From an optimization exercise on the open Yosys and OpenROAD flow, aimed at small area and a short achievable clock period; shortcuts taken in it are not production practice. Function was checked by simulation only, so behaviour that the tests miss may differ from the original. Some runs may be left out. An edit can pass the tests and still lose a function that they never use. No activity file was given, so power comes from the tool's default toggle rates.

Figure 1. M1 wires (run 1).
Drawn at 1 px/um. Supply wires on this layer in gray.
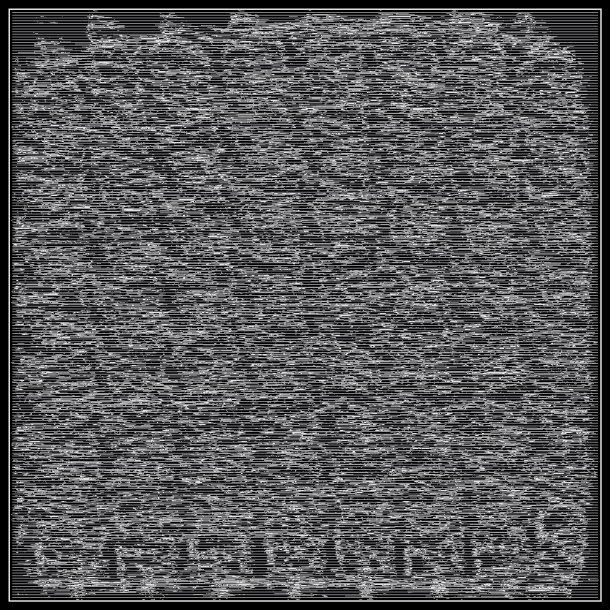
Figure 2. Met2 routing (run 1).
Drawn at 1 px/um. Cells faint in the background.
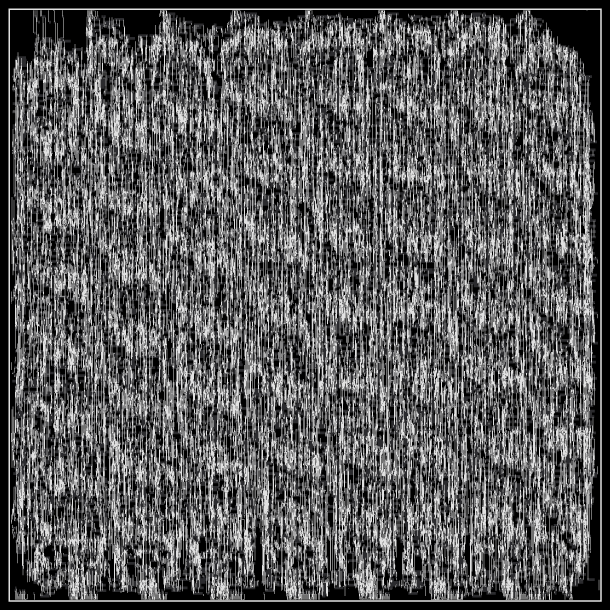
Figure 3. The metal 3 layer (run 1).
Drawn at 1 px/um. Cells faint in the background.
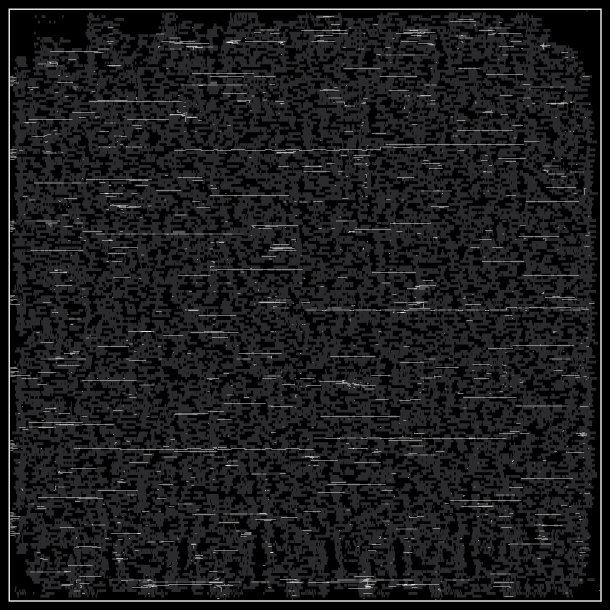
$ cat design/flow/flow/run.sh
#!/bin/bash
# Layout flow: the standard ORFS flow (standard.sh), with
#  - pin regions that follow the array's dataflow (io.tcl),
#  - timing repair aimed below the clock period (SETUP_SLACK_MARGIN),
#  - small port buffers (every port still gets one),
#  - other settings from settings.sh.
# Each tool's output stays in orfs/logs/; standard.sh's own output goes to standard.log.
set -euo pipefail
here=$(pwd)
source "$here/flow/settings.sh"
bash "$here/standard.sh" \
  IO_CONSTRAINTS="$here/flow/io.tcl" \
  SETUP_SLACK_MARGIN="$MARGIN" \
  BUFFER_PORTS_ARGS="-buffer_cell $PORT_BUF" \
  $EXTRA \
  finish > "$here/standard.log" 2>&1
$ cat design/flow/flow/settings.sh
MARGIN=5.75
PORT_BUF=sky130_fd_sc_hd__buf_2
EXTRA="CTS_CLUSTER_SIZE=30 CTS_CLUSTER_DIAMETER=100"
$ cat design/flow/flow/io.tcl
# Pin regions that follow the array's dataflow: activations enter on the left
# (row 0 at the top), weights on the top (column 0 at the left), partial sums
# leave at the bottom (column 0 at the left), with control in the middle of
# the bottom edge, next to the output multiplexers it drives.
set block [ord::get_db_block]
set die [$block getDieArea]
set dbu [$block getDbUnitsPerMicron]
set w [expr {double([$die xMax] - [$die xMin]) / $dbu}]
set h [expr {double([$die yMax] - [$die yMin]) / $dbu}]
set m 4.0

proc seg {len n k m} {
  set step [expr {($len - 2 * $m) / $n}]
  set lo [expr {$m + $k * $step}]
  set hi [expr {$lo + $step}]
  return [list [format %.2f $lo] [format %.2f $hi]]
}

for {set c 0} {$c < 8} {incr c} {
  set pins {}
  for {set b 0} {$b < 32} {incr b} { lappend pins "ps_out_vec\[[expr {32 * $c + $b}]\]" }
  lassign [seg $w 8 $c $m] lo hi
  set_io_pin_constraint -pin_names $pins -region bottom:$lo-$hi

  set pins {}
  for {set b 0} {$b < 8} {incr b} { lappend pins "w_in_vec\[[expr {8 * $c + $b}]\]" }
  set_io_pin_constraint -pin_names $pins -region top:$lo-$hi
}
for {set r 0} {$r < 8} {incr r} {
  set pins {}
  for {set b 0} {$b < 8} {incr b} { lappend pins "a_in_vec\[[expr {8 * $r + $b}]\]" }
  # row 0 at the top of the left edge
  lassign [seg $h 8 [expr {7 - $r}] $m] lo hi
  set_io_pin_constraint -pin_names $pins -region left:$lo-$hi
}
set mid [expr {$w / 2.0}]
set_io_pin_constraint -pin_names {control[0] control[1]} \
  -region bottom:[format %.2f [expr {$mid - 15}]]-[format %.2f [expr {$mid + 15}]]
$ cat design/flow/design.v
module FA (
    input  a,
    input  b,
    input  ci,
    output s,
    output co
);
assign s  = a ^ b ^ ci;
assign co = (a & b) | (a & ci) | (b & ci);
endmodule
module HA (
    input  a,
    input  b,
    output s,
    output co
);
assign s  = a ^ b;
assign co = a & b;
endmodule
module PPG (
    input  a,
    input  b,
    output y
);
assign y = ~(a | b);
endmodule
module NSP (
    input  e1,
    input  d,
    input  e2,
    input  q,
    output y
);
assign y = (e1 & d) | (e2 & q);
endmodule
module NSN (
    input  n1,
    input  d,
    input  n2,
    input  q,
    output y
);
assign y = (n1 | d) & (n2 | q);
endmodule
module NSNI (
    input  n1,
    input  d,
    input  n2,
    input  q,
    output y
);
assign y = (n1 | ~d) & (n2 | q);
endmodule
module DEC (
    input  [1:0] control,
    output ld,
    output cp,
    output nld,
    output ncp
);
assign ld  = ~control[1] &  control[0];
assign cp  =  control[1] & ~control[0];
assign nld = ~ld;
assign ncp = ~cp;
endmodule
module DECO (
    input  [1:0] control,
    output ld,
    output nld
);
assign ld  = ~control[1] & control[0];
assign nld = control[1] | ~control[0];
endmodule
module OLO (
    input  ld,
    input  wn,
    input  p,
    output y
);
assign y = ld ? ~wn : p;
endmodule
module ND2 (
    input  a,
    input  b,
    output y
);
assign y = ~(a & b);
endmodule
module ND2B (
    input  a_n,
    input  b,
    output y
);
assign y = ~(~a_n & b);
endmodule
module OHI (
    input  nld,
    input  p,
    output y
);
assign y = nld & p;
endmodule
module MAC_R0 (
    input  [7:0] wn,    
    input  [7:0] an,    
    output [0:0] yc,   
    output [15:0] y
);
    wire [63:0] pp;
    PPG u_pp0 (.a(wn[0]), .b(an[0]), .y(y[0]));
    PPG u_pp1 (.a(wn[0]), .b(an[1]), .y(pp[1]));
    PPG u_pp2 (.a(wn[0]), .b(an[2]), .y(pp[2]));
    PPG u_pp3 (.a(wn[0]), .b(an[3]), .y(pp[3]));
    PPG u_pp4 (.a(wn[0]), .b(an[4]), .y(pp[4]));
    PPG u_pp5 (.a(wn[0]), .b(an[5]), .y(pp[5]));
    PPG u_pp6 (.a(wn[0]), .b(an[6]), .y(pp[6]));
    PPG u_pp7 (.a(wn[0]), .b(an[7]), .y(pp[7]));
    PPG u_pp8 (.a(wn[1]), .b(an[0]), .y(pp[8]));
    PPG u_pp9 (.a(wn[1]), .b(an[1]), .y(pp[9]));
    PPG u_pp10 (.a(wn[1]), .b(an[2]), .y(pp[10]));
    PPG u_pp11 (.a(wn[1]), .b(an[3]), .y(pp[11]));
    PPG u_pp12 (.a(wn[1]), .b(an[4]), .y(pp[12]));
    PPG u_pp13 (.a(wn[1]), .b(an[5]), .y(pp[13]));
    PPG u_pp14 (.a(wn[1]), .b(an[6]), .y(pp[14]));
    PPG u_pp15 (.a(wn[1]), .b(an[7]), .y(pp[15]));
    PPG u_pp16 (.a(wn[2]), .b(an[0]), .y(pp[16]));
    PPG u_pp17 (.a(wn[2]), .b(an[1]), .y(pp[17]));
    PPG u_pp18 (.a(wn[2]), .b(an[2]), .y(pp[18]));
    PPG u_pp19 (.a(wn[2]), .b(an[3]), .y(pp[19]));
    PPG u_pp20 (.a(wn[2]), .b(an[4]), .y(pp[20]));
    PPG u_pp21 (.a(wn[2]), .b(an[5]), .y(pp[21]));
    PPG u_pp22 (.a(wn[2]), .b(an[6]), .y(pp[22]));
    PPG u_pp23 (.a(wn[2]), .b(an[7]), .y(pp[23]));
    PPG u_pp24 (.a(wn[3]), .b(an[0]), .y(pp[24]));
    PPG u_pp25 (.a(wn[3]), .b(an[1]), .y(pp[25]));
    PPG u_pp26 (.a(wn[3]), .b(an[2]), .y(pp[26]));
    PPG u_pp27 (.a(wn[3]), .b(an[3]), .y(pp[27]));
    PPG u_pp28 (.a(wn[3]), .b(an[4]), .y(pp[28]));
    PPG u_pp29 (.a(wn[3]), .b(an[5]), .y(pp[29]));
    PPG u_pp30 (.a(wn[3]), .b(an[6]), .y(pp[30]));
    PPG u_pp31 (.a(wn[3]), .b(an[7]), .y(pp[31]));
    PPG u_pp32 (.a(wn[4]), .b(an[0]), .y(pp[32]));
    PPG u_pp33 (.a(wn[4]), .b(an[1]), .y(pp[33]));
    PPG u_pp34 (.a(wn[4]), .b(an[2]), .y(pp[34]));
    PPG u_pp35 (.a(wn[4]), .b(an[3]), .y(pp[35]));
    PPG u_pp36 (.a(wn[4]), .b(an[4]), .y(pp[36]));
    PPG u_pp37 (.a(wn[4]), .b(an[5]), .y(pp[37]));
    PPG u_pp38 (.a(wn[4]), .b(an[6]), .y(pp[38]));
    PPG u_pp39 (.a(wn[4]), .b(an[7]), .y(pp[39]));
    PPG u_pp40 (.a(wn[5]), .b(an[0]), .y(pp[40]));
    PPG u_pp41 (.a(wn[5]), .b(an[1]), .y(pp[41]));
    PPG u_pp42 (.a(wn[5]), .b(an[2]), .y(pp[42]));
    PPG u_pp43 (.a(wn[5]), .b(an[3]), .y(pp[43]));
    PPG u_pp44 (.a(wn[5]), .b(an[4]), .y(pp[44]));
    PPG u_pp45 (.a(wn[5]), .b(an[5]), .y(pp[45]));
    PPG u_pp46 (.a(wn[5]), .b(an[6]), .y(pp[46]));
    PPG u_pp47 (.a(wn[5]), .b(an[7]), .y(pp[47]));
    PPG u_pp48 (.a(wn[6]), .b(an[0]), .y(pp[48]));
    PPG u_pp49 (.a(wn[6]), .b(an[1]), .y(pp[49]));
    PPG u_pp50 (.a(wn[6]), .b(an[2]), .y(pp[50]));
    PPG u_pp51 (.a(wn[6]), .b(an[3]), .y(pp[51]));
    PPG u_pp52 (.a(wn[6]), .b(an[4]), .y(pp[52]));
    PPG u_pp53 (.a(wn[6]), .b(an[5]), .y(pp[53]));
    PPG u_pp54 (.a(wn[6]), .b(an[6]), .y(pp[54]));
    PPG u_pp55 (.a(wn[6]), .b(an[7]), .y(pp[55]));
    PPG u_pp56 (.a(wn[7]), .b(an[0]), .y(pp[56]));
    PPG u_pp57 (.a(wn[7]), .b(an[1]), .y(pp[57]));
    PPG u_pp58 (.a(wn[7]), .b(an[2]), .y(pp[58]));
    PPG u_pp59 (.a(wn[7]), .b(an[3]), .y(pp[59]));
    PPG u_pp60 (.a(wn[7]), .b(an[4]), .y(pp[60]));
    PPG u_pp61 (.a(wn[7]), .b(an[5]), .y(pp[61]));
    PPG u_pp62 (.a(wn[7]), .b(an[6]), .y(pp[62]));
    PPG u_pp63 (.a(wn[7]), .b(an[7]), .y(pp[63]));
    wire c2;
    HA u_s1 (.a(pp[1]), .b(pp[8]), .s(y[1]), .co(c2));
    wire s3, c4;
    FA u_s3 (.a(pp[16]), .b(pp[2]), .ci(pp[9]), .s(s3), .co(c4));
    wire c6;
    HA u_s5 (.a(c2), .b(s3), .s(y[2]), .co(c6));
    wire s7, c8;
    FA u_s7 (.a(pp[10]), .b(pp[17]), .ci(pp[24]), .s(s7), .co(c8));
    wire s9, c10;
    FA u_s9 (.a(pp[3]), .b(c4), .ci(s7), .s(s9), .co(c10));
    wire c12;
    HA u_s11 (.a(c6), .b(s9), .s(y[3]), .co(c12));
    wire s13, c14;
    FA u_s13 (.a(pp[11]), .b(pp[18]), .ci(pp[25]), .s(s13), .co(c14));
    wire s15, c16;
    FA u_s15 (.a(pp[32]), .b(pp[4]), .ci(c8), .s(s15), .co(c16));
    wire s17, c18;
    FA u_s17 (.a(s13), .b(c10), .ci(s15), .s(s17), .co(c18));
    wire c20;
    HA u_s19 (.a(c12), .b(s17), .s(y[4]), .co(c20));
    wire s21, c22;
    FA u_s21 (.a(pp[12]), .b(pp[19]), .ci(pp[26]), .s(s21), .co(c22));
    wire s23, c24;
    FA u_s23 (.a(pp[33]), .b(pp[40]), .ci(pp[5]), .s(s23), .co(c24));
    wire s25, c26;
    FA u_s25 (.a(c14), .b(s21), .ci(s23), .s(s25), .co(c26));
    wire s27, c28;
    FA u_s27 (.a(c16), .b(s25), .ci(c18), .s(s27), .co(c28));
    wire c30;
    HA u_s29 (.a(c20), .b(s27), .s(y[5]), .co(c30));
    wire s31, c32;
    FA u_s31 (.a(pp[13]), .b(pp[20]), .ci(pp[27]), .s(s31), .co(c32));
    wire s33, c34;
    FA u_s33 (.a(pp[34]), .b(pp[41]), .ci(pp[48]), .s(s33), .co(c34));
    wire s35, c36;
    FA u_s35 (.a(pp[6]), .b(c22), .ci(c24), .s(s35), .co(c36));
    wire s37, c38;
    FA u_s37 (.a(s31), .b(s33), .ci(c26), .s(s37), .co(c38));
    wire s39, c40;
    FA u_s39 (.a(s35), .b(s37), .ci(c28), .s(s39), .co(c40));
    wire c42;
    HA u_s41 (.a(c30), .b(s39), .s(y[6]), .co(c42));
    wire s43, c44;
    FA u_s43 (.a(pp[14]), .b(pp[21]), .ci(pp[28]), .s(s43), .co(c44));
    wire s45, c46;
    FA u_s45 (.a(pp[35]), .b(pp[42]), .ci(pp[49]), .s(s45), .co(c46));
    wire s47, c48;
    FA u_s47 (.a(pp[56]), .b(pp[7]), .ci(c32), .s(s47), .co(c48));
    wire s49, c50;
    FA u_s49 (.a(c34), .b(s43), .ci(s45), .s(s49), .co(c50));
    wire s51, c52;
    FA u_s51 (.a(c36), .b(s47), .ci(s49), .s(s51), .co(c52));
    wire s53, c54;
    FA u_s53 (.a(c38), .b(s51), .ci(c40), .s(s53), .co(c54));
    wire c56;
    HA u_s55 (.a(c42), .b(s53), .s(y[7]), .co(c56));
    wire s57, c58;
    FA u_s57 (.a(pp[15]), .b(pp[22]), .ci(pp[29]), .s(s57), .co(c58));
    wire s59, c60;
    FA u_s59 (.a(pp[36]), .b(pp[43]), .ci(pp[50]), .s(s59), .co(c60));
    wire s61, c62;
    FA u_s61 (.a(pp[57]), .b(c44), .ci(c46), .s(s61), .co(c62));
    wire s63, c64;
    FA u_s63 (.a(s57), .b(s59), .ci(c48), .s(s63), .co(c64));
    wire s65, c66;
    FA u_s65 (.a(c50), .b(s61), .ci(s63), .s(s65), .co(c66));
    wire s67, c68;
    FA u_s67 (.a(c52), .b(s65), .ci(c54), .s(s67), .co(c68));
    wire c70;
    HA u_s69 (.a(c56), .b(s67), .s(y[8]), .co(c70));
    wire s71, c72;
    FA u_s71 (.a(pp[23]), .b(pp[30]), .ci(pp[37]), .s(s71), .co(c72));
    wire s73, c74;
    FA u_s73 (.a(pp[44]), .b(pp[51]), .ci(pp[58]), .s(s73), .co(c74));
    wire s75, c76;
    FA u_s75 (.a(c58), .b(c60), .ci(s71), .s(s75), .co(c76));
    wire s77, c78;
    FA u_s77 (.a(s73), .b(c62), .ci(s75), .s(s77), .co(c78));
    wire s79, c80;
    FA u_s79 (.a(c64), .b(s77), .ci(c66), .s(s79), .co(c80));
    wire c82;
    FA u_s81 (.a(s79), .b(c68), .ci(c70), .s(y[9]), .co(c82));
    wire s83, c84;
    FA u_s83 (.a(pp[31]), .b(pp[38]), .ci(pp[45]), .s(s83), .co(c84));
    wire s85, c86;
    FA u_s85 (.a(pp[52]), .b(pp[59]), .ci(c72), .s(s85), .co(c86));
    wire s87, c88;
    FA u_s87 (.a(c74), .b(s83), .ci(c76), .s(s87), .co(c88));
    wire s89, c90;
    FA u_s89 (.a(s85), .b(c78), .ci(s87), .s(s89), .co(c90));
    FA u_s91 (.a(s89), .b(c80), .ci(c82), .s(y[10]), .co(yc[0]));
    wire s93, c94;
    FA u_s93 (.a(pp[39]), .b(pp[46]), .ci(pp[53]), .s(s93), .co(c94));
    wire s95, c96;
    FA u_s95 (.a(pp[60]), .b(c84), .ci(s93), .s(s95), .co(c96));
    wire s97, c98;
    FA u_s97 (.a(c86), .b(s95), .ci(c88), .s(s97), .co(c98));
    wire c100;
    HA u_s99 (.a(s97), .b(c90), .s(y[11]), .co(c100));
    wire s101, c102;
    FA u_s101 (.a(pp[47]), .b(pp[54]), .ci(pp[61]), .s(s101), .co(c102));
    wire s103, c104;
    FA u_s103 (.a(c94), .b(s101), .ci(c96), .s(s103), .co(c104));
    wire c106;
    FA u_s105 (.a(s103), .b(c98), .ci(c100), .s(y[12]), .co(c106));
    wire s107, c108;
    FA u_s107 (.a(pp[55]), .b(pp[62]), .ci(c102), .s(s107), .co(c108));
    wire c110;
    FA u_s109 (.a(s107), .b(c104), .ci(c106), .s(y[13]), .co(c110));
    FA u_s111 (.a(pp[63]), .b(c108), .ci(c110), .s(y[14]), .co(y[15]));
endmodule
module MAC_R1 (
    input  [7:0] wn,    
    input  [7:0] an,    
    input  [15:0] p,
    input  [0:0] pc,    
    output [1:0] yc,   
    output [16:0] y
);
    wire [63:0] pp;
    PPG u_pp0 (.a(wn[0]), .b(an[0]), .y(pp[0]));
    PPG u_pp1 (.a(wn[0]), .b(an[1]), .y(pp[1]));
    PPG u_pp2 (.a(wn[0]), .b(an[2]), .y(pp[2]));
    PPG u_pp3 (.a(wn[0]), .b(an[3]), .y(pp[3]));
    PPG u_pp4 (.a(wn[0]), .b(an[4]), .y(pp[4]));
    PPG u_pp5 (.a(wn[0]), .b(an[5]), .y(pp[5]));
    PPG u_pp6 (.a(wn[0]), .b(an[6]), .y(pp[6]));
    PPG u_pp7 (.a(wn[0]), .b(an[7]), .y(pp[7]));
    PPG u_pp8 (.a(wn[1]), .b(an[0]), .y(pp[8]));
    PPG u_pp9 (.a(wn[1]), .b(an[1]), .y(pp[9]));
    PPG u_pp10 (.a(wn[1]), .b(an[2]), .y(pp[10]));
    PPG u_pp11 (.a(wn[1]), .b(an[3]), .y(pp[11]));
    PPG u_pp12 (.a(wn[1]), .b(an[4]), .y(pp[12]));
    PPG u_pp13 (.a(wn[1]), .b(an[5]), .y(pp[13]));
    PPG u_pp14 (.a(wn[1]), .b(an[6]), .y(pp[14]));
    PPG u_pp15 (.a(wn[1]), .b(an[7]), .y(pp[15]));
    PPG u_pp16 (.a(wn[2]), .b(an[0]), .y(pp[16]));
    PPG u_pp17 (.a(wn[2]), .b(an[1]), .y(pp[17]));
    PPG u_pp18 (.a(wn[2]), .b(an[2]), .y(pp[18]));
    PPG u_pp19 (.a(wn[2]), .b(an[3]), .y(pp[19]));
    PPG u_pp20 (.a(wn[2]), .b(an[4]), .y(pp[20]));
    PPG u_pp21 (.a(wn[2]), .b(an[5]), .y(pp[21]));
    PPG u_pp22 (.a(wn[2]), .b(an[6]), .y(pp[22]));
    PPG u_pp23 (.a(wn[2]), .b(an[7]), .y(pp[23]));
    PPG u_pp24 (.a(wn[3]), .b(an[0]), .y(pp[24]));
    PPG u_pp25 (.a(wn[3]), .b(an[1]), .y(pp[25]));
    PPG u_pp26 (.a(wn[3]), .b(an[2]), .y(pp[26]));
    PPG u_pp27 (.a(wn[3]), .b(an[3]), .y(pp[27]));
    PPG u_pp28 (.a(wn[3]), .b(an[4]), .y(pp[28]));
    PPG u_pp29 (.a(wn[3]), .b(an[5]), .y(pp[29]));
    PPG u_pp30 (.a(wn[3]), .b(an[6]), .y(pp[30]));
    PPG u_pp31 (.a(wn[3]), .b(an[7]), .y(pp[31]));
    PPG u_pp32 (.a(wn[4]), .b(an[0]), .y(pp[32]));
    PPG u_pp33 (.a(wn[4]), .b(an[1]), .y(pp[33]));
    PPG u_pp34 (.a(wn[4]), .b(an[2]), .y(pp[34]));
    PPG u_pp35 (.a(wn[4]), .b(an[3]), .y(pp[35]));
    PPG u_pp36 (.a(wn[4]), .b(an[4]), .y(pp[36]));
    PPG u_pp37 (.a(wn[4]), .b(an[5]), .y(pp[37]));
    PPG u_pp38 (.a(wn[4]), .b(an[6]), .y(pp[38]));
    PPG u_pp39 (.a(wn[4]), .b(an[7]), .y(pp[39]));
    PPG u_pp40 (.a(wn[5]), .b(an[0]), .y(pp[40]));
    PPG u_pp41 (.a(wn[5]), .b(an[1]), .y(pp[41]));
    PPG u_pp42 (.a(wn[5]), .b(an[2]), .y(pp[42]));
    PPG u_pp43 (.a(wn[5]), .b(an[3]), .y(pp[43]));
    PPG u_pp44 (.a(wn[5]), .b(an[4]), .y(pp[44]));
    PPG u_pp45 (.a(wn[5]), .b(an[5]), .y(pp[45]));
    PPG u_pp46 (.a(wn[5]), .b(an[6]), .y(pp[46]));
    PPG u_pp47 (.a(wn[5]), .b(an[7]), .y(pp[47]));
    PPG u_pp48 (.a(wn[6]), .b(an[0]), .y(pp[48]));
    PPG u_pp49 (.a(wn[6]), .b(an[1]), .y(pp[49]));
    PPG u_pp50 (.a(wn[6]), .b(an[2]), .y(pp[50]));
    PPG u_pp51 (.a(wn[6]), .b(an[3]), .y(pp[51]));
    PPG u_pp52 (.a(wn[6]), .b(an[4]), .y(pp[52]));
    PPG u_pp53 (.a(wn[6]), .b(an[5]), .y(pp[53]));
    PPG u_pp54 (.a(wn[6]), .b(an[6]), .y(pp[54]));
    PPG u_pp55 (.a(wn[6]), .b(an[7]), .y(pp[55]));
    PPG u_pp56 (.a(wn[7]), .b(an[0]), .y(pp[56]));
    PPG u_pp57 (.a(wn[7]), .b(an[1]), .y(pp[57]));
    PPG u_pp58 (.a(wn[7]), .b(an[2]), .y(pp[58]));
    PPG u_pp59 (.a(wn[7]), .b(an[3]), .y(pp[59]));
    PPG u_pp60 (.a(wn[7]), .b(an[4]), .y(pp[60]));
    PPG u_pp61 (.a(wn[7]), .b(an[5]), .y(pp[61]));
    PPG u_pp62 (.a(wn[7]), .b(an[6]), .y(pp[62]));
    PPG u_pp63 (.a(wn[7]), .b(an[7]), .y(pp[63]));
    wire c2;
    HA u_s1 (.a(p[0]), .b(pp[0]), .s(y[0]), .co(c2));
    wire s3, c4;
    FA u_s3 (.a(p[1]), .b(pp[1]), .ci(pp[8]), .s(s3), .co(c4));
    wire c6;
    HA u_s5 (.a(c2), .b(s3), .s(y[1]), .co(c6));
    wire s7, c8;
    FA u_s7 (.a(p[2]), .b(pp[16]), .ci(pp[2]), .s(s7), .co(c8));
    wire s9, c10;
    FA u_s9 (.a(pp[9]), .b(c4), .ci(s7), .s(s9), .co(c10));
    wire c12;
    HA u_s11 (.a(c6), .b(s9), .s(y[2]), .co(c12));
    wire s13, c14;
    FA u_s13 (.a(p[3]), .b(pp[10]), .ci(pp[17]), .s(s13), .co(c14));
    wire s15, c16;
    FA u_s15 (.a(pp[24]), .b(pp[3]), .ci(c8), .s(s15), .co(c16));
    wire s17, c18;
    FA u_s17 (.a(s13), .b(c10), .ci(s15), .s(s17), .co(c18));
    wire c20;
    HA u_s19 (.a(c12), .b(s17), .s(y[3]), .co(c20));
    wire s21, c22;
    FA u_s21 (.a(p[4]), .b(pp[11]), .ci(pp[18]), .s(s21), .co(c22));
    wire s23, c24;
    FA u_s23 (.a(pp[25]), .b(pp[32]), .ci(pp[4]), .s(s23), .co(c24));
    wire s25, c26;
    FA u_s25 (.a(c14), .b(s21), .ci(s23), .s(s25), .co(c26));
    wire s27, c28;
    FA u_s27 (.a(c16), .b(s25), .ci(c18), .s(s27), .co(c28));
    wire c30;
    HA u_s29 (.a(c20), .b(s27), .s(y[4]), .co(c30));
    wire s31, c32;
    FA u_s31 (.a(p[5]), .b(pp[12]), .ci(pp[19]), .s(s31), .co(c32));
    wire s33, c34;
    FA u_s33 (.a(pp[26]), .b(pp[33]), .ci(pp[40]), .s(s33), .co(c34));
    wire s35, c36;
    FA u_s35 (.a(pp[5]), .b(c22), .ci(c24), .s(s35), .co(c36));
    wire s37, c38;
    FA u_s37 (.a(s31), .b(s33), .ci(c26), .s(s37), .co(c38));
    wire s39, c40;
    FA u_s39 (.a(s35), .b(s37), .ci(c28), .s(s39), .co(c40));
    wire c42;
    HA u_s41 (.a(c30), .b(s39), .s(y[5]), .co(c42));
    wire s43, c44;
    FA u_s43 (.a(p[6]), .b(pp[13]), .ci(pp[20]), .s(s43), .co(c44));
    wire s45, c46;
    FA u_s45 (.a(pp[27]), .b(pp[34]), .ci(pp[41]), .s(s45), .co(c46));
    wire s47, c48;
    FA u_s47 (.a(pp[48]), .b(pp[6]), .ci(c32), .s(s47), .co(c48));
    wire s49, c50;
    FA u_s49 (.a(c34), .b(s43), .ci(s45), .s(s49), .co(c50));
    wire s51, c52;
    FA u_s51 (.a(c36), .b(s47), .ci(s49), .s(s51), .co(c52));
    wire s53, c54;
    FA u_s53 (.a(c38), .b(s51), .ci(c40), .s(s53), .co(c54));
    wire c56;
    HA u_s55 (.a(c42), .b(s53), .s(y[6]), .co(c56));
    wire s57, c58;
    FA u_s57 (.a(p[7]), .b(pp[14]), .ci(pp[21]), .s(s57), .co(c58));
    wire s59, c60;
    FA u_s59 (.a(pp[28]), .b(pp[35]), .ci(pp[42]), .s(s59), .co(c60));
    wire s61, c62;
    FA u_s61 (.a(pp[49]), .b(pp[56]), .ci(pp[7]), .s(s61), .co(c62));
    wire s63, c64;
    FA u_s63 (.a(c44), .b(c46), .ci(s57), .s(s63), .co(c64));
    wire s65, c66;
    FA u_s65 (.a(s59), .b(s61), .ci(c48), .s(s65), .co(c66));
    wire s67, c68;
    FA u_s67 (.a(c50), .b(s63), .ci(s65), .s(s67), .co(c68));
    wire s69, c70;
    FA u_s69 (.a(c52), .b(s67), .ci(c54), .s(s69), .co(c70));
    wire c72;
    HA u_s71 (.a(c56), .b(s69), .s(y[7]), .co(c72));
    wire s73, c74;
    FA u_s73 (.a(p[8]), .b(pp[15]), .ci(pp[22]), .s(s73), .co(c74));
    wire s75, c76;
    FA u_s75 (.a(pp[29]), .b(pp[36]), .ci(pp[43]), .s(s75), .co(c76));
    wire s77, c78;
    FA u_s77 (.a(pp[50]), .b(pp[57]), .ci(c58), .s(s77), .co(c78));
    wire s79, c80;
    FA u_s79 (.a(c60), .b(c62), .ci(s73), .s(s79), .co(c80));
    wire s81, c82;
    FA u_s81 (.a(s75), .b(c64), .ci(s77), .s(s81), .co(c82));
    wire s83, c84;
    FA u_s83 (.a(s79), .b(c66), .ci(s81), .s(s83), .co(c84));
    wire s85, c86;
    FA u_s85 (.a(c68), .b(s83), .ci(c70), .s(s85), .co(c86));
    wire c88;
    HA u_s87 (.a(c72), .b(s85), .s(y[8]), .co(c88));
    wire s89, c90;
    FA u_s89 (.a(p[9]), .b(pp[23]), .ci(pp[30]), .s(s89), .co(c90));
    wire s91, c92;
    FA u_s91 (.a(pp[37]), .b(pp[44]), .ci(pp[51]), .s(s91), .co(c92));
    wire s93, c94;
    FA u_s93 (.a(pp[58]), .b(c74), .ci(c76), .s(s93), .co(c94));
    wire s95, c96;
    FA u_s95 (.a(s89), .b(s91), .ci(c78), .s(s95), .co(c96));
    wire s97, c98;
    FA u_s97 (.a(c80), .b(s93), .ci(s95), .s(s97), .co(c98));
    wire s99, c100;
    FA u_s99 (.a(c82), .b(s97), .ci(c84), .s(s99), .co(c100));
    FA u_s101 (.a(s99), .b(c86), .ci(c88), .s(y[9]), .co(yc[0]));
    wire s103, c104;
    FA u_s103 (.a(p[10]), .b(pp[31]), .ci(pp[38]), .s(s103), .co(c104));
    wire s105, c106;
    FA u_s105 (.a(pp[45]), .b(pp[52]), .ci(pp[59]), .s(s105), .co(c106));
    wire s107, c108;
    FA u_s107 (.a(c90), .b(c92), .ci(s103), .s(s107), .co(c108));
    wire s109, c110;
    FA u_s109 (.a(s105), .b(c94), .ci(s107), .s(s109), .co(c110));
    wire s111, c112;
    FA u_s111 (.a(c96), .b(s109), .ci(c98), .s(s111), .co(c112));
    wire c114;
    HA u_s113 (.a(s111), .b(c100), .s(y[10]), .co(c114));
    wire s115, c116;
    FA u_s115 (.a(p[11]), .b(pc[0]), .ci(pp[39]), .s(s115), .co(c116));
    wire s117, c118;
    FA u_s117 (.a(pp[46]), .b(pp[53]), .ci(pp[60]), .s(s117), .co(c118));
    wire s119, c120;
    FA u_s119 (.a(c104), .b(c106), .ci(s115), .s(s119), .co(c120));
    wire s121, c122;
    FA u_s121 (.a(s117), .b(c108), .ci(s119), .s(s121), .co(c122));
    wire s123, c124;
    FA u_s123 (.a(c110), .b(s121), .ci(c112), .s(s123), .co(c124));
    wire c126;
    HA u_s125 (.a(c114), .b(s123), .s(y[11]), .co(c126));
    wire s127, c128;
    FA u_s127 (.a(p[12]), .b(pp[47]), .ci(pp[54]), .s(s127), .co(c128));
    wire s129, c130;
    FA u_s129 (.a(pp[61]), .b(c116), .ci(c118), .s(s129), .co(c130));
    wire s131, c132;
    FA u_s131 (.a(s127), .b(c120), .ci(s129), .s(s131), .co(c132));
    wire s133, c134;
    FA u_s133 (.a(c122), .b(s131), .ci(c124), .s(s133), .co(c134));
    wire c136;
    HA u_s135 (.a(c126), .b(s133), .s(y[12]), .co(c136));
    wire s137, c138;
    FA u_s137 (.a(p[13]), .b(pp[55]), .ci(pp[62]), .s(s137), .co(c138));
    wire s139, c140;
    FA u_s139 (.a(c128), .b(s137), .ci(c130), .s(s139), .co(c140));
    wire s141, c142;
    FA u_s141 (.a(s139), .b(c132), .ci(c134), .s(s141), .co(c142));
    wire c144;
    HA u_s143 (.a(c136), .b(s141), .s(y[13]), .co(c144));
    wire s145, c146;
    FA u_s145 (.a(p[14]), .b(pp[63]), .ci(c138), .s(s145), .co(c146));
    wire s147, c148;
    FA u_s147 (.a(s145), .b(c140), .ci(c142), .s(s147), .co(c148));
    HA u_s149 (.a(c144), .b(s147), .s(y[14]), .co(yc[1]));
    FA u_s151 (.a(p[15]), .b(c146), .ci(c148), .s(y[15]), .co(y[16]));
endmodule
module MAC_R2 (
    input  [7:0] wn,    
    input  [7:0] an,    
    input  [16:0] p,
    input  [1:0] pc,    
    output [1:0] yc,   
    output [17:0] y
);
    wire [63:0] pp;
    PPG u_pp0 (.a(wn[0]), .b(an[0]), .y(pp[0]));
    PPG u_pp1 (.a(wn[0]), .b(an[1]), .y(pp[1]));
    PPG u_pp2 (.a(wn[0]), .b(an[2]), .y(pp[2]));
    PPG u_pp3 (.a(wn[0]), .b(an[3]), .y(pp[3]));
    PPG u_pp4 (.a(wn[0]), .b(an[4]), .y(pp[4]));
    PPG u_pp5 (.a(wn[0]), .b(an[5]), .y(pp[5]));
    PPG u_pp6 (.a(wn[0]), .b(an[6]), .y(pp[6]));
    PPG u_pp7 (.a(wn[0]), .b(an[7]), .y(pp[7]));
    PPG u_pp8 (.a(wn[1]), .b(an[0]), .y(pp[8]));
    PPG u_pp9 (.a(wn[1]), .b(an[1]), .y(pp[9]));
    PPG u_pp10 (.a(wn[1]), .b(an[2]), .y(pp[10]));
    PPG u_pp11 (.a(wn[1]), .b(an[3]), .y(pp[11]));
    PPG u_pp12 (.a(wn[1]), .b(an[4]), .y(pp[12]));
    PPG u_pp13 (.a(wn[1]), .b(an[5]), .y(pp[13]));
    PPG u_pp14 (.a(wn[1]), .b(an[6]), .y(pp[14]));
    PPG u_pp15 (.a(wn[1]), .b(an[7]), .y(pp[15]));
    PPG u_pp16 (.a(wn[2]), .b(an[0]), .y(pp[16]));
    PPG u_pp17 (.a(wn[2]), .b(an[1]), .y(pp[17]));
    PPG u_pp18 (.a(wn[2]), .b(an[2]), .y(pp[18]));
    PPG u_pp19 (.a(wn[2]), .b(an[3]), .y(pp[19]));
    PPG u_pp20 (.a(wn[2]), .b(an[4]), .y(pp[20]));
    PPG u_pp21 (.a(wn[2]), .b(an[5]), .y(pp[21]));
    PPG u_pp22 (.a(wn[2]), .b(an[6]), .y(pp[22]));
    PPG u_pp23 (.a(wn[2]), .b(an[7]), .y(pp[23]));
    PPG u_pp24 (.a(wn[3]), .b(an[0]), .y(pp[24]));
    PPG u_pp25 (.a(wn[3]), .b(an[1]), .y(pp[25]));
    PPG u_pp26 (.a(wn[3]), .b(an[2]), .y(pp[26]));
    PPG u_pp27 (.a(wn[3]), .b(an[3]), .y(pp[27]));
    PPG u_pp28 (.a(wn[3]), .b(an[4]), .y(pp[28]));
    PPG u_pp29 (.a(wn[3]), .b(an[5]), .y(pp[29]));
    PPG u_pp30 (.a(wn[3]), .b(an[6]), .y(pp[30]));
    PPG u_pp31 (.a(wn[3]), .b(an[7]), .y(pp[31]));
    PPG u_pp32 (.a(wn[4]), .b(an[0]), .y(pp[32]));
    PPG u_pp33 (.a(wn[4]), .b(an[1]), .y(pp[33]));
    PPG u_pp34 (.a(wn[4]), .b(an[2]), .y(pp[34]));
    PPG u_pp35 (.a(wn[4]), .b(an[3]), .y(pp[35]));
    PPG u_pp36 (.a(wn[4]), .b(an[4]), .y(pp[36]));
    PPG u_pp37 (.a(wn[4]), .b(an[5]), .y(pp[37]));
    PPG u_pp38 (.a(wn[4]), .b(an[6]), .y(pp[38]));
    PPG u_pp39 (.a(wn[4]), .b(an[7]), .y(pp[39]));
    PPG u_pp40 (.a(wn[5]), .b(an[0]), .y(pp[40]));
    PPG u_pp41 (.a(wn[5]), .b(an[1]), .y(pp[41]));
    PPG u_pp42 (.a(wn[5]), .b(an[2]), .y(pp[42]));
    PPG u_pp43 (.a(wn[5]), .b(an[3]), .y(pp[43]));
    PPG u_pp44 (.a(wn[5]), .b(an[4]), .y(pp[44]));
    PPG u_pp45 (.a(wn[5]), .b(an[5]), .y(pp[45]));
    PPG u_pp46 (.a(wn[5]), .b(an[6]), .y(pp[46]));
    PPG u_pp47 (.a(wn[5]), .b(an[7]), .y(pp[47]));
    PPG u_pp48 (.a(wn[6]), .b(an[0]), .y(pp[48]));
    PPG u_pp49 (.a(wn[6]), .b(an[1]), .y(pp[49]));
    PPG u_pp50 (.a(wn[6]), .b(an[2]), .y(pp[50]));
    PPG u_pp51 (.a(wn[6]), .b(an[3]), .y(pp[51]));
    PPG u_pp52 (.a(wn[6]), .b(an[4]), .y(pp[52]));
    PPG u_pp53 (.a(wn[6]), .b(an[5]), .y(pp[53]));
    PPG u_pp54 (.a(wn[6]), .b(an[6]), .y(pp[54]));
    PPG u_pp55 (.a(wn[6]), .b(an[7]), .y(pp[55]));
    PPG u_pp56 (.a(wn[7]), .b(an[0]), .y(pp[56]));
    PPG u_pp57 (.a(wn[7]), .b(an[1]), .y(pp[57]));
    PPG u_pp58 (.a(wn[7]), .b(an[2]), .y(pp[58]));
    PPG u_pp59 (.a(wn[7]), .b(an[3]), .y(pp[59]));
    PPG u_pp60 (.a(wn[7]), .b(an[4]), .y(pp[60]));
    PPG u_pp61 (.a(wn[7]), .b(an[5]), .y(pp[61]));
    PPG u_pp62 (.a(wn[7]), .b(an[6]), .y(pp[62]));
    PPG u_pp63 (.a(wn[7]), .b(an[7]), .y(pp[63]));
    wire c2;
    HA u_s1 (.a(p[0]), .b(pp[0]), .s(y[0]), .co(c2));
    wire s3, c4;
    FA u_s3 (.a(p[1]), .b(pp[1]), .ci(pp[8]), .s(s3), .co(c4));
    wire c6;
    HA u_s5 (.a(c2), .b(s3), .s(y[1]), .co(c6));
    wire s7, c8;
    FA u_s7 (.a(p[2]), .b(pp[16]), .ci(pp[2]), .s(s7), .co(c8));
    wire s9, c10;
    FA u_s9 (.a(pp[9]), .b(c4), .ci(s7), .s(s9), .co(c10));
    wire c12;
    HA u_s11 (.a(c6), .b(s9), .s(y[2]), .co(c12));
    wire s13, c14;
    FA u_s13 (.a(p[3]), .b(pp[10]), .ci(pp[17]), .s(s13), .co(c14));
    wire s15, c16;
    FA u_s15 (.a(pp[24]), .b(pp[3]), .ci(c8), .s(s15), .co(c16));
    wire s17, c18;
    FA u_s17 (.a(s13), .b(c10), .ci(s15), .s(s17), .co(c18));
    wire c20;
    HA u_s19 (.a(c12), .b(s17), .s(y[3]), .co(c20));
    wire s21, c22;
    FA u_s21 (.a(p[4]), .b(pp[11]), .ci(pp[18]), .s(s21), .co(c22));
    wire s23, c24;
    FA u_s23 (.a(pp[25]), .b(pp[32]), .ci(pp[4]), .s(s23), .co(c24));
    wire s25, c26;
    FA u_s25 (.a(c14), .b(s21), .ci(s23), .s(s25), .co(c26));
    wire s27, c28;
    FA u_s27 (.a(c16), .b(s25), .ci(c18), .s(s27), .co(c28));
    wire c30;
    HA u_s29 (.a(c20), .b(s27), .s(y[4]), .co(c30));
    wire s31, c32;
    FA u_s31 (.a(p[5]), .b(pp[12]), .ci(pp[19]), .s(s31), .co(c32));
    wire s33, c34;
    FA u_s33 (.a(pp[26]), .b(pp[33]), .ci(pp[40]), .s(s33), .co(c34));
    wire s35, c36;
    FA u_s35 (.a(pp[5]), .b(c22), .ci(c24), .s(s35), .co(c36));
    wire s37, c38;
    FA u_s37 (.a(s31), .b(s33), .ci(c26), .s(s37), .co(c38));
    wire s39, c40;
    FA u_s39 (.a(s35), .b(s37), .ci(c28), .s(s39), .co(c40));
    wire c42;
    HA u_s41 (.a(c30), .b(s39), .s(y[5]), .co(c42));
    wire s43, c44;
    FA u_s43 (.a(p[6]), .b(pp[13]), .ci(pp[20]), .s(s43), .co(c44));
    wire s45, c46;
    FA u_s45 (.a(pp[27]), .b(pp[34]), .ci(pp[41]), .s(s45), .co(c46));
    wire s47, c48;
    FA u_s47 (.a(pp[48]), .b(pp[6]), .ci(c32), .s(s47), .co(c48));
    wire s49, c50;
    FA u_s49 (.a(c34), .b(s43), .ci(s45), .s(s49), .co(c50));
    wire s51, c52;
    FA u_s51 (.a(c36), .b(s47), .ci(s49), .s(s51), .co(c52));
    wire s53, c54;
    FA u_s53 (.a(c38), .b(s51), .ci(c40), .s(s53), .co(c54));
    wire c56;
    HA u_s55 (.a(c42), .b(s53), .s(y[6]), .co(c56));
    wire s57, c58;
    FA u_s57 (.a(p[7]), .b(pp[14]), .ci(pp[21]), .s(s57), .co(c58));
    wire s59, c60;
    FA u_s59 (.a(pp[28]), .b(pp[35]), .ci(pp[42]), .s(s59), .co(c60));
    wire s61, c62;
    FA u_s61 (.a(pp[49]), .b(pp[56]), .ci(pp[7]), .s(s61), .co(c62));
    wire s63, c64;
    FA u_s63 (.a(c44), .b(c46), .ci(s57), .s(s63), .co(c64));
    wire s65, c66;
    FA u_s65 (.a(s59), .b(s61), .ci(c48), .s(s65), .co(c66));
    wire s67, c68;
    FA u_s67 (.a(c50), .b(s63), .ci(s65), .s(s67), .co(c68));
    wire s69, c70;
    FA u_s69 (.a(c52), .b(s67), .ci(c54), .s(s69), .co(c70));
    wire c72;
    HA u_s71 (.a(c56), .b(s69), .s(y[7]), .co(c72));
    wire s73, c74;
    FA u_s73 (.a(p[8]), .b(pp[15]), .ci(pp[22]), .s(s73), .co(c74));
    wire s75, c76;
    FA u_s75 (.a(pp[29]), .b(pp[36]), .ci(pp[43]), .s(s75), .co(c76));
    wire s77, c78;
    FA u_s77 (.a(pp[50]), .b(pp[57]), .ci(c58), .s(s77), .co(c78));
    wire s79, c80;
    FA u_s79 (.a(c60), .b(c62), .ci(s73), .s(s79), .co(c80));
    wire s81, c82;
    FA u_s81 (.a(s75), .b(c64), .ci(s77), .s(s81), .co(c82));
    wire s83, c84;
    FA u_s83 (.a(s79), .b(c66), .ci(s81), .s(s83), .co(c84));
    wire s85, c86;
    FA u_s85 (.a(c68), .b(s83), .ci(c70), .s(s85), .co(c86));
    wire c88;
    HA u_s87 (.a(c72), .b(s85), .s(y[8]), .co(c88));
    wire s89, c90;
    FA u_s89 (.a(p[9]), .b(pp[23]), .ci(pp[30]), .s(s89), .co(c90));
    wire s91, c92;
    FA u_s91 (.a(pp[37]), .b(pp[44]), .ci(pp[51]), .s(s91), .co(c92));
    wire s93, c94;
    FA u_s93 (.a(pp[58]), .b(c74), .ci(c76), .s(s93), .co(c94));
    wire s95, c96;
    FA u_s95 (.a(s89), .b(s91), .ci(c78), .s(s95), .co(c96));
    wire s97, c98;
    FA u_s97 (.a(c80), .b(s93), .ci(s95), .s(s97), .co(c98));
    wire s99, c100;
    FA u_s99 (.a(c82), .b(s97), .ci(c84), .s(s99), .co(c100));
    FA u_s101 (.a(s99), .b(c86), .ci(c88), .s(y[9]), .co(yc[0]));
    wire s103, c104;
    FA u_s103 (.a(p[10]), .b(pc[0]), .ci(pp[31]), .s(s103), .co(c104));
    wire s105, c106;
    FA u_s105 (.a(pp[38]), .b(pp[45]), .ci(pp[52]), .s(s105), .co(c106));
    wire s107, c108;
    FA u_s107 (.a(pp[59]), .b(c90), .ci(c92), .s(s107), .co(c108));
    wire s109, c110;
    FA u_s109 (.a(s103), .b(s105), .ci(c94), .s(s109), .co(c110));
    wire s111, c112;
    FA u_s111 (.a(s107), .b(c96), .ci(s109), .s(s111), .co(c112));
    wire c114;
    FA u_s113 (.a(c98), .b(s111), .ci(c100), .s(y[10]), .co(c114));
    wire s115, c116;
    FA u_s115 (.a(p[11]), .b(pp[39]), .ci(pp[46]), .s(s115), .co(c116));
    wire s117, c118;
    FA u_s117 (.a(pp[53]), .b(pp[60]), .ci(c104), .s(s117), .co(c118));
    wire s119, c120;
    FA u_s119 (.a(c106), .b(s115), .ci(s117), .s(s119), .co(c120));
    wire s121, c122;
    FA u_s121 (.a(c108), .b(c110), .ci(s119), .s(s121), .co(c122));
    wire c124;
    FA u_s123 (.a(c112), .b(s121), .ci(c114), .s(y[11]), .co(c124));
    wire s125, c126;
    FA u_s125 (.a(p[12]), .b(pp[47]), .ci(pp[54]), .s(s125), .co(c126));
    wire s127, c128;
    FA u_s127 (.a(pp[61]), .b(c116), .ci(s125), .s(s127), .co(c128));
    wire s129, c130;
    FA u_s129 (.a(c118), .b(s127), .ci(c120), .s(s129), .co(c130));
    wire c132;
    FA u_s131 (.a(s129), .b(c122), .ci(c124), .s(y[12]), .co(c132));
    wire s133, c134;
    FA u_s133 (.a(p[13]), .b(pp[55]), .ci(pp[62]), .s(s133), .co(c134));
    wire s135, c136;
    FA u_s135 (.a(c126), .b(s133), .ci(c128), .s(s135), .co(c136));
    FA u_s137 (.a(s135), .b(c130), .ci(c132), .s(y[13]), .co(yc[1]));
    wire s139, c140;
    FA u_s139 (.a(p[14]), .b(pp[63]), .ci(c134), .s(s139), .co(c140));
    wire c142;
    HA u_s141 (.a(s139), .b(c136), .s(y[14]), .co(c142));
    wire s143, c144;
    FA u_s143 (.a(p[15]), .b(pc[1]), .ci(c140), .s(s143), .co(c144));
    wire c146;
    HA u_s145 (.a(s143), .b(c142), .s(y[15]), .co(c146));
    FA u_s147 (.a(p[16]), .b(c144), .ci(c146), .s(y[16]), .co(y[17]));
endmodule
module MAC_R3 (
    input  [7:0] wn,    
    input  [7:0] an,    
    input  [17:0] p,
    input  [1:0] pc,    
    output [1:0] yc,   
    output [17:0] y
);
    wire [63:0] pp;
    PPG u_pp0 (.a(wn[0]), .b(an[0]), .y(pp[0]));
    PPG u_pp1 (.a(wn[0]), .b(an[1]), .y(pp[1]));
    PPG u_pp2 (.a(wn[0]), .b(an[2]), .y(pp[2]));
    PPG u_pp3 (.a(wn[0]), .b(an[3]), .y(pp[3]));
    PPG u_pp4 (.a(wn[0]), .b(an[4]), .y(pp[4]));
    PPG u_pp5 (.a(wn[0]), .b(an[5]), .y(pp[5]));
    PPG u_pp6 (.a(wn[0]), .b(an[6]), .y(pp[6]));
    PPG u_pp7 (.a(wn[0]), .b(an[7]), .y(pp[7]));
    PPG u_pp8 (.a(wn[1]), .b(an[0]), .y(pp[8]));
    PPG u_pp9 (.a(wn[1]), .b(an[1]), .y(pp[9]));
    PPG u_pp10 (.a(wn[1]), .b(an[2]), .y(pp[10]));
    PPG u_pp11 (.a(wn[1]), .b(an[3]), .y(pp[11]));
    PPG u_pp12 (.a(wn[1]), .b(an[4]), .y(pp[12]));
    PPG u_pp13 (.a(wn[1]), .b(an[5]), .y(pp[13]));
    PPG u_pp14 (.a(wn[1]), .b(an[6]), .y(pp[14]));
    PPG u_pp15 (.a(wn[1]), .b(an[7]), .y(pp[15]));
    PPG u_pp16 (.a(wn[2]), .b(an[0]), .y(pp[16]));
    PPG u_pp17 (.a(wn[2]), .b(an[1]), .y(pp[17]));
    PPG u_pp18 (.a(wn[2]), .b(an[2]), .y(pp[18]));
    PPG u_pp19 (.a(wn[2]), .b(an[3]), .y(pp[19]));
    PPG u_pp20 (.a(wn[2]), .b(an[4]), .y(pp[20]));
    PPG u_pp21 (.a(wn[2]), .b(an[5]), .y(pp[21]));
    PPG u_pp22 (.a(wn[2]), .b(an[6]), .y(pp[22]));
    PPG u_pp23 (.a(wn[2]), .b(an[7]), .y(pp[23]));
    PPG u_pp24 (.a(wn[3]), .b(an[0]), .y(pp[24]));
    PPG u_pp25 (.a(wn[3]), .b(an[1]), .y(pp[25]));
    PPG u_pp26 (.a(wn[3]), .b(an[2]), .y(pp[26]));
    PPG u_pp27 (.a(wn[3]), .b(an[3]), .y(pp[27]));
    PPG u_pp28 (.a(wn[3]), .b(an[4]), .y(pp[28]));
    PPG u_pp29 (.a(wn[3]), .b(an[5]), .y(pp[29]));
    PPG u_pp30 (.a(wn[3]), .b(an[6]), .y(pp[30]));
    PPG u_pp31 (.a(wn[3]), .b(an[7]), .y(pp[31]));
    PPG u_pp32 (.a(wn[4]), .b(an[0]), .y(pp[32]));
    PPG u_pp33 (.a(wn[4]), .b(an[1]), .y(pp[33]));
    PPG u_pp34 (.a(wn[4]), .b(an[2]), .y(pp[34]));
    PPG u_pp35 (.a(wn[4]), .b(an[3]), .y(pp[35]));
    PPG u_pp36 (.a(wn[4]), .b(an[4]), .y(pp[36]));
    PPG u_pp37 (.a(wn[4]), .b(an[5]), .y(pp[37]));
    PPG u_pp38 (.a(wn[4]), .b(an[6]), .y(pp[38]));
    PPG u_pp39 (.a(wn[4]), .b(an[7]), .y(pp[39]));
    PPG u_pp40 (.a(wn[5]), .b(an[0]), .y(pp[40]));
    PPG u_pp41 (.a(wn[5]), .b(an[1]), .y(pp[41]));
    PPG u_pp42 (.a(wn[5]), .b(an[2]), .y(pp[42]));
    PPG u_pp43 (.a(wn[5]), .b(an[3]), .y(pp[43]));
    PPG u_pp44 (.a(wn[5]), .b(an[4]), .y(pp[44]));
    PPG u_pp45 (.a(wn[5]), .b(an[5]), .y(pp[45]));
    PPG u_pp46 (.a(wn[5]), .b(an[6]), .y(pp[46]));
    PPG u_pp47 (.a(wn[5]), .b(an[7]), .y(pp[47]));
    PPG u_pp48 (.a(wn[6]), .b(an[0]), .y(pp[48]));
    PPG u_pp49 (.a(wn[6]), .b(an[1]), .y(pp[49]));
    PPG u_pp50 (.a(wn[6]), .b(an[2]), .y(pp[50]));
    PPG u_pp51 (.a(wn[6]), .b(an[3]), .y(pp[51]));
    PPG u_pp52 (.a(wn[6]), .b(an[4]), .y(pp[52]));
    PPG u_pp53 (.a(wn[6]), .b(an[5]), .y(pp[53]));
    PPG u_pp54 (.a(wn[6]), .b(an[6]), .y(pp[54]));
    PPG u_pp55 (.a(wn[6]), .b(an[7]), .y(pp[55]));
    PPG u_pp56 (.a(wn[7]), .b(an[0]), .y(pp[56]));
    PPG u_pp57 (.a(wn[7]), .b(an[1]), .y(pp[57]));
    PPG u_pp58 (.a(wn[7]), .b(an[2]), .y(pp[58]));
    PPG u_pp59 (.a(wn[7]), .b(an[3]), .y(pp[59]));
    PPG u_pp60 (.a(wn[7]), .b(an[4]), .y(pp[60]));
    PPG u_pp61 (.a(wn[7]), .b(an[5]), .y(pp[61]));
    PPG u_pp62 (.a(wn[7]), .b(an[6]), .y(pp[62]));
    PPG u_pp63 (.a(wn[7]), .b(an[7]), .y(pp[63]));
    wire c2;
    HA u_s1 (.a(p[0]), .b(pp[0]), .s(y[0]), .co(c2));
    wire s3, c4;
    FA u_s3 (.a(p[1]), .b(pp[1]), .ci(pp[8]), .s(s3), .co(c4));
    wire c6;
    HA u_s5 (.a(c2), .b(s3), .s(y[1]), .co(c6));
    wire s7, c8;
    FA u_s7 (.a(p[2]), .b(pp[16]), .ci(pp[2]), .s(s7), .co(c8));
    wire s9, c10;
    FA u_s9 (.a(pp[9]), .b(c4), .ci(s7), .s(s9), .co(c10));
    wire c12;
    HA u_s11 (.a(c6), .b(s9), .s(y[2]), .co(c12));
    wire s13, c14;
    FA u_s13 (.a(p[3]), .b(pp[10]), .ci(pp[17]), .s(s13), .co(c14));
    wire s15, c16;
    FA u_s15 (.a(pp[24]), .b(pp[3]), .ci(c8), .s(s15), .co(c16));
    wire s17, c18;
    FA u_s17 (.a(s13), .b(c10), .ci(s15), .s(s17), .co(c18));
    wire c20;
    HA u_s19 (.a(c12), .b(s17), .s(y[3]), .co(c20));
    wire s21, c22;
    FA u_s21 (.a(p[4]), .b(pp[11]), .ci(pp[18]), .s(s21), .co(c22));
    wire s23, c24;
    FA u_s23 (.a(pp[25]), .b(pp[32]), .ci(pp[4]), .s(s23), .co(c24));
    wire s25, c26;
    FA u_s25 (.a(c14), .b(s21), .ci(s23), .s(s25), .co(c26));
    wire s27, c28;
    FA u_s27 (.a(c16), .b(s25), .ci(c18), .s(s27), .co(c28));
    wire c30;
    HA u_s29 (.a(c20), .b(s27), .s(y[4]), .co(c30));
    wire s31, c32;
    FA u_s31 (.a(p[5]), .b(pp[12]), .ci(pp[19]), .s(s31), .co(c32));
    wire s33, c34;
    FA u_s33 (.a(pp[26]), .b(pp[33]), .ci(pp[40]), .s(s33), .co(c34));
    wire s35, c36;
    FA u_s35 (.a(pp[5]), .b(c22), .ci(c24), .s(s35), .co(c36));
    wire s37, c38;
    FA u_s37 (.a(s31), .b(s33), .ci(c26), .s(s37), .co(c38));
    wire s39, c40;
    FA u_s39 (.a(s35), .b(s37), .ci(c28), .s(s39), .co(c40));
    wire c42;
    HA u_s41 (.a(c30), .b(s39), .s(y[5]), .co(c42));
    wire s43, c44;
    FA u_s43 (.a(p[6]), .b(pp[13]), .ci(pp[20]), .s(s43), .co(c44));
    wire s45, c46;
    FA u_s45 (.a(pp[27]), .b(pp[34]), .ci(pp[41]), .s(s45), .co(c46));
    wire s47, c48;
    FA u_s47 (.a(pp[48]), .b(pp[6]), .ci(c32), .s(s47), .co(c48));
    wire s49, c50;
    FA u_s49 (.a(c34), .b(s43), .ci(s45), .s(s49), .co(c50));
    wire s51, c52;
    FA u_s51 (.a(c36), .b(s47), .ci(s49), .s(s51), .co(c52));
    wire s53, c54;
    FA u_s53 (.a(c38), .b(s51), .ci(c40), .s(s53), .co(c54));
    wire c56;
    HA u_s55 (.a(c42), .b(s53), .s(y[6]), .co(c56));
    wire s57, c58;
    FA u_s57 (.a(p[7]), .b(pp[14]), .ci(pp[21]), .s(s57), .co(c58));
    wire s59, c60;
    FA u_s59 (.a(pp[28]), .b(pp[35]), .ci(pp[42]), .s(s59), .co(c60));
    wire s61, c62;
    FA u_s61 (.a(pp[49]), .b(pp[56]), .ci(pp[7]), .s(s61), .co(c62));
    wire s63, c64;
    FA u_s63 (.a(c44), .b(c46), .ci(s57), .s(s63), .co(c64));
    wire s65, c66;
    FA u_s65 (.a(s59), .b(s61), .ci(c48), .s(s65), .co(c66));
    wire s67, c68;
    FA u_s67 (.a(c50), .b(s63), .ci(s65), .s(s67), .co(c68));
    wire s69, c70;
    FA u_s69 (.a(c52), .b(s67), .ci(c54), .s(s69), .co(c70));
    wire c72;
    HA u_s71 (.a(c56), .b(s69), .s(y[7]), .co(c72));
    wire s73, c74;
    FA u_s73 (.a(p[8]), .b(pp[15]), .ci(pp[22]), .s(s73), .co(c74));
    wire s75, c76;
    FA u_s75 (.a(pp[29]), .b(pp[36]), .ci(pp[43]), .s(s75), .co(c76));
    wire s77, c78;
    FA u_s77 (.a(pp[50]), .b(pp[57]), .ci(c58), .s(s77), .co(c78));
    wire s79, c80;
    FA u_s79 (.a(c60), .b(c62), .ci(s73), .s(s79), .co(c80));
    wire s81, c82;
    FA u_s81 (.a(s75), .b(c64), .ci(s77), .s(s81), .co(c82));
    wire s83, c84;
    FA u_s83 (.a(s79), .b(c66), .ci(s81), .s(s83), .co(c84));
    wire s85, c86;
    FA u_s85 (.a(c68), .b(s83), .ci(c70), .s(s85), .co(c86));
    wire c88;
    HA u_s87 (.a(c72), .b(s85), .s(y[8]), .co(c88));
    wire s89, c90;
    FA u_s89 (.a(p[9]), .b(pp[23]), .ci(pp[30]), .s(s89), .co(c90));
    wire s91, c92;
    FA u_s91 (.a(pp[37]), .b(pp[44]), .ci(pp[51]), .s(s91), .co(c92));
    wire s93, c94;
    FA u_s93 (.a(pp[58]), .b(c74), .ci(c76), .s(s93), .co(c94));
    wire s95, c96;
    FA u_s95 (.a(s89), .b(s91), .ci(c78), .s(s95), .co(c96));
    wire s97, c98;
    FA u_s97 (.a(c80), .b(s93), .ci(s95), .s(s97), .co(c98));
    wire s99, c100;
    FA u_s99 (.a(c82), .b(s97), .ci(c84), .s(s99), .co(c100));
    FA u_s101 (.a(s99), .b(c86), .ci(c88), .s(y[9]), .co(yc[0]));
    wire s103, c104;
    FA u_s103 (.a(p[10]), .b(pc[0]), .ci(pp[31]), .s(s103), .co(c104));
    wire s105, c106;
    FA u_s105 (.a(pp[38]), .b(pp[45]), .ci(pp[52]), .s(s105), .co(c106));
    wire s107, c108;
    FA u_s107 (.a(pp[59]), .b(c90), .ci(c92), .s(s107), .co(c108));
    wire s109, c110;
    FA u_s109 (.a(s103), .b(s105), .ci(c94), .s(s109), .co(c110));
    wire s111, c112;
    FA u_s111 (.a(s107), .b(c96), .ci(s109), .s(s111), .co(c112));
    wire c114;
    FA u_s113 (.a(c98), .b(s111), .ci(c100), .s(y[10]), .co(c114));
    wire s115, c116;
    FA u_s115 (.a(p[11]), .b(pp[39]), .ci(pp[46]), .s(s115), .co(c116));
    wire s117, c118;
    FA u_s117 (.a(pp[53]), .b(pp[60]), .ci(c104), .s(s117), .co(c118));
    wire s119, c120;
    FA u_s119 (.a(c106), .b(s115), .ci(s117), .s(s119), .co(c120));
    wire s121, c122;
    FA u_s121 (.a(c108), .b(c110), .ci(s119), .s(s121), .co(c122));
    wire c124;
    FA u_s123 (.a(c112), .b(s121), .ci(c114), .s(y[11]), .co(c124));
    wire s125, c126;
    FA u_s125 (.a(p[12]), .b(pp[47]), .ci(pp[54]), .s(s125), .co(c126));
    wire s127, c128;
    FA u_s127 (.a(pp[61]), .b(c116), .ci(s125), .s(s127), .co(c128));
    wire s129, c130;
    FA u_s129 (.a(c118), .b(s127), .ci(c120), .s(s129), .co(c130));
    wire c132;
    FA u_s131 (.a(s129), .b(c122), .ci(c124), .s(y[12]), .co(c132));
    wire s133, c134;
    FA u_s133 (.a(p[13]), .b(pp[55]), .ci(pp[62]), .s(s133), .co(c134));
    wire s135, c136;
    FA u_s135 (.a(c126), .b(s133), .ci(c128), .s(s135), .co(c136));
    wire c138;
    FA u_s137 (.a(s135), .b(c130), .ci(c132), .s(y[13]), .co(c138));
    wire s139, c140;
    FA u_s139 (.a(p[14]), .b(pc[1]), .ci(pp[63]), .s(s139), .co(c140));
    wire s141, c142;
    FA u_s141 (.a(c134), .b(s139), .ci(c136), .s(s141), .co(c142));
    HA u_s143 (.a(s141), .b(c138), .s(y[14]), .co(yc[1]));
    wire c146;
    FA u_s145 (.a(p[15]), .b(c140), .ci(c142), .s(y[15]), .co(c146));
    wire c148;
    HA u_s147 (.a(p[16]), .b(c146), .s(y[16]), .co(c148));
    wire c150;
    HA u_s149 (.a(p[17]), .b(c148), .s(y[17]), .co(c150));
endmodule
module MAC_R4 (
    input  [7:0] wn,    
    input  [7:0] an,    
    input  [17:0] p,
    input  [1:0] pc,    
    output [1:0] yc,   
    output [18:0] y
);
    wire [63:0] pp;
    PPG u_pp0 (.a(wn[0]), .b(an[0]), .y(pp[0]));
    PPG u_pp1 (.a(wn[0]), .b(an[1]), .y(pp[1]));
    PPG u_pp2 (.a(wn[0]), .b(an[2]), .y(pp[2]));
    PPG u_pp3 (.a(wn[0]), .b(an[3]), .y(pp[3]));
    PPG u_pp4 (.a(wn[0]), .b(an[4]), .y(pp[4]));
    PPG u_pp5 (.a(wn[0]), .b(an[5]), .y(pp[5]));
    PPG u_pp6 (.a(wn[0]), .b(an[6]), .y(pp[6]));
    PPG u_pp7 (.a(wn[0]), .b(an[7]), .y(pp[7]));
    PPG u_pp8 (.a(wn[1]), .b(an[0]), .y(pp[8]));
    PPG u_pp9 (.a(wn[1]), .b(an[1]), .y(pp[9]));
    PPG u_pp10 (.a(wn[1]), .b(an[2]), .y(pp[10]));
    PPG u_pp11 (.a(wn[1]), .b(an[3]), .y(pp[11]));
    PPG u_pp12 (.a(wn[1]), .b(an[4]), .y(pp[12]));
    PPG u_pp13 (.a(wn[1]), .b(an[5]), .y(pp[13]));
    PPG u_pp14 (.a(wn[1]), .b(an[6]), .y(pp[14]));
    PPG u_pp15 (.a(wn[1]), .b(an[7]), .y(pp[15]));
    PPG u_pp16 (.a(wn[2]), .b(an[0]), .y(pp[16]));
    PPG u_pp17 (.a(wn[2]), .b(an[1]), .y(pp[17]));
    PPG u_pp18 (.a(wn[2]), .b(an[2]), .y(pp[18]));
    PPG u_pp19 (.a(wn[2]), .b(an[3]), .y(pp[19]));
    PPG u_pp20 (.a(wn[2]), .b(an[4]), .y(pp[20]));
    PPG u_pp21 (.a(wn[2]), .b(an[5]), .y(pp[21]));
    PPG u_pp22 (.a(wn[2]), .b(an[6]), .y(pp[22]));
    PPG u_pp23 (.a(wn[2]), .b(an[7]), .y(pp[23]));
    PPG u_pp24 (.a(wn[3]), .b(an[0]), .y(pp[24]));
    PPG u_pp25 (.a(wn[3]), .b(an[1]), .y(pp[25]));
    PPG u_pp26 (.a(wn[3]), .b(an[2]), .y(pp[26]));
    PPG u_pp27 (.a(wn[3]), .b(an[3]), .y(pp[27]));
    PPG u_pp28 (.a(wn[3]), .b(an[4]), .y(pp[28]));
    PPG u_pp29 (.a(wn[3]), .b(an[5]), .y(pp[29]));
    PPG u_pp30 (.a(wn[3]), .b(an[6]), .y(pp[30]));
    PPG u_pp31 (.a(wn[3]), .b(an[7]), .y(pp[31]));
    PPG u_pp32 (.a(wn[4]), .b(an[0]), .y(pp[32]));
    PPG u_pp33 (.a(wn[4]), .b(an[1]), .y(pp[33]));
    PPG u_pp34 (.a(wn[4]), .b(an[2]), .y(pp[34]));
    PPG u_pp35 (.a(wn[4]), .b(an[3]), .y(pp[35]));
    PPG u_pp36 (.a(wn[4]), .b(an[4]), .y(pp[36]));
    PPG u_pp37 (.a(wn[4]), .b(an[5]), .y(pp[37]));
    PPG u_pp38 (.a(wn[4]), .b(an[6]), .y(pp[38]));
    PPG u_pp39 (.a(wn[4]), .b(an[7]), .y(pp[39]));
    PPG u_pp40 (.a(wn[5]), .b(an[0]), .y(pp[40]));
    PPG u_pp41 (.a(wn[5]), .b(an[1]), .y(pp[41]));
    PPG u_pp42 (.a(wn[5]), .b(an[2]), .y(pp[42]));
    PPG u_pp43 (.a(wn[5]), .b(an[3]), .y(pp[43]));
    PPG u_pp44 (.a(wn[5]), .b(an[4]), .y(pp[44]));
    PPG u_pp45 (.a(wn[5]), .b(an[5]), .y(pp[45]));
    PPG u_pp46 (.a(wn[5]), .b(an[6]), .y(pp[46]));
    PPG u_pp47 (.a(wn[5]), .b(an[7]), .y(pp[47]));
    PPG u_pp48 (.a(wn[6]), .b(an[0]), .y(pp[48]));
    PPG u_pp49 (.a(wn[6]), .b(an[1]), .y(pp[49]));
    PPG u_pp50 (.a(wn[6]), .b(an[2]), .y(pp[50]));
    PPG u_pp51 (.a(wn[6]), .b(an[3]), .y(pp[51]));
    PPG u_pp52 (.a(wn[6]), .b(an[4]), .y(pp[52]));
    PPG u_pp53 (.a(wn[6]), .b(an[5]), .y(pp[53]));
    PPG u_pp54 (.a(wn[6]), .b(an[6]), .y(pp[54]));
    PPG u_pp55 (.a(wn[6]), .b(an[7]), .y(pp[55]));
    PPG u_pp56 (.a(wn[7]), .b(an[0]), .y(pp[56]));
    PPG u_pp57 (.a(wn[7]), .b(an[1]), .y(pp[57]));
    PPG u_pp58 (.a(wn[7]), .b(an[2]), .y(pp[58]));
    PPG u_pp59 (.a(wn[7]), .b(an[3]), .y(pp[59]));
    PPG u_pp60 (.a(wn[7]), .b(an[4]), .y(pp[60]));
    PPG u_pp61 (.a(wn[7]), .b(an[5]), .y(pp[61]));
    PPG u_pp62 (.a(wn[7]), .b(an[6]), .y(pp[62]));
    PPG u_pp63 (.a(wn[7]), .b(an[7]), .y(pp[63]));
    wire c2;
    HA u_s1 (.a(p[0]), .b(pp[0]), .s(y[0]), .co(c2));
    wire s3, c4;
    FA u_s3 (.a(p[1]), .b(pp[1]), .ci(pp[8]), .s(s3), .co(c4));
    wire c6;
    HA u_s5 (.a(c2), .b(s3), .s(y[1]), .co(c6));
    wire s7, c8;
    FA u_s7 (.a(p[2]), .b(pp[16]), .ci(pp[2]), .s(s7), .co(c8));
    wire s9, c10;
    FA u_s9 (.a(pp[9]), .b(c4), .ci(s7), .s(s9), .co(c10));
    wire c12;
    HA u_s11 (.a(c6), .b(s9), .s(y[2]), .co(c12));
    wire s13, c14;
    FA u_s13 (.a(p[3]), .b(pp[10]), .ci(pp[17]), .s(s13), .co(c14));
    wire s15, c16;
    FA u_s15 (.a(pp[24]), .b(pp[3]), .ci(c8), .s(s15), .co(c16));
    wire s17, c18;
    FA u_s17 (.a(s13), .b(c10), .ci(s15), .s(s17), .co(c18));
    wire c20;
    HA u_s19 (.a(c12), .b(s17), .s(y[3]), .co(c20));
    wire s21, c22;
    FA u_s21 (.a(p[4]), .b(pp[11]), .ci(pp[18]), .s(s21), .co(c22));
    wire s23, c24;
    FA u_s23 (.a(pp[25]), .b(pp[32]), .ci(pp[4]), .s(s23), .co(c24));
    wire s25, c26;
    FA u_s25 (.a(c14), .b(s21), .ci(s23), .s(s25), .co(c26));
    wire s27, c28;
    FA u_s27 (.a(c16), .b(s25), .ci(c18), .s(s27), .co(c28));
    wire c30;
    HA u_s29 (.a(c20), .b(s27), .s(y[4]), .co(c30));
    wire s31, c32;
    FA u_s31 (.a(p[5]), .b(pp[12]), .ci(pp[19]), .s(s31), .co(c32));
    wire s33, c34;
    FA u_s33 (.a(pp[26]), .b(pp[33]), .ci(pp[40]), .s(s33), .co(c34));
    wire s35, c36;
    FA u_s35 (.a(pp[5]), .b(c22), .ci(c24), .s(s35), .co(c36));
    wire s37, c38;
    FA u_s37 (.a(s31), .b(s33), .ci(c26), .s(s37), .co(c38));
    wire s39, c40;
    FA u_s39 (.a(s35), .b(s37), .ci(c28), .s(s39), .co(c40));
    wire c42;
    HA u_s41 (.a(c30), .b(s39), .s(y[5]), .co(c42));
    wire s43, c44;
    FA u_s43 (.a(p[6]), .b(pp[13]), .ci(pp[20]), .s(s43), .co(c44));
    wire s45, c46;
    FA u_s45 (.a(pp[27]), .b(pp[34]), .ci(pp[41]), .s(s45), .co(c46));
    wire s47, c48;
    FA u_s47 (.a(pp[48]), .b(pp[6]), .ci(c32), .s(s47), .co(c48));
    wire s49, c50;
    FA u_s49 (.a(c34), .b(s43), .ci(s45), .s(s49), .co(c50));
    wire s51, c52;
    FA u_s51 (.a(c36), .b(s47), .ci(s49), .s(s51), .co(c52));
    wire s53, c54;
    FA u_s53 (.a(c38), .b(s51), .ci(c40), .s(s53), .co(c54));
    wire c56;
    HA u_s55 (.a(c42), .b(s53), .s(y[6]), .co(c56));
    wire s57, c58;
    FA u_s57 (.a(p[7]), .b(pp[14]), .ci(pp[21]), .s(s57), .co(c58));
    wire s59, c60;
    FA u_s59 (.a(pp[28]), .b(pp[35]), .ci(pp[42]), .s(s59), .co(c60));
    wire s61, c62;
    FA u_s61 (.a(pp[49]), .b(pp[56]), .ci(pp[7]), .s(s61), .co(c62));
    wire s63, c64;
    FA u_s63 (.a(c44), .b(c46), .ci(s57), .s(s63), .co(c64));
    wire s65, c66;
    FA u_s65 (.a(s59), .b(s61), .ci(c48), .s(s65), .co(c66));
    wire s67, c68;
    FA u_s67 (.a(c50), .b(s63), .ci(s65), .s(s67), .co(c68));
    wire s69, c70;
    FA u_s69 (.a(c52), .b(s67), .ci(c54), .s(s69), .co(c70));
    wire c72;
    HA u_s71 (.a(c56), .b(s69), .s(y[7]), .co(c72));
    wire s73, c74;
    FA u_s73 (.a(p[8]), .b(pp[15]), .ci(pp[22]), .s(s73), .co(c74));
    wire s75, c76;
    FA u_s75 (.a(pp[29]), .b(pp[36]), .ci(pp[43]), .s(s75), .co(c76));
    wire s77, c78;
    FA u_s77 (.a(pp[50]), .b(pp[57]), .ci(c58), .s(s77), .co(c78));
    wire s79, c80;
    FA u_s79 (.a(c60), .b(c62), .ci(s73), .s(s79), .co(c80));
    wire s81, c82;
    FA u_s81 (.a(s75), .b(c64), .ci(s77), .s(s81), .co(c82));
    wire s83, c84;
    FA u_s83 (.a(s79), .b(c66), .ci(s81), .s(s83), .co(c84));
    wire s85, c86;
    FA u_s85 (.a(c68), .b(s83), .ci(c70), .s(s85), .co(c86));
    wire c88;
    HA u_s87 (.a(c72), .b(s85), .s(y[8]), .co(c88));
    wire s89, c90;
    FA u_s89 (.a(p[9]), .b(pp[23]), .ci(pp[30]), .s(s89), .co(c90));
    wire s91, c92;
    FA u_s91 (.a(pp[37]), .b(pp[44]), .ci(pp[51]), .s(s91), .co(c92));
    wire s93, c94;
    FA u_s93 (.a(pp[58]), .b(c74), .ci(c76), .s(s93), .co(c94));
    wire s95, c96;
    FA u_s95 (.a(s89), .b(s91), .ci(c78), .s(s95), .co(c96));
    wire s97, c98;
    FA u_s97 (.a(c80), .b(s93), .ci(s95), .s(s97), .co(c98));
    wire s99, c100;
    FA u_s99 (.a(c82), .b(s97), .ci(c84), .s(s99), .co(c100));
    FA u_s101 (.a(s99), .b(c86), .ci(c88), .s(y[9]), .co(yc[0]));
    wire s103, c104;
    FA u_s103 (.a(p[10]), .b(pc[0]), .ci(pp[31]), .s(s103), .co(c104));
    wire s105, c106;
    FA u_s105 (.a(pp[38]), .b(pp[45]), .ci(pp[52]), .s(s105), .co(c106));
    wire s107, c108;
    FA u_s107 (.a(pp[59]), .b(c90), .ci(c92), .s(s107), .co(c108));
    wire s109, c110;
    FA u_s109 (.a(s103), .b(s105), .ci(c94), .s(s109), .co(c110));
    wire s111, c112;
    FA u_s111 (.a(s107), .b(c96), .ci(s109), .s(s111), .co(c112));
    wire c114;
    FA u_s113 (.a(c98), .b(s111), .ci(c100), .s(y[10]), .co(c114));
    wire s115, c116;
    FA u_s115 (.a(p[11]), .b(pp[39]), .ci(pp[46]), .s(s115), .co(c116));
    wire s117, c118;
    FA u_s117 (.a(pp[53]), .b(pp[60]), .ci(c104), .s(s117), .co(c118));
    wire s119, c120;
    FA u_s119 (.a(c106), .b(s115), .ci(s117), .s(s119), .co(c120));
    wire s121, c122;
    FA u_s121 (.a(c108), .b(c110), .ci(s119), .s(s121), .co(c122));
    wire c124;
    FA u_s123 (.a(c112), .b(s121), .ci(c114), .s(y[11]), .co(c124));
    wire s125, c126;
    FA u_s125 (.a(p[12]), .b(pp[47]), .ci(pp[54]), .s(s125), .co(c126));
    wire s127, c128;
    FA u_s127 (.a(pp[61]), .b(c116), .ci(s125), .s(s127), .co(c128));
    wire s129, c130;
    FA u_s129 (.a(c118), .b(s127), .ci(c120), .s(s129), .co(c130));
    wire c132;
    FA u_s131 (.a(s129), .b(c122), .ci(c124), .s(y[12]), .co(c132));
    wire s133, c134;
    FA u_s133 (.a(p[13]), .b(pp[55]), .ci(pp[62]), .s(s133), .co(c134));
    wire s135, c136;
    FA u_s135 (.a(c126), .b(s133), .ci(c128), .s(s135), .co(c136));
    FA u_s137 (.a(s135), .b(c130), .ci(c132), .s(y[13]), .co(yc[1]));
    wire s139, c140;
    FA u_s139 (.a(p[14]), .b(pp[63]), .ci(c134), .s(s139), .co(c140));
    wire c142;
    HA u_s141 (.a(s139), .b(c136), .s(y[14]), .co(c142));
    wire s143, c144;
    FA u_s143 (.a(p[15]), .b(pc[1]), .ci(c140), .s(s143), .co(c144));
    wire c146;
    HA u_s145 (.a(s143), .b(c142), .s(y[15]), .co(c146));
    wire c148;
    FA u_s147 (.a(p[16]), .b(c144), .ci(c146), .s(y[16]), .co(c148));
    HA u_s149 (.a(p[17]), .b(c148), .s(y[17]), .co(y[18]));
endmodule
module MAC_R5 (
    input  [7:0] wn,    
    input  [7:0] an,    
    input  [18:0] p,
    input  [1:0] pc,    
    output [1:0] yc,   
    output [18:0] y
);
    wire [63:0] pp;
    PPG u_pp0 (.a(wn[0]), .b(an[0]), .y(pp[0]));
    PPG u_pp1 (.a(wn[0]), .b(an[1]), .y(pp[1]));
    PPG u_pp2 (.a(wn[0]), .b(an[2]), .y(pp[2]));
    PPG u_pp3 (.a(wn[0]), .b(an[3]), .y(pp[3]));
    PPG u_pp4 (.a(wn[0]), .b(an[4]), .y(pp[4]));
    PPG u_pp5 (.a(wn[0]), .b(an[5]), .y(pp[5]));
    PPG u_pp6 (.a(wn[0]), .b(an[6]), .y(pp[6]));
    PPG u_pp7 (.a(wn[0]), .b(an[7]), .y(pp[7]));
    PPG u_pp8 (.a(wn[1]), .b(an[0]), .y(pp[8]));
    PPG u_pp9 (.a(wn[1]), .b(an[1]), .y(pp[9]));
    PPG u_pp10 (.a(wn[1]), .b(an[2]), .y(pp[10]));
    PPG u_pp11 (.a(wn[1]), .b(an[3]), .y(pp[11]));
    PPG u_pp12 (.a(wn[1]), .b(an[4]), .y(pp[12]));
    PPG u_pp13 (.a(wn[1]), .b(an[5]), .y(pp[13]));
    PPG u_pp14 (.a(wn[1]), .b(an[6]), .y(pp[14]));
    PPG u_pp15 (.a(wn[1]), .b(an[7]), .y(pp[15]));
    PPG u_pp16 (.a(wn[2]), .b(an[0]), .y(pp[16]));
    PPG u_pp17 (.a(wn[2]), .b(an[1]), .y(pp[17]));
    PPG u_pp18 (.a(wn[2]), .b(an[2]), .y(pp[18]));
    PPG u_pp19 (.a(wn[2]), .b(an[3]), .y(pp[19]));
    PPG u_pp20 (.a(wn[2]), .b(an[4]), .y(pp[20]));
    PPG u_pp21 (.a(wn[2]), .b(an[5]), .y(pp[21]));
    PPG u_pp22 (.a(wn[2]), .b(an[6]), .y(pp[22]));
    PPG u_pp23 (.a(wn[2]), .b(an[7]), .y(pp[23]));
    PPG u_pp24 (.a(wn[3]), .b(an[0]), .y(pp[24]));
    PPG u_pp25 (.a(wn[3]), .b(an[1]), .y(pp[25]));
    PPG u_pp26 (.a(wn[3]), .b(an[2]), .y(pp[26]));
    PPG u_pp27 (.a(wn[3]), .b(an[3]), .y(pp[27]));
    PPG u_pp28 (.a(wn[3]), .b(an[4]), .y(pp[28]));
    PPG u_pp29 (.a(wn[3]), .b(an[5]), .y(pp[29]));
    PPG u_pp30 (.a(wn[3]), .b(an[6]), .y(pp[30]));
    PPG u_pp31 (.a(wn[3]), .b(an[7]), .y(pp[31]));
    PPG u_pp32 (.a(wn[4]), .b(an[0]), .y(pp[32]));
    PPG u_pp33 (.a(wn[4]), .b(an[1]), .y(pp[33]));
    PPG u_pp34 (.a(wn[4]), .b(an[2]), .y(pp[34]));
    PPG u_pp35 (.a(wn[4]), .b(an[3]), .y(pp[35]));
    PPG u_pp36 (.a(wn[4]), .b(an[4]), .y(pp[36]));
    PPG u_pp37 (.a(wn[4]), .b(an[5]), .y(pp[37]));
    PPG u_pp38 (.a(wn[4]), .b(an[6]), .y(pp[38]));
    PPG u_pp39 (.a(wn[4]), .b(an[7]), .y(pp[39]));
    PPG u_pp40 (.a(wn[5]), .b(an[0]), .y(pp[40]));
    PPG u_pp41 (.a(wn[5]), .b(an[1]), .y(pp[41]));
    PPG u_pp42 (.a(wn[5]), .b(an[2]), .y(pp[42]));
    PPG u_pp43 (.a(wn[5]), .b(an[3]), .y(pp[43]));
    PPG u_pp44 (.a(wn[5]), .b(an[4]), .y(pp[44]));
    PPG u_pp45 (.a(wn[5]), .b(an[5]), .y(pp[45]));
    PPG u_pp46 (.a(wn[5]), .b(an[6]), .y(pp[46]));
    PPG u_pp47 (.a(wn[5]), .b(an[7]), .y(pp[47]));
    PPG u_pp48 (.a(wn[6]), .b(an[0]), .y(pp[48]));
    PPG u_pp49 (.a(wn[6]), .b(an[1]), .y(pp[49]));
    PPG u_pp50 (.a(wn[6]), .b(an[2]), .y(pp[50]));
    PPG u_pp51 (.a(wn[6]), .b(an[3]), .y(pp[51]));
    PPG u_pp52 (.a(wn[6]), .b(an[4]), .y(pp[52]));
    PPG u_pp53 (.a(wn[6]), .b(an[5]), .y(pp[53]));
    PPG u_pp54 (.a(wn[6]), .b(an[6]), .y(pp[54]));
    PPG u_pp55 (.a(wn[6]), .b(an[7]), .y(pp[55]));
    PPG u_pp56 (.a(wn[7]), .b(an[0]), .y(pp[56]));
    PPG u_pp57 (.a(wn[7]), .b(an[1]), .y(pp[57]));
    PPG u_pp58 (.a(wn[7]), .b(an[2]), .y(pp[58]));
    PPG u_pp59 (.a(wn[7]), .b(an[3]), .y(pp[59]));
    PPG u_pp60 (.a(wn[7]), .b(an[4]), .y(pp[60]));
    PPG u_pp61 (.a(wn[7]), .b(an[5]), .y(pp[61]));
    PPG u_pp62 (.a(wn[7]), .b(an[6]), .y(pp[62]));
    PPG u_pp63 (.a(wn[7]), .b(an[7]), .y(pp[63]));
    wire c2;
    HA u_s1 (.a(p[0]), .b(pp[0]), .s(y[0]), .co(c2));
    wire s3, c4;
    FA u_s3 (.a(p[1]), .b(pp[1]), .ci(pp[8]), .s(s3), .co(c4));
    wire c6;
    HA u_s5 (.a(c2), .b(s3), .s(y[1]), .co(c6));
    wire s7, c8;
    FA u_s7 (.a(p[2]), .b(pp[16]), .ci(pp[2]), .s(s7), .co(c8));
    wire s9, c10;
    FA u_s9 (.a(pp[9]), .b(c4), .ci(s7), .s(s9), .co(c10));
    wire c12;
    HA u_s11 (.a(c6), .b(s9), .s(y[2]), .co(c12));
    wire s13, c14;
    FA u_s13 (.a(p[3]), .b(pp[10]), .ci(pp[17]), .s(s13), .co(c14));
    wire s15, c16;
    FA u_s15 (.a(pp[24]), .b(pp[3]), .ci(c8), .s(s15), .co(c16));
    wire s17, c18;
    FA u_s17 (.a(s13), .b(c10), .ci(s15), .s(s17), .co(c18));
    wire c20;
    HA u_s19 (.a(c12), .b(s17), .s(y[3]), .co(c20));
    wire s21, c22;
    FA u_s21 (.a(p[4]), .b(pp[11]), .ci(pp[18]), .s(s21), .co(c22));
    wire s23, c24;
    FA u_s23 (.a(pp[25]), .b(pp[32]), .ci(pp[4]), .s(s23), .co(c24));
    wire s25, c26;
    FA u_s25 (.a(c14), .b(s21), .ci(s23), .s(s25), .co(c26));
    wire s27, c28;
    FA u_s27 (.a(c16), .b(s25), .ci(c18), .s(s27), .co(c28));
    wire c30;
    HA u_s29 (.a(c20), .b(s27), .s(y[4]), .co(c30));
    wire s31, c32;
    FA u_s31 (.a(p[5]), .b(pp[12]), .ci(pp[19]), .s(s31), .co(c32));
    wire s33, c34;
    FA u_s33 (.a(pp[26]), .b(pp[33]), .ci(pp[40]), .s(s33), .co(c34));
    wire s35, c36;
    FA u_s35 (.a(pp[5]), .b(c22), .ci(c24), .s(s35), .co(c36));
    wire s37, c38;
    FA u_s37 (.a(s31), .b(s33), .ci(c26), .s(s37), .co(c38));
    wire s39, c40;
    FA u_s39 (.a(s35), .b(s37), .ci(c28), .s(s39), .co(c40));
    wire c42;
    HA u_s41 (.a(c30), .b(s39), .s(y[5]), .co(c42));
    wire s43, c44;
    FA u_s43 (.a(p[6]), .b(pp[13]), .ci(pp[20]), .s(s43), .co(c44));
    wire s45, c46;
    FA u_s45 (.a(pp[27]), .b(pp[34]), .ci(pp[41]), .s(s45), .co(c46));
    wire s47, c48;
    FA u_s47 (.a(pp[48]), .b(pp[6]), .ci(c32), .s(s47), .co(c48));
    wire s49, c50;
    FA u_s49 (.a(c34), .b(s43), .ci(s45), .s(s49), .co(c50));
    wire s51, c52;
    FA u_s51 (.a(c36), .b(s47), .ci(s49), .s(s51), .co(c52));
    wire s53, c54;
    FA u_s53 (.a(c38), .b(s51), .ci(c40), .s(s53), .co(c54));
    wire c56;
    HA u_s55 (.a(c42), .b(s53), .s(y[6]), .co(c56));
    wire s57, c58;
    FA u_s57 (.a(p[7]), .b(pp[14]), .ci(pp[21]), .s(s57), .co(c58));
    wire s59, c60;
    FA u_s59 (.a(pp[28]), .b(pp[35]), .ci(pp[42]), .s(s59), .co(c60));
    wire s61, c62;
    FA u_s61 (.a(pp[49]), .b(pp[56]), .ci(pp[7]), .s(s61), .co(c62));
    wire s63, c64;
    FA u_s63 (.a(c44), .b(c46), .ci(s57), .s(s63), .co(c64));
    wire s65, c66;
    FA u_s65 (.a(s59), .b(s61), .ci(c48), .s(s65), .co(c66));
    wire s67, c68;
    FA u_s67 (.a(c50), .b(s63), .ci(s65), .s(s67), .co(c68));
    wire s69, c70;
    FA u_s69 (.a(c52), .b(s67), .ci(c54), .s(s69), .co(c70));
    wire c72;
    HA u_s71 (.a(c56), .b(s69), .s(y[7]), .co(c72));
    wire s73, c74;
    FA u_s73 (.a(p[8]), .b(pp[15]), .ci(pp[22]), .s(s73), .co(c74));
    wire s75, c76;
    FA u_s75 (.a(pp[29]), .b(pp[36]), .ci(pp[43]), .s(s75), .co(c76));
    wire s77, c78;
    FA u_s77 (.a(pp[50]), .b(pp[57]), .ci(c58), .s(s77), .co(c78));
    wire s79, c80;
    FA u_s79 (.a(c60), .b(c62), .ci(s73), .s(s79), .co(c80));
    wire s81, c82;
    FA u_s81 (.a(s75), .b(c64), .ci(s77), .s(s81), .co(c82));
    wire s83, c84;
    FA u_s83 (.a(s79), .b(c66), .ci(s81), .s(s83), .co(c84));
    wire s85, c86;
    FA u_s85 (.a(c68), .b(s83), .ci(c70), .s(s85), .co(c86));
    wire c88;
    HA u_s87 (.a(c72), .b(s85), .s(y[8]), .co(c88));
    wire s89, c90;
    FA u_s89 (.a(p[9]), .b(pp[23]), .ci(pp[30]), .s(s89), .co(c90));
    wire s91, c92;
    FA u_s91 (.a(pp[37]), .b(pp[44]), .ci(pp[51]), .s(s91), .co(c92));
    wire s93, c94;
    FA u_s93 (.a(pp[58]), .b(c74), .ci(c76), .s(s93), .co(c94));
    wire s95, c96;
    FA u_s95 (.a(s89), .b(s91), .ci(c78), .s(s95), .co(c96));
    wire s97, c98;
    FA u_s97 (.a(c80), .b(s93), .ci(s95), .s(s97), .co(c98));
    wire s99, c100;
    FA u_s99 (.a(c82), .b(s97), .ci(c84), .s(s99), .co(c100));
    FA u_s101 (.a(s99), .b(c86), .ci(c88), .s(y[9]), .co(yc[0]));
    wire s103, c104;
    FA u_s103 (.a(p[10]), .b(pc[0]), .ci(pp[31]), .s(s103), .co(c104));
    wire s105, c106;
    FA u_s105 (.a(pp[38]), .b(pp[45]), .ci(pp[52]), .s(s105), .co(c106));
    wire s107, c108;
    FA u_s107 (.a(pp[59]), .b(c90), .ci(c92), .s(s107), .co(c108));
    wire s109, c110;
    FA u_s109 (.a(s103), .b(s105), .ci(c94), .s(s109), .co(c110));
    wire s111, c112;
    FA u_s111 (.a(s107), .b(c96), .ci(s109), .s(s111), .co(c112));
    wire c114;
    FA u_s113 (.a(c98), .b(s111), .ci(c100), .s(y[10]), .co(c114));
    wire s115, c116;
    FA u_s115 (.a(p[11]), .b(pp[39]), .ci(pp[46]), .s(s115), .co(c116));
    wire s117, c118;
    FA u_s117 (.a(pp[53]), .b(pp[60]), .ci(c104), .s(s117), .co(c118));
    wire s119, c120;
    FA u_s119 (.a(c106), .b(s115), .ci(s117), .s(s119), .co(c120));
    wire s121, c122;
    FA u_s121 (.a(c108), .b(c110), .ci(s119), .s(s121), .co(c122));
    wire c124;
    FA u_s123 (.a(c112), .b(s121), .ci(c114), .s(y[11]), .co(c124));
    wire s125, c126;
    FA u_s125 (.a(p[12]), .b(pp[47]), .ci(pp[54]), .s(s125), .co(c126));
    wire s127, c128;
    FA u_s127 (.a(pp[61]), .b(c116), .ci(s125), .s(s127), .co(c128));
    wire s129, c130;
    FA u_s129 (.a(c118), .b(s127), .ci(c120), .s(s129), .co(c130));
    wire c132;
    FA u_s131 (.a(s129), .b(c122), .ci(c124), .s(y[12]), .co(c132));
    wire s133, c134;
    FA u_s133 (.a(p[13]), .b(pp[55]), .ci(pp[62]), .s(s133), .co(c134));
    wire s135, c136;
    FA u_s135 (.a(c126), .b(s133), .ci(c128), .s(s135), .co(c136));
    wire c138;
    FA u_s137 (.a(s135), .b(c130), .ci(c132), .s(y[13]), .co(c138));
    wire s139, c140;
    FA u_s139 (.a(p[14]), .b(pc[1]), .ci(pp[63]), .s(s139), .co(c140));
    wire s141, c142;
    FA u_s141 (.a(c134), .b(s139), .ci(c136), .s(s141), .co(c142));
    HA u_s143 (.a(s141), .b(c138), .s(y[14]), .co(yc[1]));
    wire c146;
    FA u_s145 (.a(p[15]), .b(c140), .ci(c142), .s(y[15]), .co(c146));
    wire c148;
    HA u_s147 (.a(p[16]), .b(c146), .s(y[16]), .co(c148));
    wire c150;
    HA u_s149 (.a(p[17]), .b(c148), .s(y[17]), .co(c150));
    wire c152;
    HA u_s151 (.a(p[18]), .b(c150), .s(y[18]), .co(c152));
endmodule
module MAC_R6 (
    input  [7:0] wn,    
    input  [7:0] an,    
    input  [18:0] p,
    input  [1:0] pc,    
    output [1:0] yc,   
    output [18:0] y
);
    wire [63:0] pp;
    PPG u_pp0 (.a(wn[0]), .b(an[0]), .y(pp[0]));
    PPG u_pp1 (.a(wn[0]), .b(an[1]), .y(pp[1]));
    PPG u_pp2 (.a(wn[0]), .b(an[2]), .y(pp[2]));
    PPG u_pp3 (.a(wn[0]), .b(an[3]), .y(pp[3]));
    PPG u_pp4 (.a(wn[0]), .b(an[4]), .y(pp[4]));
    PPG u_pp5 (.a(wn[0]), .b(an[5]), .y(pp[5]));
    PPG u_pp6 (.a(wn[0]), .b(an[6]), .y(pp[6]));
    PPG u_pp7 (.a(wn[0]), .b(an[7]), .y(pp[7]));
    PPG u_pp8 (.a(wn[1]), .b(an[0]), .y(pp[8]));
    PPG u_pp9 (.a(wn[1]), .b(an[1]), .y(pp[9]));
    PPG u_pp10 (.a(wn[1]), .b(an[2]), .y(pp[10]));
    PPG u_pp11 (.a(wn[1]), .b(an[3]), .y(pp[11]));
    PPG u_pp12 (.a(wn[1]), .b(an[4]), .y(pp[12]));
    PPG u_pp13 (.a(wn[1]), .b(an[5]), .y(pp[13]));
    PPG u_pp14 (.a(wn[1]), .b(an[6]), .y(pp[14]));
    PPG u_pp15 (.a(wn[1]), .b(an[7]), .y(pp[15]));
    PPG u_pp16 (.a(wn[2]), .b(an[0]), .y(pp[16]));
    PPG u_pp17 (.a(wn[2]), .b(an[1]), .y(pp[17]));
    PPG u_pp18 (.a(wn[2]), .b(an[2]), .y(pp[18]));
    PPG u_pp19 (.a(wn[2]), .b(an[3]), .y(pp[19]));
    PPG u_pp20 (.a(wn[2]), .b(an[4]), .y(pp[20]));
    PPG u_pp21 (.a(wn[2]), .b(an[5]), .y(pp[21]));
    PPG u_pp22 (.a(wn[2]), .b(an[6]), .y(pp[22]));
    PPG u_pp23 (.a(wn[2]), .b(an[7]), .y(pp[23]));
    PPG u_pp24 (.a(wn[3]), .b(an[0]), .y(pp[24]));
    PPG u_pp25 (.a(wn[3]), .b(an[1]), .y(pp[25]));
    PPG u_pp26 (.a(wn[3]), .b(an[2]), .y(pp[26]));
    PPG u_pp27 (.a(wn[3]), .b(an[3]), .y(pp[27]));
    PPG u_pp28 (.a(wn[3]), .b(an[4]), .y(pp[28]));
    PPG u_pp29 (.a(wn[3]), .b(an[5]), .y(pp[29]));
    PPG u_pp30 (.a(wn[3]), .b(an[6]), .y(pp[30]));
    PPG u_pp31 (.a(wn[3]), .b(an[7]), .y(pp[31]));
    PPG u_pp32 (.a(wn[4]), .b(an[0]), .y(pp[32]));
    PPG u_pp33 (.a(wn[4]), .b(an[1]), .y(pp[33]));
    PPG u_pp34 (.a(wn[4]), .b(an[2]), .y(pp[34]));
    PPG u_pp35 (.a(wn[4]), .b(an[3]), .y(pp[35]));
    PPG u_pp36 (.a(wn[4]), .b(an[4]), .y(pp[36]));
    PPG u_pp37 (.a(wn[4]), .b(an[5]), .y(pp[37]));
    PPG u_pp38 (.a(wn[4]), .b(an[6]), .y(pp[38]));
    PPG u_pp39 (.a(wn[4]), .b(an[7]), .y(pp[39]));
    PPG u_pp40 (.a(wn[5]), .b(an[0]), .y(pp[40]));
    PPG u_pp41 (.a(wn[5]), .b(an[1]), .y(pp[41]));
    PPG u_pp42 (.a(wn[5]), .b(an[2]), .y(pp[42]));
    PPG u_pp43 (.a(wn[5]), .b(an[3]), .y(pp[43]));
    PPG u_pp44 (.a(wn[5]), .b(an[4]), .y(pp[44]));
    PPG u_pp45 (.a(wn[5]), .b(an[5]), .y(pp[45]));
    PPG u_pp46 (.a(wn[5]), .b(an[6]), .y(pp[46]));
    PPG u_pp47 (.a(wn[5]), .b(an[7]), .y(pp[47]));
    PPG u_pp48 (.a(wn[6]), .b(an[0]), .y(pp[48]));
    PPG u_pp49 (.a(wn[6]), .b(an[1]), .y(pp[49]));
    PPG u_pp50 (.a(wn[6]), .b(an[2]), .y(pp[50]));
    PPG u_pp51 (.a(wn[6]), .b(an[3]), .y(pp[51]));
    PPG u_pp52 (.a(wn[6]), .b(an[4]), .y(pp[52]));
    PPG u_pp53 (.a(wn[6]), .b(an[5]), .y(pp[53]));
    PPG u_pp54 (.a(wn[6]), .b(an[6]), .y(pp[54]));
    PPG u_pp55 (.a(wn[6]), .b(an[7]), .y(pp[55]));
    PPG u_pp56 (.a(wn[7]), .b(an[0]), .y(pp[56]));
    PPG u_pp57 (.a(wn[7]), .b(an[1]), .y(pp[57]));
    PPG u_pp58 (.a(wn[7]), .b(an[2]), .y(pp[58]));
    PPG u_pp59 (.a(wn[7]), .b(an[3]), .y(pp[59]));
    PPG u_pp60 (.a(wn[7]), .b(an[4]), .y(pp[60]));
    PPG u_pp61 (.a(wn[7]), .b(an[5]), .y(pp[61]));
    PPG u_pp62 (.a(wn[7]), .b(an[6]), .y(pp[62]));
    PPG u_pp63 (.a(wn[7]), .b(an[7]), .y(pp[63]));
    wire c2;
    HA u_s1 (.a(p[0]), .b(pp[0]), .s(y[0]), .co(c2));
    wire s3, c4;
    FA u_s3 (.a(p[1]), .b(pp[1]), .ci(pp[8]), .s(s3), .co(c4));
    wire c6;
    HA u_s5 (.a(c2), .b(s3), .s(y[1]), .co(c6));
    wire s7, c8;
    FA u_s7 (.a(p[2]), .b(pp[16]), .ci(pp[2]), .s(s7), .co(c8));
    wire s9, c10;
    FA u_s9 (.a(pp[9]), .b(c4), .ci(s7), .s(s9), .co(c10));
    wire c12;
    HA u_s11 (.a(c6), .b(s9), .s(y[2]), .co(c12));
    wire s13, c14;
    FA u_s13 (.a(p[3]), .b(pp[10]), .ci(pp[17]), .s(s13), .co(c14));
    wire s15, c16;
    FA u_s15 (.a(pp[24]), .b(pp[3]), .ci(c8), .s(s15), .co(c16));
    wire s17, c18;
    FA u_s17 (.a(s13), .b(c10), .ci(s15), .s(s17), .co(c18));
    wire c20;
    HA u_s19 (.a(c12), .b(s17), .s(y[3]), .co(c20));
    wire s21, c22;
    FA u_s21 (.a(p[4]), .b(pp[11]), .ci(pp[18]), .s(s21), .co(c22));
    wire s23, c24;
    FA u_s23 (.a(pp[25]), .b(pp[32]), .ci(pp[4]), .s(s23), .co(c24));
    wire s25, c26;
    FA u_s25 (.a(c14), .b(s21), .ci(s23), .s(s25), .co(c26));
    wire s27, c28;
    FA u_s27 (.a(c16), .b(s25), .ci(c18), .s(s27), .co(c28));
    wire c30;
    HA u_s29 (.a(c20), .b(s27), .s(y[4]), .co(c30));
    wire s31, c32;
    FA u_s31 (.a(p[5]), .b(pp[12]), .ci(pp[19]), .s(s31), .co(c32));
    wire s33, c34;
    FA u_s33 (.a(pp[26]), .b(pp[33]), .ci(pp[40]), .s(s33), .co(c34));
    wire s35, c36;
    FA u_s35 (.a(pp[5]), .b(c22), .ci(c24), .s(s35), .co(c36));
    wire s37, c38;
    FA u_s37 (.a(s31), .b(s33), .ci(c26), .s(s37), .co(c38));
    wire s39, c40;
    FA u_s39 (.a(s35), .b(s37), .ci(c28), .s(s39), .co(c40));
    wire c42;
    HA u_s41 (.a(c30), .b(s39), .s(y[5]), .co(c42));
    wire s43, c44;
    FA u_s43 (.a(p[6]), .b(pp[13]), .ci(pp[20]), .s(s43), .co(c44));
    wire s45, c46;
    FA u_s45 (.a(pp[27]), .b(pp[34]), .ci(pp[41]), .s(s45), .co(c46));
    wire s47, c48;
    FA u_s47 (.a(pp[48]), .b(pp[6]), .ci(c32), .s(s47), .co(c48));
    wire s49, c50;
    FA u_s49 (.a(c34), .b(s43), .ci(s45), .s(s49), .co(c50));
    wire s51, c52;
    FA u_s51 (.a(c36), .b(s47), .ci(s49), .s(s51), .co(c52));
    wire s53, c54;
    FA u_s53 (.a(c38), .b(s51), .ci(c40), .s(s53), .co(c54));
    wire c56;
    HA u_s55 (.a(c42), .b(s53), .s(y[6]), .co(c56));
    wire s57, c58;
    FA u_s57 (.a(p[7]), .b(pp[14]), .ci(pp[21]), .s(s57), .co(c58));
    wire s59, c60;
    FA u_s59 (.a(pp[28]), .b(pp[35]), .ci(pp[42]), .s(s59), .co(c60));
    wire s61, c62;
    FA u_s61 (.a(pp[49]), .b(pp[56]), .ci(pp[7]), .s(s61), .co(c62));
    wire s63, c64;
    FA u_s63 (.a(c44), .b(c46), .ci(s57), .s(s63), .co(c64));
    wire s65, c66;
    FA u_s65 (.a(s59), .b(s61), .ci(c48), .s(s65), .co(c66));
    wire s67, c68;
    FA u_s67 (.a(c50), .b(s63), .ci(s65), .s(s67), .co(c68));
    wire s69, c70;
    FA u_s69 (.a(c52), .b(s67), .ci(c54), .s(s69), .co(c70));
    wire c72;
    HA u_s71 (.a(c56), .b(s69), .s(y[7]), .co(c72));
    wire s73, c74;
    FA u_s73 (.a(p[8]), .b(pp[15]), .ci(pp[22]), .s(s73), .co(c74));
    wire s75, c76;
    FA u_s75 (.a(pp[29]), .b(pp[36]), .ci(pp[43]), .s(s75), .co(c76));
    wire s77, c78;
    FA u_s77 (.a(pp[50]), .b(pp[57]), .ci(c58), .s(s77), .co(c78));
    wire s79, c80;
    FA u_s79 (.a(c60), .b(c62), .ci(s73), .s(s79), .co(c80));
    wire s81, c82;
    FA u_s81 (.a(s75), .b(c64), .ci(s77), .s(s81), .co(c82));
    wire s83, c84;
    FA u_s83 (.a(s79), .b(c66), .ci(s81), .s(s83), .co(c84));
    wire s85, c86;
    FA u_s85 (.a(c68), .b(s83), .ci(c70), .s(s85), .co(c86));
    wire c88;
    HA u_s87 (.a(c72), .b(s85), .s(y[8]), .co(c88));
    wire s89, c90;
    FA u_s89 (.a(p[9]), .b(pp[23]), .ci(pp[30]), .s(s89), .co(c90));
    wire s91, c92;
    FA u_s91 (.a(pp[37]), .b(pp[44]), .ci(pp[51]), .s(s91), .co(c92));
    wire s93, c94;
    FA u_s93 (.a(pp[58]), .b(c74), .ci(c76), .s(s93), .co(c94));
    wire s95, c96;
    FA u_s95 (.a(s89), .b(s91), .ci(c78), .s(s95), .co(c96));
    wire s97, c98;
    FA u_s97 (.a(c80), .b(s93), .ci(s95), .s(s97), .co(c98));
    wire s99, c100;
    FA u_s99 (.a(c82), .b(s97), .ci(c84), .s(s99), .co(c100));
    FA u_s101 (.a(s99), .b(c86), .ci(c88), .s(y[9]), .co(yc[0]));
    wire s103, c104;
    FA u_s103 (.a(p[10]), .b(pc[0]), .ci(pp[31]), .s(s103), .co(c104));
    wire s105, c106;
    FA u_s105 (.a(pp[38]), .b(pp[45]), .ci(pp[52]), .s(s105), .co(c106));
    wire s107, c108;
    FA u_s107 (.a(pp[59]), .b(c90), .ci(c92), .s(s107), .co(c108));
    wire s109, c110;
    FA u_s109 (.a(s103), .b(s105), .ci(c94), .s(s109), .co(c110));
    wire s111, c112;
    FA u_s111 (.a(s107), .b(c96), .ci(s109), .s(s111), .co(c112));
    wire c114;
    FA u_s113 (.a(c98), .b(s111), .ci(c100), .s(y[10]), .co(c114));
    wire s115, c116;
    FA u_s115 (.a(p[11]), .b(pp[39]), .ci(pp[46]), .s(s115), .co(c116));
    wire s117, c118;
    FA u_s117 (.a(pp[53]), .b(pp[60]), .ci(c104), .s(s117), .co(c118));
    wire s119, c120;
    FA u_s119 (.a(c106), .b(s115), .ci(s117), .s(s119), .co(c120));
    wire s121, c122;
    FA u_s121 (.a(c108), .b(c110), .ci(s119), .s(s121), .co(c122));
    wire c124;
    FA u_s123 (.a(c112), .b(s121), .ci(c114), .s(y[11]), .co(c124));
    wire s125, c126;
    FA u_s125 (.a(p[12]), .b(pp[47]), .ci(pp[54]), .s(s125), .co(c126));
    wire s127, c128;
    FA u_s127 (.a(pp[61]), .b(c116), .ci(s125), .s(s127), .co(c128));
    wire s129, c130;
    FA u_s129 (.a(c118), .b(s127), .ci(c120), .s(s129), .co(c130));
    wire c132;
    FA u_s131 (.a(s129), .b(c122), .ci(c124), .s(y[12]), .co(c132));
    wire s133, c134;
    FA u_s133 (.a(p[13]), .b(pp[55]), .ci(pp[62]), .s(s133), .co(c134));
    wire s135, c136;
    FA u_s135 (.a(c126), .b(s133), .ci(c128), .s(s135), .co(c136));
    FA u_s137 (.a(s135), .b(c130), .ci(c132), .s(y[13]), .co(yc[1]));
    wire s139, c140;
    FA u_s139 (.a(p[14]), .b(pp[63]), .ci(c134), .s(s139), .co(c140));
    wire c142;
    HA u_s141 (.a(s139), .b(c136), .s(y[14]), .co(c142));
    wire s143, c144;
    FA u_s143 (.a(p[15]), .b(pc[1]), .ci(c140), .s(s143), .co(c144));
    wire c146;
    HA u_s145 (.a(s143), .b(c142), .s(y[15]), .co(c146));
    wire c148;
    FA u_s147 (.a(p[16]), .b(c144), .ci(c146), .s(y[16]), .co(c148));
    wire c150;
    HA u_s149 (.a(p[17]), .b(c148), .s(y[17]), .co(c150));
    wire c152;
    HA u_s151 (.a(p[18]), .b(c150), .s(y[18]), .co(c152));
endmodule
module MAC_R7 (
    input  [7:0] wn,    
    input  [7:0] an,    
    input  [18:0] p,
    input  [1:0] pc,    
    output [18:0] y
);
    wire [63:0] pp;
    PPG u_pp0 (.a(wn[0]), .b(an[0]), .y(pp[0]));
    PPG u_pp1 (.a(wn[0]), .b(an[1]), .y(pp[1]));
    PPG u_pp2 (.a(wn[0]), .b(an[2]), .y(pp[2]));
    PPG u_pp3 (.a(wn[0]), .b(an[3]), .y(pp[3]));
    PPG u_pp4 (.a(wn[0]), .b(an[4]), .y(pp[4]));
    PPG u_pp5 (.a(wn[0]), .b(an[5]), .y(pp[5]));
    PPG u_pp6 (.a(wn[0]), .b(an[6]), .y(pp[6]));
    PPG u_pp7 (.a(wn[0]), .b(an[7]), .y(pp[7]));
    PPG u_pp8 (.a(wn[1]), .b(an[0]), .y(pp[8]));
    PPG u_pp9 (.a(wn[1]), .b(an[1]), .y(pp[9]));
    PPG u_pp10 (.a(wn[1]), .b(an[2]), .y(pp[10]));
    PPG u_pp11 (.a(wn[1]), .b(an[3]), .y(pp[11]));
    PPG u_pp12 (.a(wn[1]), .b(an[4]), .y(pp[12]));
    PPG u_pp13 (.a(wn[1]), .b(an[5]), .y(pp[13]));
    PPG u_pp14 (.a(wn[1]), .b(an[6]), .y(pp[14]));
    PPG u_pp15 (.a(wn[1]), .b(an[7]), .y(pp[15]));
    PPG u_pp16 (.a(wn[2]), .b(an[0]), .y(pp[16]));
    PPG u_pp17 (.a(wn[2]), .b(an[1]), .y(pp[17]));
    PPG u_pp18 (.a(wn[2]), .b(an[2]), .y(pp[18]));
    PPG u_pp19 (.a(wn[2]), .b(an[3]), .y(pp[19]));
    PPG u_pp20 (.a(wn[2]), .b(an[4]), .y(pp[20]));
    PPG u_pp21 (.a(wn[2]), .b(an[5]), .y(pp[21]));
    PPG u_pp22 (.a(wn[2]), .b(an[6]), .y(pp[22]));
    PPG u_pp23 (.a(wn[2]), .b(an[7]), .y(pp[23]));
    PPG u_pp24 (.a(wn[3]), .b(an[0]), .y(pp[24]));
    PPG u_pp25 (.a(wn[3]), .b(an[1]), .y(pp[25]));
    PPG u_pp26 (.a(wn[3]), .b(an[2]), .y(pp[26]));
    PPG u_pp27 (.a(wn[3]), .b(an[3]), .y(pp[27]));
    PPG u_pp28 (.a(wn[3]), .b(an[4]), .y(pp[28]));
    PPG u_pp29 (.a(wn[3]), .b(an[5]), .y(pp[29]));
    PPG u_pp30 (.a(wn[3]), .b(an[6]), .y(pp[30]));
    PPG u_pp31 (.a(wn[3]), .b(an[7]), .y(pp[31]));
    PPG u_pp32 (.a(wn[4]), .b(an[0]), .y(pp[32]));
    PPG u_pp33 (.a(wn[4]), .b(an[1]), .y(pp[33]));
    PPG u_pp34 (.a(wn[4]), .b(an[2]), .y(pp[34]));
    PPG u_pp35 (.a(wn[4]), .b(an[3]), .y(pp[35]));
    PPG u_pp36 (.a(wn[4]), .b(an[4]), .y(pp[36]));
    PPG u_pp37 (.a(wn[4]), .b(an[5]), .y(pp[37]));
    PPG u_pp38 (.a(wn[4]), .b(an[6]), .y(pp[38]));
    PPG u_pp39 (.a(wn[4]), .b(an[7]), .y(pp[39]));
    PPG u_pp40 (.a(wn[5]), .b(an[0]), .y(pp[40]));
    PPG u_pp41 (.a(wn[5]), .b(an[1]), .y(pp[41]));
    PPG u_pp42 (.a(wn[5]), .b(an[2]), .y(pp[42]));
    PPG u_pp43 (.a(wn[5]), .b(an[3]), .y(pp[43]));
    PPG u_pp44 (.a(wn[5]), .b(an[4]), .y(pp[44]));
    PPG u_pp45 (.a(wn[5]), .b(an[5]), .y(pp[45]));
    PPG u_pp46 (.a(wn[5]), .b(an[6]), .y(pp[46]));
    PPG u_pp47 (.a(wn[5]), .b(an[7]), .y(pp[47]));
    PPG u_pp48 (.a(wn[6]), .b(an[0]), .y(pp[48]));
    PPG u_pp49 (.a(wn[6]), .b(an[1]), .y(pp[49]));
    PPG u_pp50 (.a(wn[6]), .b(an[2]), .y(pp[50]));
    PPG u_pp51 (.a(wn[6]), .b(an[3]), .y(pp[51]));
    PPG u_pp52 (.a(wn[6]), .b(an[4]), .y(pp[52]));
    PPG u_pp53 (.a(wn[6]), .b(an[5]), .y(pp[53]));
    PPG u_pp54 (.a(wn[6]), .b(an[6]), .y(pp[54]));
    PPG u_pp55 (.a(wn[6]), .b(an[7]), .y(pp[55]));
    PPG u_pp56 (.a(wn[7]), .b(an[0]), .y(pp[56]));
    PPG u_pp57 (.a(wn[7]), .b(an[1]), .y(pp[57]));
    PPG u_pp58 (.a(wn[7]), .b(an[2]), .y(pp[58]));
    PPG u_pp59 (.a(wn[7]), .b(an[3]), .y(pp[59]));
    PPG u_pp60 (.a(wn[7]), .b(an[4]), .y(pp[60]));
    PPG u_pp61 (.a(wn[7]), .b(an[5]), .y(pp[61]));
    PPG u_pp62 (.a(wn[7]), .b(an[6]), .y(pp[62]));
    PPG u_pp63 (.a(wn[7]), .b(an[7]), .y(pp[63]));
    wire s1, c2;
    HA u_s1 (.a(p[5]), .b(pp[12]), .s(s1), .co(c2));
    wire s3, c4;
    FA u_s3 (.a(p[6]), .b(pp[13]), .ci(pp[20]), .s(s3), .co(c4));
    wire s5, c6;
    HA u_s5 (.a(pp[27]), .b(pp[34]), .s(s5), .co(c6));
    wire s7, c8;
    FA u_s7 (.a(p[7]), .b(pp[14]), .ci(pp[21]), .s(s7), .co(c8));
    wire s9, c10;
    FA u_s9 (.a(pp[28]), .b(pp[35]), .ci(pp[42]), .s(s9), .co(c10));
    wire s11, c12;
    HA u_s11 (.a(pp[49]), .b(pp[56]), .s(s11), .co(c12));
    wire s13, c14;
    FA u_s13 (.a(p[8]), .b(pp[15]), .ci(pp[22]), .s(s13), .co(c14));
    wire s15, c16;
    FA u_s15 (.a(pp[29]), .b(pp[36]), .ci(pp[43]), .s(s15), .co(c16));
    wire s17, c18;
    HA u_s17 (.a(pp[50]), .b(pp[57]), .s(s17), .co(c18));
    wire s19, c20;
    FA u_s19 (.a(p[9]), .b(pp[23]), .ci(pp[30]), .s(s19), .co(c20));
    wire s21, c22;
    FA u_s21 (.a(pp[37]), .b(pp[44]), .ci(pp[51]), .s(s21), .co(c22));
    wire s23, c24;
    FA u_s23 (.a(p[10]), .b(pc[0]), .ci(pp[31]), .s(s23), .co(c24));
    wire s25, c26;
    HA u_s25 (.a(pp[38]), .b(pp[45]), .s(s25), .co(c26));
    wire s27, c28;
    HA u_s27 (.a(p[11]), .b(pp[39]), .s(s27), .co(c28));
    wire s29, c30;
    HA u_s29 (.a(p[3]), .b(pp[10]), .s(s29), .co(c30));
    wire s31, c32;
    FA u_s31 (.a(p[4]), .b(pp[11]), .ci(pp[18]), .s(s31), .co(c32));
    wire s33, c34;
    HA u_s33 (.a(pp[25]), .b(pp[32]), .s(s33), .co(c34));
    wire s35, c36;
    FA u_s35 (.a(pp[19]), .b(pp[26]), .ci(pp[33]), .s(s35), .co(c36));
    wire s37, c38;
    FA u_s37 (.a(pp[40]), .b(pp[5]), .ci(s1), .s(s37), .co(c38));
    wire s39, c40;
    FA u_s39 (.a(pp[41]), .b(pp[48]), .ci(pp[6]), .s(s39), .co(c40));
    wire s41, c42;
    FA u_s41 (.a(c2), .b(s5), .ci(s3), .s(s41), .co(c42));
    wire s43, c44;
    FA u_s43 (.a(pp[7]), .b(c6), .ci(s11), .s(s43), .co(c44));
    wire s45, c46;
    FA u_s45 (.a(c4), .b(s7), .ci(s9), .s(s45), .co(c46));
    wire s47, c48;
    FA u_s47 (.a(c12), .b(s17), .ci(c10), .s(s47), .co(c48));
    wire s49, c50;
    FA u_s49 (.a(c8), .b(s13), .ci(s15), .s(s49), .co(c50));
    wire s51, c52;
    FA u_s51 (.a(pp[58]), .b(c18), .ci(c14), .s(s51), .co(c52));
    wire s53, c54;
    FA u_s53 (.a(c16), .b(s19), .ci(s21), .s(s53), .co(c54));
    wire s55, c56;
    FA u_s55 (.a(pp[52]), .b(pp[59]), .ci(s25), .s(s55), .co(c56));
    wire s57, c58;
    FA u_s57 (.a(c20), .b(c22), .ci(s23), .s(s57), .co(c58));
    wire s59, c60;
    FA u_s59 (.a(pp[46]), .b(pp[53]), .ci(pp[60]), .s(s59), .co(c60));
    wire s61, c62;
    FA u_s61 (.a(c26), .b(s27), .ci(c24), .s(s61), .co(c62));
    wire s63, c64;
    FA u_s63 (.a(p[12]), .b(pp[47]), .ci(pp[54]), .s(s63), .co(c64));
    wire s65, c66;
    HA u_s65 (.a(pp[61]), .b(c28), .s(s65), .co(c66));
    wire s67, c68;
    HA u_s67 (.a(p[13]), .b(pp[55]), .s(s67), .co(c68));
    wire s69, c70;
    HA u_s69 (.a(p[2]), .b(pp[16]), .s(s69), .co(c70));
    wire s71, c72;
    FA u_s71 (.a(pp[17]), .b(pp[24]), .ci(pp[3]), .s(s71), .co(c72));
    wire s73, c74;
    FA u_s73 (.a(pp[4]), .b(c30), .ci(s33), .s(s73), .co(c74));
    wire s75, c76;
    FA u_s75 (.a(c34), .b(c32), .ci(s35), .s(s75), .co(c76));
    wire s77, c78;
    FA u_s77 (.a(c36), .b(s39), .ci(c38), .s(s77), .co(c78));
    wire s79, c80;
    FA u_s79 (.a(c40), .b(s43), .ci(c42), .s(s79), .co(c80));
    wire s81, c82;
    FA u_s81 (.a(c44), .b(s47), .ci(c46), .s(s81), .co(c82));
    wire s83, c84;
    FA u_s83 (.a(c48), .b(s51), .ci(c50), .s(s83), .co(c84));
    wire s85, c86;
    FA u_s85 (.a(s55), .b(c52), .ci(c54), .s(s85), .co(c86));
    wire s87, c88;
    FA u_s87 (.a(s59), .b(c56), .ci(s61), .s(s87), .co(c88));
    wire s89, c90;
    FA u_s89 (.a(c60), .b(s63), .ci(s65), .s(s89), .co(c90));
    wire s91, c92;
    FA u_s91 (.a(pp[62]), .b(s67), .ci(c64), .s(s91), .co(c92));
    wire s93, c94;
    FA u_s93 (.a(p[14]), .b(pc[1]), .ci(pp[63]), .s(s93), .co(c94));
    wire s95, c96;
    HA u_s95 (.a(p[1]), .b(pp[1]), .s(s95), .co(c96));
    wire s97, c98;
    FA u_s97 (.a(pp[2]), .b(pp[9]), .ci(s69), .s(s97), .co(c98));
    wire s99, c100;
    FA u_s99 (.a(c70), .b(s29), .ci(s71), .s(s99), .co(c100));
    wire s101, c102;
    FA u_s101 (.a(c72), .b(s31), .ci(s73), .s(s101), .co(c102));
    wire s103, c104;
    FA u_s103 (.a(c74), .b(s37), .ci(s75), .s(s103), .co(c104));
    wire s105, c106;
    FA u_s105 (.a(c76), .b(s41), .ci(s77), .s(s105), .co(c106));
    wire s107, c108;
    FA u_s107 (.a(s45), .b(c78), .ci(s79), .s(s107), .co(c108));
    wire s109, c110;
    FA u_s109 (.a(s49), .b(c80), .ci(s81), .s(s109), .co(c110));
    wire s111, c112;
    FA u_s111 (.a(s53), .b(c82), .ci(s83), .s(s111), .co(c112));
    wire s113, c114;
    FA u_s113 (.a(s57), .b(c84), .ci(s85), .s(s113), .co(c114));
    wire s115, c116;
    FA u_s115 (.a(c58), .b(s87), .ci(c86), .s(s115), .co(c116));
    wire s117, c118;
    FA u_s117 (.a(c62), .b(s89), .ci(c88), .s(s117), .co(c118));
    wire s119, c120;
    FA u_s119 (.a(c66), .b(s91), .ci(c90), .s(s119), .co(c120));
    wire s121, c122;
    FA u_s121 (.a(c68), .b(s93), .ci(c92), .s(s121), .co(c122));
    wire s123, c124;
    HA u_s123 (.a(p[15]), .b(c94), .s(s123), .co(c124));
    wire [18:0] g0, p0;
    assign g0[0] = p[0] & pp[0];
    assign p0[0] = p[0] ^ pp[0];
    assign g0[1] = pp[8] & s95;
    assign p0[1] = pp[8] ^ s95;
    assign g0[2] = c96 & s97;
    assign p0[2] = c96 ^ s97;
    assign g0[3] = c98 & s99;
    assign p0[3] = c98 ^ s99;
    assign g0[4] = c100 & s101;
    assign p0[4] = c100 ^ s101;
    assign g0[5] = c102 & s103;
    assign p0[5] = c102 ^ s103;
    assign g0[6] = c104 & s105;
    assign p0[6] = c104 ^ s105;
    assign g0[7] = c106 & s107;
    assign p0[7] = c106 ^ s107;
    assign g0[8] = c108 & s109;
    assign p0[8] = c108 ^ s109;
    assign g0[9] = c110 & s111;
    assign p0[9] = c110 ^ s111;
    assign g0[10] = c112 & s113;
    assign p0[10] = c112 ^ s113;
    assign g0[11] = c114 & s115;
    assign p0[11] = c114 ^ s115;
    assign g0[12] = s117 & c116;
    assign p0[12] = s117 ^ c116;
    assign g0[13] = s119 & c118;
    assign p0[13] = s119 ^ c118;
    assign g0[14] = s121 & c120;
    assign p0[14] = s121 ^ c120;
    assign g0[15] = s123 & c122;
    assign p0[15] = s123 ^ c122;
    assign g0[16] = p[16] & c124;
    assign p0[16] = p[16] ^ c124;
    assign g0[17] = p[17] & 1'b0;
    assign p0[17] = p[17] ^ 1'b0;
    assign g0[18] = p[18] & 1'b0;
    assign p0[18] = p[18] ^ 1'b0;
    wire g1_1 = g0[1] | (p0[1] & g0[0]);
    wire p1_1 = p0[1] & p0[0];
    wire g1_3 = g0[3] | (p0[3] & g0[2]);
    wire p1_3 = p0[3] & p0[2];
    wire g1_5 = g0[5] | (p0[5] & g0[4]);
    wire p1_5 = p0[5] & p0[4];
    wire g1_7 = g0[7] | (p0[7] & g0[6]);
    wire p1_7 = p0[7] & p0[6];
    wire g1_9 = g0[9] | (p0[9] & g0[8]);
    wire p1_9 = p0[9] & p0[8];
    wire g1_11 = g0[11] | (p0[11] & g0[10]);
    wire p1_11 = p0[11] & p0[10];
    wire g1_13 = g0[13] | (p0[13] & g0[12]);
    wire p1_13 = p0[13] & p0[12];
    wire g1_15 = g0[15] | (p0[15] & g0[14]);
    wire p1_15 = p0[15] & p0[14];
    wire g1_17 = g0[17] | (p0[17] & g0[16]);
    wire p1_17 = p0[17] & p0[16];
    wire g2_2 = g0[2] | (p0[2] & g1_1);
    wire p2_2 = p0[2] & p1_1;
    wire g2_3 = g1_3 | (p1_3 & g1_1);
    wire p2_3 = p1_3 & p1_1;
    wire g2_6 = g0[6] | (p0[6] & g1_5);
    wire p2_6 = p0[6] & p1_5;
    wire g2_7 = g1_7 | (p1_7 & g1_5);
    wire p2_7 = p1_7 & p1_5;
    wire g2_10 = g0[10] | (p0[10] & g1_9);
    wire p2_10 = p0[10] & p1_9;
    wire g2_11 = g1_11 | (p1_11 & g1_9);
    wire p2_11 = p1_11 & p1_9;
    wire g2_14 = g0[14] | (p0[14] & g1_13);
    wire p2_14 = p0[14] & p1_13;
    wire g2_15 = g1_15 | (p1_15 & g1_13);
    wire p2_15 = p1_15 & p1_13;
    wire g2_18 = g0[18] | (p0[18] & g1_17);
    wire p2_18 = p0[18] & p1_17;
    wire g3_4 = g0[4] | (p0[4] & g2_3);
    wire p3_4 = p0[4] & p2_3;
    wire g3_5 = g1_5 | (p1_5 & g2_3);
    wire p3_5 = p1_5 & p2_3;
    wire g3_6 = g2_6 | (p2_6 & g2_3);
    wire p3_6 = p2_6 & p2_3;
    wire g3_7 = g2_7 | (p2_7 & g2_3);
    wire p3_7 = p2_7 & p2_3;
    wire g3_12 = g0[12] | (p0[12] & g2_11);
    wire p3_12 = p0[12] & p2_11;
    wire g3_13 = g1_13 | (p1_13 & g2_11);
    wire p3_13 = p1_13 & p2_11;
    wire g3_14 = g2_14 | (p2_14 & g2_11);
    wire p3_14 = p2_14 & p2_11;
    wire g3_15 = g2_15 | (p2_15 & g2_11);
    wire p3_15 = p2_15 & p2_11;
    wire g4_8 = g0[8] | (p0[8] & g3_7);
    wire p4_8 = p0[8] & p3_7;
    wire g4_9 = g1_9 | (p1_9 & g3_7);
    wire p4_9 = p1_9 & p3_7;
    wire g4_10 = g2_10 | (p2_10 & g3_7);
    wire p4_10 = p2_10 & p3_7;
    wire g4_11 = g2_11 | (p2_11 & g3_7);
    wire p4_11 = p2_11 & p3_7;
    wire g4_12 = g3_12 | (p3_12 & g3_7);
    wire p4_12 = p3_12 & p3_7;
    wire g4_13 = g3_13 | (p3_13 & g3_7);
    wire p4_13 = p3_13 & p3_7;
    wire g4_14 = g3_14 | (p3_14 & g3_7);
    wire p4_14 = p3_14 & p3_7;
    wire g4_15 = g3_15 | (p3_15 & g3_7);
    wire p4_15 = p3_15 & p3_7;
    wire g5_16 = g0[16] | (p0[16] & g4_15);
    wire p5_16 = p0[16] & p4_15;
    wire g5_17 = g1_17 | (p1_17 & g4_15);
    wire p5_17 = p1_17 & p4_15;
    wire g5_18 = g2_18 | (p2_18 & g4_15);
    wire p5_18 = p2_18 & p4_15;
    assign y[0] = p0[0];
    assign y[1] = p0[1] ^ g0[0];
    assign y[2] = p0[2] ^ g1_1;
    assign y[3] = p0[3] ^ g2_2;
    assign y[4] = p0[4] ^ g2_3;
    assign y[5] = p0[5] ^ g3_4;
    assign y[6] = p0[6] ^ g3_5;
    assign y[7] = p0[7] ^ g3_6;
    assign y[8] = p0[8] ^ g3_7;
    assign y[9] = p0[9] ^ g4_8;
    assign y[10] = p0[10] ^ g4_9;
    assign y[11] = p0[11] ^ g4_10;
    assign y[12] = p0[12] ^ g4_11;
    assign y[13] = p0[13] ^ g4_12;
    assign y[14] = p0[14] ^ g4_13;
    assign y[15] = p0[15] ^ g4_14;
    assign y[16] = p0[16] ^ g4_15;
    assign y[17] = p0[17] ^ g5_16;
    assign y[18] = p0[18] ^ g5_17;
endmodule
module PE_R0 #(
    parameter COL = 0
) (
    input clk,
    input reset_n,
    input ld,     
    input cp,     
    input nld,
    input ncp,
    input  [7:0] a_in,    
    input  [7:0] w_in,    
    output [7:0] an_out,
    output [7:0] wn_out,
    output [0:0] pc_out,
    output [15:0] ps_out
);
reg [7:0] an_reg;
reg [7:0] wn_reg;
reg [15:0] ps_reg;
reg [0:0] pc_reg;
assign an_out = an_reg;
assign wn_out = wn_reg;
assign ps_out = ps_reg;
assign pc_out = pc_reg;
wire [7:0] an_next;
wire [7:0] wn_next;
wire [15:0] ps_sum;
wire [15:0] ps_next;
wire [0:0] pc_sum;
wire [0:0] pc_next;
MAC_R0 u_mac (.wn(wn_reg), .an(an_reg), .yc(pc_sum), .y(ps_sum));
genvar i;
generate
    for (i = 0; i < 8; i = i + 1) begin : g_aw
        if (COL == 0) begin : g_a0
            NSNI u_nsa (.n1(ncp), .d(a_in[i]), .n2(nld), .q(an_reg[i]), .y(an_next[i]));
        end else begin : g_a
            NSN u_nsa (.n1(ncp), .d(a_in[i]), .n2(nld), .q(an_reg[i]), .y(an_next[i]));
        end
        NSNI u_nsw (.n1(nld), .d(w_in[i]), .n2(ncp), .q(wn_reg[i]), .y(wn_next[i]));
    end
    for (i = 0; i < 16; i = i + 1) begin : g_ps
        NSP u_nsp (.e1(cp), .d(ps_sum[i]), .e2(ld), .q(ps_reg[i]), .y(ps_next[i]));
    end
    for (i = 0; i < 1; i = i + 1) begin : g_pc
        NSP u_nsc (.e1(cp), .d(pc_sum[i]), .e2(ld), .q(pc_reg[i]), .y(pc_next[i]));
    end
endgenerate
always @(posedge clk or negedge reset_n) begin
    if (!reset_n) begin
        an_reg <= 8'hff;
        wn_reg <= 8'hff;
        ps_reg <= 0;
        pc_reg <= 0;
    end else begin
        an_reg <= an_next;
        wn_reg <= wn_next;
        ps_reg <= ps_next;
        pc_reg <= pc_next;
    end
end
endmodule
module PE_R1 #(
    parameter COL = 0
) (
    input clk,
    input reset_n,
    input ld,     
    input cp,     
    input nld,
    input ncp,
    input  [7:0] a_in,    
    input  [7:0] w_in,    
    input  [15:0] ps_in,
    input  [0:0] pc_in,
    output [7:0] an_out,
    output [7:0] wn_out,
    output [1:0] pc_out,
    output [16:0] ps_out
);
reg [7:0] an_reg;
reg [7:0] wn_reg;
reg [16:0] ps_reg;
reg [1:0] pc_reg;
assign an_out = an_reg;
assign wn_out = wn_reg;
assign ps_out = ps_reg;
assign pc_out = pc_reg;
wire [7:0] an_next;
wire [7:0] wn_next;
wire [16:0] ps_sum;
wire [16:0] ps_next;
wire [1:0] pc_sum;
wire [1:0] pc_next;
MAC_R1 u_mac (.wn(wn_reg), .an(an_reg), .p(ps_in), .pc(pc_in), .yc(pc_sum), .y(ps_sum));
genvar i;
generate
    for (i = 0; i < 8; i = i + 1) begin : g_aw
        if (COL == 0) begin : g_a0
            NSNI u_nsa (.n1(ncp), .d(a_in[i]), .n2(nld), .q(an_reg[i]), .y(an_next[i]));
        end else begin : g_a
            NSN u_nsa (.n1(ncp), .d(a_in[i]), .n2(nld), .q(an_reg[i]), .y(an_next[i]));
        end
        NSN u_nsw (.n1(nld), .d(w_in[i]), .n2(ncp), .q(wn_reg[i]), .y(wn_next[i]));
    end
    for (i = 0; i < 17; i = i + 1) begin : g_ps
        NSP u_nsp (.e1(cp), .d(ps_sum[i]), .e2(ld), .q(ps_reg[i]), .y(ps_next[i]));
    end
    for (i = 0; i < 2; i = i + 1) begin : g_pc
        NSP u_nsc (.e1(cp), .d(pc_sum[i]), .e2(ld), .q(pc_reg[i]), .y(pc_next[i]));
    end
endgenerate
always @(posedge clk or negedge reset_n) begin
    if (!reset_n) begin
        an_reg <= 8'hff;
        wn_reg <= 8'hff;
        ps_reg <= 0;
        pc_reg <= 0;
    end else begin
        an_reg <= an_next;
        wn_reg <= wn_next;
        ps_reg <= ps_next;
        pc_reg <= pc_next;
    end
end
endmodule
module PE_R2 #(
    parameter COL = 0
) (
    input clk,
    input reset_n,
    input ld,     
    input cp,     
    input nld,
    input ncp,
    input  [7:0] a_in,    
    input  [7:0] w_in,    
    input  [16:0] ps_in,
    input  [1:0] pc_in,
    output [7:0] an_out,
    output [7:0] wn_out,
    output [1:0] pc_out,
    output [17:0] ps_out
);
reg [7:0] an_reg;
reg [7:0] wn_reg;
reg [17:0] ps_reg;
reg [1:0] pc_reg;
assign an_out = an_reg;
assign wn_out = wn_reg;
assign ps_out = ps_reg;
assign pc_out = pc_reg;
wire [7:0] an_next;
wire [7:0] wn_next;
wire [17:0] ps_sum;
wire [17:0] ps_next;
wire [1:0] pc_sum;
wire [1:0] pc_next;
MAC_R2 u_mac (.wn(wn_reg), .an(an_reg), .p(ps_in), .pc(pc_in), .yc(pc_sum), .y(ps_sum));
genvar i;
generate
    for (i = 0; i < 8; i = i + 1) begin : g_aw
        if (COL == 0) begin : g_a0
            NSNI u_nsa (.n1(ncp), .d(a_in[i]), .n2(nld), .q(an_reg[i]), .y(an_next[i]));
        end else begin : g_a
            NSN u_nsa (.n1(ncp), .d(a_in[i]), .n2(nld), .q(an_reg[i]), .y(an_next[i]));
        end
        NSN u_nsw (.n1(nld), .d(w_in[i]), .n2(ncp), .q(wn_reg[i]), .y(wn_next[i]));
    end
    for (i = 0; i < 18; i = i + 1) begin : g_ps
        NSP u_nsp (.e1(cp), .d(ps_sum[i]), .e2(ld), .q(ps_reg[i]), .y(ps_next[i]));
    end
    for (i = 0; i < 2; i = i + 1) begin : g_pc
        NSP u_nsc (.e1(cp), .d(pc_sum[i]), .e2(ld), .q(pc_reg[i]), .y(pc_next[i]));
    end
endgenerate
always @(posedge clk or negedge reset_n) begin
    if (!reset_n) begin
        an_reg <= 8'hff;
        wn_reg <= 8'hff;
        ps_reg <= 0;
        pc_reg <= 0;
    end else begin
        an_reg <= an_next;
        wn_reg <= wn_next;
        ps_reg <= ps_next;
        pc_reg <= pc_next;
    end
end
endmodule
module PE_R3 #(
    parameter COL = 0
) (
    input clk,
    input reset_n,
    input ld,     
    input cp,     
    input nld,
    input ncp,
    input  [7:0] a_in,    
    input  [7:0] w_in,    
    input  [17:0] ps_in,
    input  [1:0] pc_in,
    output [7:0] an_out,
    output [7:0] wn_out,
    output [1:0] pc_out,
    output [17:0] ps_out
);
reg [7:0] an_reg;
reg [7:0] wn_reg;
reg [17:0] ps_reg;
reg [1:0] pc_reg;
assign an_out = an_reg;
assign wn_out = wn_reg;
assign ps_out = ps_reg;
assign pc_out = pc_reg;
wire [7:0] an_next;
wire [7:0] wn_next;
wire [17:0] ps_sum;
wire [17:0] ps_next;
wire [1:0] pc_sum;
wire [1:0] pc_next;
MAC_R3 u_mac (.wn(wn_reg), .an(an_reg), .p(ps_in), .pc(pc_in), .yc(pc_sum), .y(ps_sum));
genvar i;
generate
    for (i = 0; i < 8; i = i + 1) begin : g_aw
        if (COL == 0) begin : g_a0
            NSNI u_nsa (.n1(ncp), .d(a_in[i]), .n2(nld), .q(an_reg[i]), .y(an_next[i]));
        end else begin : g_a
            NSN u_nsa (.n1(ncp), .d(a_in[i]), .n2(nld), .q(an_reg[i]), .y(an_next[i]));
        end
        NSN u_nsw (.n1(nld), .d(w_in[i]), .n2(ncp), .q(wn_reg[i]), .y(wn_next[i]));
    end
    for (i = 0; i < 18; i = i + 1) begin : g_ps
        NSP u_nsp (.e1(cp), .d(ps_sum[i]), .e2(ld), .q(ps_reg[i]), .y(ps_next[i]));
    end
    for (i = 0; i < 2; i = i + 1) begin : g_pc
        NSP u_nsc (.e1(cp), .d(pc_sum[i]), .e2(ld), .q(pc_reg[i]), .y(pc_next[i]));
    end
endgenerate
always @(posedge clk or negedge reset_n) begin
    if (!reset_n) begin
        an_reg <= 8'hff;
        wn_reg <= 8'hff;
        ps_reg <= 0;
        pc_reg <= 0;
    end else begin
        an_reg <= an_next;
        wn_reg <= wn_next;
        ps_reg <= ps_next;
        pc_reg <= pc_next;
    end
end
endmodule
module PE_R4 #(
    parameter COL = 0
) (
    input clk,
    input reset_n,
    input ld,     
    input cp,     
    input nld,
    input ncp,
    input  [7:0] a_in,    
    input  [7:0] w_in,    
    input  [17:0] ps_in,
    input  [1:0] pc_in,
    output [7:0] an_out,
    output [7:0] wn_out,
    output [1:0] pc_out,
    output [18:0] ps_out
);
reg [7:0] an_reg;
reg [7:0] wn_reg;
reg [18:0] ps_reg;
reg [1:0] pc_reg;
assign an_out = an_reg;
assign wn_out = wn_reg;
assign ps_out = ps_reg;
assign pc_out = pc_reg;
wire [7:0] an_next;
wire [7:0] wn_next;
wire [18:0] ps_sum;
wire [18:0] ps_next;
wire [1:0] pc_sum;
wire [1:0] pc_next;
MAC_R4 u_mac (.wn(wn_reg), .an(an_reg), .p(ps_in), .pc(pc_in), .yc(pc_sum), .y(ps_sum));
genvar i;
generate
    for (i = 0; i < 8; i = i + 1) begin : g_aw
        if (COL == 0) begin : g_a0
            NSNI u_nsa (.n1(ncp), .d(a_in[i]), .n2(nld), .q(an_reg[i]), .y(an_next[i]));
        end else begin : g_a
            NSN u_nsa (.n1(ncp), .d(a_in[i]), .n2(nld), .q(an_reg[i]), .y(an_next[i]));
        end
        NSN u_nsw (.n1(nld), .d(w_in[i]), .n2(ncp), .q(wn_reg[i]), .y(wn_next[i]));
    end
    for (i = 0; i < 19; i = i + 1) begin : g_ps
        NSP u_nsp (.e1(cp), .d(ps_sum[i]), .e2(ld), .q(ps_reg[i]), .y(ps_next[i]));
    end
    for (i = 0; i < 2; i = i + 1) begin : g_pc
        NSP u_nsc (.e1(cp), .d(pc_sum[i]), .e2(ld), .q(pc_reg[i]), .y(pc_next[i]));
    end
endgenerate
always @(posedge clk or negedge reset_n) begin
    if (!reset_n) begin
        an_reg <= 8'hff;
        wn_reg <= 8'hff;
        ps_reg <= 0;
        pc_reg <= 0;
    end else begin
        an_reg <= an_next;
        wn_reg <= wn_next;
        ps_reg <= ps_next;
        pc_reg <= pc_next;
    end
end
endmodule
module PE_R5 #(
    parameter COL = 0
) (
    input clk,
    input reset_n,
    input ld,     
    input cp,     
    input nld,
    input ncp,
    input  [7:0] a_in,    
    input  [7:0] w_in,    
    input  [18:0] ps_in,
    input  [1:0] pc_in,
    output [7:0] an_out,
    output [7:0] wn_out,
    output [1:0] pc_out,
    output [18:0] ps_out
);
reg [7:0] an_reg;
reg [7:0] wn_reg;
reg [18:0] ps_reg;
reg [1:0] pc_reg;
assign an_out = an_reg;
assign wn_out = wn_reg;
assign ps_out = ps_reg;
assign pc_out = pc_reg;
wire [7:0] an_next;
wire [7:0] wn_next;
wire [18:0] ps_sum;
wire [18:0] ps_next;
wire [1:0] pc_sum;
wire [1:0] pc_next;
MAC_R5 u_mac (.wn(wn_reg), .an(an_reg), .p(ps_in), .pc(pc_in), .yc(pc_sum), .y(ps_sum));
genvar i;
generate
    for (i = 0; i < 8; i = i + 1) begin : g_aw
        if (COL == 0) begin : g_a0
            NSNI u_nsa (.n1(ncp), .d(a_in[i]), .n2(nld), .q(an_reg[i]), .y(an_next[i]));
        end else begin : g_a
            NSN u_nsa (.n1(ncp), .d(a_in[i]), .n2(nld), .q(an_reg[i]), .y(an_next[i]));
        end
        NSN u_nsw (.n1(nld), .d(w_in[i]), .n2(ncp), .q(wn_reg[i]), .y(wn_next[i]));
    end
    for (i = 0; i < 19; i = i + 1) begin : g_ps
        NSP u_nsp (.e1(cp), .d(ps_sum[i]), .e2(ld), .q(ps_reg[i]), .y(ps_next[i]));
    end
    for (i = 0; i < 2; i = i + 1) begin : g_pc
        NSP u_nsc (.e1(cp), .d(pc_sum[i]), .e2(ld), .q(pc_reg[i]), .y(pc_next[i]));
    end
endgenerate
always @(posedge clk or negedge reset_n) begin
    if (!reset_n) begin
        an_reg <= 8'hff;
        wn_reg <= 8'hff;
        ps_reg <= 0;
        pc_reg <= 0;
    end else begin
        an_reg <= an_next;
        wn_reg <= wn_next;
        ps_reg <= ps_next;
        pc_reg <= pc_next;
    end
end
endmodule
module PE_R6 #(
    parameter COL = 0
) (
    input clk,
    input reset_n,
    input ld,     
    input cp,     
    input nld,
    input ncp,
    input  [7:0] a_in,    
    input  [7:0] w_in,    
    input  [18:0] ps_in,
    input  [1:0] pc_in,
    output [7:0] an_out,
    output [7:0] wn_out,
    output [1:0] pc_out,
    output [18:0] ps_out
);
reg [7:0] an_reg;
reg [7:0] wn_reg;
reg [18:0] ps_reg;
reg [1:0] pc_reg;
assign an_out = an_reg;
assign wn_out = wn_reg;
assign ps_out = ps_reg;
assign pc_out = pc_reg;
wire [7:0] an_next;
wire [7:0] wn_next;
wire [18:0] ps_sum;
wire [18:0] ps_next;
wire [1:0] pc_sum;
wire [1:0] pc_next;
MAC_R6 u_mac (.wn(wn_reg), .an(an_reg), .p(ps_in), .pc(pc_in), .yc(pc_sum), .y(ps_sum));
genvar i;
generate
    for (i = 0; i < 8; i = i + 1) begin : g_aw
        if (COL == 0) begin : g_a0
            NSNI u_nsa (.n1(ncp), .d(a_in[i]), .n2(nld), .q(an_reg[i]), .y(an_next[i]));
        end else begin : g_a
            NSN u_nsa (.n1(ncp), .d(a_in[i]), .n2(nld), .q(an_reg[i]), .y(an_next[i]));
        end
        NSN u_nsw (.n1(nld), .d(w_in[i]), .n2(ncp), .q(wn_reg[i]), .y(wn_next[i]));
    end
    for (i = 0; i < 19; i = i + 1) begin : g_ps
        NSP u_nsp (.e1(cp), .d(ps_sum[i]), .e2(ld), .q(ps_reg[i]), .y(ps_next[i]));
    end
    for (i = 0; i < 2; i = i + 1) begin : g_pc
        NSP u_nsc (.e1(cp), .d(pc_sum[i]), .e2(ld), .q(pc_reg[i]), .y(pc_next[i]));
    end
endgenerate
always @(posedge clk or negedge reset_n) begin
    if (!reset_n) begin
        an_reg <= 8'hff;
        wn_reg <= 8'hff;
        ps_reg <= 0;
        pc_reg <= 0;
    end else begin
        an_reg <= an_next;
        wn_reg <= wn_next;
        ps_reg <= ps_next;
        pc_reg <= pc_next;
    end
end
endmodule
module PE_R7 #(
    parameter COL = 0
) (
    input clk,
    input reset_n,
    input ld,     
    input cp,     
    input nld,
    input ncp,
    input  [7:0] a_in,    
    input  [7:0] w_in,    
    input  [18:0] ps_in,
    input  [1:0] pc_in,
    output [7:0] an_out,
    output [7:0] wn_out,
    output [18:0] ps_out
);
reg [7:0] an_reg;
reg [7:0] wn_reg;
reg [18:0] ps_reg;
assign an_out = an_reg;
assign wn_out = wn_reg;
assign ps_out = ps_reg;
wire [7:0] an_next;
wire [7:0] wn_next;
wire [18:0] ps_sum;
wire [18:0] ps_next;
MAC_R7 u_mac (.wn(wn_reg), .an(an_reg), .p(ps_in), .pc(pc_in), .y(ps_sum));
genvar i;
generate
    for (i = 0; i < 8; i = i + 1) begin : g_aw
        if (COL == 0) begin : g_a0
            NSNI u_nsa (.n1(ncp), .d(a_in[i]), .n2(nld), .q(an_reg[i]), .y(an_next[i]));
        end else begin : g_a
            NSN u_nsa (.n1(ncp), .d(a_in[i]), .n2(nld), .q(an_reg[i]), .y(an_next[i]));
        end
        NSN u_nsw (.n1(nld), .d(w_in[i]), .n2(ncp), .q(wn_reg[i]), .y(wn_next[i]));
    end
    for (i = 0; i < 19; i = i + 1) begin : g_ps
        NSP u_nsp (.e1(cp), .d(ps_sum[i]), .e2(ld), .q(ps_reg[i]), .y(ps_next[i]));
    end
endgenerate
always @(posedge clk or negedge reset_n) begin
    if (!reset_n) begin
        an_reg <= 8'hff;
        wn_reg <= 8'hff;
        ps_reg <= 0;
    end else begin
        an_reg <= an_next;
        wn_reg <= wn_next;
        ps_reg <= ps_next;
    end
end
endmodule
module SystolicArrayWS #(
    parameter ARR_WIDTH  = 8,
    parameter ARR_HEIGHT = 8,
    parameter WORD_WIDTH = 8
) (
    input clk,
    input reset_n,
    input [1:0] control,
    input [WORD_WIDTH*ARR_WIDTH-1:0]  w_in_vec,
    input [WORD_WIDTH*ARR_HEIGHT-1:0] a_in_vec,
    output [WORD_WIDTH*4*ARR_WIDTH-1:0] ps_out_vec
);
wire ld, cp, nld, ncp;
DEC u_dec (.control(control), .ld(ld), .cp(cp), .nld(nld), .ncp(ncp));
wire [7:0] wn_0 [0:7];
wire [7:0] wn_1 [0:7];
wire [7:0] wn_2 [0:7];
wire [7:0] wn_3 [0:7];
wire [7:0] wn_4 [0:7];
wire [7:0] wn_5 [0:7];
wire [7:0] wn_6 [0:7];
wire [7:0] wn_7 [0:7];
wire [7:0] wn_8 [0:7];
wire [7:0] an_0 [0:8];
wire [15:0] ps_0 [0:7];
wire [0:0] pc_0 [0:7];
wire [7:0] an_1 [0:8];
wire [16:0] ps_1 [0:7];
wire [1:0] pc_1 [0:7];
wire [7:0] an_2 [0:8];
wire [17:0] ps_2 [0:7];
wire [1:0] pc_2 [0:7];
wire [7:0] an_3 [0:8];
wire [17:0] ps_3 [0:7];
wire [1:0] pc_3 [0:7];
wire [7:0] an_4 [0:8];
wire [18:0] ps_4 [0:7];
wire [1:0] pc_4 [0:7];
wire [7:0] an_5 [0:8];
wire [18:0] ps_5 [0:7];
wire [1:0] pc_5 [0:7];
wire [7:0] an_6 [0:8];
wire [18:0] ps_6 [0:7];
wire [1:0] pc_6 [0:7];
wire [7:0] an_7 [0:8];
wire [18:0] ps_7 [0:7];
genvar c;
generate
    for (c = 0; c < 8; c = c + 1) begin : g_in
        assign wn_0[c] = w_in_vec[c*8 +: 8];
    end
    assign an_0[0] = a_in_vec[0 +: 8];
    assign an_1[0] = a_in_vec[8 +: 8];
    assign an_2[0] = a_in_vec[16 +: 8];
    assign an_3[0] = a_in_vec[24 +: 8];
    assign an_4[0] = a_in_vec[32 +: 8];
    assign an_5[0] = a_in_vec[40 +: 8];
    assign an_6[0] = a_in_vec[48 +: 8];
    assign an_7[0] = a_in_vec[56 +: 8];
    for (c = 0; c < 8; c = c + 1) begin : g_row0
        PE_R0 #(.COL(c)) pe_unit (
            .clk(clk),
            .reset_n(reset_n),
            .ld(ld),
            .cp(cp),
            .nld(nld),
            .ncp(ncp),
            .a_in(an_0[c]),
            .w_in(wn_0[c]),
            .an_out(an_0[c+1]),
            .wn_out(wn_1[c]),
            .pc_out(pc_0[c]),
            .ps_out(ps_0[c])
        );
    end
    for (c = 0; c < 8; c = c + 1) begin : g_row1
        PE_R1 #(.COL(c)) pe_unit (
            .clk(clk),
            .reset_n(reset_n),
            .ld(ld),
            .cp(cp),
            .nld(nld),
            .ncp(ncp),
            .a_in(an_1[c]),
            .w_in(wn_1[c]),
            .ps_in(ps_0[c]),
            .pc_in(pc_0[c]),
            .an_out(an_1[c+1]),
            .wn_out(wn_2[c]),
            .pc_out(pc_1[c]),
            .ps_out(ps_1[c])
        );
    end
    for (c = 0; c < 8; c = c + 1) begin : g_row2
        PE_R2 #(.COL(c)) pe_unit (
            .clk(clk),
            .reset_n(reset_n),
            .ld(ld),
            .cp(cp),
            .nld(nld),
            .ncp(ncp),
            .a_in(an_2[c]),
            .w_in(wn_2[c]),
            .ps_in(ps_1[c]),
            .pc_in(pc_1[c]),
            .an_out(an_2[c+1]),
            .wn_out(wn_3[c]),
            .pc_out(pc_2[c]),
            .ps_out(ps_2[c])
        );
    end
    for (c = 0; c < 8; c = c + 1) begin : g_row3
        PE_R3 #(.COL(c)) pe_unit (
            .clk(clk),
            .reset_n(reset_n),
            .ld(ld),
            .cp(cp),
            .nld(nld),
            .ncp(ncp),
            .a_in(an_3[c]),
            .w_in(wn_3[c]),
            .ps_in(ps_2[c]),
            .pc_in(pc_2[c]),
            .an_out(an_3[c+1]),
            .wn_out(wn_4[c]),
            .pc_out(pc_3[c]),
            .ps_out(ps_3[c])
        );
    end
    for (c = 0; c < 8; c = c + 1) begin : g_row4
        PE_R4 #(.COL(c)) pe_unit (
            .clk(clk),
            .reset_n(reset_n),
            .ld(ld),
            .cp(cp),
            .nld(nld),
            .ncp(ncp),
            .a_in(an_4[c]),
            .w_in(wn_4[c]),
            .ps_in(ps_3[c]),
            .pc_in(pc_3[c]),
            .an_out(an_4[c+1]),
            .wn_out(wn_5[c]),
            .pc_out(pc_4[c]),
            .ps_out(ps_4[c])
        );
    end
    for (c = 0; c < 8; c = c + 1) begin : g_row5
        PE_R5 #(.COL(c)) pe_unit (
            .clk(clk),
            .reset_n(reset_n),
            .ld(ld),
            .cp(cp),
            .nld(nld),
            .ncp(ncp),
            .a_in(an_5[c]),
            .w_in(wn_5[c]),
            .ps_in(ps_4[c]),
            .pc_in(pc_4[c]),
            .an_out(an_5[c+1]),
            .wn_out(wn_6[c]),
            .pc_out(pc_5[c]),
            .ps_out(ps_5[c])
        );
    end
    for (c = 0; c < 8; c = c + 1) begin : g_row6
        PE_R6 #(.COL(c)) pe_unit (
            .clk(clk),
            .reset_n(reset_n),
            .ld(ld),
            .cp(cp),
            .nld(nld),
            .ncp(ncp),
            .a_in(an_6[c]),
            .w_in(wn_6[c]),
            .ps_in(ps_5[c]),
            .pc_in(pc_5[c]),
            .an_out(an_6[c+1]),
            .wn_out(wn_7[c]),
            .pc_out(pc_6[c]),
            .ps_out(ps_6[c])
        );
    end
    for (c = 0; c < 8; c = c + 1) begin : g_row7
        PE_R7 #(.COL(c)) pe_unit (
            .clk(clk),
            .reset_n(reset_n),
            .ld(ld),
            .cp(cp),
            .nld(nld),
            .ncp(ncp),
            .a_in(an_7[c]),
            .w_in(wn_7[c]),
            .ps_in(ps_6[c]),
            .pc_in(pc_6[c]),
            .an_out(an_7[c+1]),
            .wn_out(wn_8[c]),
            .ps_out(ps_7[c])
        );
    end
    for (c = 0; c < 8; c = c + 1) begin : g_out
        wire old, onld;
        DECO u_deco (.control(control), .ld(old), .nld(onld));
        genvar b;
        for (b = 0; b < 8; b = b + 1) begin : g_lo
            wire t1, t2;
            ND2B u_t1 (.a_n(wn_8[c][b]), .b(old), .y(t1));
            ND2 u_t2 (.a(onld), .b(ps_7[c][b]), .y(t2));
            ND2 u_o (.a(t1), .b(t2), .y(ps_out_vec[c*32+b]));
        end
        for (b = 8; b < 19; b = b + 1) begin : g_hi
            OHI u_o (.nld(onld), .p(ps_7[c][b]), .y(ps_out_vec[c*32+b]));
        end
        assign ps_out_vec[c*32+31:c*32+19] = 13'd0;
    end
endgenerate
endmodule
$ cat design/flow/standard.sh
#!/bin/bash
# synth_recipe.tcl (not shown) runs the flow's synth.tcl, then flattens the netlist and writes it again
# the make line also repeats each setting of config.mk as NAME=value (left out here)
make -C /OpenROAD-flow-scripts/flow DESIGN_CONFIG=/design/flow/config.mk WORK_HOME=/design/flow/orfs CLKGATE_MAP_FILE= SYNTH_SCRIPT=/design/flow/synth_recipe.tcl "${@:-finish}"
$ cat design/flow/constraint.sdc
create_clock -name core_clock -period 11.0 [get_ports {clk}]
set_input_delay 2.2000 -clock core_clock [delete_from_list [all_inputs] [get_ports {clk}]]
set_output_delay 2.2000 -clock core_clock [all_outputs]
set_load 0.01 [all_outputs]
$ cat design/flow/config.mk
export PLATFORM = sky130hd
export DESIGN_NAME = SystolicArrayWS
export DESIGN_NICKNAME = SystolicArrayWS
export VERILOG_FILES = /design/flow/design.v
export SDC_FILE = /design/flow/constraint.sdc
export NUM_CORES = 8
export LEC_CHECK = 0
export CAP_MARGIN = 20
export CORE_MARGIN = 2
export CORE_UTILIZATION = 55
export SLEW_MARGIN = 20
export SYNTH_HIERARCHICAL = 1
export SYNTH_MINIMUM_KEEP_SIZE = 0
==> flow_summary.toml, run 1 <==
[min_path]
hold_path_class = "reg2reg"

[clock_tree]
clockBufferDepth = 4
clkLatencyLatePin_ns = 0.91

[place]
place_hpwl_um = 333600
dp_slack_ns = 5.199

[setup_path]
cp-end-kind = "output pin"
cp-startpoint = "control[1]"
r2r_cells = 12
r2r_slack_ns = 5.85
cp_data_arrival_time_ns = 3.03
slowest_delay_ns = 0.28

[timing]
hold_ws_ns = 0.4927
worstMarginPinSlew_ns = 1.286

[synth]
synth_top_area_share_pct = 40.51

[global_route]
grt_pass1_wl_um = 746400
grt_max_degree = 216

[route]
drcViolationCount = 0
ant_nets = 0
dr.pass1.iters = 6

[power_and_ir_drop]
worst_ir_drop_vdd_mv = 0.1102
total_power_mw = 15.62

[finish]
drive_gt1_share_pct = 12.06

[floorplanning]
ioPinCount = 388
rows = 215
die-area_mm2 = 0.3483

[run_status]
status = "finished clean"
## Picture notes: Figure 1
main direction: horizontal
share of all routed wire: 39%
longest straight run: 68.5 um
nets with wire on the layer: 18055
wire length on this layer: 173 mm

## Picture notes: Figure 2
share of all routed wire: 56%
wire length on this layer: 251 mm
longest straight run: 98.9 um

## Picture notes: Figure 3
nets with wire on the layer: 847
share of all routed wire: 2.6%
wire length on this layer: 11400 um
Total Wirelength: 448000 um
routed vias: 120900
GR Layer Usage met3: 1.936%

run 1: worst min path at each step:
stage | startpoint | end | slack (ns)
6_report | g_row7[0].pe_unit.ps_reg[10]$_DFF_PN0_ | g_row7[0].pe_unit.ps_reg[10]$_DFF_PN0_ | 0.49
5_1_grt | g_row7[1].pe_unit.ps_reg[9]$_DFF_PN0_ | g_row7[1].pe_unit.ps_reg[9]$_DFF_PN0_ | 0.52
4_1_cts | g_row7[0].pe_unit.ps_reg[10]$_DFF_PN0_ | g_row7[0].pe_unit.ps_reg[10]$_DFF_PN0_ | 0.50
3_5_place_dp | g_row7[0].pe_unit.ps_reg[9]$_DFF_PN0_ | g_row7[0].pe_unit.ps_reg[9]$_DFF_PN0_ | 0.47
3_3_place_gp | g_row7[0].pe_unit.ps_reg[10]$_DFF_PN0_ | g_row7[0].pe_unit.ps_reg[10]$_DFF_PN0_ | 0.49
2_1_floorplan | g_row7[0].pe_unit.ps_reg[10]$_DFF_PN0_ | g_row7[0].pe_unit.ps_reg[10]$_DFF_PN0_ | 0.45
run 1: logic make-up (layout without fill, tap and decap cells):
group	after synthesis	in the layout	synth area share (%)
AO/OA/AOI/OAI	2552	2552	11.45
AND/OR/NAND/NOR	4708	4712	9.746
buffers and inverters	376	1051	0.9535
adder cells (fa/ha/maj)	4728	4728	46.50
other	1	105	0.001985
flip-flops	2288	2288	30.98
XOR/XNOR	80	80	0.3708
run 1: cell usage after synthesis (all sizes together):
master   count
conb         1
nor2      4272
o31ai       16
or3         24
ha         904
o21a         8
and3         8
o22a       896
a31oi        8
xor2        40
a2111o       8
a211o        8
o311a        8
a2111oi      8
nand3       24
and2b        1
xnor2       40
o211a        8
and2        88
nand2b      82
nand2      152
o21ai       40
a22o      1264
o21bai       8
a211oi       8
a21oi      208
dfstp     1024
buf        104
a21o        24
nor2b       17
fa        3824
nor3        24
o311ai      16
dfrtp     1264
nand4        8
o22ai        8
and4b        8
inv        272
a2bb2oi      8
run 1: modules after synthesis, one instance, submodules excluded, excerpt:
module           times used  cells  area (um^2)
NSP                    1264      1        8.758
ND2                     128      1        3.754
PPG                    4096      1        3.754
MAC_R7                    8    105        839.6
DECO                      8      2        12.51
NSNI                    128      3        12.51
NSN                     896      1        8.758
ND2B                     64      1        6.256
DEC                       1      4        27.53
FA                     3784      1        20.02
OHI                      88      1        6.256
SystolicArrayWS           1    105        784.5
HA                      776      1        12.51
run 1: where the power goes:
group | leakage [nW] | internal (mW) | switching [mW]
logic | 71.2 | 0.182 | 0.583
registers | 28.4 | 8.54 | 0.206
clock network | 2.33 | 2.64 | 3.48
total | 102 | 11.4 | 4.27
run 1: per-layer routing:
layer  global-route usage [%]  routed length, um  vias to the layer above  share of wire [%]
met2                    49.25             251400                     2112                 56
met3                    1.936              11410                      699                2.5
met4                    6.744              11820                        0                2.6
li1                         -                  -                    51400                  -
met5                        0                  0                        -                  0
met1                    33.49             173400                    66680                 39
run 1: repair_timing:
action	CTS	global route
resized for setup	40	3
gates cloned	0	5
hold endpoints to repair	0	0
endpoints found under the setup margin	152	63
setup buffers	0	192
hold buffers	0	0
run 1: final cells by class:
type                    instances  area, um^2
diodes                          1       2.502
clock buffers                 149        3578
clock inverters                91        1254
fillers                     27860      139300
inverters                     272        1021
multi-input cells           12180      129200
flip-flops and latches       2288       58540
well taps                    4557        5702
repair buffers                539        3839
Figure 4. The whole layout, all layers (run 1).
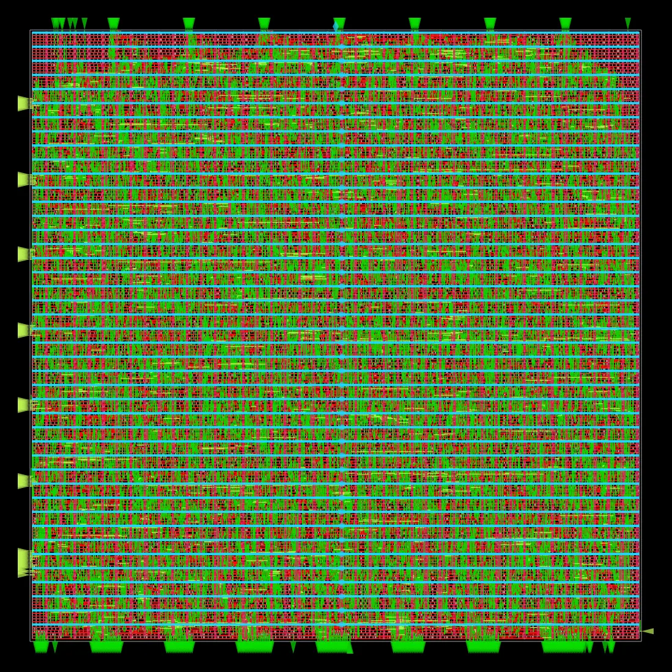

--- run 2: outline of the changes from run 1 ---
design/flow/design.v: 2663 -> 2576 lines; modules unchanged: 13
  NR2: new, 7 lines
  INV: new, 6 lines
  RES7: new, 7 lines
  MAC_R0: edited, 182 -> 182 lines
  MAC_R1: edited, 223 -> 216 lines
  MAC_R2: edited, 219 -> 224 lines
  MAC_R3: edited, 222 -> 219 lines
  MAC_R4: edited, 221 -> 218 lines
  MAC_R5: edited, 224 -> 221 lines
  MAC_R6: edited, 224 -> 221 lines
  MAC_R7: edited, 329 -> 221 lines
  PE_R1: edited, 64 -> 64 lines
  PE_R2: edited, 64 -> 64 lines
  PE_R3: edited, 64 -> 64 lines
  PE_R4: edited, 64 -> 64 lines
  PE_R5: edited, 64 -> 64 lines
  PE_R6: edited, 64 -> 64 lines
  PE_R7: edited, 54 -> 64 lines
  SystolicArrayWS: edited, 217 -> 222 lines
==> module MAC_R6 as of run 2 <==
module MAC_R6 (
    input  [7:0] wn,    
    input  [7:0] an,    
    input  [18:0] p,
    input  [2:0] pc,    
    output [2:0] yc,   
    output [18:0] y
);
    wire [63:0] pp;
    PPG u_pp0 (.a(wn[0]), .b(an[0]), .y(pp[0]));
    PPG u_pp1 (.a(wn[0]), .b(an[1]), .y(pp[1]));
    PPG u_pp2 (.a(wn[0]), .b(an[2]), .y(pp[2]));
    PPG u_pp3 (.a(wn[0]), .b(an[3]), .y(pp[3]));
    PPG u_pp4 (.a(wn[0]), .b(an[4]), .y(pp[4]));
    PPG u_pp5 (.a(wn[0]), .b(an[5]), .y(pp[5]));
    PPG u_pp6 (.a(wn[0]), .b(an[6]), .y(pp[6]));
    PPG u_pp7 (.a(wn[0]), .b(an[7]), .y(pp[7]));
    PPG u_pp8 (.a(wn[1]), .b(an[0]), .y(pp[8]));
    PPG u_pp9 (.a(wn[1]), .b(an[1]), .y(pp[9]));
    PPG u_pp10 (.a(wn[1]), .b(an[2]), .y(pp[10]));
    PPG u_pp11 (.a(wn[1]), .b(an[3]), .y(pp[11]));
    PPG u_pp12 (.a(wn[1]), .b(an[4]), .y(pp[12]));
    PPG u_pp13 (.a(wn[1]), .b(an[5]), .y(pp[13]));
    PPG u_pp14 (.a(wn[1]), .b(an[6]), .y(pp[14]));
    PPG u_pp15 (.a(wn[1]), .b(an[7]), .y(pp[15]));
    PPG u_pp16 (.a(wn[2]), .b(an[0]), .y(pp[16]));
    PPG u_pp17 (.a(wn[2]), .b(an[1]), .y(pp[17]));
    PPG u_pp18 (.a(wn[2]), .b(an[2]), .y(pp[18]));
    PPG u_pp19 (.a(wn[2]), .b(an[3]), .y(pp[19]));
    PPG u_pp20 (.a(wn[2]), .b(an[4]), .y(pp[20]));
    PPG u_pp21 (.a(wn[2]), .b(an[5]), .y(pp[21]));
    PPG u_pp22 (.a(wn[2]), .b(an[6]), .y(pp[22]));
    PPG u_pp23 (.a(wn[2]), .b(an[7]), .y(pp[23]));
    PPG u_pp24 (.a(wn[3]), .b(an[0]), .y(pp[24]));
    PPG u_pp25 (.a(wn[3]), .b(an[1]), .y(pp[25]));
    PPG u_pp26 (.a(wn[3]), .b(an[2]), .y(pp[26]));
    PPG u_pp27 (.a(wn[3]), .b(an[3]), .y(pp[27]));
    PPG u_pp28 (.a(wn[3]), .b(an[4]), .y(pp[28]));
    PPG u_pp29 (.a(wn[3]), .b(an[5]), .y(pp[29]));
    PPG u_pp30 (.a(wn[3]), .b(an[6]), .y(pp[30]));
    PPG u_pp31 (.a(wn[3]), .b(an[7]), .y(pp[31]));
    PPG u_pp32 (.a(wn[4]), .b(an[0]), .y(pp[32]));
    PPG u_pp33 (.a(wn[4]), .b(an[1]), .y(pp[33]));
    PPG u_pp34 (.a(wn[4]), .b(an[2]), .y(pp[34]));
    PPG u_pp35 (.a(wn[4]), .b(an[3]), .y(pp[35]));
    PPG u_pp36 (.a(wn[4]), .b(an[4]), .y(pp[36]));
    PPG u_pp37 (.a(wn[4]), .b(an[5]), .y(pp[37]));
    PPG u_pp38 (.a(wn[4]), .b(an[6]), .y(pp[38]));
    PPG u_pp39 (.a(wn[4]), .b(an[7]), .y(pp[39]));
    PPG u_pp40 (.a(wn[5]), .b(an[0]), .y(pp[40]));
    PPG u_pp41 (.a(wn[5]), .b(an[1]), .y(pp[41]));
    PPG u_pp42 (.a(wn[5]), .b(an[2]), .y(pp[42]));
    PPG u_pp43 (.a(wn[5]), .b(an[3]), .y(pp[43]));
    PPG u_pp44 (.a(wn[5]), .b(an[4]), .y(pp[44]));
    PPG u_pp45 (.a(wn[5]), .b(an[5]), .y(pp[45]));
    PPG u_pp46 (.a(wn[5]), .b(an[6]), .y(pp[46]));
    PPG u_pp47 (.a(wn[5]), .b(an[7]), .y(pp[47]));
    PPG u_pp48 (.a(wn[6]), .b(an[0]), .y(pp[48]));
    PPG u_pp49 (.a(wn[6]), .b(an[1]), .y(pp[49]));
    PPG u_pp50 (.a(wn[6]), .b(an[2]), .y(pp[50]));
    PPG u_pp51 (.a(wn[6]), .b(an[3]), .y(pp[51]));
    PPG u_pp52 (.a(wn[6]), .b(an[4]), .y(pp[52]));
    PPG u_pp53 (.a(wn[6]), .b(an[5]), .y(pp[53]));
    PPG u_pp54 (.a(wn[6]), .b(an[6]), .y(pp[54]));
    PPG u_pp55 (.a(wn[6]), .b(an[7]), .y(pp[55]));
    PPG u_pp56 (.a(wn[7]), .b(an[0]), .y(pp[56]));
    PPG u_pp57 (.a(wn[7]), .b(an[1]), .y(pp[57]));
    PPG u_pp58 (.a(wn[7]), .b(an[2]), .y(pp[58]));
    PPG u_pp59 (.a(wn[7]), .b(an[3]), .y(pp[59]));
    PPG u_pp60 (.a(wn[7]), .b(an[4]), .y(pp[60]));
    PPG u_pp61 (.a(wn[7]), .b(an[5]), .y(pp[61]));
    PPG u_pp62 (.a(wn[7]), .b(an[6]), .y(pp[62]));
    PPG u_pp63 (.a(wn[7]), .b(an[7]), .y(pp[63]));
    wire c2;
    HA u_s1 (.a(p[0]), .b(pp[0]), .s(y[0]), .co(c2));
    wire s3, c4;
    FA u_s3 (.a(p[1]), .b(pp[1]), .ci(pp[8]), .s(s3), .co(c4));
    wire c6;
    HA u_s5 (.a(c2), .b(s3), .s(y[1]), .co(c6));
    wire s7, c8;
    FA u_s7 (.a(p[2]), .b(pp[16]), .ci(pp[2]), .s(s7), .co(c8));
    wire s9, c10;
    FA u_s9 (.a(pp[9]), .b(c4), .ci(s7), .s(s9), .co(c10));
    wire c12;
    HA u_s11 (.a(c6), .b(s9), .s(y[2]), .co(c12));
    wire s13, c14;
    FA u_s13 (.a(p[3]), .b(pp[10]), .ci(pp[17]), .s(s13), .co(c14));
    wire s15, c16;
    FA u_s15 (.a(pp[24]), .b(pp[3]), .ci(c8), .s(s15), .co(c16));
    wire s17, c18;
    FA u_s17 (.a(s13), .b(c10), .ci(s15), .s(s17), .co(c18));
    wire c20;
    HA u_s19 (.a(c12), .b(s17), .s(y[3]), .co(c20));
    wire s21, c22;
    FA u_s21 (.a(p[4]), .b(pp[11]), .ci(pp[18]), .s(s21), .co(c22));
    wire s23, c24;
    FA u_s23 (.a(pp[25]), .b(pp[32]), .ci(pp[4]), .s(s23), .co(c24));
    wire s25, c26;
    FA u_s25 (.a(c14), .b(s21), .ci(s23), .s(s25), .co(c26));
    wire s27, c28;
    FA u_s27 (.a(c16), .b(s25), .ci(c18), .s(s27), .co(c28));
    wire c30;
    HA u_s29 (.a(c20), .b(s27), .s(y[4]), .co(c30));
    wire s31, c32;
    FA u_s31 (.a(p[5]), .b(pp[12]), .ci(pp[19]), .s(s31), .co(c32));
    wire s33, c34;
    FA u_s33 (.a(pp[26]), .b(pp[33]), .ci(pp[40]), .s(s33), .co(c34));
    wire s35, c36;
    FA u_s35 (.a(pp[5]), .b(c22), .ci(c24), .s(s35), .co(c36));
    wire s37, c38;
    FA u_s37 (.a(s31), .b(s33), .ci(c26), .s(s37), .co(c38));
    wire s39, c40;
    FA u_s39 (.a(s35), .b(s37), .ci(c28), .s(s39), .co(c40));
    wire c42;
    HA u_s41 (.a(c30), .b(s39), .s(y[5]), .co(c42));
    wire s43, c44;
    FA u_s43 (.a(p[6]), .b(pp[13]), .ci(pp[20]), .s(s43), .co(c44));
    wire s45, c46;
    FA u_s45 (.a(pp[27]), .b(pp[34]), .ci(pp[41]), .s(s45), .co(c46));
    wire s47, c48;
    FA u_s47 (.a(pp[48]), .b(pp[6]), .ci(c32), .s(s47), .co(c48));
    wire s49, c50;
    FA u_s49 (.a(c34), .b(s43), .ci(s45), .s(s49), .co(c50));
    wire s51, c52;
    FA u_s51 (.a(c36), .b(s47), .ci(s49), .s(s51), .co(c52));
    wire s53, c54;
    FA u_s53 (.a(c38), .b(s51), .ci(c40), .s(s53), .co(c54));
    wire c56;
    HA u_s55 (.a(c42), .b(s53), .s(y[6]), .co(c56));
    wire s57, c58;
    FA u_s57 (.a(p[7]), .b(pp[14]), .ci(pp[21]), .s(s57), .co(c58));
    wire s59, c60;
    FA u_s59 (.a(pp[28]), .b(pp[35]), .ci(pp[42]), .s(s59), .co(c60));
    wire s61, c62;
    FA u_s61 (.a(pp[49]), .b(pp[56]), .ci(pp[7]), .s(s61), .co(c62));
    wire s63, c64;
    FA u_s63 (.a(c44), .b(c46), .ci(s57), .s(s63), .co(c64));
    wire s65, c66;
    FA u_s65 (.a(s59), .b(s61), .ci(c48), .s(s65), .co(c66));
    wire s67, c68;
    FA u_s67 (.a(c50), .b(s63), .ci(s65), .s(s67), .co(c68));
    wire s69, c70;
    FA u_s69 (.a(c52), .b(s67), .ci(c54), .s(s69), .co(c70));
    wire c72;
    HA u_s71 (.a(c56), .b(s69), .s(y[7]), .co(c72));
    wire s73, c74;
    FA u_s73 (.a(p[8]), .b(pp[15]), .ci(pp[22]), .s(s73), .co(c74));
    wire s75, c76;
    FA u_s75 (.a(pp[29]), .b(pp[36]), .ci(pp[43]), .s(s75), .co(c76));
    wire s77, c78;
    FA u_s77 (.a(pp[50]), .b(pp[57]), .ci(c58), .s(s77), .co(c78));
    wire s79, c80;
    FA u_s79 (.a(c60), .b(c62), .ci(s73), .s(s79), .co(c80));
    wire s81, c82;
    FA u_s81 (.a(s75), .b(c64), .ci(s77), .s(s81), .co(c82));
    wire s83, c84;
    FA u_s83 (.a(s79), .b(c66), .ci(s81), .s(s83), .co(c84));
    wire s85, c86;
    FA u_s85 (.a(c68), .b(s83), .ci(c70), .s(s85), .co(c86));
    HA u_s87 (.a(c72), .b(s85), .s(y[8]), .co(yc[0]));
    wire s89, c90;
    FA u_s89 (.a(p[9]), .b(pc[0]), .ci(pp[23]), .s(s89), .co(c90));
    wire s91, c92;
    FA u_s91 (.a(pp[30]), .b(pp[37]), .ci(pp[44]), .s(s91), .co(c92));
    wire s93, c94;
    FA u_s93 (.a(pp[51]), .b(pp[58]), .ci(c74), .s(s93), .co(c94));
    wire s95, c96;
    FA u_s95 (.a(c76), .b(s89), .ci(s91), .s(s95), .co(c96));
    wire s97, c98;
    FA u_s97 (.a(c78), .b(c80), .ci(s93), .s(s97), .co(c98));
    wire s99, c100;
    FA u_s99 (.a(s95), .b(c82), .ci(s97), .s(s99), .co(c100));
    FA u_s101 (.a(c84), .b(s99), .ci(c86), .s(y[9]), .co(yc[1]));
    wire s103, c104;
    FA u_s103 (.a(p[10]), .b(pc[1]), .ci(pp[31]), .s(s103), .co(c104));
    wire s105, c106;
    FA u_s105 (.a(pp[38]), .b(pp[45]), .ci(pp[52]), .s(s105), .co(c106));
    wire s107, c108;
    FA u_s107 (.a(pp[59]), .b(c90), .ci(c92), .s(s107), .co(c108));
    wire s109, c110;
    FA u_s109 (.a(s103), .b(s105), .ci(c94), .s(s109), .co(c110));
    wire s111, c112;
    FA u_s111 (.a(s107), .b(c96), .ci(s109), .s(s111), .co(c112));
    wire c114;
    FA u_s113 (.a(c98), .b(s111), .ci(c100), .s(y[10]), .co(c114));
    wire s115, c116;
    FA u_s115 (.a(p[11]), .b(pp[39]), .ci(pp[46]), .s(s115), .co(c116));
    wire s117, c118;
    FA u_s117 (.a(pp[53]), .b(pp[60]), .ci(c104), .s(s117), .co(c118));
    wire s119, c120;
    FA u_s119 (.a(c106), .b(s115), .ci(c108), .s(s119), .co(c120));
    wire s121, c122;
    FA u_s121 (.a(s117), .b(c110), .ci(s119), .s(s121), .co(c122));
    wire c124;
    FA u_s123 (.a(c112), .b(s121), .ci(c114), .s(y[11]), .co(c124));
    wire s125, c126;
    FA u_s125 (.a(p[12]), .b(pp[47]), .ci(pp[54]), .s(s125), .co(c126));
    wire s127, c128;
    FA u_s127 (.a(pp[61]), .b(c116), .ci(s125), .s(s127), .co(c128));
    wire s129, c130;
    FA u_s129 (.a(c118), .b(s127), .ci(c120), .s(s129), .co(c130));
    wire c132;
    FA u_s131 (.a(c122), .b(s129), .ci(c124), .s(y[12]), .co(c132));
    wire s133, c134;
    FA u_s133 (.a(p[13]), .b(pp[55]), .ci(pp[62]), .s(s133), .co(c134));
    wire s135, c136;
    FA u_s135 (.a(c126), .b(s133), .ci(c128), .s(s135), .co(c136));
    wire c138;
    FA u_s137 (.a(s135), .b(c130), .ci(c132), .s(y[13]), .co(c138));
    wire s139, c140;
    FA u_s139 (.a(p[14]), .b(pp[63]), .ci(c134), .s(s139), .co(c140));
    FA u_s141 (.a(s139), .b(c136), .ci(c138), .s(y[14]), .co(yc[2]));
    wire c144;
    FA u_s143 (.a(p[15]), .b(pc[2]), .ci(c140), .s(y[15]), .co(c144));
    wire c146;
    HA u_s145 (.a(p[16]), .b(c144), .s(y[16]), .co(c146));
    wire c148;
    HA u_s147 (.a(p[17]), .b(c146), .s(y[17]), .co(c148));
    wire c150;
    HA u_s149 (.a(p[18]), .b(c148), .s(y[18]), .co(c150));
endmodule
==> module NR2 as of run 2 <==
module NR2 (
    input  a,
    input  b,
    output y
);
assign y = ~(a | b);
endmodule
==> module RES7 as of run 2 <==
module RES7 (
    input  [9:0] s,
    input  [2:0] pc,
    output [9:0] y
);
assign y = s + (10'd1 & {10{pc[0]}}) + (10'd2 & {10{pc[1]}}) + (10'd64 & {10{pc[2]}});
endmodule
==> module PE_R5 as of run 2 <==
module PE_R5 #(
    parameter COL = 0
) (
    input clk,
    input reset_n,
    input ld,     
    input cp,     
    input nld,
    input ncp,
    input  [7:0] a_in,    
    input  [7:0] w_in,    
    input  [18:0] ps_in,
    input  [2:0] pc_in,
    output [7:0] an_out,
    output [7:0] wn_out,
    output [2:0] pc_out,
    output [18:0] ps_out
);
reg [7:0] an_reg;
reg [7:0] wn_reg;
reg [18:0] ps_reg;
reg [2:0] pc_reg;
assign an_out = an_reg;
assign wn_out = wn_reg;
assign ps_out = ps_reg;
assign pc_out = pc_reg;
wire [7:0] an_next;
wire [7:0] wn_next;
wire [18:0] ps_sum;
wire [18:0] ps_next;
wire [2:0] pc_sum;
wire [2:0] pc_next;
MAC_R5 u_mac (.wn(wn_reg), .an(an_reg), .p(ps_in), .pc(pc_in), .yc(pc_sum), .y(ps_sum));
genvar i;
generate
    for (i = 0; i < 8; i = i + 1) begin : g_aw
        if (COL == 0) begin : g_a0
            NSNI u_nsa (.n1(ncp), .d(a_in[i]), .n2(nld), .q(an_reg[i]), .y(an_next[i]));
        end else begin : g_a
            NSN u_nsa (.n1(ncp), .d(a_in[i]), .n2(nld), .q(an_reg[i]), .y(an_next[i]));
        end
        NSN u_nsw (.n1(nld), .d(w_in[i]), .n2(ncp), .q(wn_reg[i]), .y(wn_next[i]));
    end
    for (i = 0; i < 19; i = i + 1) begin : g_ps
        NSP u_nsp (.e1(cp), .d(ps_sum[i]), .e2(ld), .q(ps_reg[i]), .y(ps_next[i]));
    end
    for (i = 0; i < 3; i = i + 1) begin : g_pc
        NSP u_nsc (.e1(cp), .d(pc_sum[i]), .e2(ld), .q(pc_reg[i]), .y(pc_next[i]));
    end
endgenerate
always @(posedge clk or negedge reset_n) begin
    if (!reset_n) begin
        an_reg <= 8'hff;
        wn_reg <= 8'hff;
        ps_reg <= 0;
        pc_reg <= 0;
    end else begin
        an_reg <= an_next;
        wn_reg <= wn_next;
        ps_reg <= ps_next;
        pc_reg <= pc_next;
    end
end
endmodule
==> module PE_R4 as of run 2 <==
module PE_R4 #(
    parameter COL = 0
) (
    input clk,
    input reset_n,
    input ld,     
    input cp,     
    input nld,
    input ncp,
    input  [7:0] a_in,    
    input  [7:0] w_in,    
    input  [17:0] ps_in,
    input  [2:0] pc_in,
    output [7:0] an_out,
    output [7:0] wn_out,
    output [2:0] pc_out,
    output [18:0] ps_out
);
reg [7:0] an_reg;
reg [7:0] wn_reg;
reg [18:0] ps_reg;
reg [2:0] pc_reg;
assign an_out = an_reg;
assign wn_out = wn_reg;
assign ps_out = ps_reg;
assign pc_out = pc_reg;
wire [7:0] an_next;
wire [7:0] wn_next;
wire [18:0] ps_sum;
wire [18:0] ps_next;
wire [2:0] pc_sum;
wire [2:0] pc_next;
MAC_R4 u_mac (.wn(wn_reg), .an(an_reg), .p(ps_in), .pc(pc_in), .yc(pc_sum), .y(ps_sum));
genvar i;
generate
    for (i = 0; i < 8; i = i + 1) begin : g_aw
        if (COL == 0) begin : g_a0
            NSNI u_nsa (.n1(ncp), .d(a_in[i]), .n2(nld), .q(an_reg[i]), .y(an_next[i]));
        end else begin : g_a
            NSN u_nsa (.n1(ncp), .d(a_in[i]), .n2(nld), .q(an_reg[i]), .y(an_next[i]));
        end
        NSN u_nsw (.n1(nld), .d(w_in[i]), .n2(ncp), .q(wn_reg[i]), .y(wn_next[i]));
    end
    for (i = 0; i < 19; i = i + 1) begin : g_ps
        NSP u_nsp (.e1(cp), .d(ps_sum[i]), .e2(ld), .q(ps_reg[i]), .y(ps_next[i]));
    end
    for (i = 0; i < 3; i = i + 1) begin : g_pc
        NSP u_nsc (.e1(cp), .d(pc_sum[i]), .e2(ld), .q(pc_reg[i]), .y(pc_next[i]));
    end
endgenerate
always @(posedge clk or negedge reset_n) begin
    if (!reset_n) begin
        an_reg <= 8'hff;
        wn_reg <= 8'hff;
        ps_reg <= 0;
        pc_reg <= 0;
    end else begin
        an_reg <= an_next;
        wn_reg <= wn_next;
        ps_reg <= ps_next;
        pc_reg <= pc_next;
    end
end
endmodule
==> module INV as of run 2 <==
module INV (
    input  a,
    output y
);
assign y = ~a;
endmodule
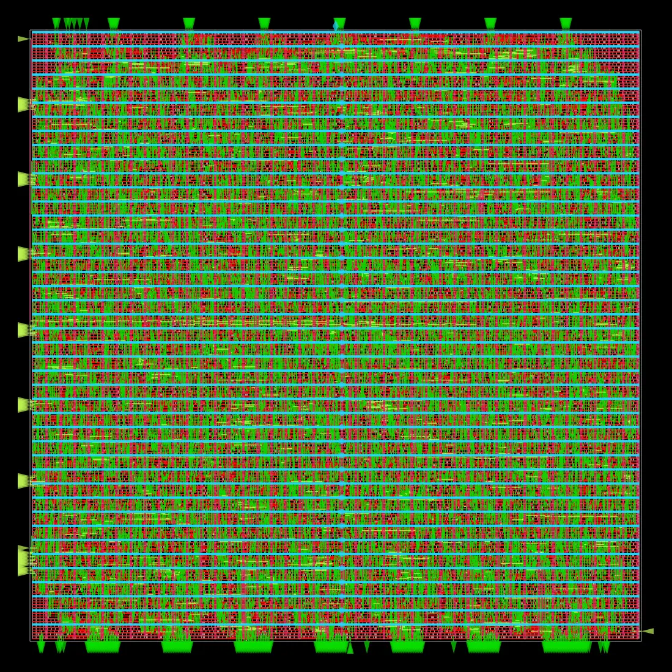
Figure 5: run 2, the whole layout, all layers.
Cell Count, Final, Fillers Out: 19580
row cnt: 215
DIE AREA: 0.3477 mm^2

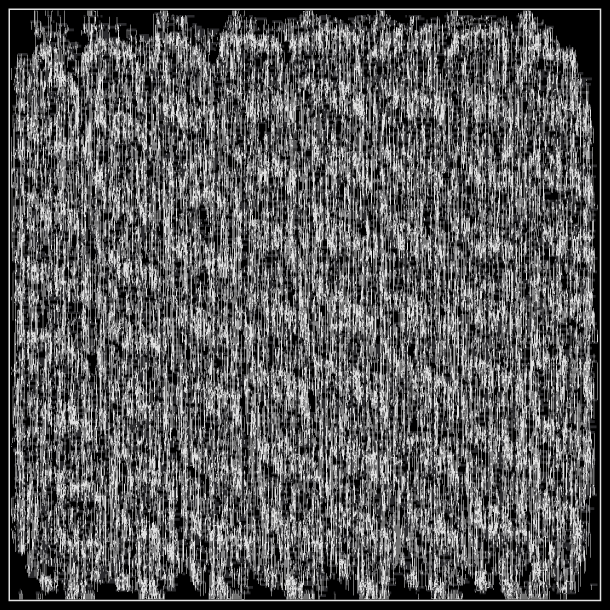
Figure 6: run 2, met2 routing.
Drawn at 1 px/um. Cells faint in the background.
main direction: vertical
share of all routed wire: 56%
wire length on this layer: 251 mm
nets with wire on the layer: 18204
longest straight run: 124 um

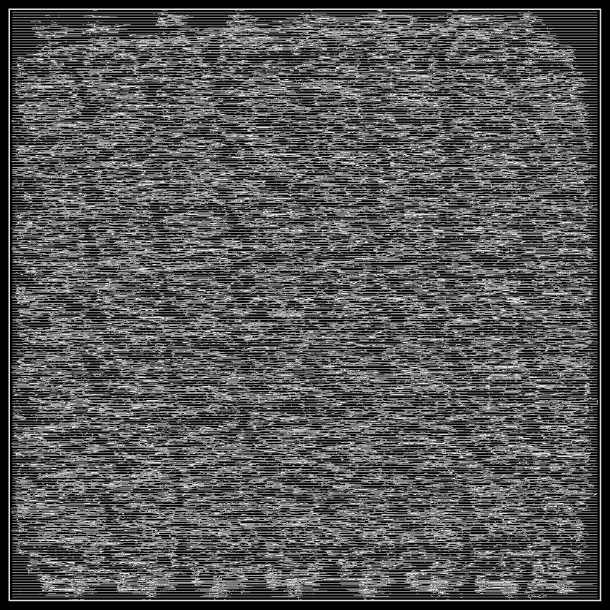
Figure 7: run 2, M1 wires.
Drawn at 1 px/um. Supply wires on this layer in gray.
wire length on this layer: 172 mm
share of all routed wire: 39%
Total Wirelength: 446400 um
global routing usage on met1: 33.94%
routed vias: 118700

==> flow_summary.toml, run 2 <==
[setup_path]
r2r_end = "g_row7[7].pe_unit.ps_reg[14]$_DFF_PN0_"
cp_max_fo = 20
start_kind = "input pin"
crit_end = "ps_out_vec[49]"
r2r_cells = 11
path_class = "in2out"
r2r_slack_ns = 5.95
crit_required_ns = 8.80
cp_data_arrival_time_ns = 3.02
cp-end-kind = "output pin"
cp-startpoint = "control[1]"

[floorplanning]
ioPinCount = 388
fp.coreArea_mm2 = 0.3422
die_h_um = 589.7

[global_route]
grt_pass1_wl_um = 746000
track_usage_pct = 26.61
antenna_found_initial = 1
gr-total-overflow = 0
first_global_vias = 138200
grt_max_degree = 200

[synth]
synth.most_common_cell = "nor2_1"
synth_top_area_share_pct = 41.25
yosysWarnings = 71
synth_edf_count = 0
synthTopCellsByCount = "4224 x nor2_1, 3888 x fa_1, 1336 x a22o_1, 1336 x dfrtp_1, 1024 x dfstp_2"
ys_async_sr_fraction_pct = 100.0
synthFlopType = "dfrtp_1"
syn_area_per_cell_um2 = 13.08

[clock_tree]
cts_max_level = 4
path_clk_slew_ns = 0.11
clockBufferDepth = 4
root_buffer = "clkbuf_16"
clkLatencyLatePin_ns = 0.88
post_cts_buffers = 0
cts_sinks = 2360

[power_and_ir_drop]
p_per_area_mw_per_mm2 = 80.21
total_power_mw = 16.18
worst_ir_drop_vdd_mv = 0.1161

[finish]
fillers = 27730
area_growth_pct = 6.916
drive_gt1_share_pct = 11.07

[timing]
worstMarginPinSlew_ns = 1.228
clock_skew_ns = 0.03161

[place]
place_hpwl_um = 333800
dp_slack_ns = 5.176
numPortBuffers = 283

[job]
max_cap_viol_count = 0

[route]
ant_nets = 0
drcViolationCount = 0
dr.pass1.iters = 7
wl_per_cell_um = 22.80

[run_status]
status = "finished clean"

[min_path]
hold_path_class = "reg2reg"
## run 2: modules after synthesis, one instance, submodules excluded, excerpt
| module | flops+latches | cells inside |
|---|---|---|
| HA | 0 | 1 |
| DEC | 0 | 4 |
| FA | 0 | 1 |
| ND2 | 0 | 1 |
| OHI | 0 | 1 |
| ND2B | 0 | 1 |
| SystolicArrayWS | 0 | 105 |
| RES7 | 0 | 39 |
| NSN | 0 | 1 |
| PPG | 0 | 1 |
| NSP | 0 | 1 |
| NSNI | 0 | 3 |
## run 2: cell type report
type | count | area [um^2] | area share (%)
Sequential cell | 2360 | 60340 | 29.91
Timing Repair Buffer | 357 | 2450 | 1.214
Multi-Input combinational cell | 11910 | 127500 | 63.21
Tap cell | 4557 | 5702 | 2.827
Inverter | 144 | 540.5 | 0.2680
Antenna cell | 2 | 5.005 | 0.002481
Clock inverter | 96 | 1479 | 0.7332
Clock buffer | 154 | 3702 | 1.835
## run 2: how the worst min path moves through the flow
stage	startpoint	cells past startpoint	endpoint
finish	g_row7[5].pe_unit.ps_reg[8]$_DFF_PN0_	1	g_row7[5].pe_unit.ps_reg[8]$_DFF_PN0_
global route	g_row7[6].pe_unit.ps_reg[8]$_DFF_PN0_	1	g_row7[6].pe_unit.ps_reg[8]$_DFF_PN0_
CTS	g_row7[6].pe_unit.ps_reg[8]$_DFF_PN0_	1	g_row7[6].pe_unit.ps_reg[8]$_DFF_PN0_
detailed placement	g_row7[6].pe_unit.ps_reg[8]$_DFF_PN0_	1	g_row7[6].pe_unit.ps_reg[8]$_DFF_PN0_
global placement	g_row5[5].pe_unit.ps_reg[17]$_DFF_PN0_	1	g_row5[5].pe_unit.ps_reg[17]$_DFF_PN0_
floorplan	g_row7[0].pe_unit.ps_reg[8]$_DFF_PN0_	1	g_row7[0].pe_unit.ps_reg[8]$_DFF_PN0_
## run 2: where the power goes
group	internal (mW)	switching, mW	total, mW
clock network	2.82	3.60	6.41
logic	0.168	0.584	0.753
registers	8.80	0.213	9.02
## run 2: cell families after synthesis
logic type / count (synthesis) / share of synthesized area, %
buffers and inverters: 256 / 0.7215
other: 1 / 0.001988
AOI/OAI and AO/OA: 2448 / 11.04
and+or+nand+nor: 4636 / 9.601
DFF: 2360 / 31.98
adders and majority gates: 4664 / 46.40
xor gates and xnor gates: 56 / 0.2600
## run 2: timing repair
action / 4_1_cts / 5_1_grt
gates resized for setup: 40 / 1
hold buffers: 0 / 0
setup endpoints to repair: 152 / 19
gates cloned: 0 / 1
## run 2: metal layers
layer / share of wire [%] / vias to the layer above / wire (um) / track usage [%]
met4: 2.5 / 0 / 11310 / 6.895
met3: 2.7 / 669 / 11990 / 1.774
met5: 0 / - / 0 / 0
met1: 39 / 65670 / 172200 / 33.94
met2: 56 / 2359 / 250900 / 49.35
li1: - / 49970 / - / -
## run 2: metrics by stage
stage	utilization (%)	hold WS [ns]	area [um^2]	std cells
floorplan	-	0.4548	189100	14520
global placement	57.37	0.4885	196300	19320
detailed placement	57.37	0.4840	196300	19320
CTS	58.93	0.5060	201700	19570
global route	58.95	0.5195	201700	19580
finish	58.95	0.5076	201700	19580
## run 2: worst max-delay path: stages
cell	delay, ns
buf_12	0.22
nand2b_4	0.27
and2_1	0.16
buf_2	0.14
Figure 8. Signal wires on met4 (run 2).
Drawn at 1 px/um. Supply wires on this layer in gray.
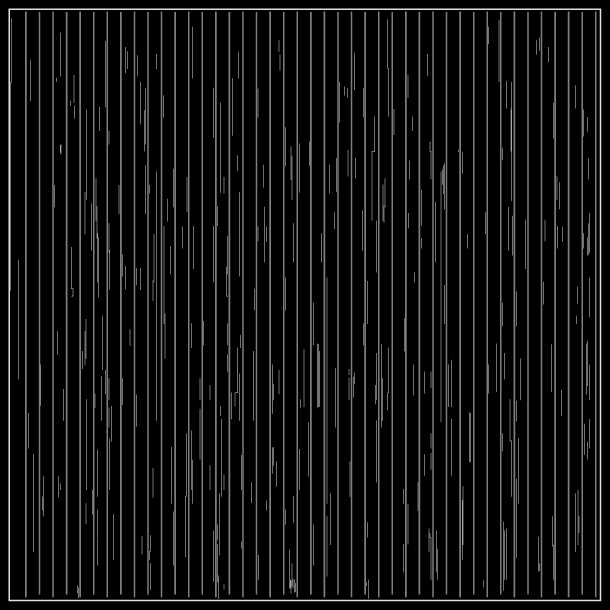

==> run 2 -> run 3 <==
--- a/design/flow/design.v
+++ b/design/flow/design.v
@@ -79,6 +79,13 @@
 );
 assign y = ld ? ~wn : p;
 endmodule
+module X2 (
+    input  a,
+    input  b,
+    output y
+);
+assign y = a ^ b;
+endmodule
 module ND2 (
     input  a,
     input  b,
--- a/design/flow/flow/io.tcl
+++ b/design/flow/flow/io.tcl
@@ -16,11 +16,18 @@
   return [list [format %.2f $lo] [format %.2f $hi]]
 }
 
+set span 450.0
+set x0 [expr {($w - $span) / 2.0}]
+set zeros {}
 for {set c 0} {$c < 8} {incr c} {
   set pins {}
-  for {set b 0} {$b < 32} {incr b} { lappend pins "ps_out_vec\[[expr {32 * $c + $b}]\]" }
+  for {set b 0} {$b < 19} {incr b} { lappend pins "ps_out_vec\[[expr {32 * $c + $b}]\]" }
+  for {set b 19} {$b < 32} {incr b} { lappend zeros "ps_out_vec\[[expr {32 * $c + $b}]\]" }
+  lassign [seg $span 8 $c 0] lo hi
+  set lo [format %.2f [expr {$x0 + $lo}]]
+  set hi [format %.2f [expr {$x0 + $hi}]]
+  set_io_pin_constraint -pin_names $pins -region bottom:$lo-$hi
   lassign [seg $w 8 $c $m] lo hi
-  set_io_pin_constraint -pin_names $pins -region bottom:$lo-$hi
 
   set pins {}
   for {set b 0} {$b < 8} {incr b} { lappend pins "w_in_vec\[[expr {8 * $c + $b}]\]" }
@@ -33,6 +40,8 @@
   lassign [seg $h 8 [expr {7 - $r}] $m] lo hi
   set_io_pin_constraint -pin_names $pins -region left:$lo-$hi
 }
+# the outputs that are always 0 go on the right edge
+set_io_pin_constraint -pin_names $zeros -region right:*
 set mid [expr {$w / 2.0}]
 set_io_pin_constraint -pin_names {control[0] control[1]} \
   -region bottom:[format %.2f [expr {$mid - 15}]]-[format %.2f [expr {$mid + 15}]]
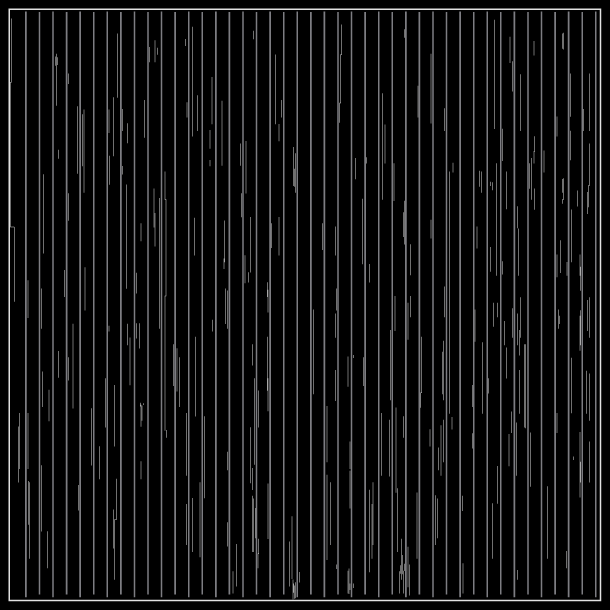
Figure 9: run 3, signal wires on met4.
Drawn at 1 px/um. Supply wires on this layer in gray.
nets with wire on the layer: 217
wire length on this layer: 10700 um
longest straight run: 242 um
main direction: vertical
share of all routed wire: 2.4%
Total Wirelength: 444900 um
routed vias: 118500

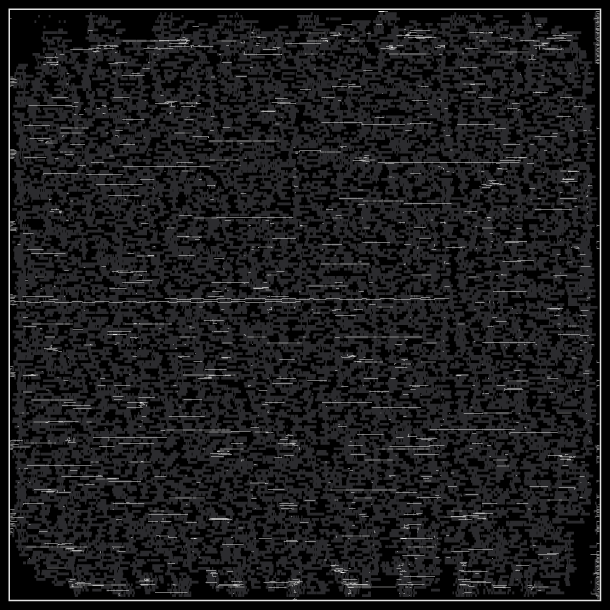
Figure 10: run 3, the metal 3 layer.
Drawn at 1 px/um. Cells faint in the background.
main direction: horizontal
share of all routed wire: 2.6%
nets with wire on the layer: 959
wire length on this layer: 11500 um
longest straight run: 141 um
GR Layer Usage met3: 1.601%

==> flow_summary.toml, run 3 <==
[timing]
clock_skew_ns = 0.04916
worstMarginPinSlew_ns = 1.166
hold_ws_ns = 0.5092

[power_and_ir_drop]
combPwrFrac_pct = 4.8
clock_power_share_pct = 37.9
p_seq_share_pct = 57.3
p_sw_share_pct = 27.11

[floorplanning]
die-area_mm2 = 0.3477

[min_path]
min_from = "g_row7[0].pe_unit.ps_reg[10]$_DFF_PN0_"

[finish]
area_growth_pct = 6.580
fin_area_mm2 = 0.2011

[route]
drcViolationCount = 0
ant_nets = 0
wl_met3_um = 11500

[synth]
synthFlopType = "dfrtp_1"
syn_area_per_cell_um2 = 13.08
synthTopCellsByCount = "4224 x nor2_1, 3888 x fa_1, 1336 x a22o_1, 1336 x dfrtp_1, 1024 x dfstp_2"
yosysWarnings = 71
synth_top_area_share_pct = 41.25

[setup_path]
r2r_slack_ns = 5.94
cp-startpoint = "control[1]"
path_class = "in2out"
crit_required_ns = 8.80
r2r_cells = 12

[run_status]
status = "finished clean"

[place]
place_hpwl_um = 330700
place_inst = 19310

[clock_tree]
root_buffer = "clkbuf_16"
cts_max_level = 3

[global_route]
grt_pass1_wl_um = 748500
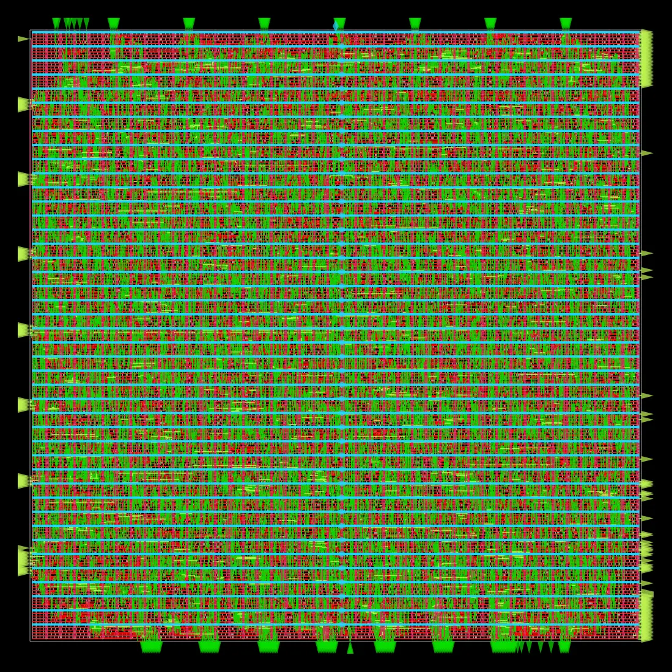
Figure 11: run 3, the whole layout, all layers.
Cell Count, Final, Fillers Out: 19550
Die Width: 589.7 um

run 3: metrics by stage:
stage / utilization [%] / setup TNS [ns]
finish: 58.77 / 0
global route: 58.77 / 0
CTS: 58.75 / 0
detailed placement: 57.36 / 0
global placement: 57.36 / 0
floorplan: - / -9917.10
run 3: worst min-delay path by stage:
| stage | depth (start not counted) | endpoint |
|---|---|---|
| floorplan | 1 | g_row7[0].pe_unit.ps_reg[8]$_DFF_PN0_ |
| global placement | 1 | g_row5[0].pe_unit.ps_reg[17]$_DFF_PN0_ |
| CTS | 1 | g_row3[6].pe_unit.ps_reg[17]$_DFF_PN0_ |
| finish | 1 | g_row7[0].pe_unit.ps_reg[10]$_DFF_PN0_ |
| detailed placement | 1 | g_row7[7].pe_unit.ps_reg[8]$_DFF_PN0_ |
| global route | 1 | g_row7[2].pe_unit.ps_reg[10]$_DFF_PN0_ |
run 3: repair_timing:
item,4_1_cts,5_1_grt
endpoints found under the setup margin,152,149
gates resized for setup,39,2
setup buffers,0,0
cloned,0,2
run 3: area by class of cell:
class | count | area [um^2]
well taps | 4557 | 5702
multi-input cells | 11910 | 127500
diodes | 2 | 5.005
fillers | 27790 | 141100
flip-flops and latches | 2360 | 60340
inverters | 144 | 540.5
repair buffers | 342 | 2380
clock buffers | 140 | 3247
clock inverters | 93 | 1363
run 3: critical path, stage by stage:
cell      delay [ns]
buf_12          0.17
nand2b_2        0.29
and2_1          0.20
buf_2           0.13
run 3: cell families (layout without fill, tap and decap cells):
family / Yosys count / after routing / share of synthesized area [%]
fa+ha+maj: 4664 / 4664 / 46.40
simple gates: 4636 / 4637 / 9.601
buf+inv: 256 / 719 / 0.7215
other cells: 1 / 106 / 0.001988
xor+xnor: 56 / 56 / 0.2600
flops: 2360 / 2360 / 31.98
compound gates: 2448 / 2448 / 11.04
run 3: power by group through the flow:
stage                     clock [mW]  combinational (mW)  sequential [mW]
after floorplan                    0               0.451             9.07
after global placement             0               0.732             9.17
after detailed placement           0               0.758             9.17
after CTS                       6.19               0.765             9.02
after global routing            6.48               0.850             9.04
final                           5.97               0.750             9.02
run 3: per-layer routing:
metal / track usage, % / vias up
li1: - / 49880
met3: 1.601 / 600
met4: 6.552 / 0
met5: 0 / -
met2: 49.23 / 2367
met1: 34.39 / 65700
run 3: per-module statistics from Yosys (local to each module, per instance), a selection:
module           cells  times used  area [um^2]
FA                   1        3888        20.02
HA                   1         744        12.51
ND2                  1         128        3.754
NSN                  1         896        8.758
NSNI                 3         128        12.51
OHI                  1          88        6.256
SystolicArrayWS    105           1        784.5
Figure 12. M1 wires (run 3).
Drawn at 1 px/um. Supply wires on this layer in gray.
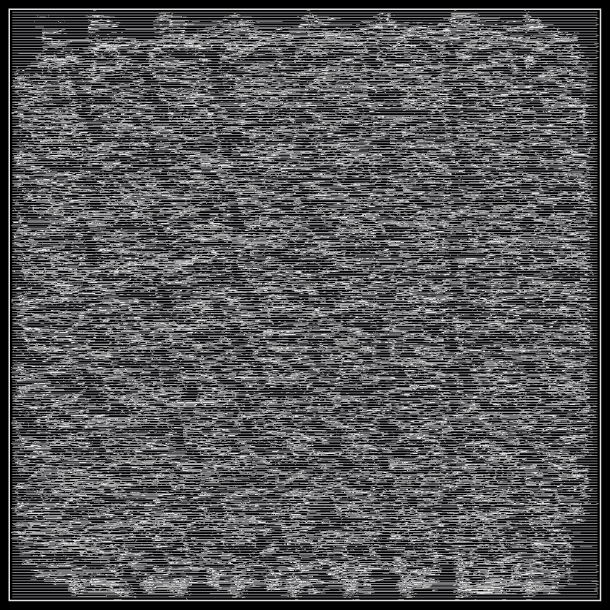

## Run 4: large edit since run 3, in outline
design/flow/design.v: 2583 -> 2559 lines; modules unchanged: 22
  DEC: edited, 12 -> 21 lines
  DECO: edited, 8 -> 9 lines
  PE_R0: edited, 62 -> 56 lines
  PE_R1: edited, 64 -> 58 lines
  PE_R2: edited, 64 -> 58 lines
  PE_R3: edited, 64 -> 58 lines
  PE_R4: edited, 64 -> 58 lines
  PE_R5: edited, 64 -> 58 lines
  PE_R6: edited, 64 -> 58 lines
  PE_R7: edited, 64 -> 58 lines
  SystolicArrayWS: edited, 222 -> 236 lines
==> module PE_R5 as of run 4 <==
module PE_R5 #(
    parameter COL = 0
) (
    input clk,
    input ldv,    
    input cpv,    
    input nldv,
    input ncpv,
    input nld,    
    input ncp,    
    input  [7:0] a_in,    
    input  [7:0] w_in,    
    input  [18:0] ps_in,
    input  [2:0] pc_in,
    output [7:0] an_out,
    output [7:0] wn_out,
    output [2:0] pc_out,
    output [18:0] ps_out
);
reg [7:0] an_reg;
reg [7:0] wn_reg;
reg [18:0] ps_reg;
reg [2:0] pc_reg;
assign an_out = an_reg;
assign wn_out = wn_reg;
assign ps_out = ps_reg;
assign pc_out = pc_reg;
wire [7:0] an_next;
wire [7:0] wn_next;
wire [18:0] ps_sum;
wire [18:0] ps_next;
wire [2:0] pc_sum;
wire [2:0] pc_next;
MAC_R5 u_mac (.wn(wn_reg), .an(an_reg), .p(ps_in), .pc(pc_in), .yc(pc_sum), .y(ps_sum));
genvar i;
generate
    for (i = 0; i < 8; i = i + 1) begin : g_aw
        if (COL == 0) begin : g_a0
            NSNI u_nsa (.n1(ncp), .d(a_in[i]), .n2(nldv), .q(an_reg[i]), .y(an_next[i]));
        end else begin : g_a
            NSN u_nsa (.n1(ncpv), .d(a_in[i]), .n2(nldv), .q(an_reg[i]), .y(an_next[i]));
        end
        NSN u_nsw (.n1(nldv), .d(w_in[i]), .n2(ncpv), .q(wn_reg[i]), .y(wn_next[i]));
    end
    for (i = 0; i < 19; i = i + 1) begin : g_ps
        NSP u_nsp (.e1(cpv), .d(ps_sum[i]), .e2(ldv), .q(ps_reg[i]), .y(ps_next[i]));
    end
    for (i = 0; i < 3; i = i + 1) begin : g_pc
        NSP u_nsc (.e1(cpv), .d(pc_sum[i]), .e2(ldv), .q(pc_reg[i]), .y(pc_next[i]));
    end
endgenerate
always @(posedge clk) begin
    an_reg <= an_next;
    wn_reg <= wn_next;
    ps_reg <= ps_next;
    pc_reg <= pc_next;
end
endmodule
==> module PE_R4 as of run 4 <==
module PE_R4 #(
    parameter COL = 0
) (
    input clk,
    input ldv,    
    input cpv,    
    input nldv,
    input ncpv,
    input nld,    
    input ncp,    
    input  [7:0] a_in,    
    input  [7:0] w_in,    
    input  [17:0] ps_in,
    input  [2:0] pc_in,
    output [7:0] an_out,
    output [7:0] wn_out,
    output [2:0] pc_out,
    output [18:0] ps_out
);
reg [7:0] an_reg;
reg [7:0] wn_reg;
reg [18:0] ps_reg;
reg [2:0] pc_reg;
assign an_out = an_reg;
assign wn_out = wn_reg;
assign ps_out = ps_reg;
assign pc_out = pc_reg;
wire [7:0] an_next;
wire [7:0] wn_next;
wire [18:0] ps_sum;
wire [18:0] ps_next;
wire [2:0] pc_sum;
wire [2:0] pc_next;
MAC_R4 u_mac (.wn(wn_reg), .an(an_reg), .p(ps_in), .pc(pc_in), .yc(pc_sum), .y(ps_sum));
genvar i;
generate
    for (i = 0; i < 8; i = i + 1) begin : g_aw
        if (COL == 0) begin : g_a0
            NSNI u_nsa (.n1(ncp), .d(a_in[i]), .n2(nldv), .q(an_reg[i]), .y(an_next[i]));
        end else begin : g_a
            NSN u_nsa (.n1(ncpv), .d(a_in[i]), .n2(nldv), .q(an_reg[i]), .y(an_next[i]));
        end
        NSN u_nsw (.n1(nldv), .d(w_in[i]), .n2(ncpv), .q(wn_reg[i]), .y(wn_next[i]));
    end
    for (i = 0; i < 19; i = i + 1) begin : g_ps
        NSP u_nsp (.e1(cpv), .d(ps_sum[i]), .e2(ldv), .q(ps_reg[i]), .y(ps_next[i]));
    end
    for (i = 0; i < 3; i = i + 1) begin : g_pc
        NSP u_nsc (.e1(cpv), .d(pc_sum[i]), .e2(ldv), .q(pc_reg[i]), .y(pc_next[i]));
    end
endgenerate
always @(posedge clk) begin
    an_reg <= an_next;
    wn_reg <= wn_next;
    ps_reg <= ps_next;
    pc_reg <= pc_next;
end
endmodule
==> module DEC as of run 4 <==
module DEC (
    input  [1:0] control,
    input  valid,
    output ld,
    output cp,
    output nld,
    output ncp,
    output ldv,
    output cpv,
    output nldv,
    output ncpv
);
assign ld   = ~control[1] &  control[0];
assign cp   =  control[1] & ~control[0];
assign nld  = ~ld;
assign ncp  = ~cp;
assign ldv  = ld & valid;
assign cpv  = cp & valid;
assign nldv = ~ldv;
assign ncpv = ~cpv;
endmodule
==> module PE_R0 as of run 4 <==
module PE_R0 #(
    parameter COL = 0
) (
    input clk,
    input ldv,    
    input cpv,    
    input nldv,
    input ncpv,
    input nld,    
    input ncp,    
    input  [7:0] a_in,    
    input  [7:0] w_in,    
    output [7:0] an_out,
    output [7:0] wn_out,
    output [0:0] pc_out,
    output [15:0] ps_out
);
reg [7:0] an_reg;
reg [7:0] wn_reg;
reg [15:0] ps_reg;
reg [0:0] pc_reg;
assign an_out = an_reg;
assign wn_out = wn_reg;
assign ps_out = ps_reg;
assign pc_out = pc_reg;
wire [7:0] an_next;
wire [7:0] wn_next;
wire [15:0] ps_sum;
wire [15:0] ps_next;
wire [0:0] pc_sum;
wire [0:0] pc_next;
MAC_R0 u_mac (.wn(wn_reg), .an(an_reg), .yc(pc_sum), .y(ps_sum));
genvar i;
generate
    for (i = 0; i < 8; i = i + 1) begin : g_aw
        if (COL == 0) begin : g_a0
            NSNI u_nsa (.n1(ncp), .d(a_in[i]), .n2(nldv), .q(an_reg[i]), .y(an_next[i]));
        end else begin : g_a
            NSN u_nsa (.n1(ncpv), .d(a_in[i]), .n2(nldv), .q(an_reg[i]), .y(an_next[i]));
        end
        NSNI u_nsw (.n1(nld), .d(w_in[i]), .n2(ncpv), .q(wn_reg[i]), .y(wn_next[i]));
    end
    for (i = 0; i < 16; i = i + 1) begin : g_ps
        NSP u_nsp (.e1(cpv), .d(ps_sum[i]), .e2(ldv), .q(ps_reg[i]), .y(ps_next[i]));
    end
    for (i = 0; i < 1; i = i + 1) begin : g_pc
        NSP u_nsc (.e1(cpv), .d(pc_sum[i]), .e2(ldv), .q(pc_reg[i]), .y(pc_next[i]));
    end
endgenerate
always @(posedge clk) begin
    an_reg <= an_next;
    wn_reg <= wn_next;
    ps_reg <= ps_next;
    pc_reg <= pc_next;
end
endmodule
==> module PE_R3 as of run 4 <==
module PE_R3 #(
    parameter COL = 0
) (
    input clk,
    input ldv,    
    input cpv,    
    input nldv,
    input ncpv,
    input nld,    
    input ncp,    
    input  [7:0] a_in,    
    input  [7:0] w_in,    
    input  [17:0] ps_in,
    input  [2:0] pc_in,
    output [7:0] an_out,
    output [7:0] wn_out,
    output [2:0] pc_out,
    output [17:0] ps_out
);
reg [7:0] an_reg;
reg [7:0] wn_reg;
reg [17:0] ps_reg;
reg [2:0] pc_reg;
assign an_out = an_reg;
assign wn_out = wn_reg;
assign ps_out = ps_reg;
assign pc_out = pc_reg;
wire [7:0] an_next;
wire [7:0] wn_next;
wire [17:0] ps_sum;
wire [17:0] ps_next;
wire [2:0] pc_sum;
wire [2:0] pc_next;
MAC_R3 u_mac (.wn(wn_reg), .an(an_reg), .p(ps_in), .pc(pc_in), .yc(pc_sum), .y(ps_sum));
genvar i;
generate
    for (i = 0; i < 8; i = i + 1) begin : g_aw
        if (COL == 0) begin : g_a0
            NSNI u_nsa (.n1(ncp), .d(a_in[i]), .n2(nldv), .q(an_reg[i]), .y(an_next[i]));
        end else begin : g_a
            NSN u_nsa (.n1(ncpv), .d(a_in[i]), .n2(nldv), .q(an_reg[i]), .y(an_next[i]));
        end
        NSN u_nsw (.n1(nldv), .d(w_in[i]), .n2(ncpv), .q(wn_reg[i]), .y(wn_next[i]));
    end
    for (i = 0; i < 18; i = i + 1) begin : g_ps
        NSP u_nsp (.e1(cpv), .d(ps_sum[i]), .e2(ldv), .q(ps_reg[i]), .y(ps_next[i]));
    end
    for (i = 0; i < 3; i = i + 1) begin : g_pc
        NSP u_nsc (.e1(cpv), .d(pc_sum[i]), .e2(ldv), .q(pc_reg[i]), .y(pc_next[i]));
    end
endgenerate
always @(posedge clk) begin
    an_reg <= an_next;
    wn_reg <= wn_next;
    ps_reg <= ps_next;
    pc_reg <= pc_next;
end
endmodule
==> module SystolicArrayWS as of run 4 <==
module SystolicArrayWS #(
    parameter ARR_WIDTH  = 8,
    parameter ARR_HEIGHT = 8,
    parameter WORD_WIDTH = 8
) (
    input clk,
    input reset_n,
    input [1:0] control,
    input [WORD_WIDTH*ARR_WIDTH-1:0]  w_in_vec,
    input [WORD_WIDTH*ARR_HEIGHT-1:0] a_in_vec,
    output [WORD_WIDTH*4*ARR_WIDTH-1:0] ps_out_vec
);
reg valid;
always @(posedge clk or negedge reset_n) begin
    if (!reset_n) valid <= 1'b0;
    else          valid <= 1'b1;
end
wire ld, cp, nld, ncp, ldv, cpv, nldv, ncpv;
DEC u_dec (.control(control), .valid(valid), .ld(ld), .cp(cp), .nld(nld), .ncp(ncp),
           .ldv(ldv), .cpv(cpv), .nldv(nldv), .ncpv(ncpv));
wire [7:0] wn_0 [0:7];
wire [7:0] wn_1 [0:7];
wire [7:0] wn_2 [0:7];
wire [7:0] wn_3 [0:7];
wire [7:0] wn_4 [0:7];
wire [7:0] wn_5 [0:7];
wire [7:0] wn_6 [0:7];
wire [7:0] wn_7 [0:7];
wire [7:0] wn_8 [0:7];
wire [7:0] an_0 [0:8];
wire [15:0] ps_0 [0:7];
wire [0:0] pc_0 [0:7];
wire [7:0] an_1 [0:8];
wire [16:0] ps_1 [0:7];
wire [2:0] pc_1 [0:7];
wire [7:0] an_2 [0:8];
wire [17:0] ps_2 [0:7];
wire [2:0] pc_2 [0:7];
wire [7:0] an_3 [0:8];
wire [17:0] ps_3 [0:7];
wire [2:0] pc_3 [0:7];
wire [7:0] an_4 [0:8];
wire [18:0] ps_4 [0:7];
wire [2:0] pc_4 [0:7];
wire [7:0] an_5 [0:8];
wire [18:0] ps_5 [0:7];
wire [2:0] pc_5 [0:7];
wire [7:0] an_6 [0:8];
wire [18:0] ps_6 [0:7];
wire [2:0] pc_6 [0:7];
wire [7:0] an_7 [0:8];
wire [18:0] ps_7 [0:7];
wire [2:0] pc_7 [0:7];
genvar c;
generate
    for (c = 0; c < 8; c = c + 1) begin : g_in
        assign wn_0[c] = w_in_vec[c*8 +: 8];
    end
    assign an_0[0] = a_in_vec[0 +: 8];
    assign an_1[0] = a_in_vec[8 +: 8];
    assign an_2[0] = a_in_vec[16 +: 8];
    assign an_3[0] = a_in_vec[24 +: 8];
    assign an_4[0] = a_in_vec[32 +: 8];
    assign an_5[0] = a_in_vec[40 +: 8];
    assign an_6[0] = a_in_vec[48 +: 8];
    assign an_7[0] = a_in_vec[56 +: 8];
    for (c = 0; c < 8; c = c + 1) begin : g_row0
        PE_R0 #(.COL(c)) pe_unit (
            .clk(clk),
            .ldv(ldv),
            .cpv(cpv),
            .nldv(nldv),
            .ncpv(ncpv),
            .nld(nld),
            .ncp(ncp),
            .a_in(an_0[c]),
            .w_in(wn_0[c]),
            .an_out(an_0[c+1]),
            .wn_out(wn_1[c]),
            .pc_out(pc_0[c]),
            .ps_out(ps_0[c])
        );
    end
    for (c = 0; c < 8; c = c + 1) begin : g_row1
        PE_R1 #(.COL(c)) pe_unit (
            .clk(clk),
            .ldv(ldv),
            .cpv(cpv),
            .nldv(nldv),
            .ncpv(ncpv),
            .nld(nld),
            .ncp(ncp),
            .a_in(an_1[c]),
            .w_in(wn_1[c]),
            .ps_in(ps_0[c]),
            .pc_in(pc_0[c]),
            .an_out(an_1[c+1]),
            .wn_out(wn_2[c]),
            .pc_out(pc_1[c]),
            .ps_out(ps_1[c])
        );
    end
    for (c = 0; c < 8; c = c + 1) begin : g_row2
        PE_R2 #(.COL(c)) pe_unit (
            .clk(clk),
            .ldv(ldv),
            .cpv(cpv),
            .nldv(nldv),
            .ncpv(ncpv),
            .nld(nld),
            .ncp(ncp),
            .a_in(an_2[c]),
            .w_in(wn_2[c]),
            .ps_in(ps_1[c]),
            .pc_in(pc_1[c]),
            .an_out(an_2[c+1]),
            .wn_out(wn_3[c]),
            .pc_out(pc_2[c]),
            .ps_out(ps_2[c])
        );
    end
    for (c = 0; c < 8; c = c + 1) begin : g_row3
        PE_R3 #(.COL(c)) pe_unit (
            .clk(clk),
            .ldv(ldv),
            .cpv(cpv),
            .nldv(nldv),
            .ncpv(ncpv),
            .nld(nld),
            .ncp(ncp),
            .a_in(an_3[c]),
            .w_in(wn_3[c]),
            .ps_in(ps_2[c]),
            .pc_in(pc_2[c]),
            .an_out(an_3[c+1]),
            .wn_out(wn_4[c]),
            .pc_out(pc_3[c]),
            .ps_out(ps_3[c])
        );
    end
    for (c = 0; c < 8; c = c + 1) begin : g_row4
        PE_R4 #(.COL(c)) pe_unit (
            .clk(clk),
            .ldv(ldv),
            .cpv(cpv),
            .nldv(nldv),
            .ncpv(ncpv),
            .nld(nld),
            .ncp(ncp),
            .a_in(an_4[c]),
            .w_in(wn_4[c]),
            .ps_in(ps_3[c]),
            .pc_in(pc_3[c]),
            .an_out(an_4[c+1]),
            .wn_out(wn_5[c]),
            .pc_out(pc_4[c]),
            .ps_out(ps_4[c])
        );
    end
    for (c = 0; c < 8; c = c + 1) begin : g_row5
        PE_R5 #(.COL(c)) pe_unit (
            .clk(clk),
            .ldv(ldv),
            .cpv(cpv),
            .nldv(nldv),
            .ncpv(ncpv),
            .nld(nld),
            .ncp(ncp),
            .a_in(an_5[c]),
            .w_in(wn_5[c]),
            .ps_in(ps_4[c]),
            .pc_in(pc_4[c]),
            .an_out(an_5[c+1]),
            .wn_out(wn_6[c]),
            .pc_out(pc_5[c]),
            .ps_out(ps_5[c])
        );
    end
    for (c = 0; c < 8; c = c + 1) begin : g_row6
        PE_R6 #(.COL(c)) pe_unit (
            .clk(clk),
            .ldv(ldv),
            .cpv(cpv),
            .nldv(nldv),
            .ncpv(ncpv),
            .nld(nld),
            .ncp(ncp),
            .a_in(an_6[c]),
            .w_in(wn_6[c]),
            .ps_in(ps_5[c]),
            .pc_in(pc_5[c]),
            .an_out(an_6[c+1]),
            .wn_out(wn_7[c]),
            .pc_out(pc_6[c]),
            .ps_out(ps_6[c])
        );
    end
    for (c = 0; c < 8; c = c + 1) begin : g_row7
        PE_R7 #(.COL(c)) pe_unit (
            .clk(clk),
            .ldv(ldv),
            .cpv(cpv),
            .nldv(nldv),
            .ncpv(ncpv),
            .nld(nld),
            .ncp(ncp),
            .a_in(an_7[c]),
            .w_in(wn_7[c]),
            .ps_in(ps_6[c]),
            .pc_in(pc_6[c]),
            .an_out(an_7[c+1]),
            .wn_out(wn_8[c]),
            .pc_out(pc_7[c]),
            .ps_out(ps_7[c])
        );
    end
    for (c = 0; c < 8; c = c + 1) begin : g_out
        wire sw, sp;
        wire [18:0] p7;
        assign p7[8:0] = ps_7[c][8:0];
        RES7 u_res (.s(ps_7[c][18:9]), .pc(pc_7[c]), .y(p7[18:9]));
        DECO u_deco (.control(control), .valid(valid), .sw(sw), .sp(sp));
        genvar b;
        for (b = 0; b < 8; b = b + 1) begin : g_lo
            wire t1, t2;
            ND2B u_t1 (.a_n(wn_8[c][b]), .b(sw), .y(t1));
            ND2 u_t2 (.a(sp), .b(p7[b]), .y(t2));
            ND2 u_o (.a(t1), .b(t2), .y(ps_out_vec[c*32+b]));
        end
        for (b = 8; b < 19; b = b + 1) begin : g_hi
            OHI u_o (.nld(sp), .p(p7[b]), .y(ps_out_vec[c*32+b]));
        end
        assign ps_out_vec[c*32+31:c*32+19] = 13'd0;
    end
endgenerate
endmodule
==> module DECO as of run 4 <==
module DECO (
    input  [1:0] control,
    input  valid,
    output sw,
    output sp
);
assign sw = ~control[1] & control[0] & valid;
assign sp = (control[1] | ~control[0]) & valid;
endmodule
==> module PE_R1 as of run 4 <==
module PE_R1 #(
    parameter COL = 0
) (
    input clk,
    input ldv,    
    input cpv,    
    input nldv,
    input ncpv,
    input nld,    
    input ncp,    
    input  [7:0] a_in,    
    input  [7:0] w_in,    
    input  [15:0] ps_in,
    input  [0:0] pc_in,
    output [7:0] an_out,
    output [7:0] wn_out,
    output [2:0] pc_out,
    output [16:0] ps_out
);
reg [7:0] an_reg;
reg [7:0] wn_reg;
reg [16:0] ps_reg;
reg [2:0] pc_reg;
assign an_out = an_reg;
assign wn_out = wn_reg;
assign ps_out = ps_reg;
assign pc_out = pc_reg;
wire [7:0] an_next;
wire [7:0] wn_next;
wire [16:0] ps_sum;
wire [16:0] ps_next;
wire [2:0] pc_sum;
wire [2:0] pc_next;
MAC_R1 u_mac (.wn(wn_reg), .an(an_reg), .p(ps_in), .pc(pc_in), .yc(pc_sum), .y(ps_sum));
genvar i;
generate
    for (i = 0; i < 8; i = i + 1) begin : g_aw
        if (COL == 0) begin : g_a0
            NSNI u_nsa (.n1(ncp), .d(a_in[i]), .n2(nldv), .q(an_reg[i]), .y(an_next[i]));
        end else begin : g_a
            NSN u_nsa (.n1(ncpv), .d(a_in[i]), .n2(nldv), .q(an_reg[i]), .y(an_next[i]));
        end
        NSN u_nsw (.n1(nldv), .d(w_in[i]), .n2(ncpv), .q(wn_reg[i]), .y(wn_next[i]));
    end
    for (i = 0; i < 17; i = i + 1) begin : g_ps
        NSP u_nsp (.e1(cpv), .d(ps_sum[i]), .e2(ldv), .q(ps_reg[i]), .y(ps_next[i]));
    end
    for (i = 0; i < 3; i = i + 1) begin : g_pc
        NSP u_nsc (.e1(cpv), .d(pc_sum[i]), .e2(ldv), .q(pc_reg[i]), .y(pc_next[i]));
    end
endgenerate
always @(posedge clk) begin
    an_reg <= an_next;
    wn_reg <= wn_next;
    ps_reg <= ps_next;
    pc_reg <= pc_next;
end
endmodule
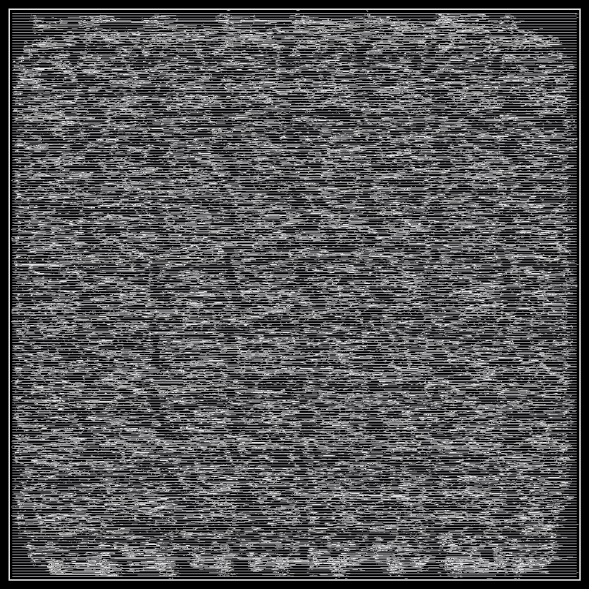
Figure 13: run 4, M1 wires.
Drawn at 1 px/um. Supply wires on this layer in gray.
longest straight run: 72.2 um
share of all routed wire: 39%
routed vias: 114600
Total Wirelength: 416100 um

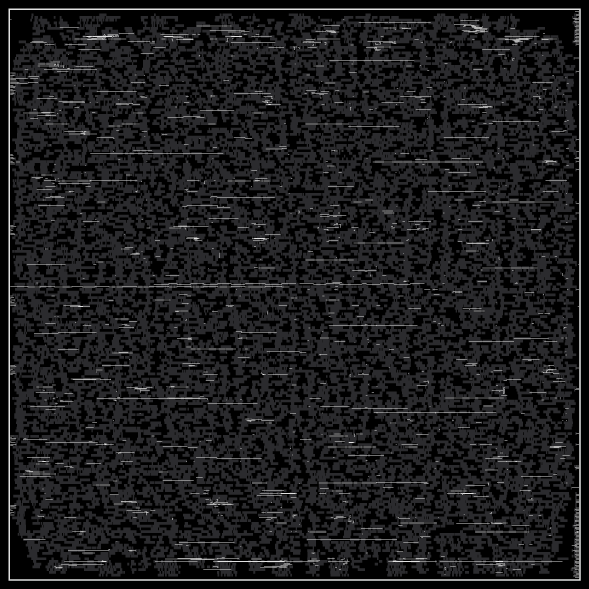
Figure 14: run 4, the metal 3 layer.
Drawn at 1 px/um. Cells faint in the background.
main direction: horizontal
share of all routed wire: 2.7%

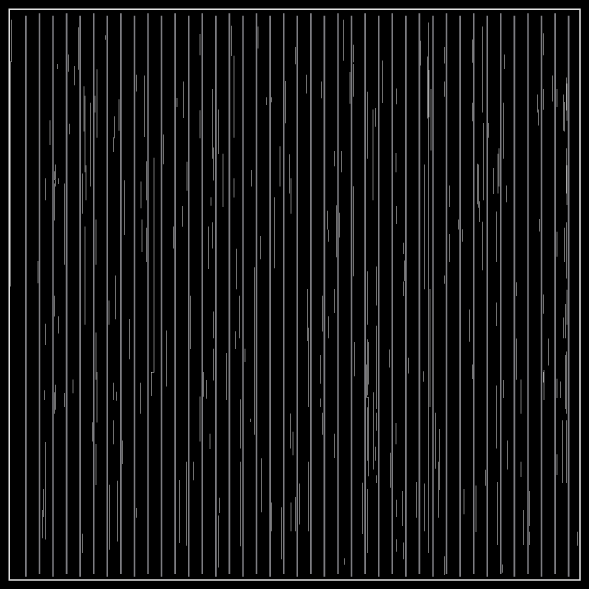
Figure 15: run 4, signal wires on met4.
Drawn at 1 px/um. Supply wires on this layer in gray.
main direction: vertical
longest straight run: 530 um
nets with wire on the layer: 204

==> flow_summary.toml, run 4 <==
[route]
wl_met3_um = 11390
dr_wl_met2_um = 233600
highest_layer = "met4"
ant_nets = 0
met1Wirelength_um = 161000

[setup_path]
start_kind = "input pin"
cp_cell_sequence = "buf_16 > inv_8 > a21boi_4 > buf_12 > clkbuf_16 > and2_1 > buf_2"
cp_max_fo = 7
cp_data_arrival_time_ns = 3.07
path_buf_inv = 5
r2r_slack_ns = 5.98
cp-startpoint = "control[1]"
slowest_delay_ns = 0.16

[clock_tree]
cts_sinks = 2361
clkLatencyLatePin_ns = 0.88
clockBufferDepth = 4
root_buffer = "clkbuf_16"

[finish]
area_growth_pct = 6.950
drive_gt1_share_pct = 4.210

[min_path]
hold_path_class = "reg2reg"

[power_and_ir_drop]
total_power_mw = 15.24
p_per_area_mw_per_mm2 = 81.10

[global_route]
grt_pass1_wl_um = 696100
gr-total-overflow = 0

[run_status]
status = "finished clean"

[job]
max_cap_viol_count = 0

[timing]
fin_tns_setup_ns = 0
worstMarginPinSlew_ns = 1.240

[place]
place_hpwl_um = 314700

[floorplanning]
rows = 207
fp.coreArea_mm2 = 0.3178
ioPinCount = 388
-- run 4: final cells by class --
class | instances | area, um^2 | area share [%]
sequential | 2361 | 47270 | 25.16
multi-input combinational | 11910 | 127600 | 67.90
tap | 4180 | 5230 | 2.784
clock inverter | 89 | 1192 | 0.6347
timing repair buffer | 344 | 2361 | 1.257
antenna | 2 | 5.005 | 0.002664
clock buffer | 155 | 3674 | 1.955
inverter | 152 | 578.1 | 0.3077
-- run 4: final timing paths --
path / to
hold reg to reg: g_row7[5].pe_unit.ps_reg[8]$_DFF_P_
max in group asynchronous: valid$_DFF_PN0_
hold / removal: g_row7[5].pe_unit.ps_reg[8]$_DFF_P_
setup / recovery: ps_out_vec[238]
setup reg to reg: g_row7[7].pe_unit.ps_reg[14]$_DFF_P_
min in group asynchronous: valid$_DFF_PN0_
-- run 4: per-layer routing --
layer,vias to the layer above,GRT usage [%]
met5,-,0
met4,0,6.412
met3,568,1.739
met2,2169,49.86
met1,61960,32.89
li1,49930,-
-- run 4: power by group --
part	switching (mW)	internal (mW)
combinational	0.299	0.0960
clock	3.44	2.71
sequential	0.113	8.57
total	3.85	11.4
-- run 4: what timing repair did --
item,CTS,global route
pin swaps,8,3
gates resized for setup,32,38
setup buffers,12,1
cloned,0,5
endpoints found under the setup margin,152,151
-- run 4: through the flow --
step	instance area (um^2)	cells	utilization, %	hold slack, ns	worst slack, ns
after floorplan	176100	14540	-	0.4309	-10.87
after global placement	182400	18930	57.40	0.4602	4.964
after detailed placement	182400	18930	57.40	0.4547	4.850
after CTS	187600	19190	59.03	0.4866	5.750
after global routing	187900	19190	59.12	0.4981	5.697
final	187900	19190	59.12	0.4836	5.734

## port drivers added, routing unchanged
The results above use ideal ports. As a check the final layouts listed here were re-extracted and re-timed, cells and wires unchanged. Step 1, drivers: a clkbuf_16 drives clk and a buf_2 each remaining input, both assumed. Step 2, shift: input delay + t, output delay - t, t = (earliest + latest rising clock arrival at the registers) / 2. This alone moves slack from input paths to output paths. a / b / c = ideal ports / drivers / drivers and shift; a / b = the first two.
run | t, ns | setup WS [ns] | hold slack, ns
run 1 | 1.020 | 5.772 / 5.698 / 5.698 | 0.493 / 0.493 / 0.493
run 2 | 0.976 | 5.781 / 5.720 / 5.688 | 0.508 / 0.508 / 0.508
run 3 | 1.055 | 5.800 / 5.685 / 5.685 | 0.509 / 0.509 / 0.509
run 4 | 0.957 | 5.734 / 5.599 / 5.599 | 0.484 / 0.484 / 0.484
After both steps setup and hold are still met in every run listed. The setup slack of run 4, which loses most, moves by -0.135 ns with the drivers and by -0.135 ns with both steps.
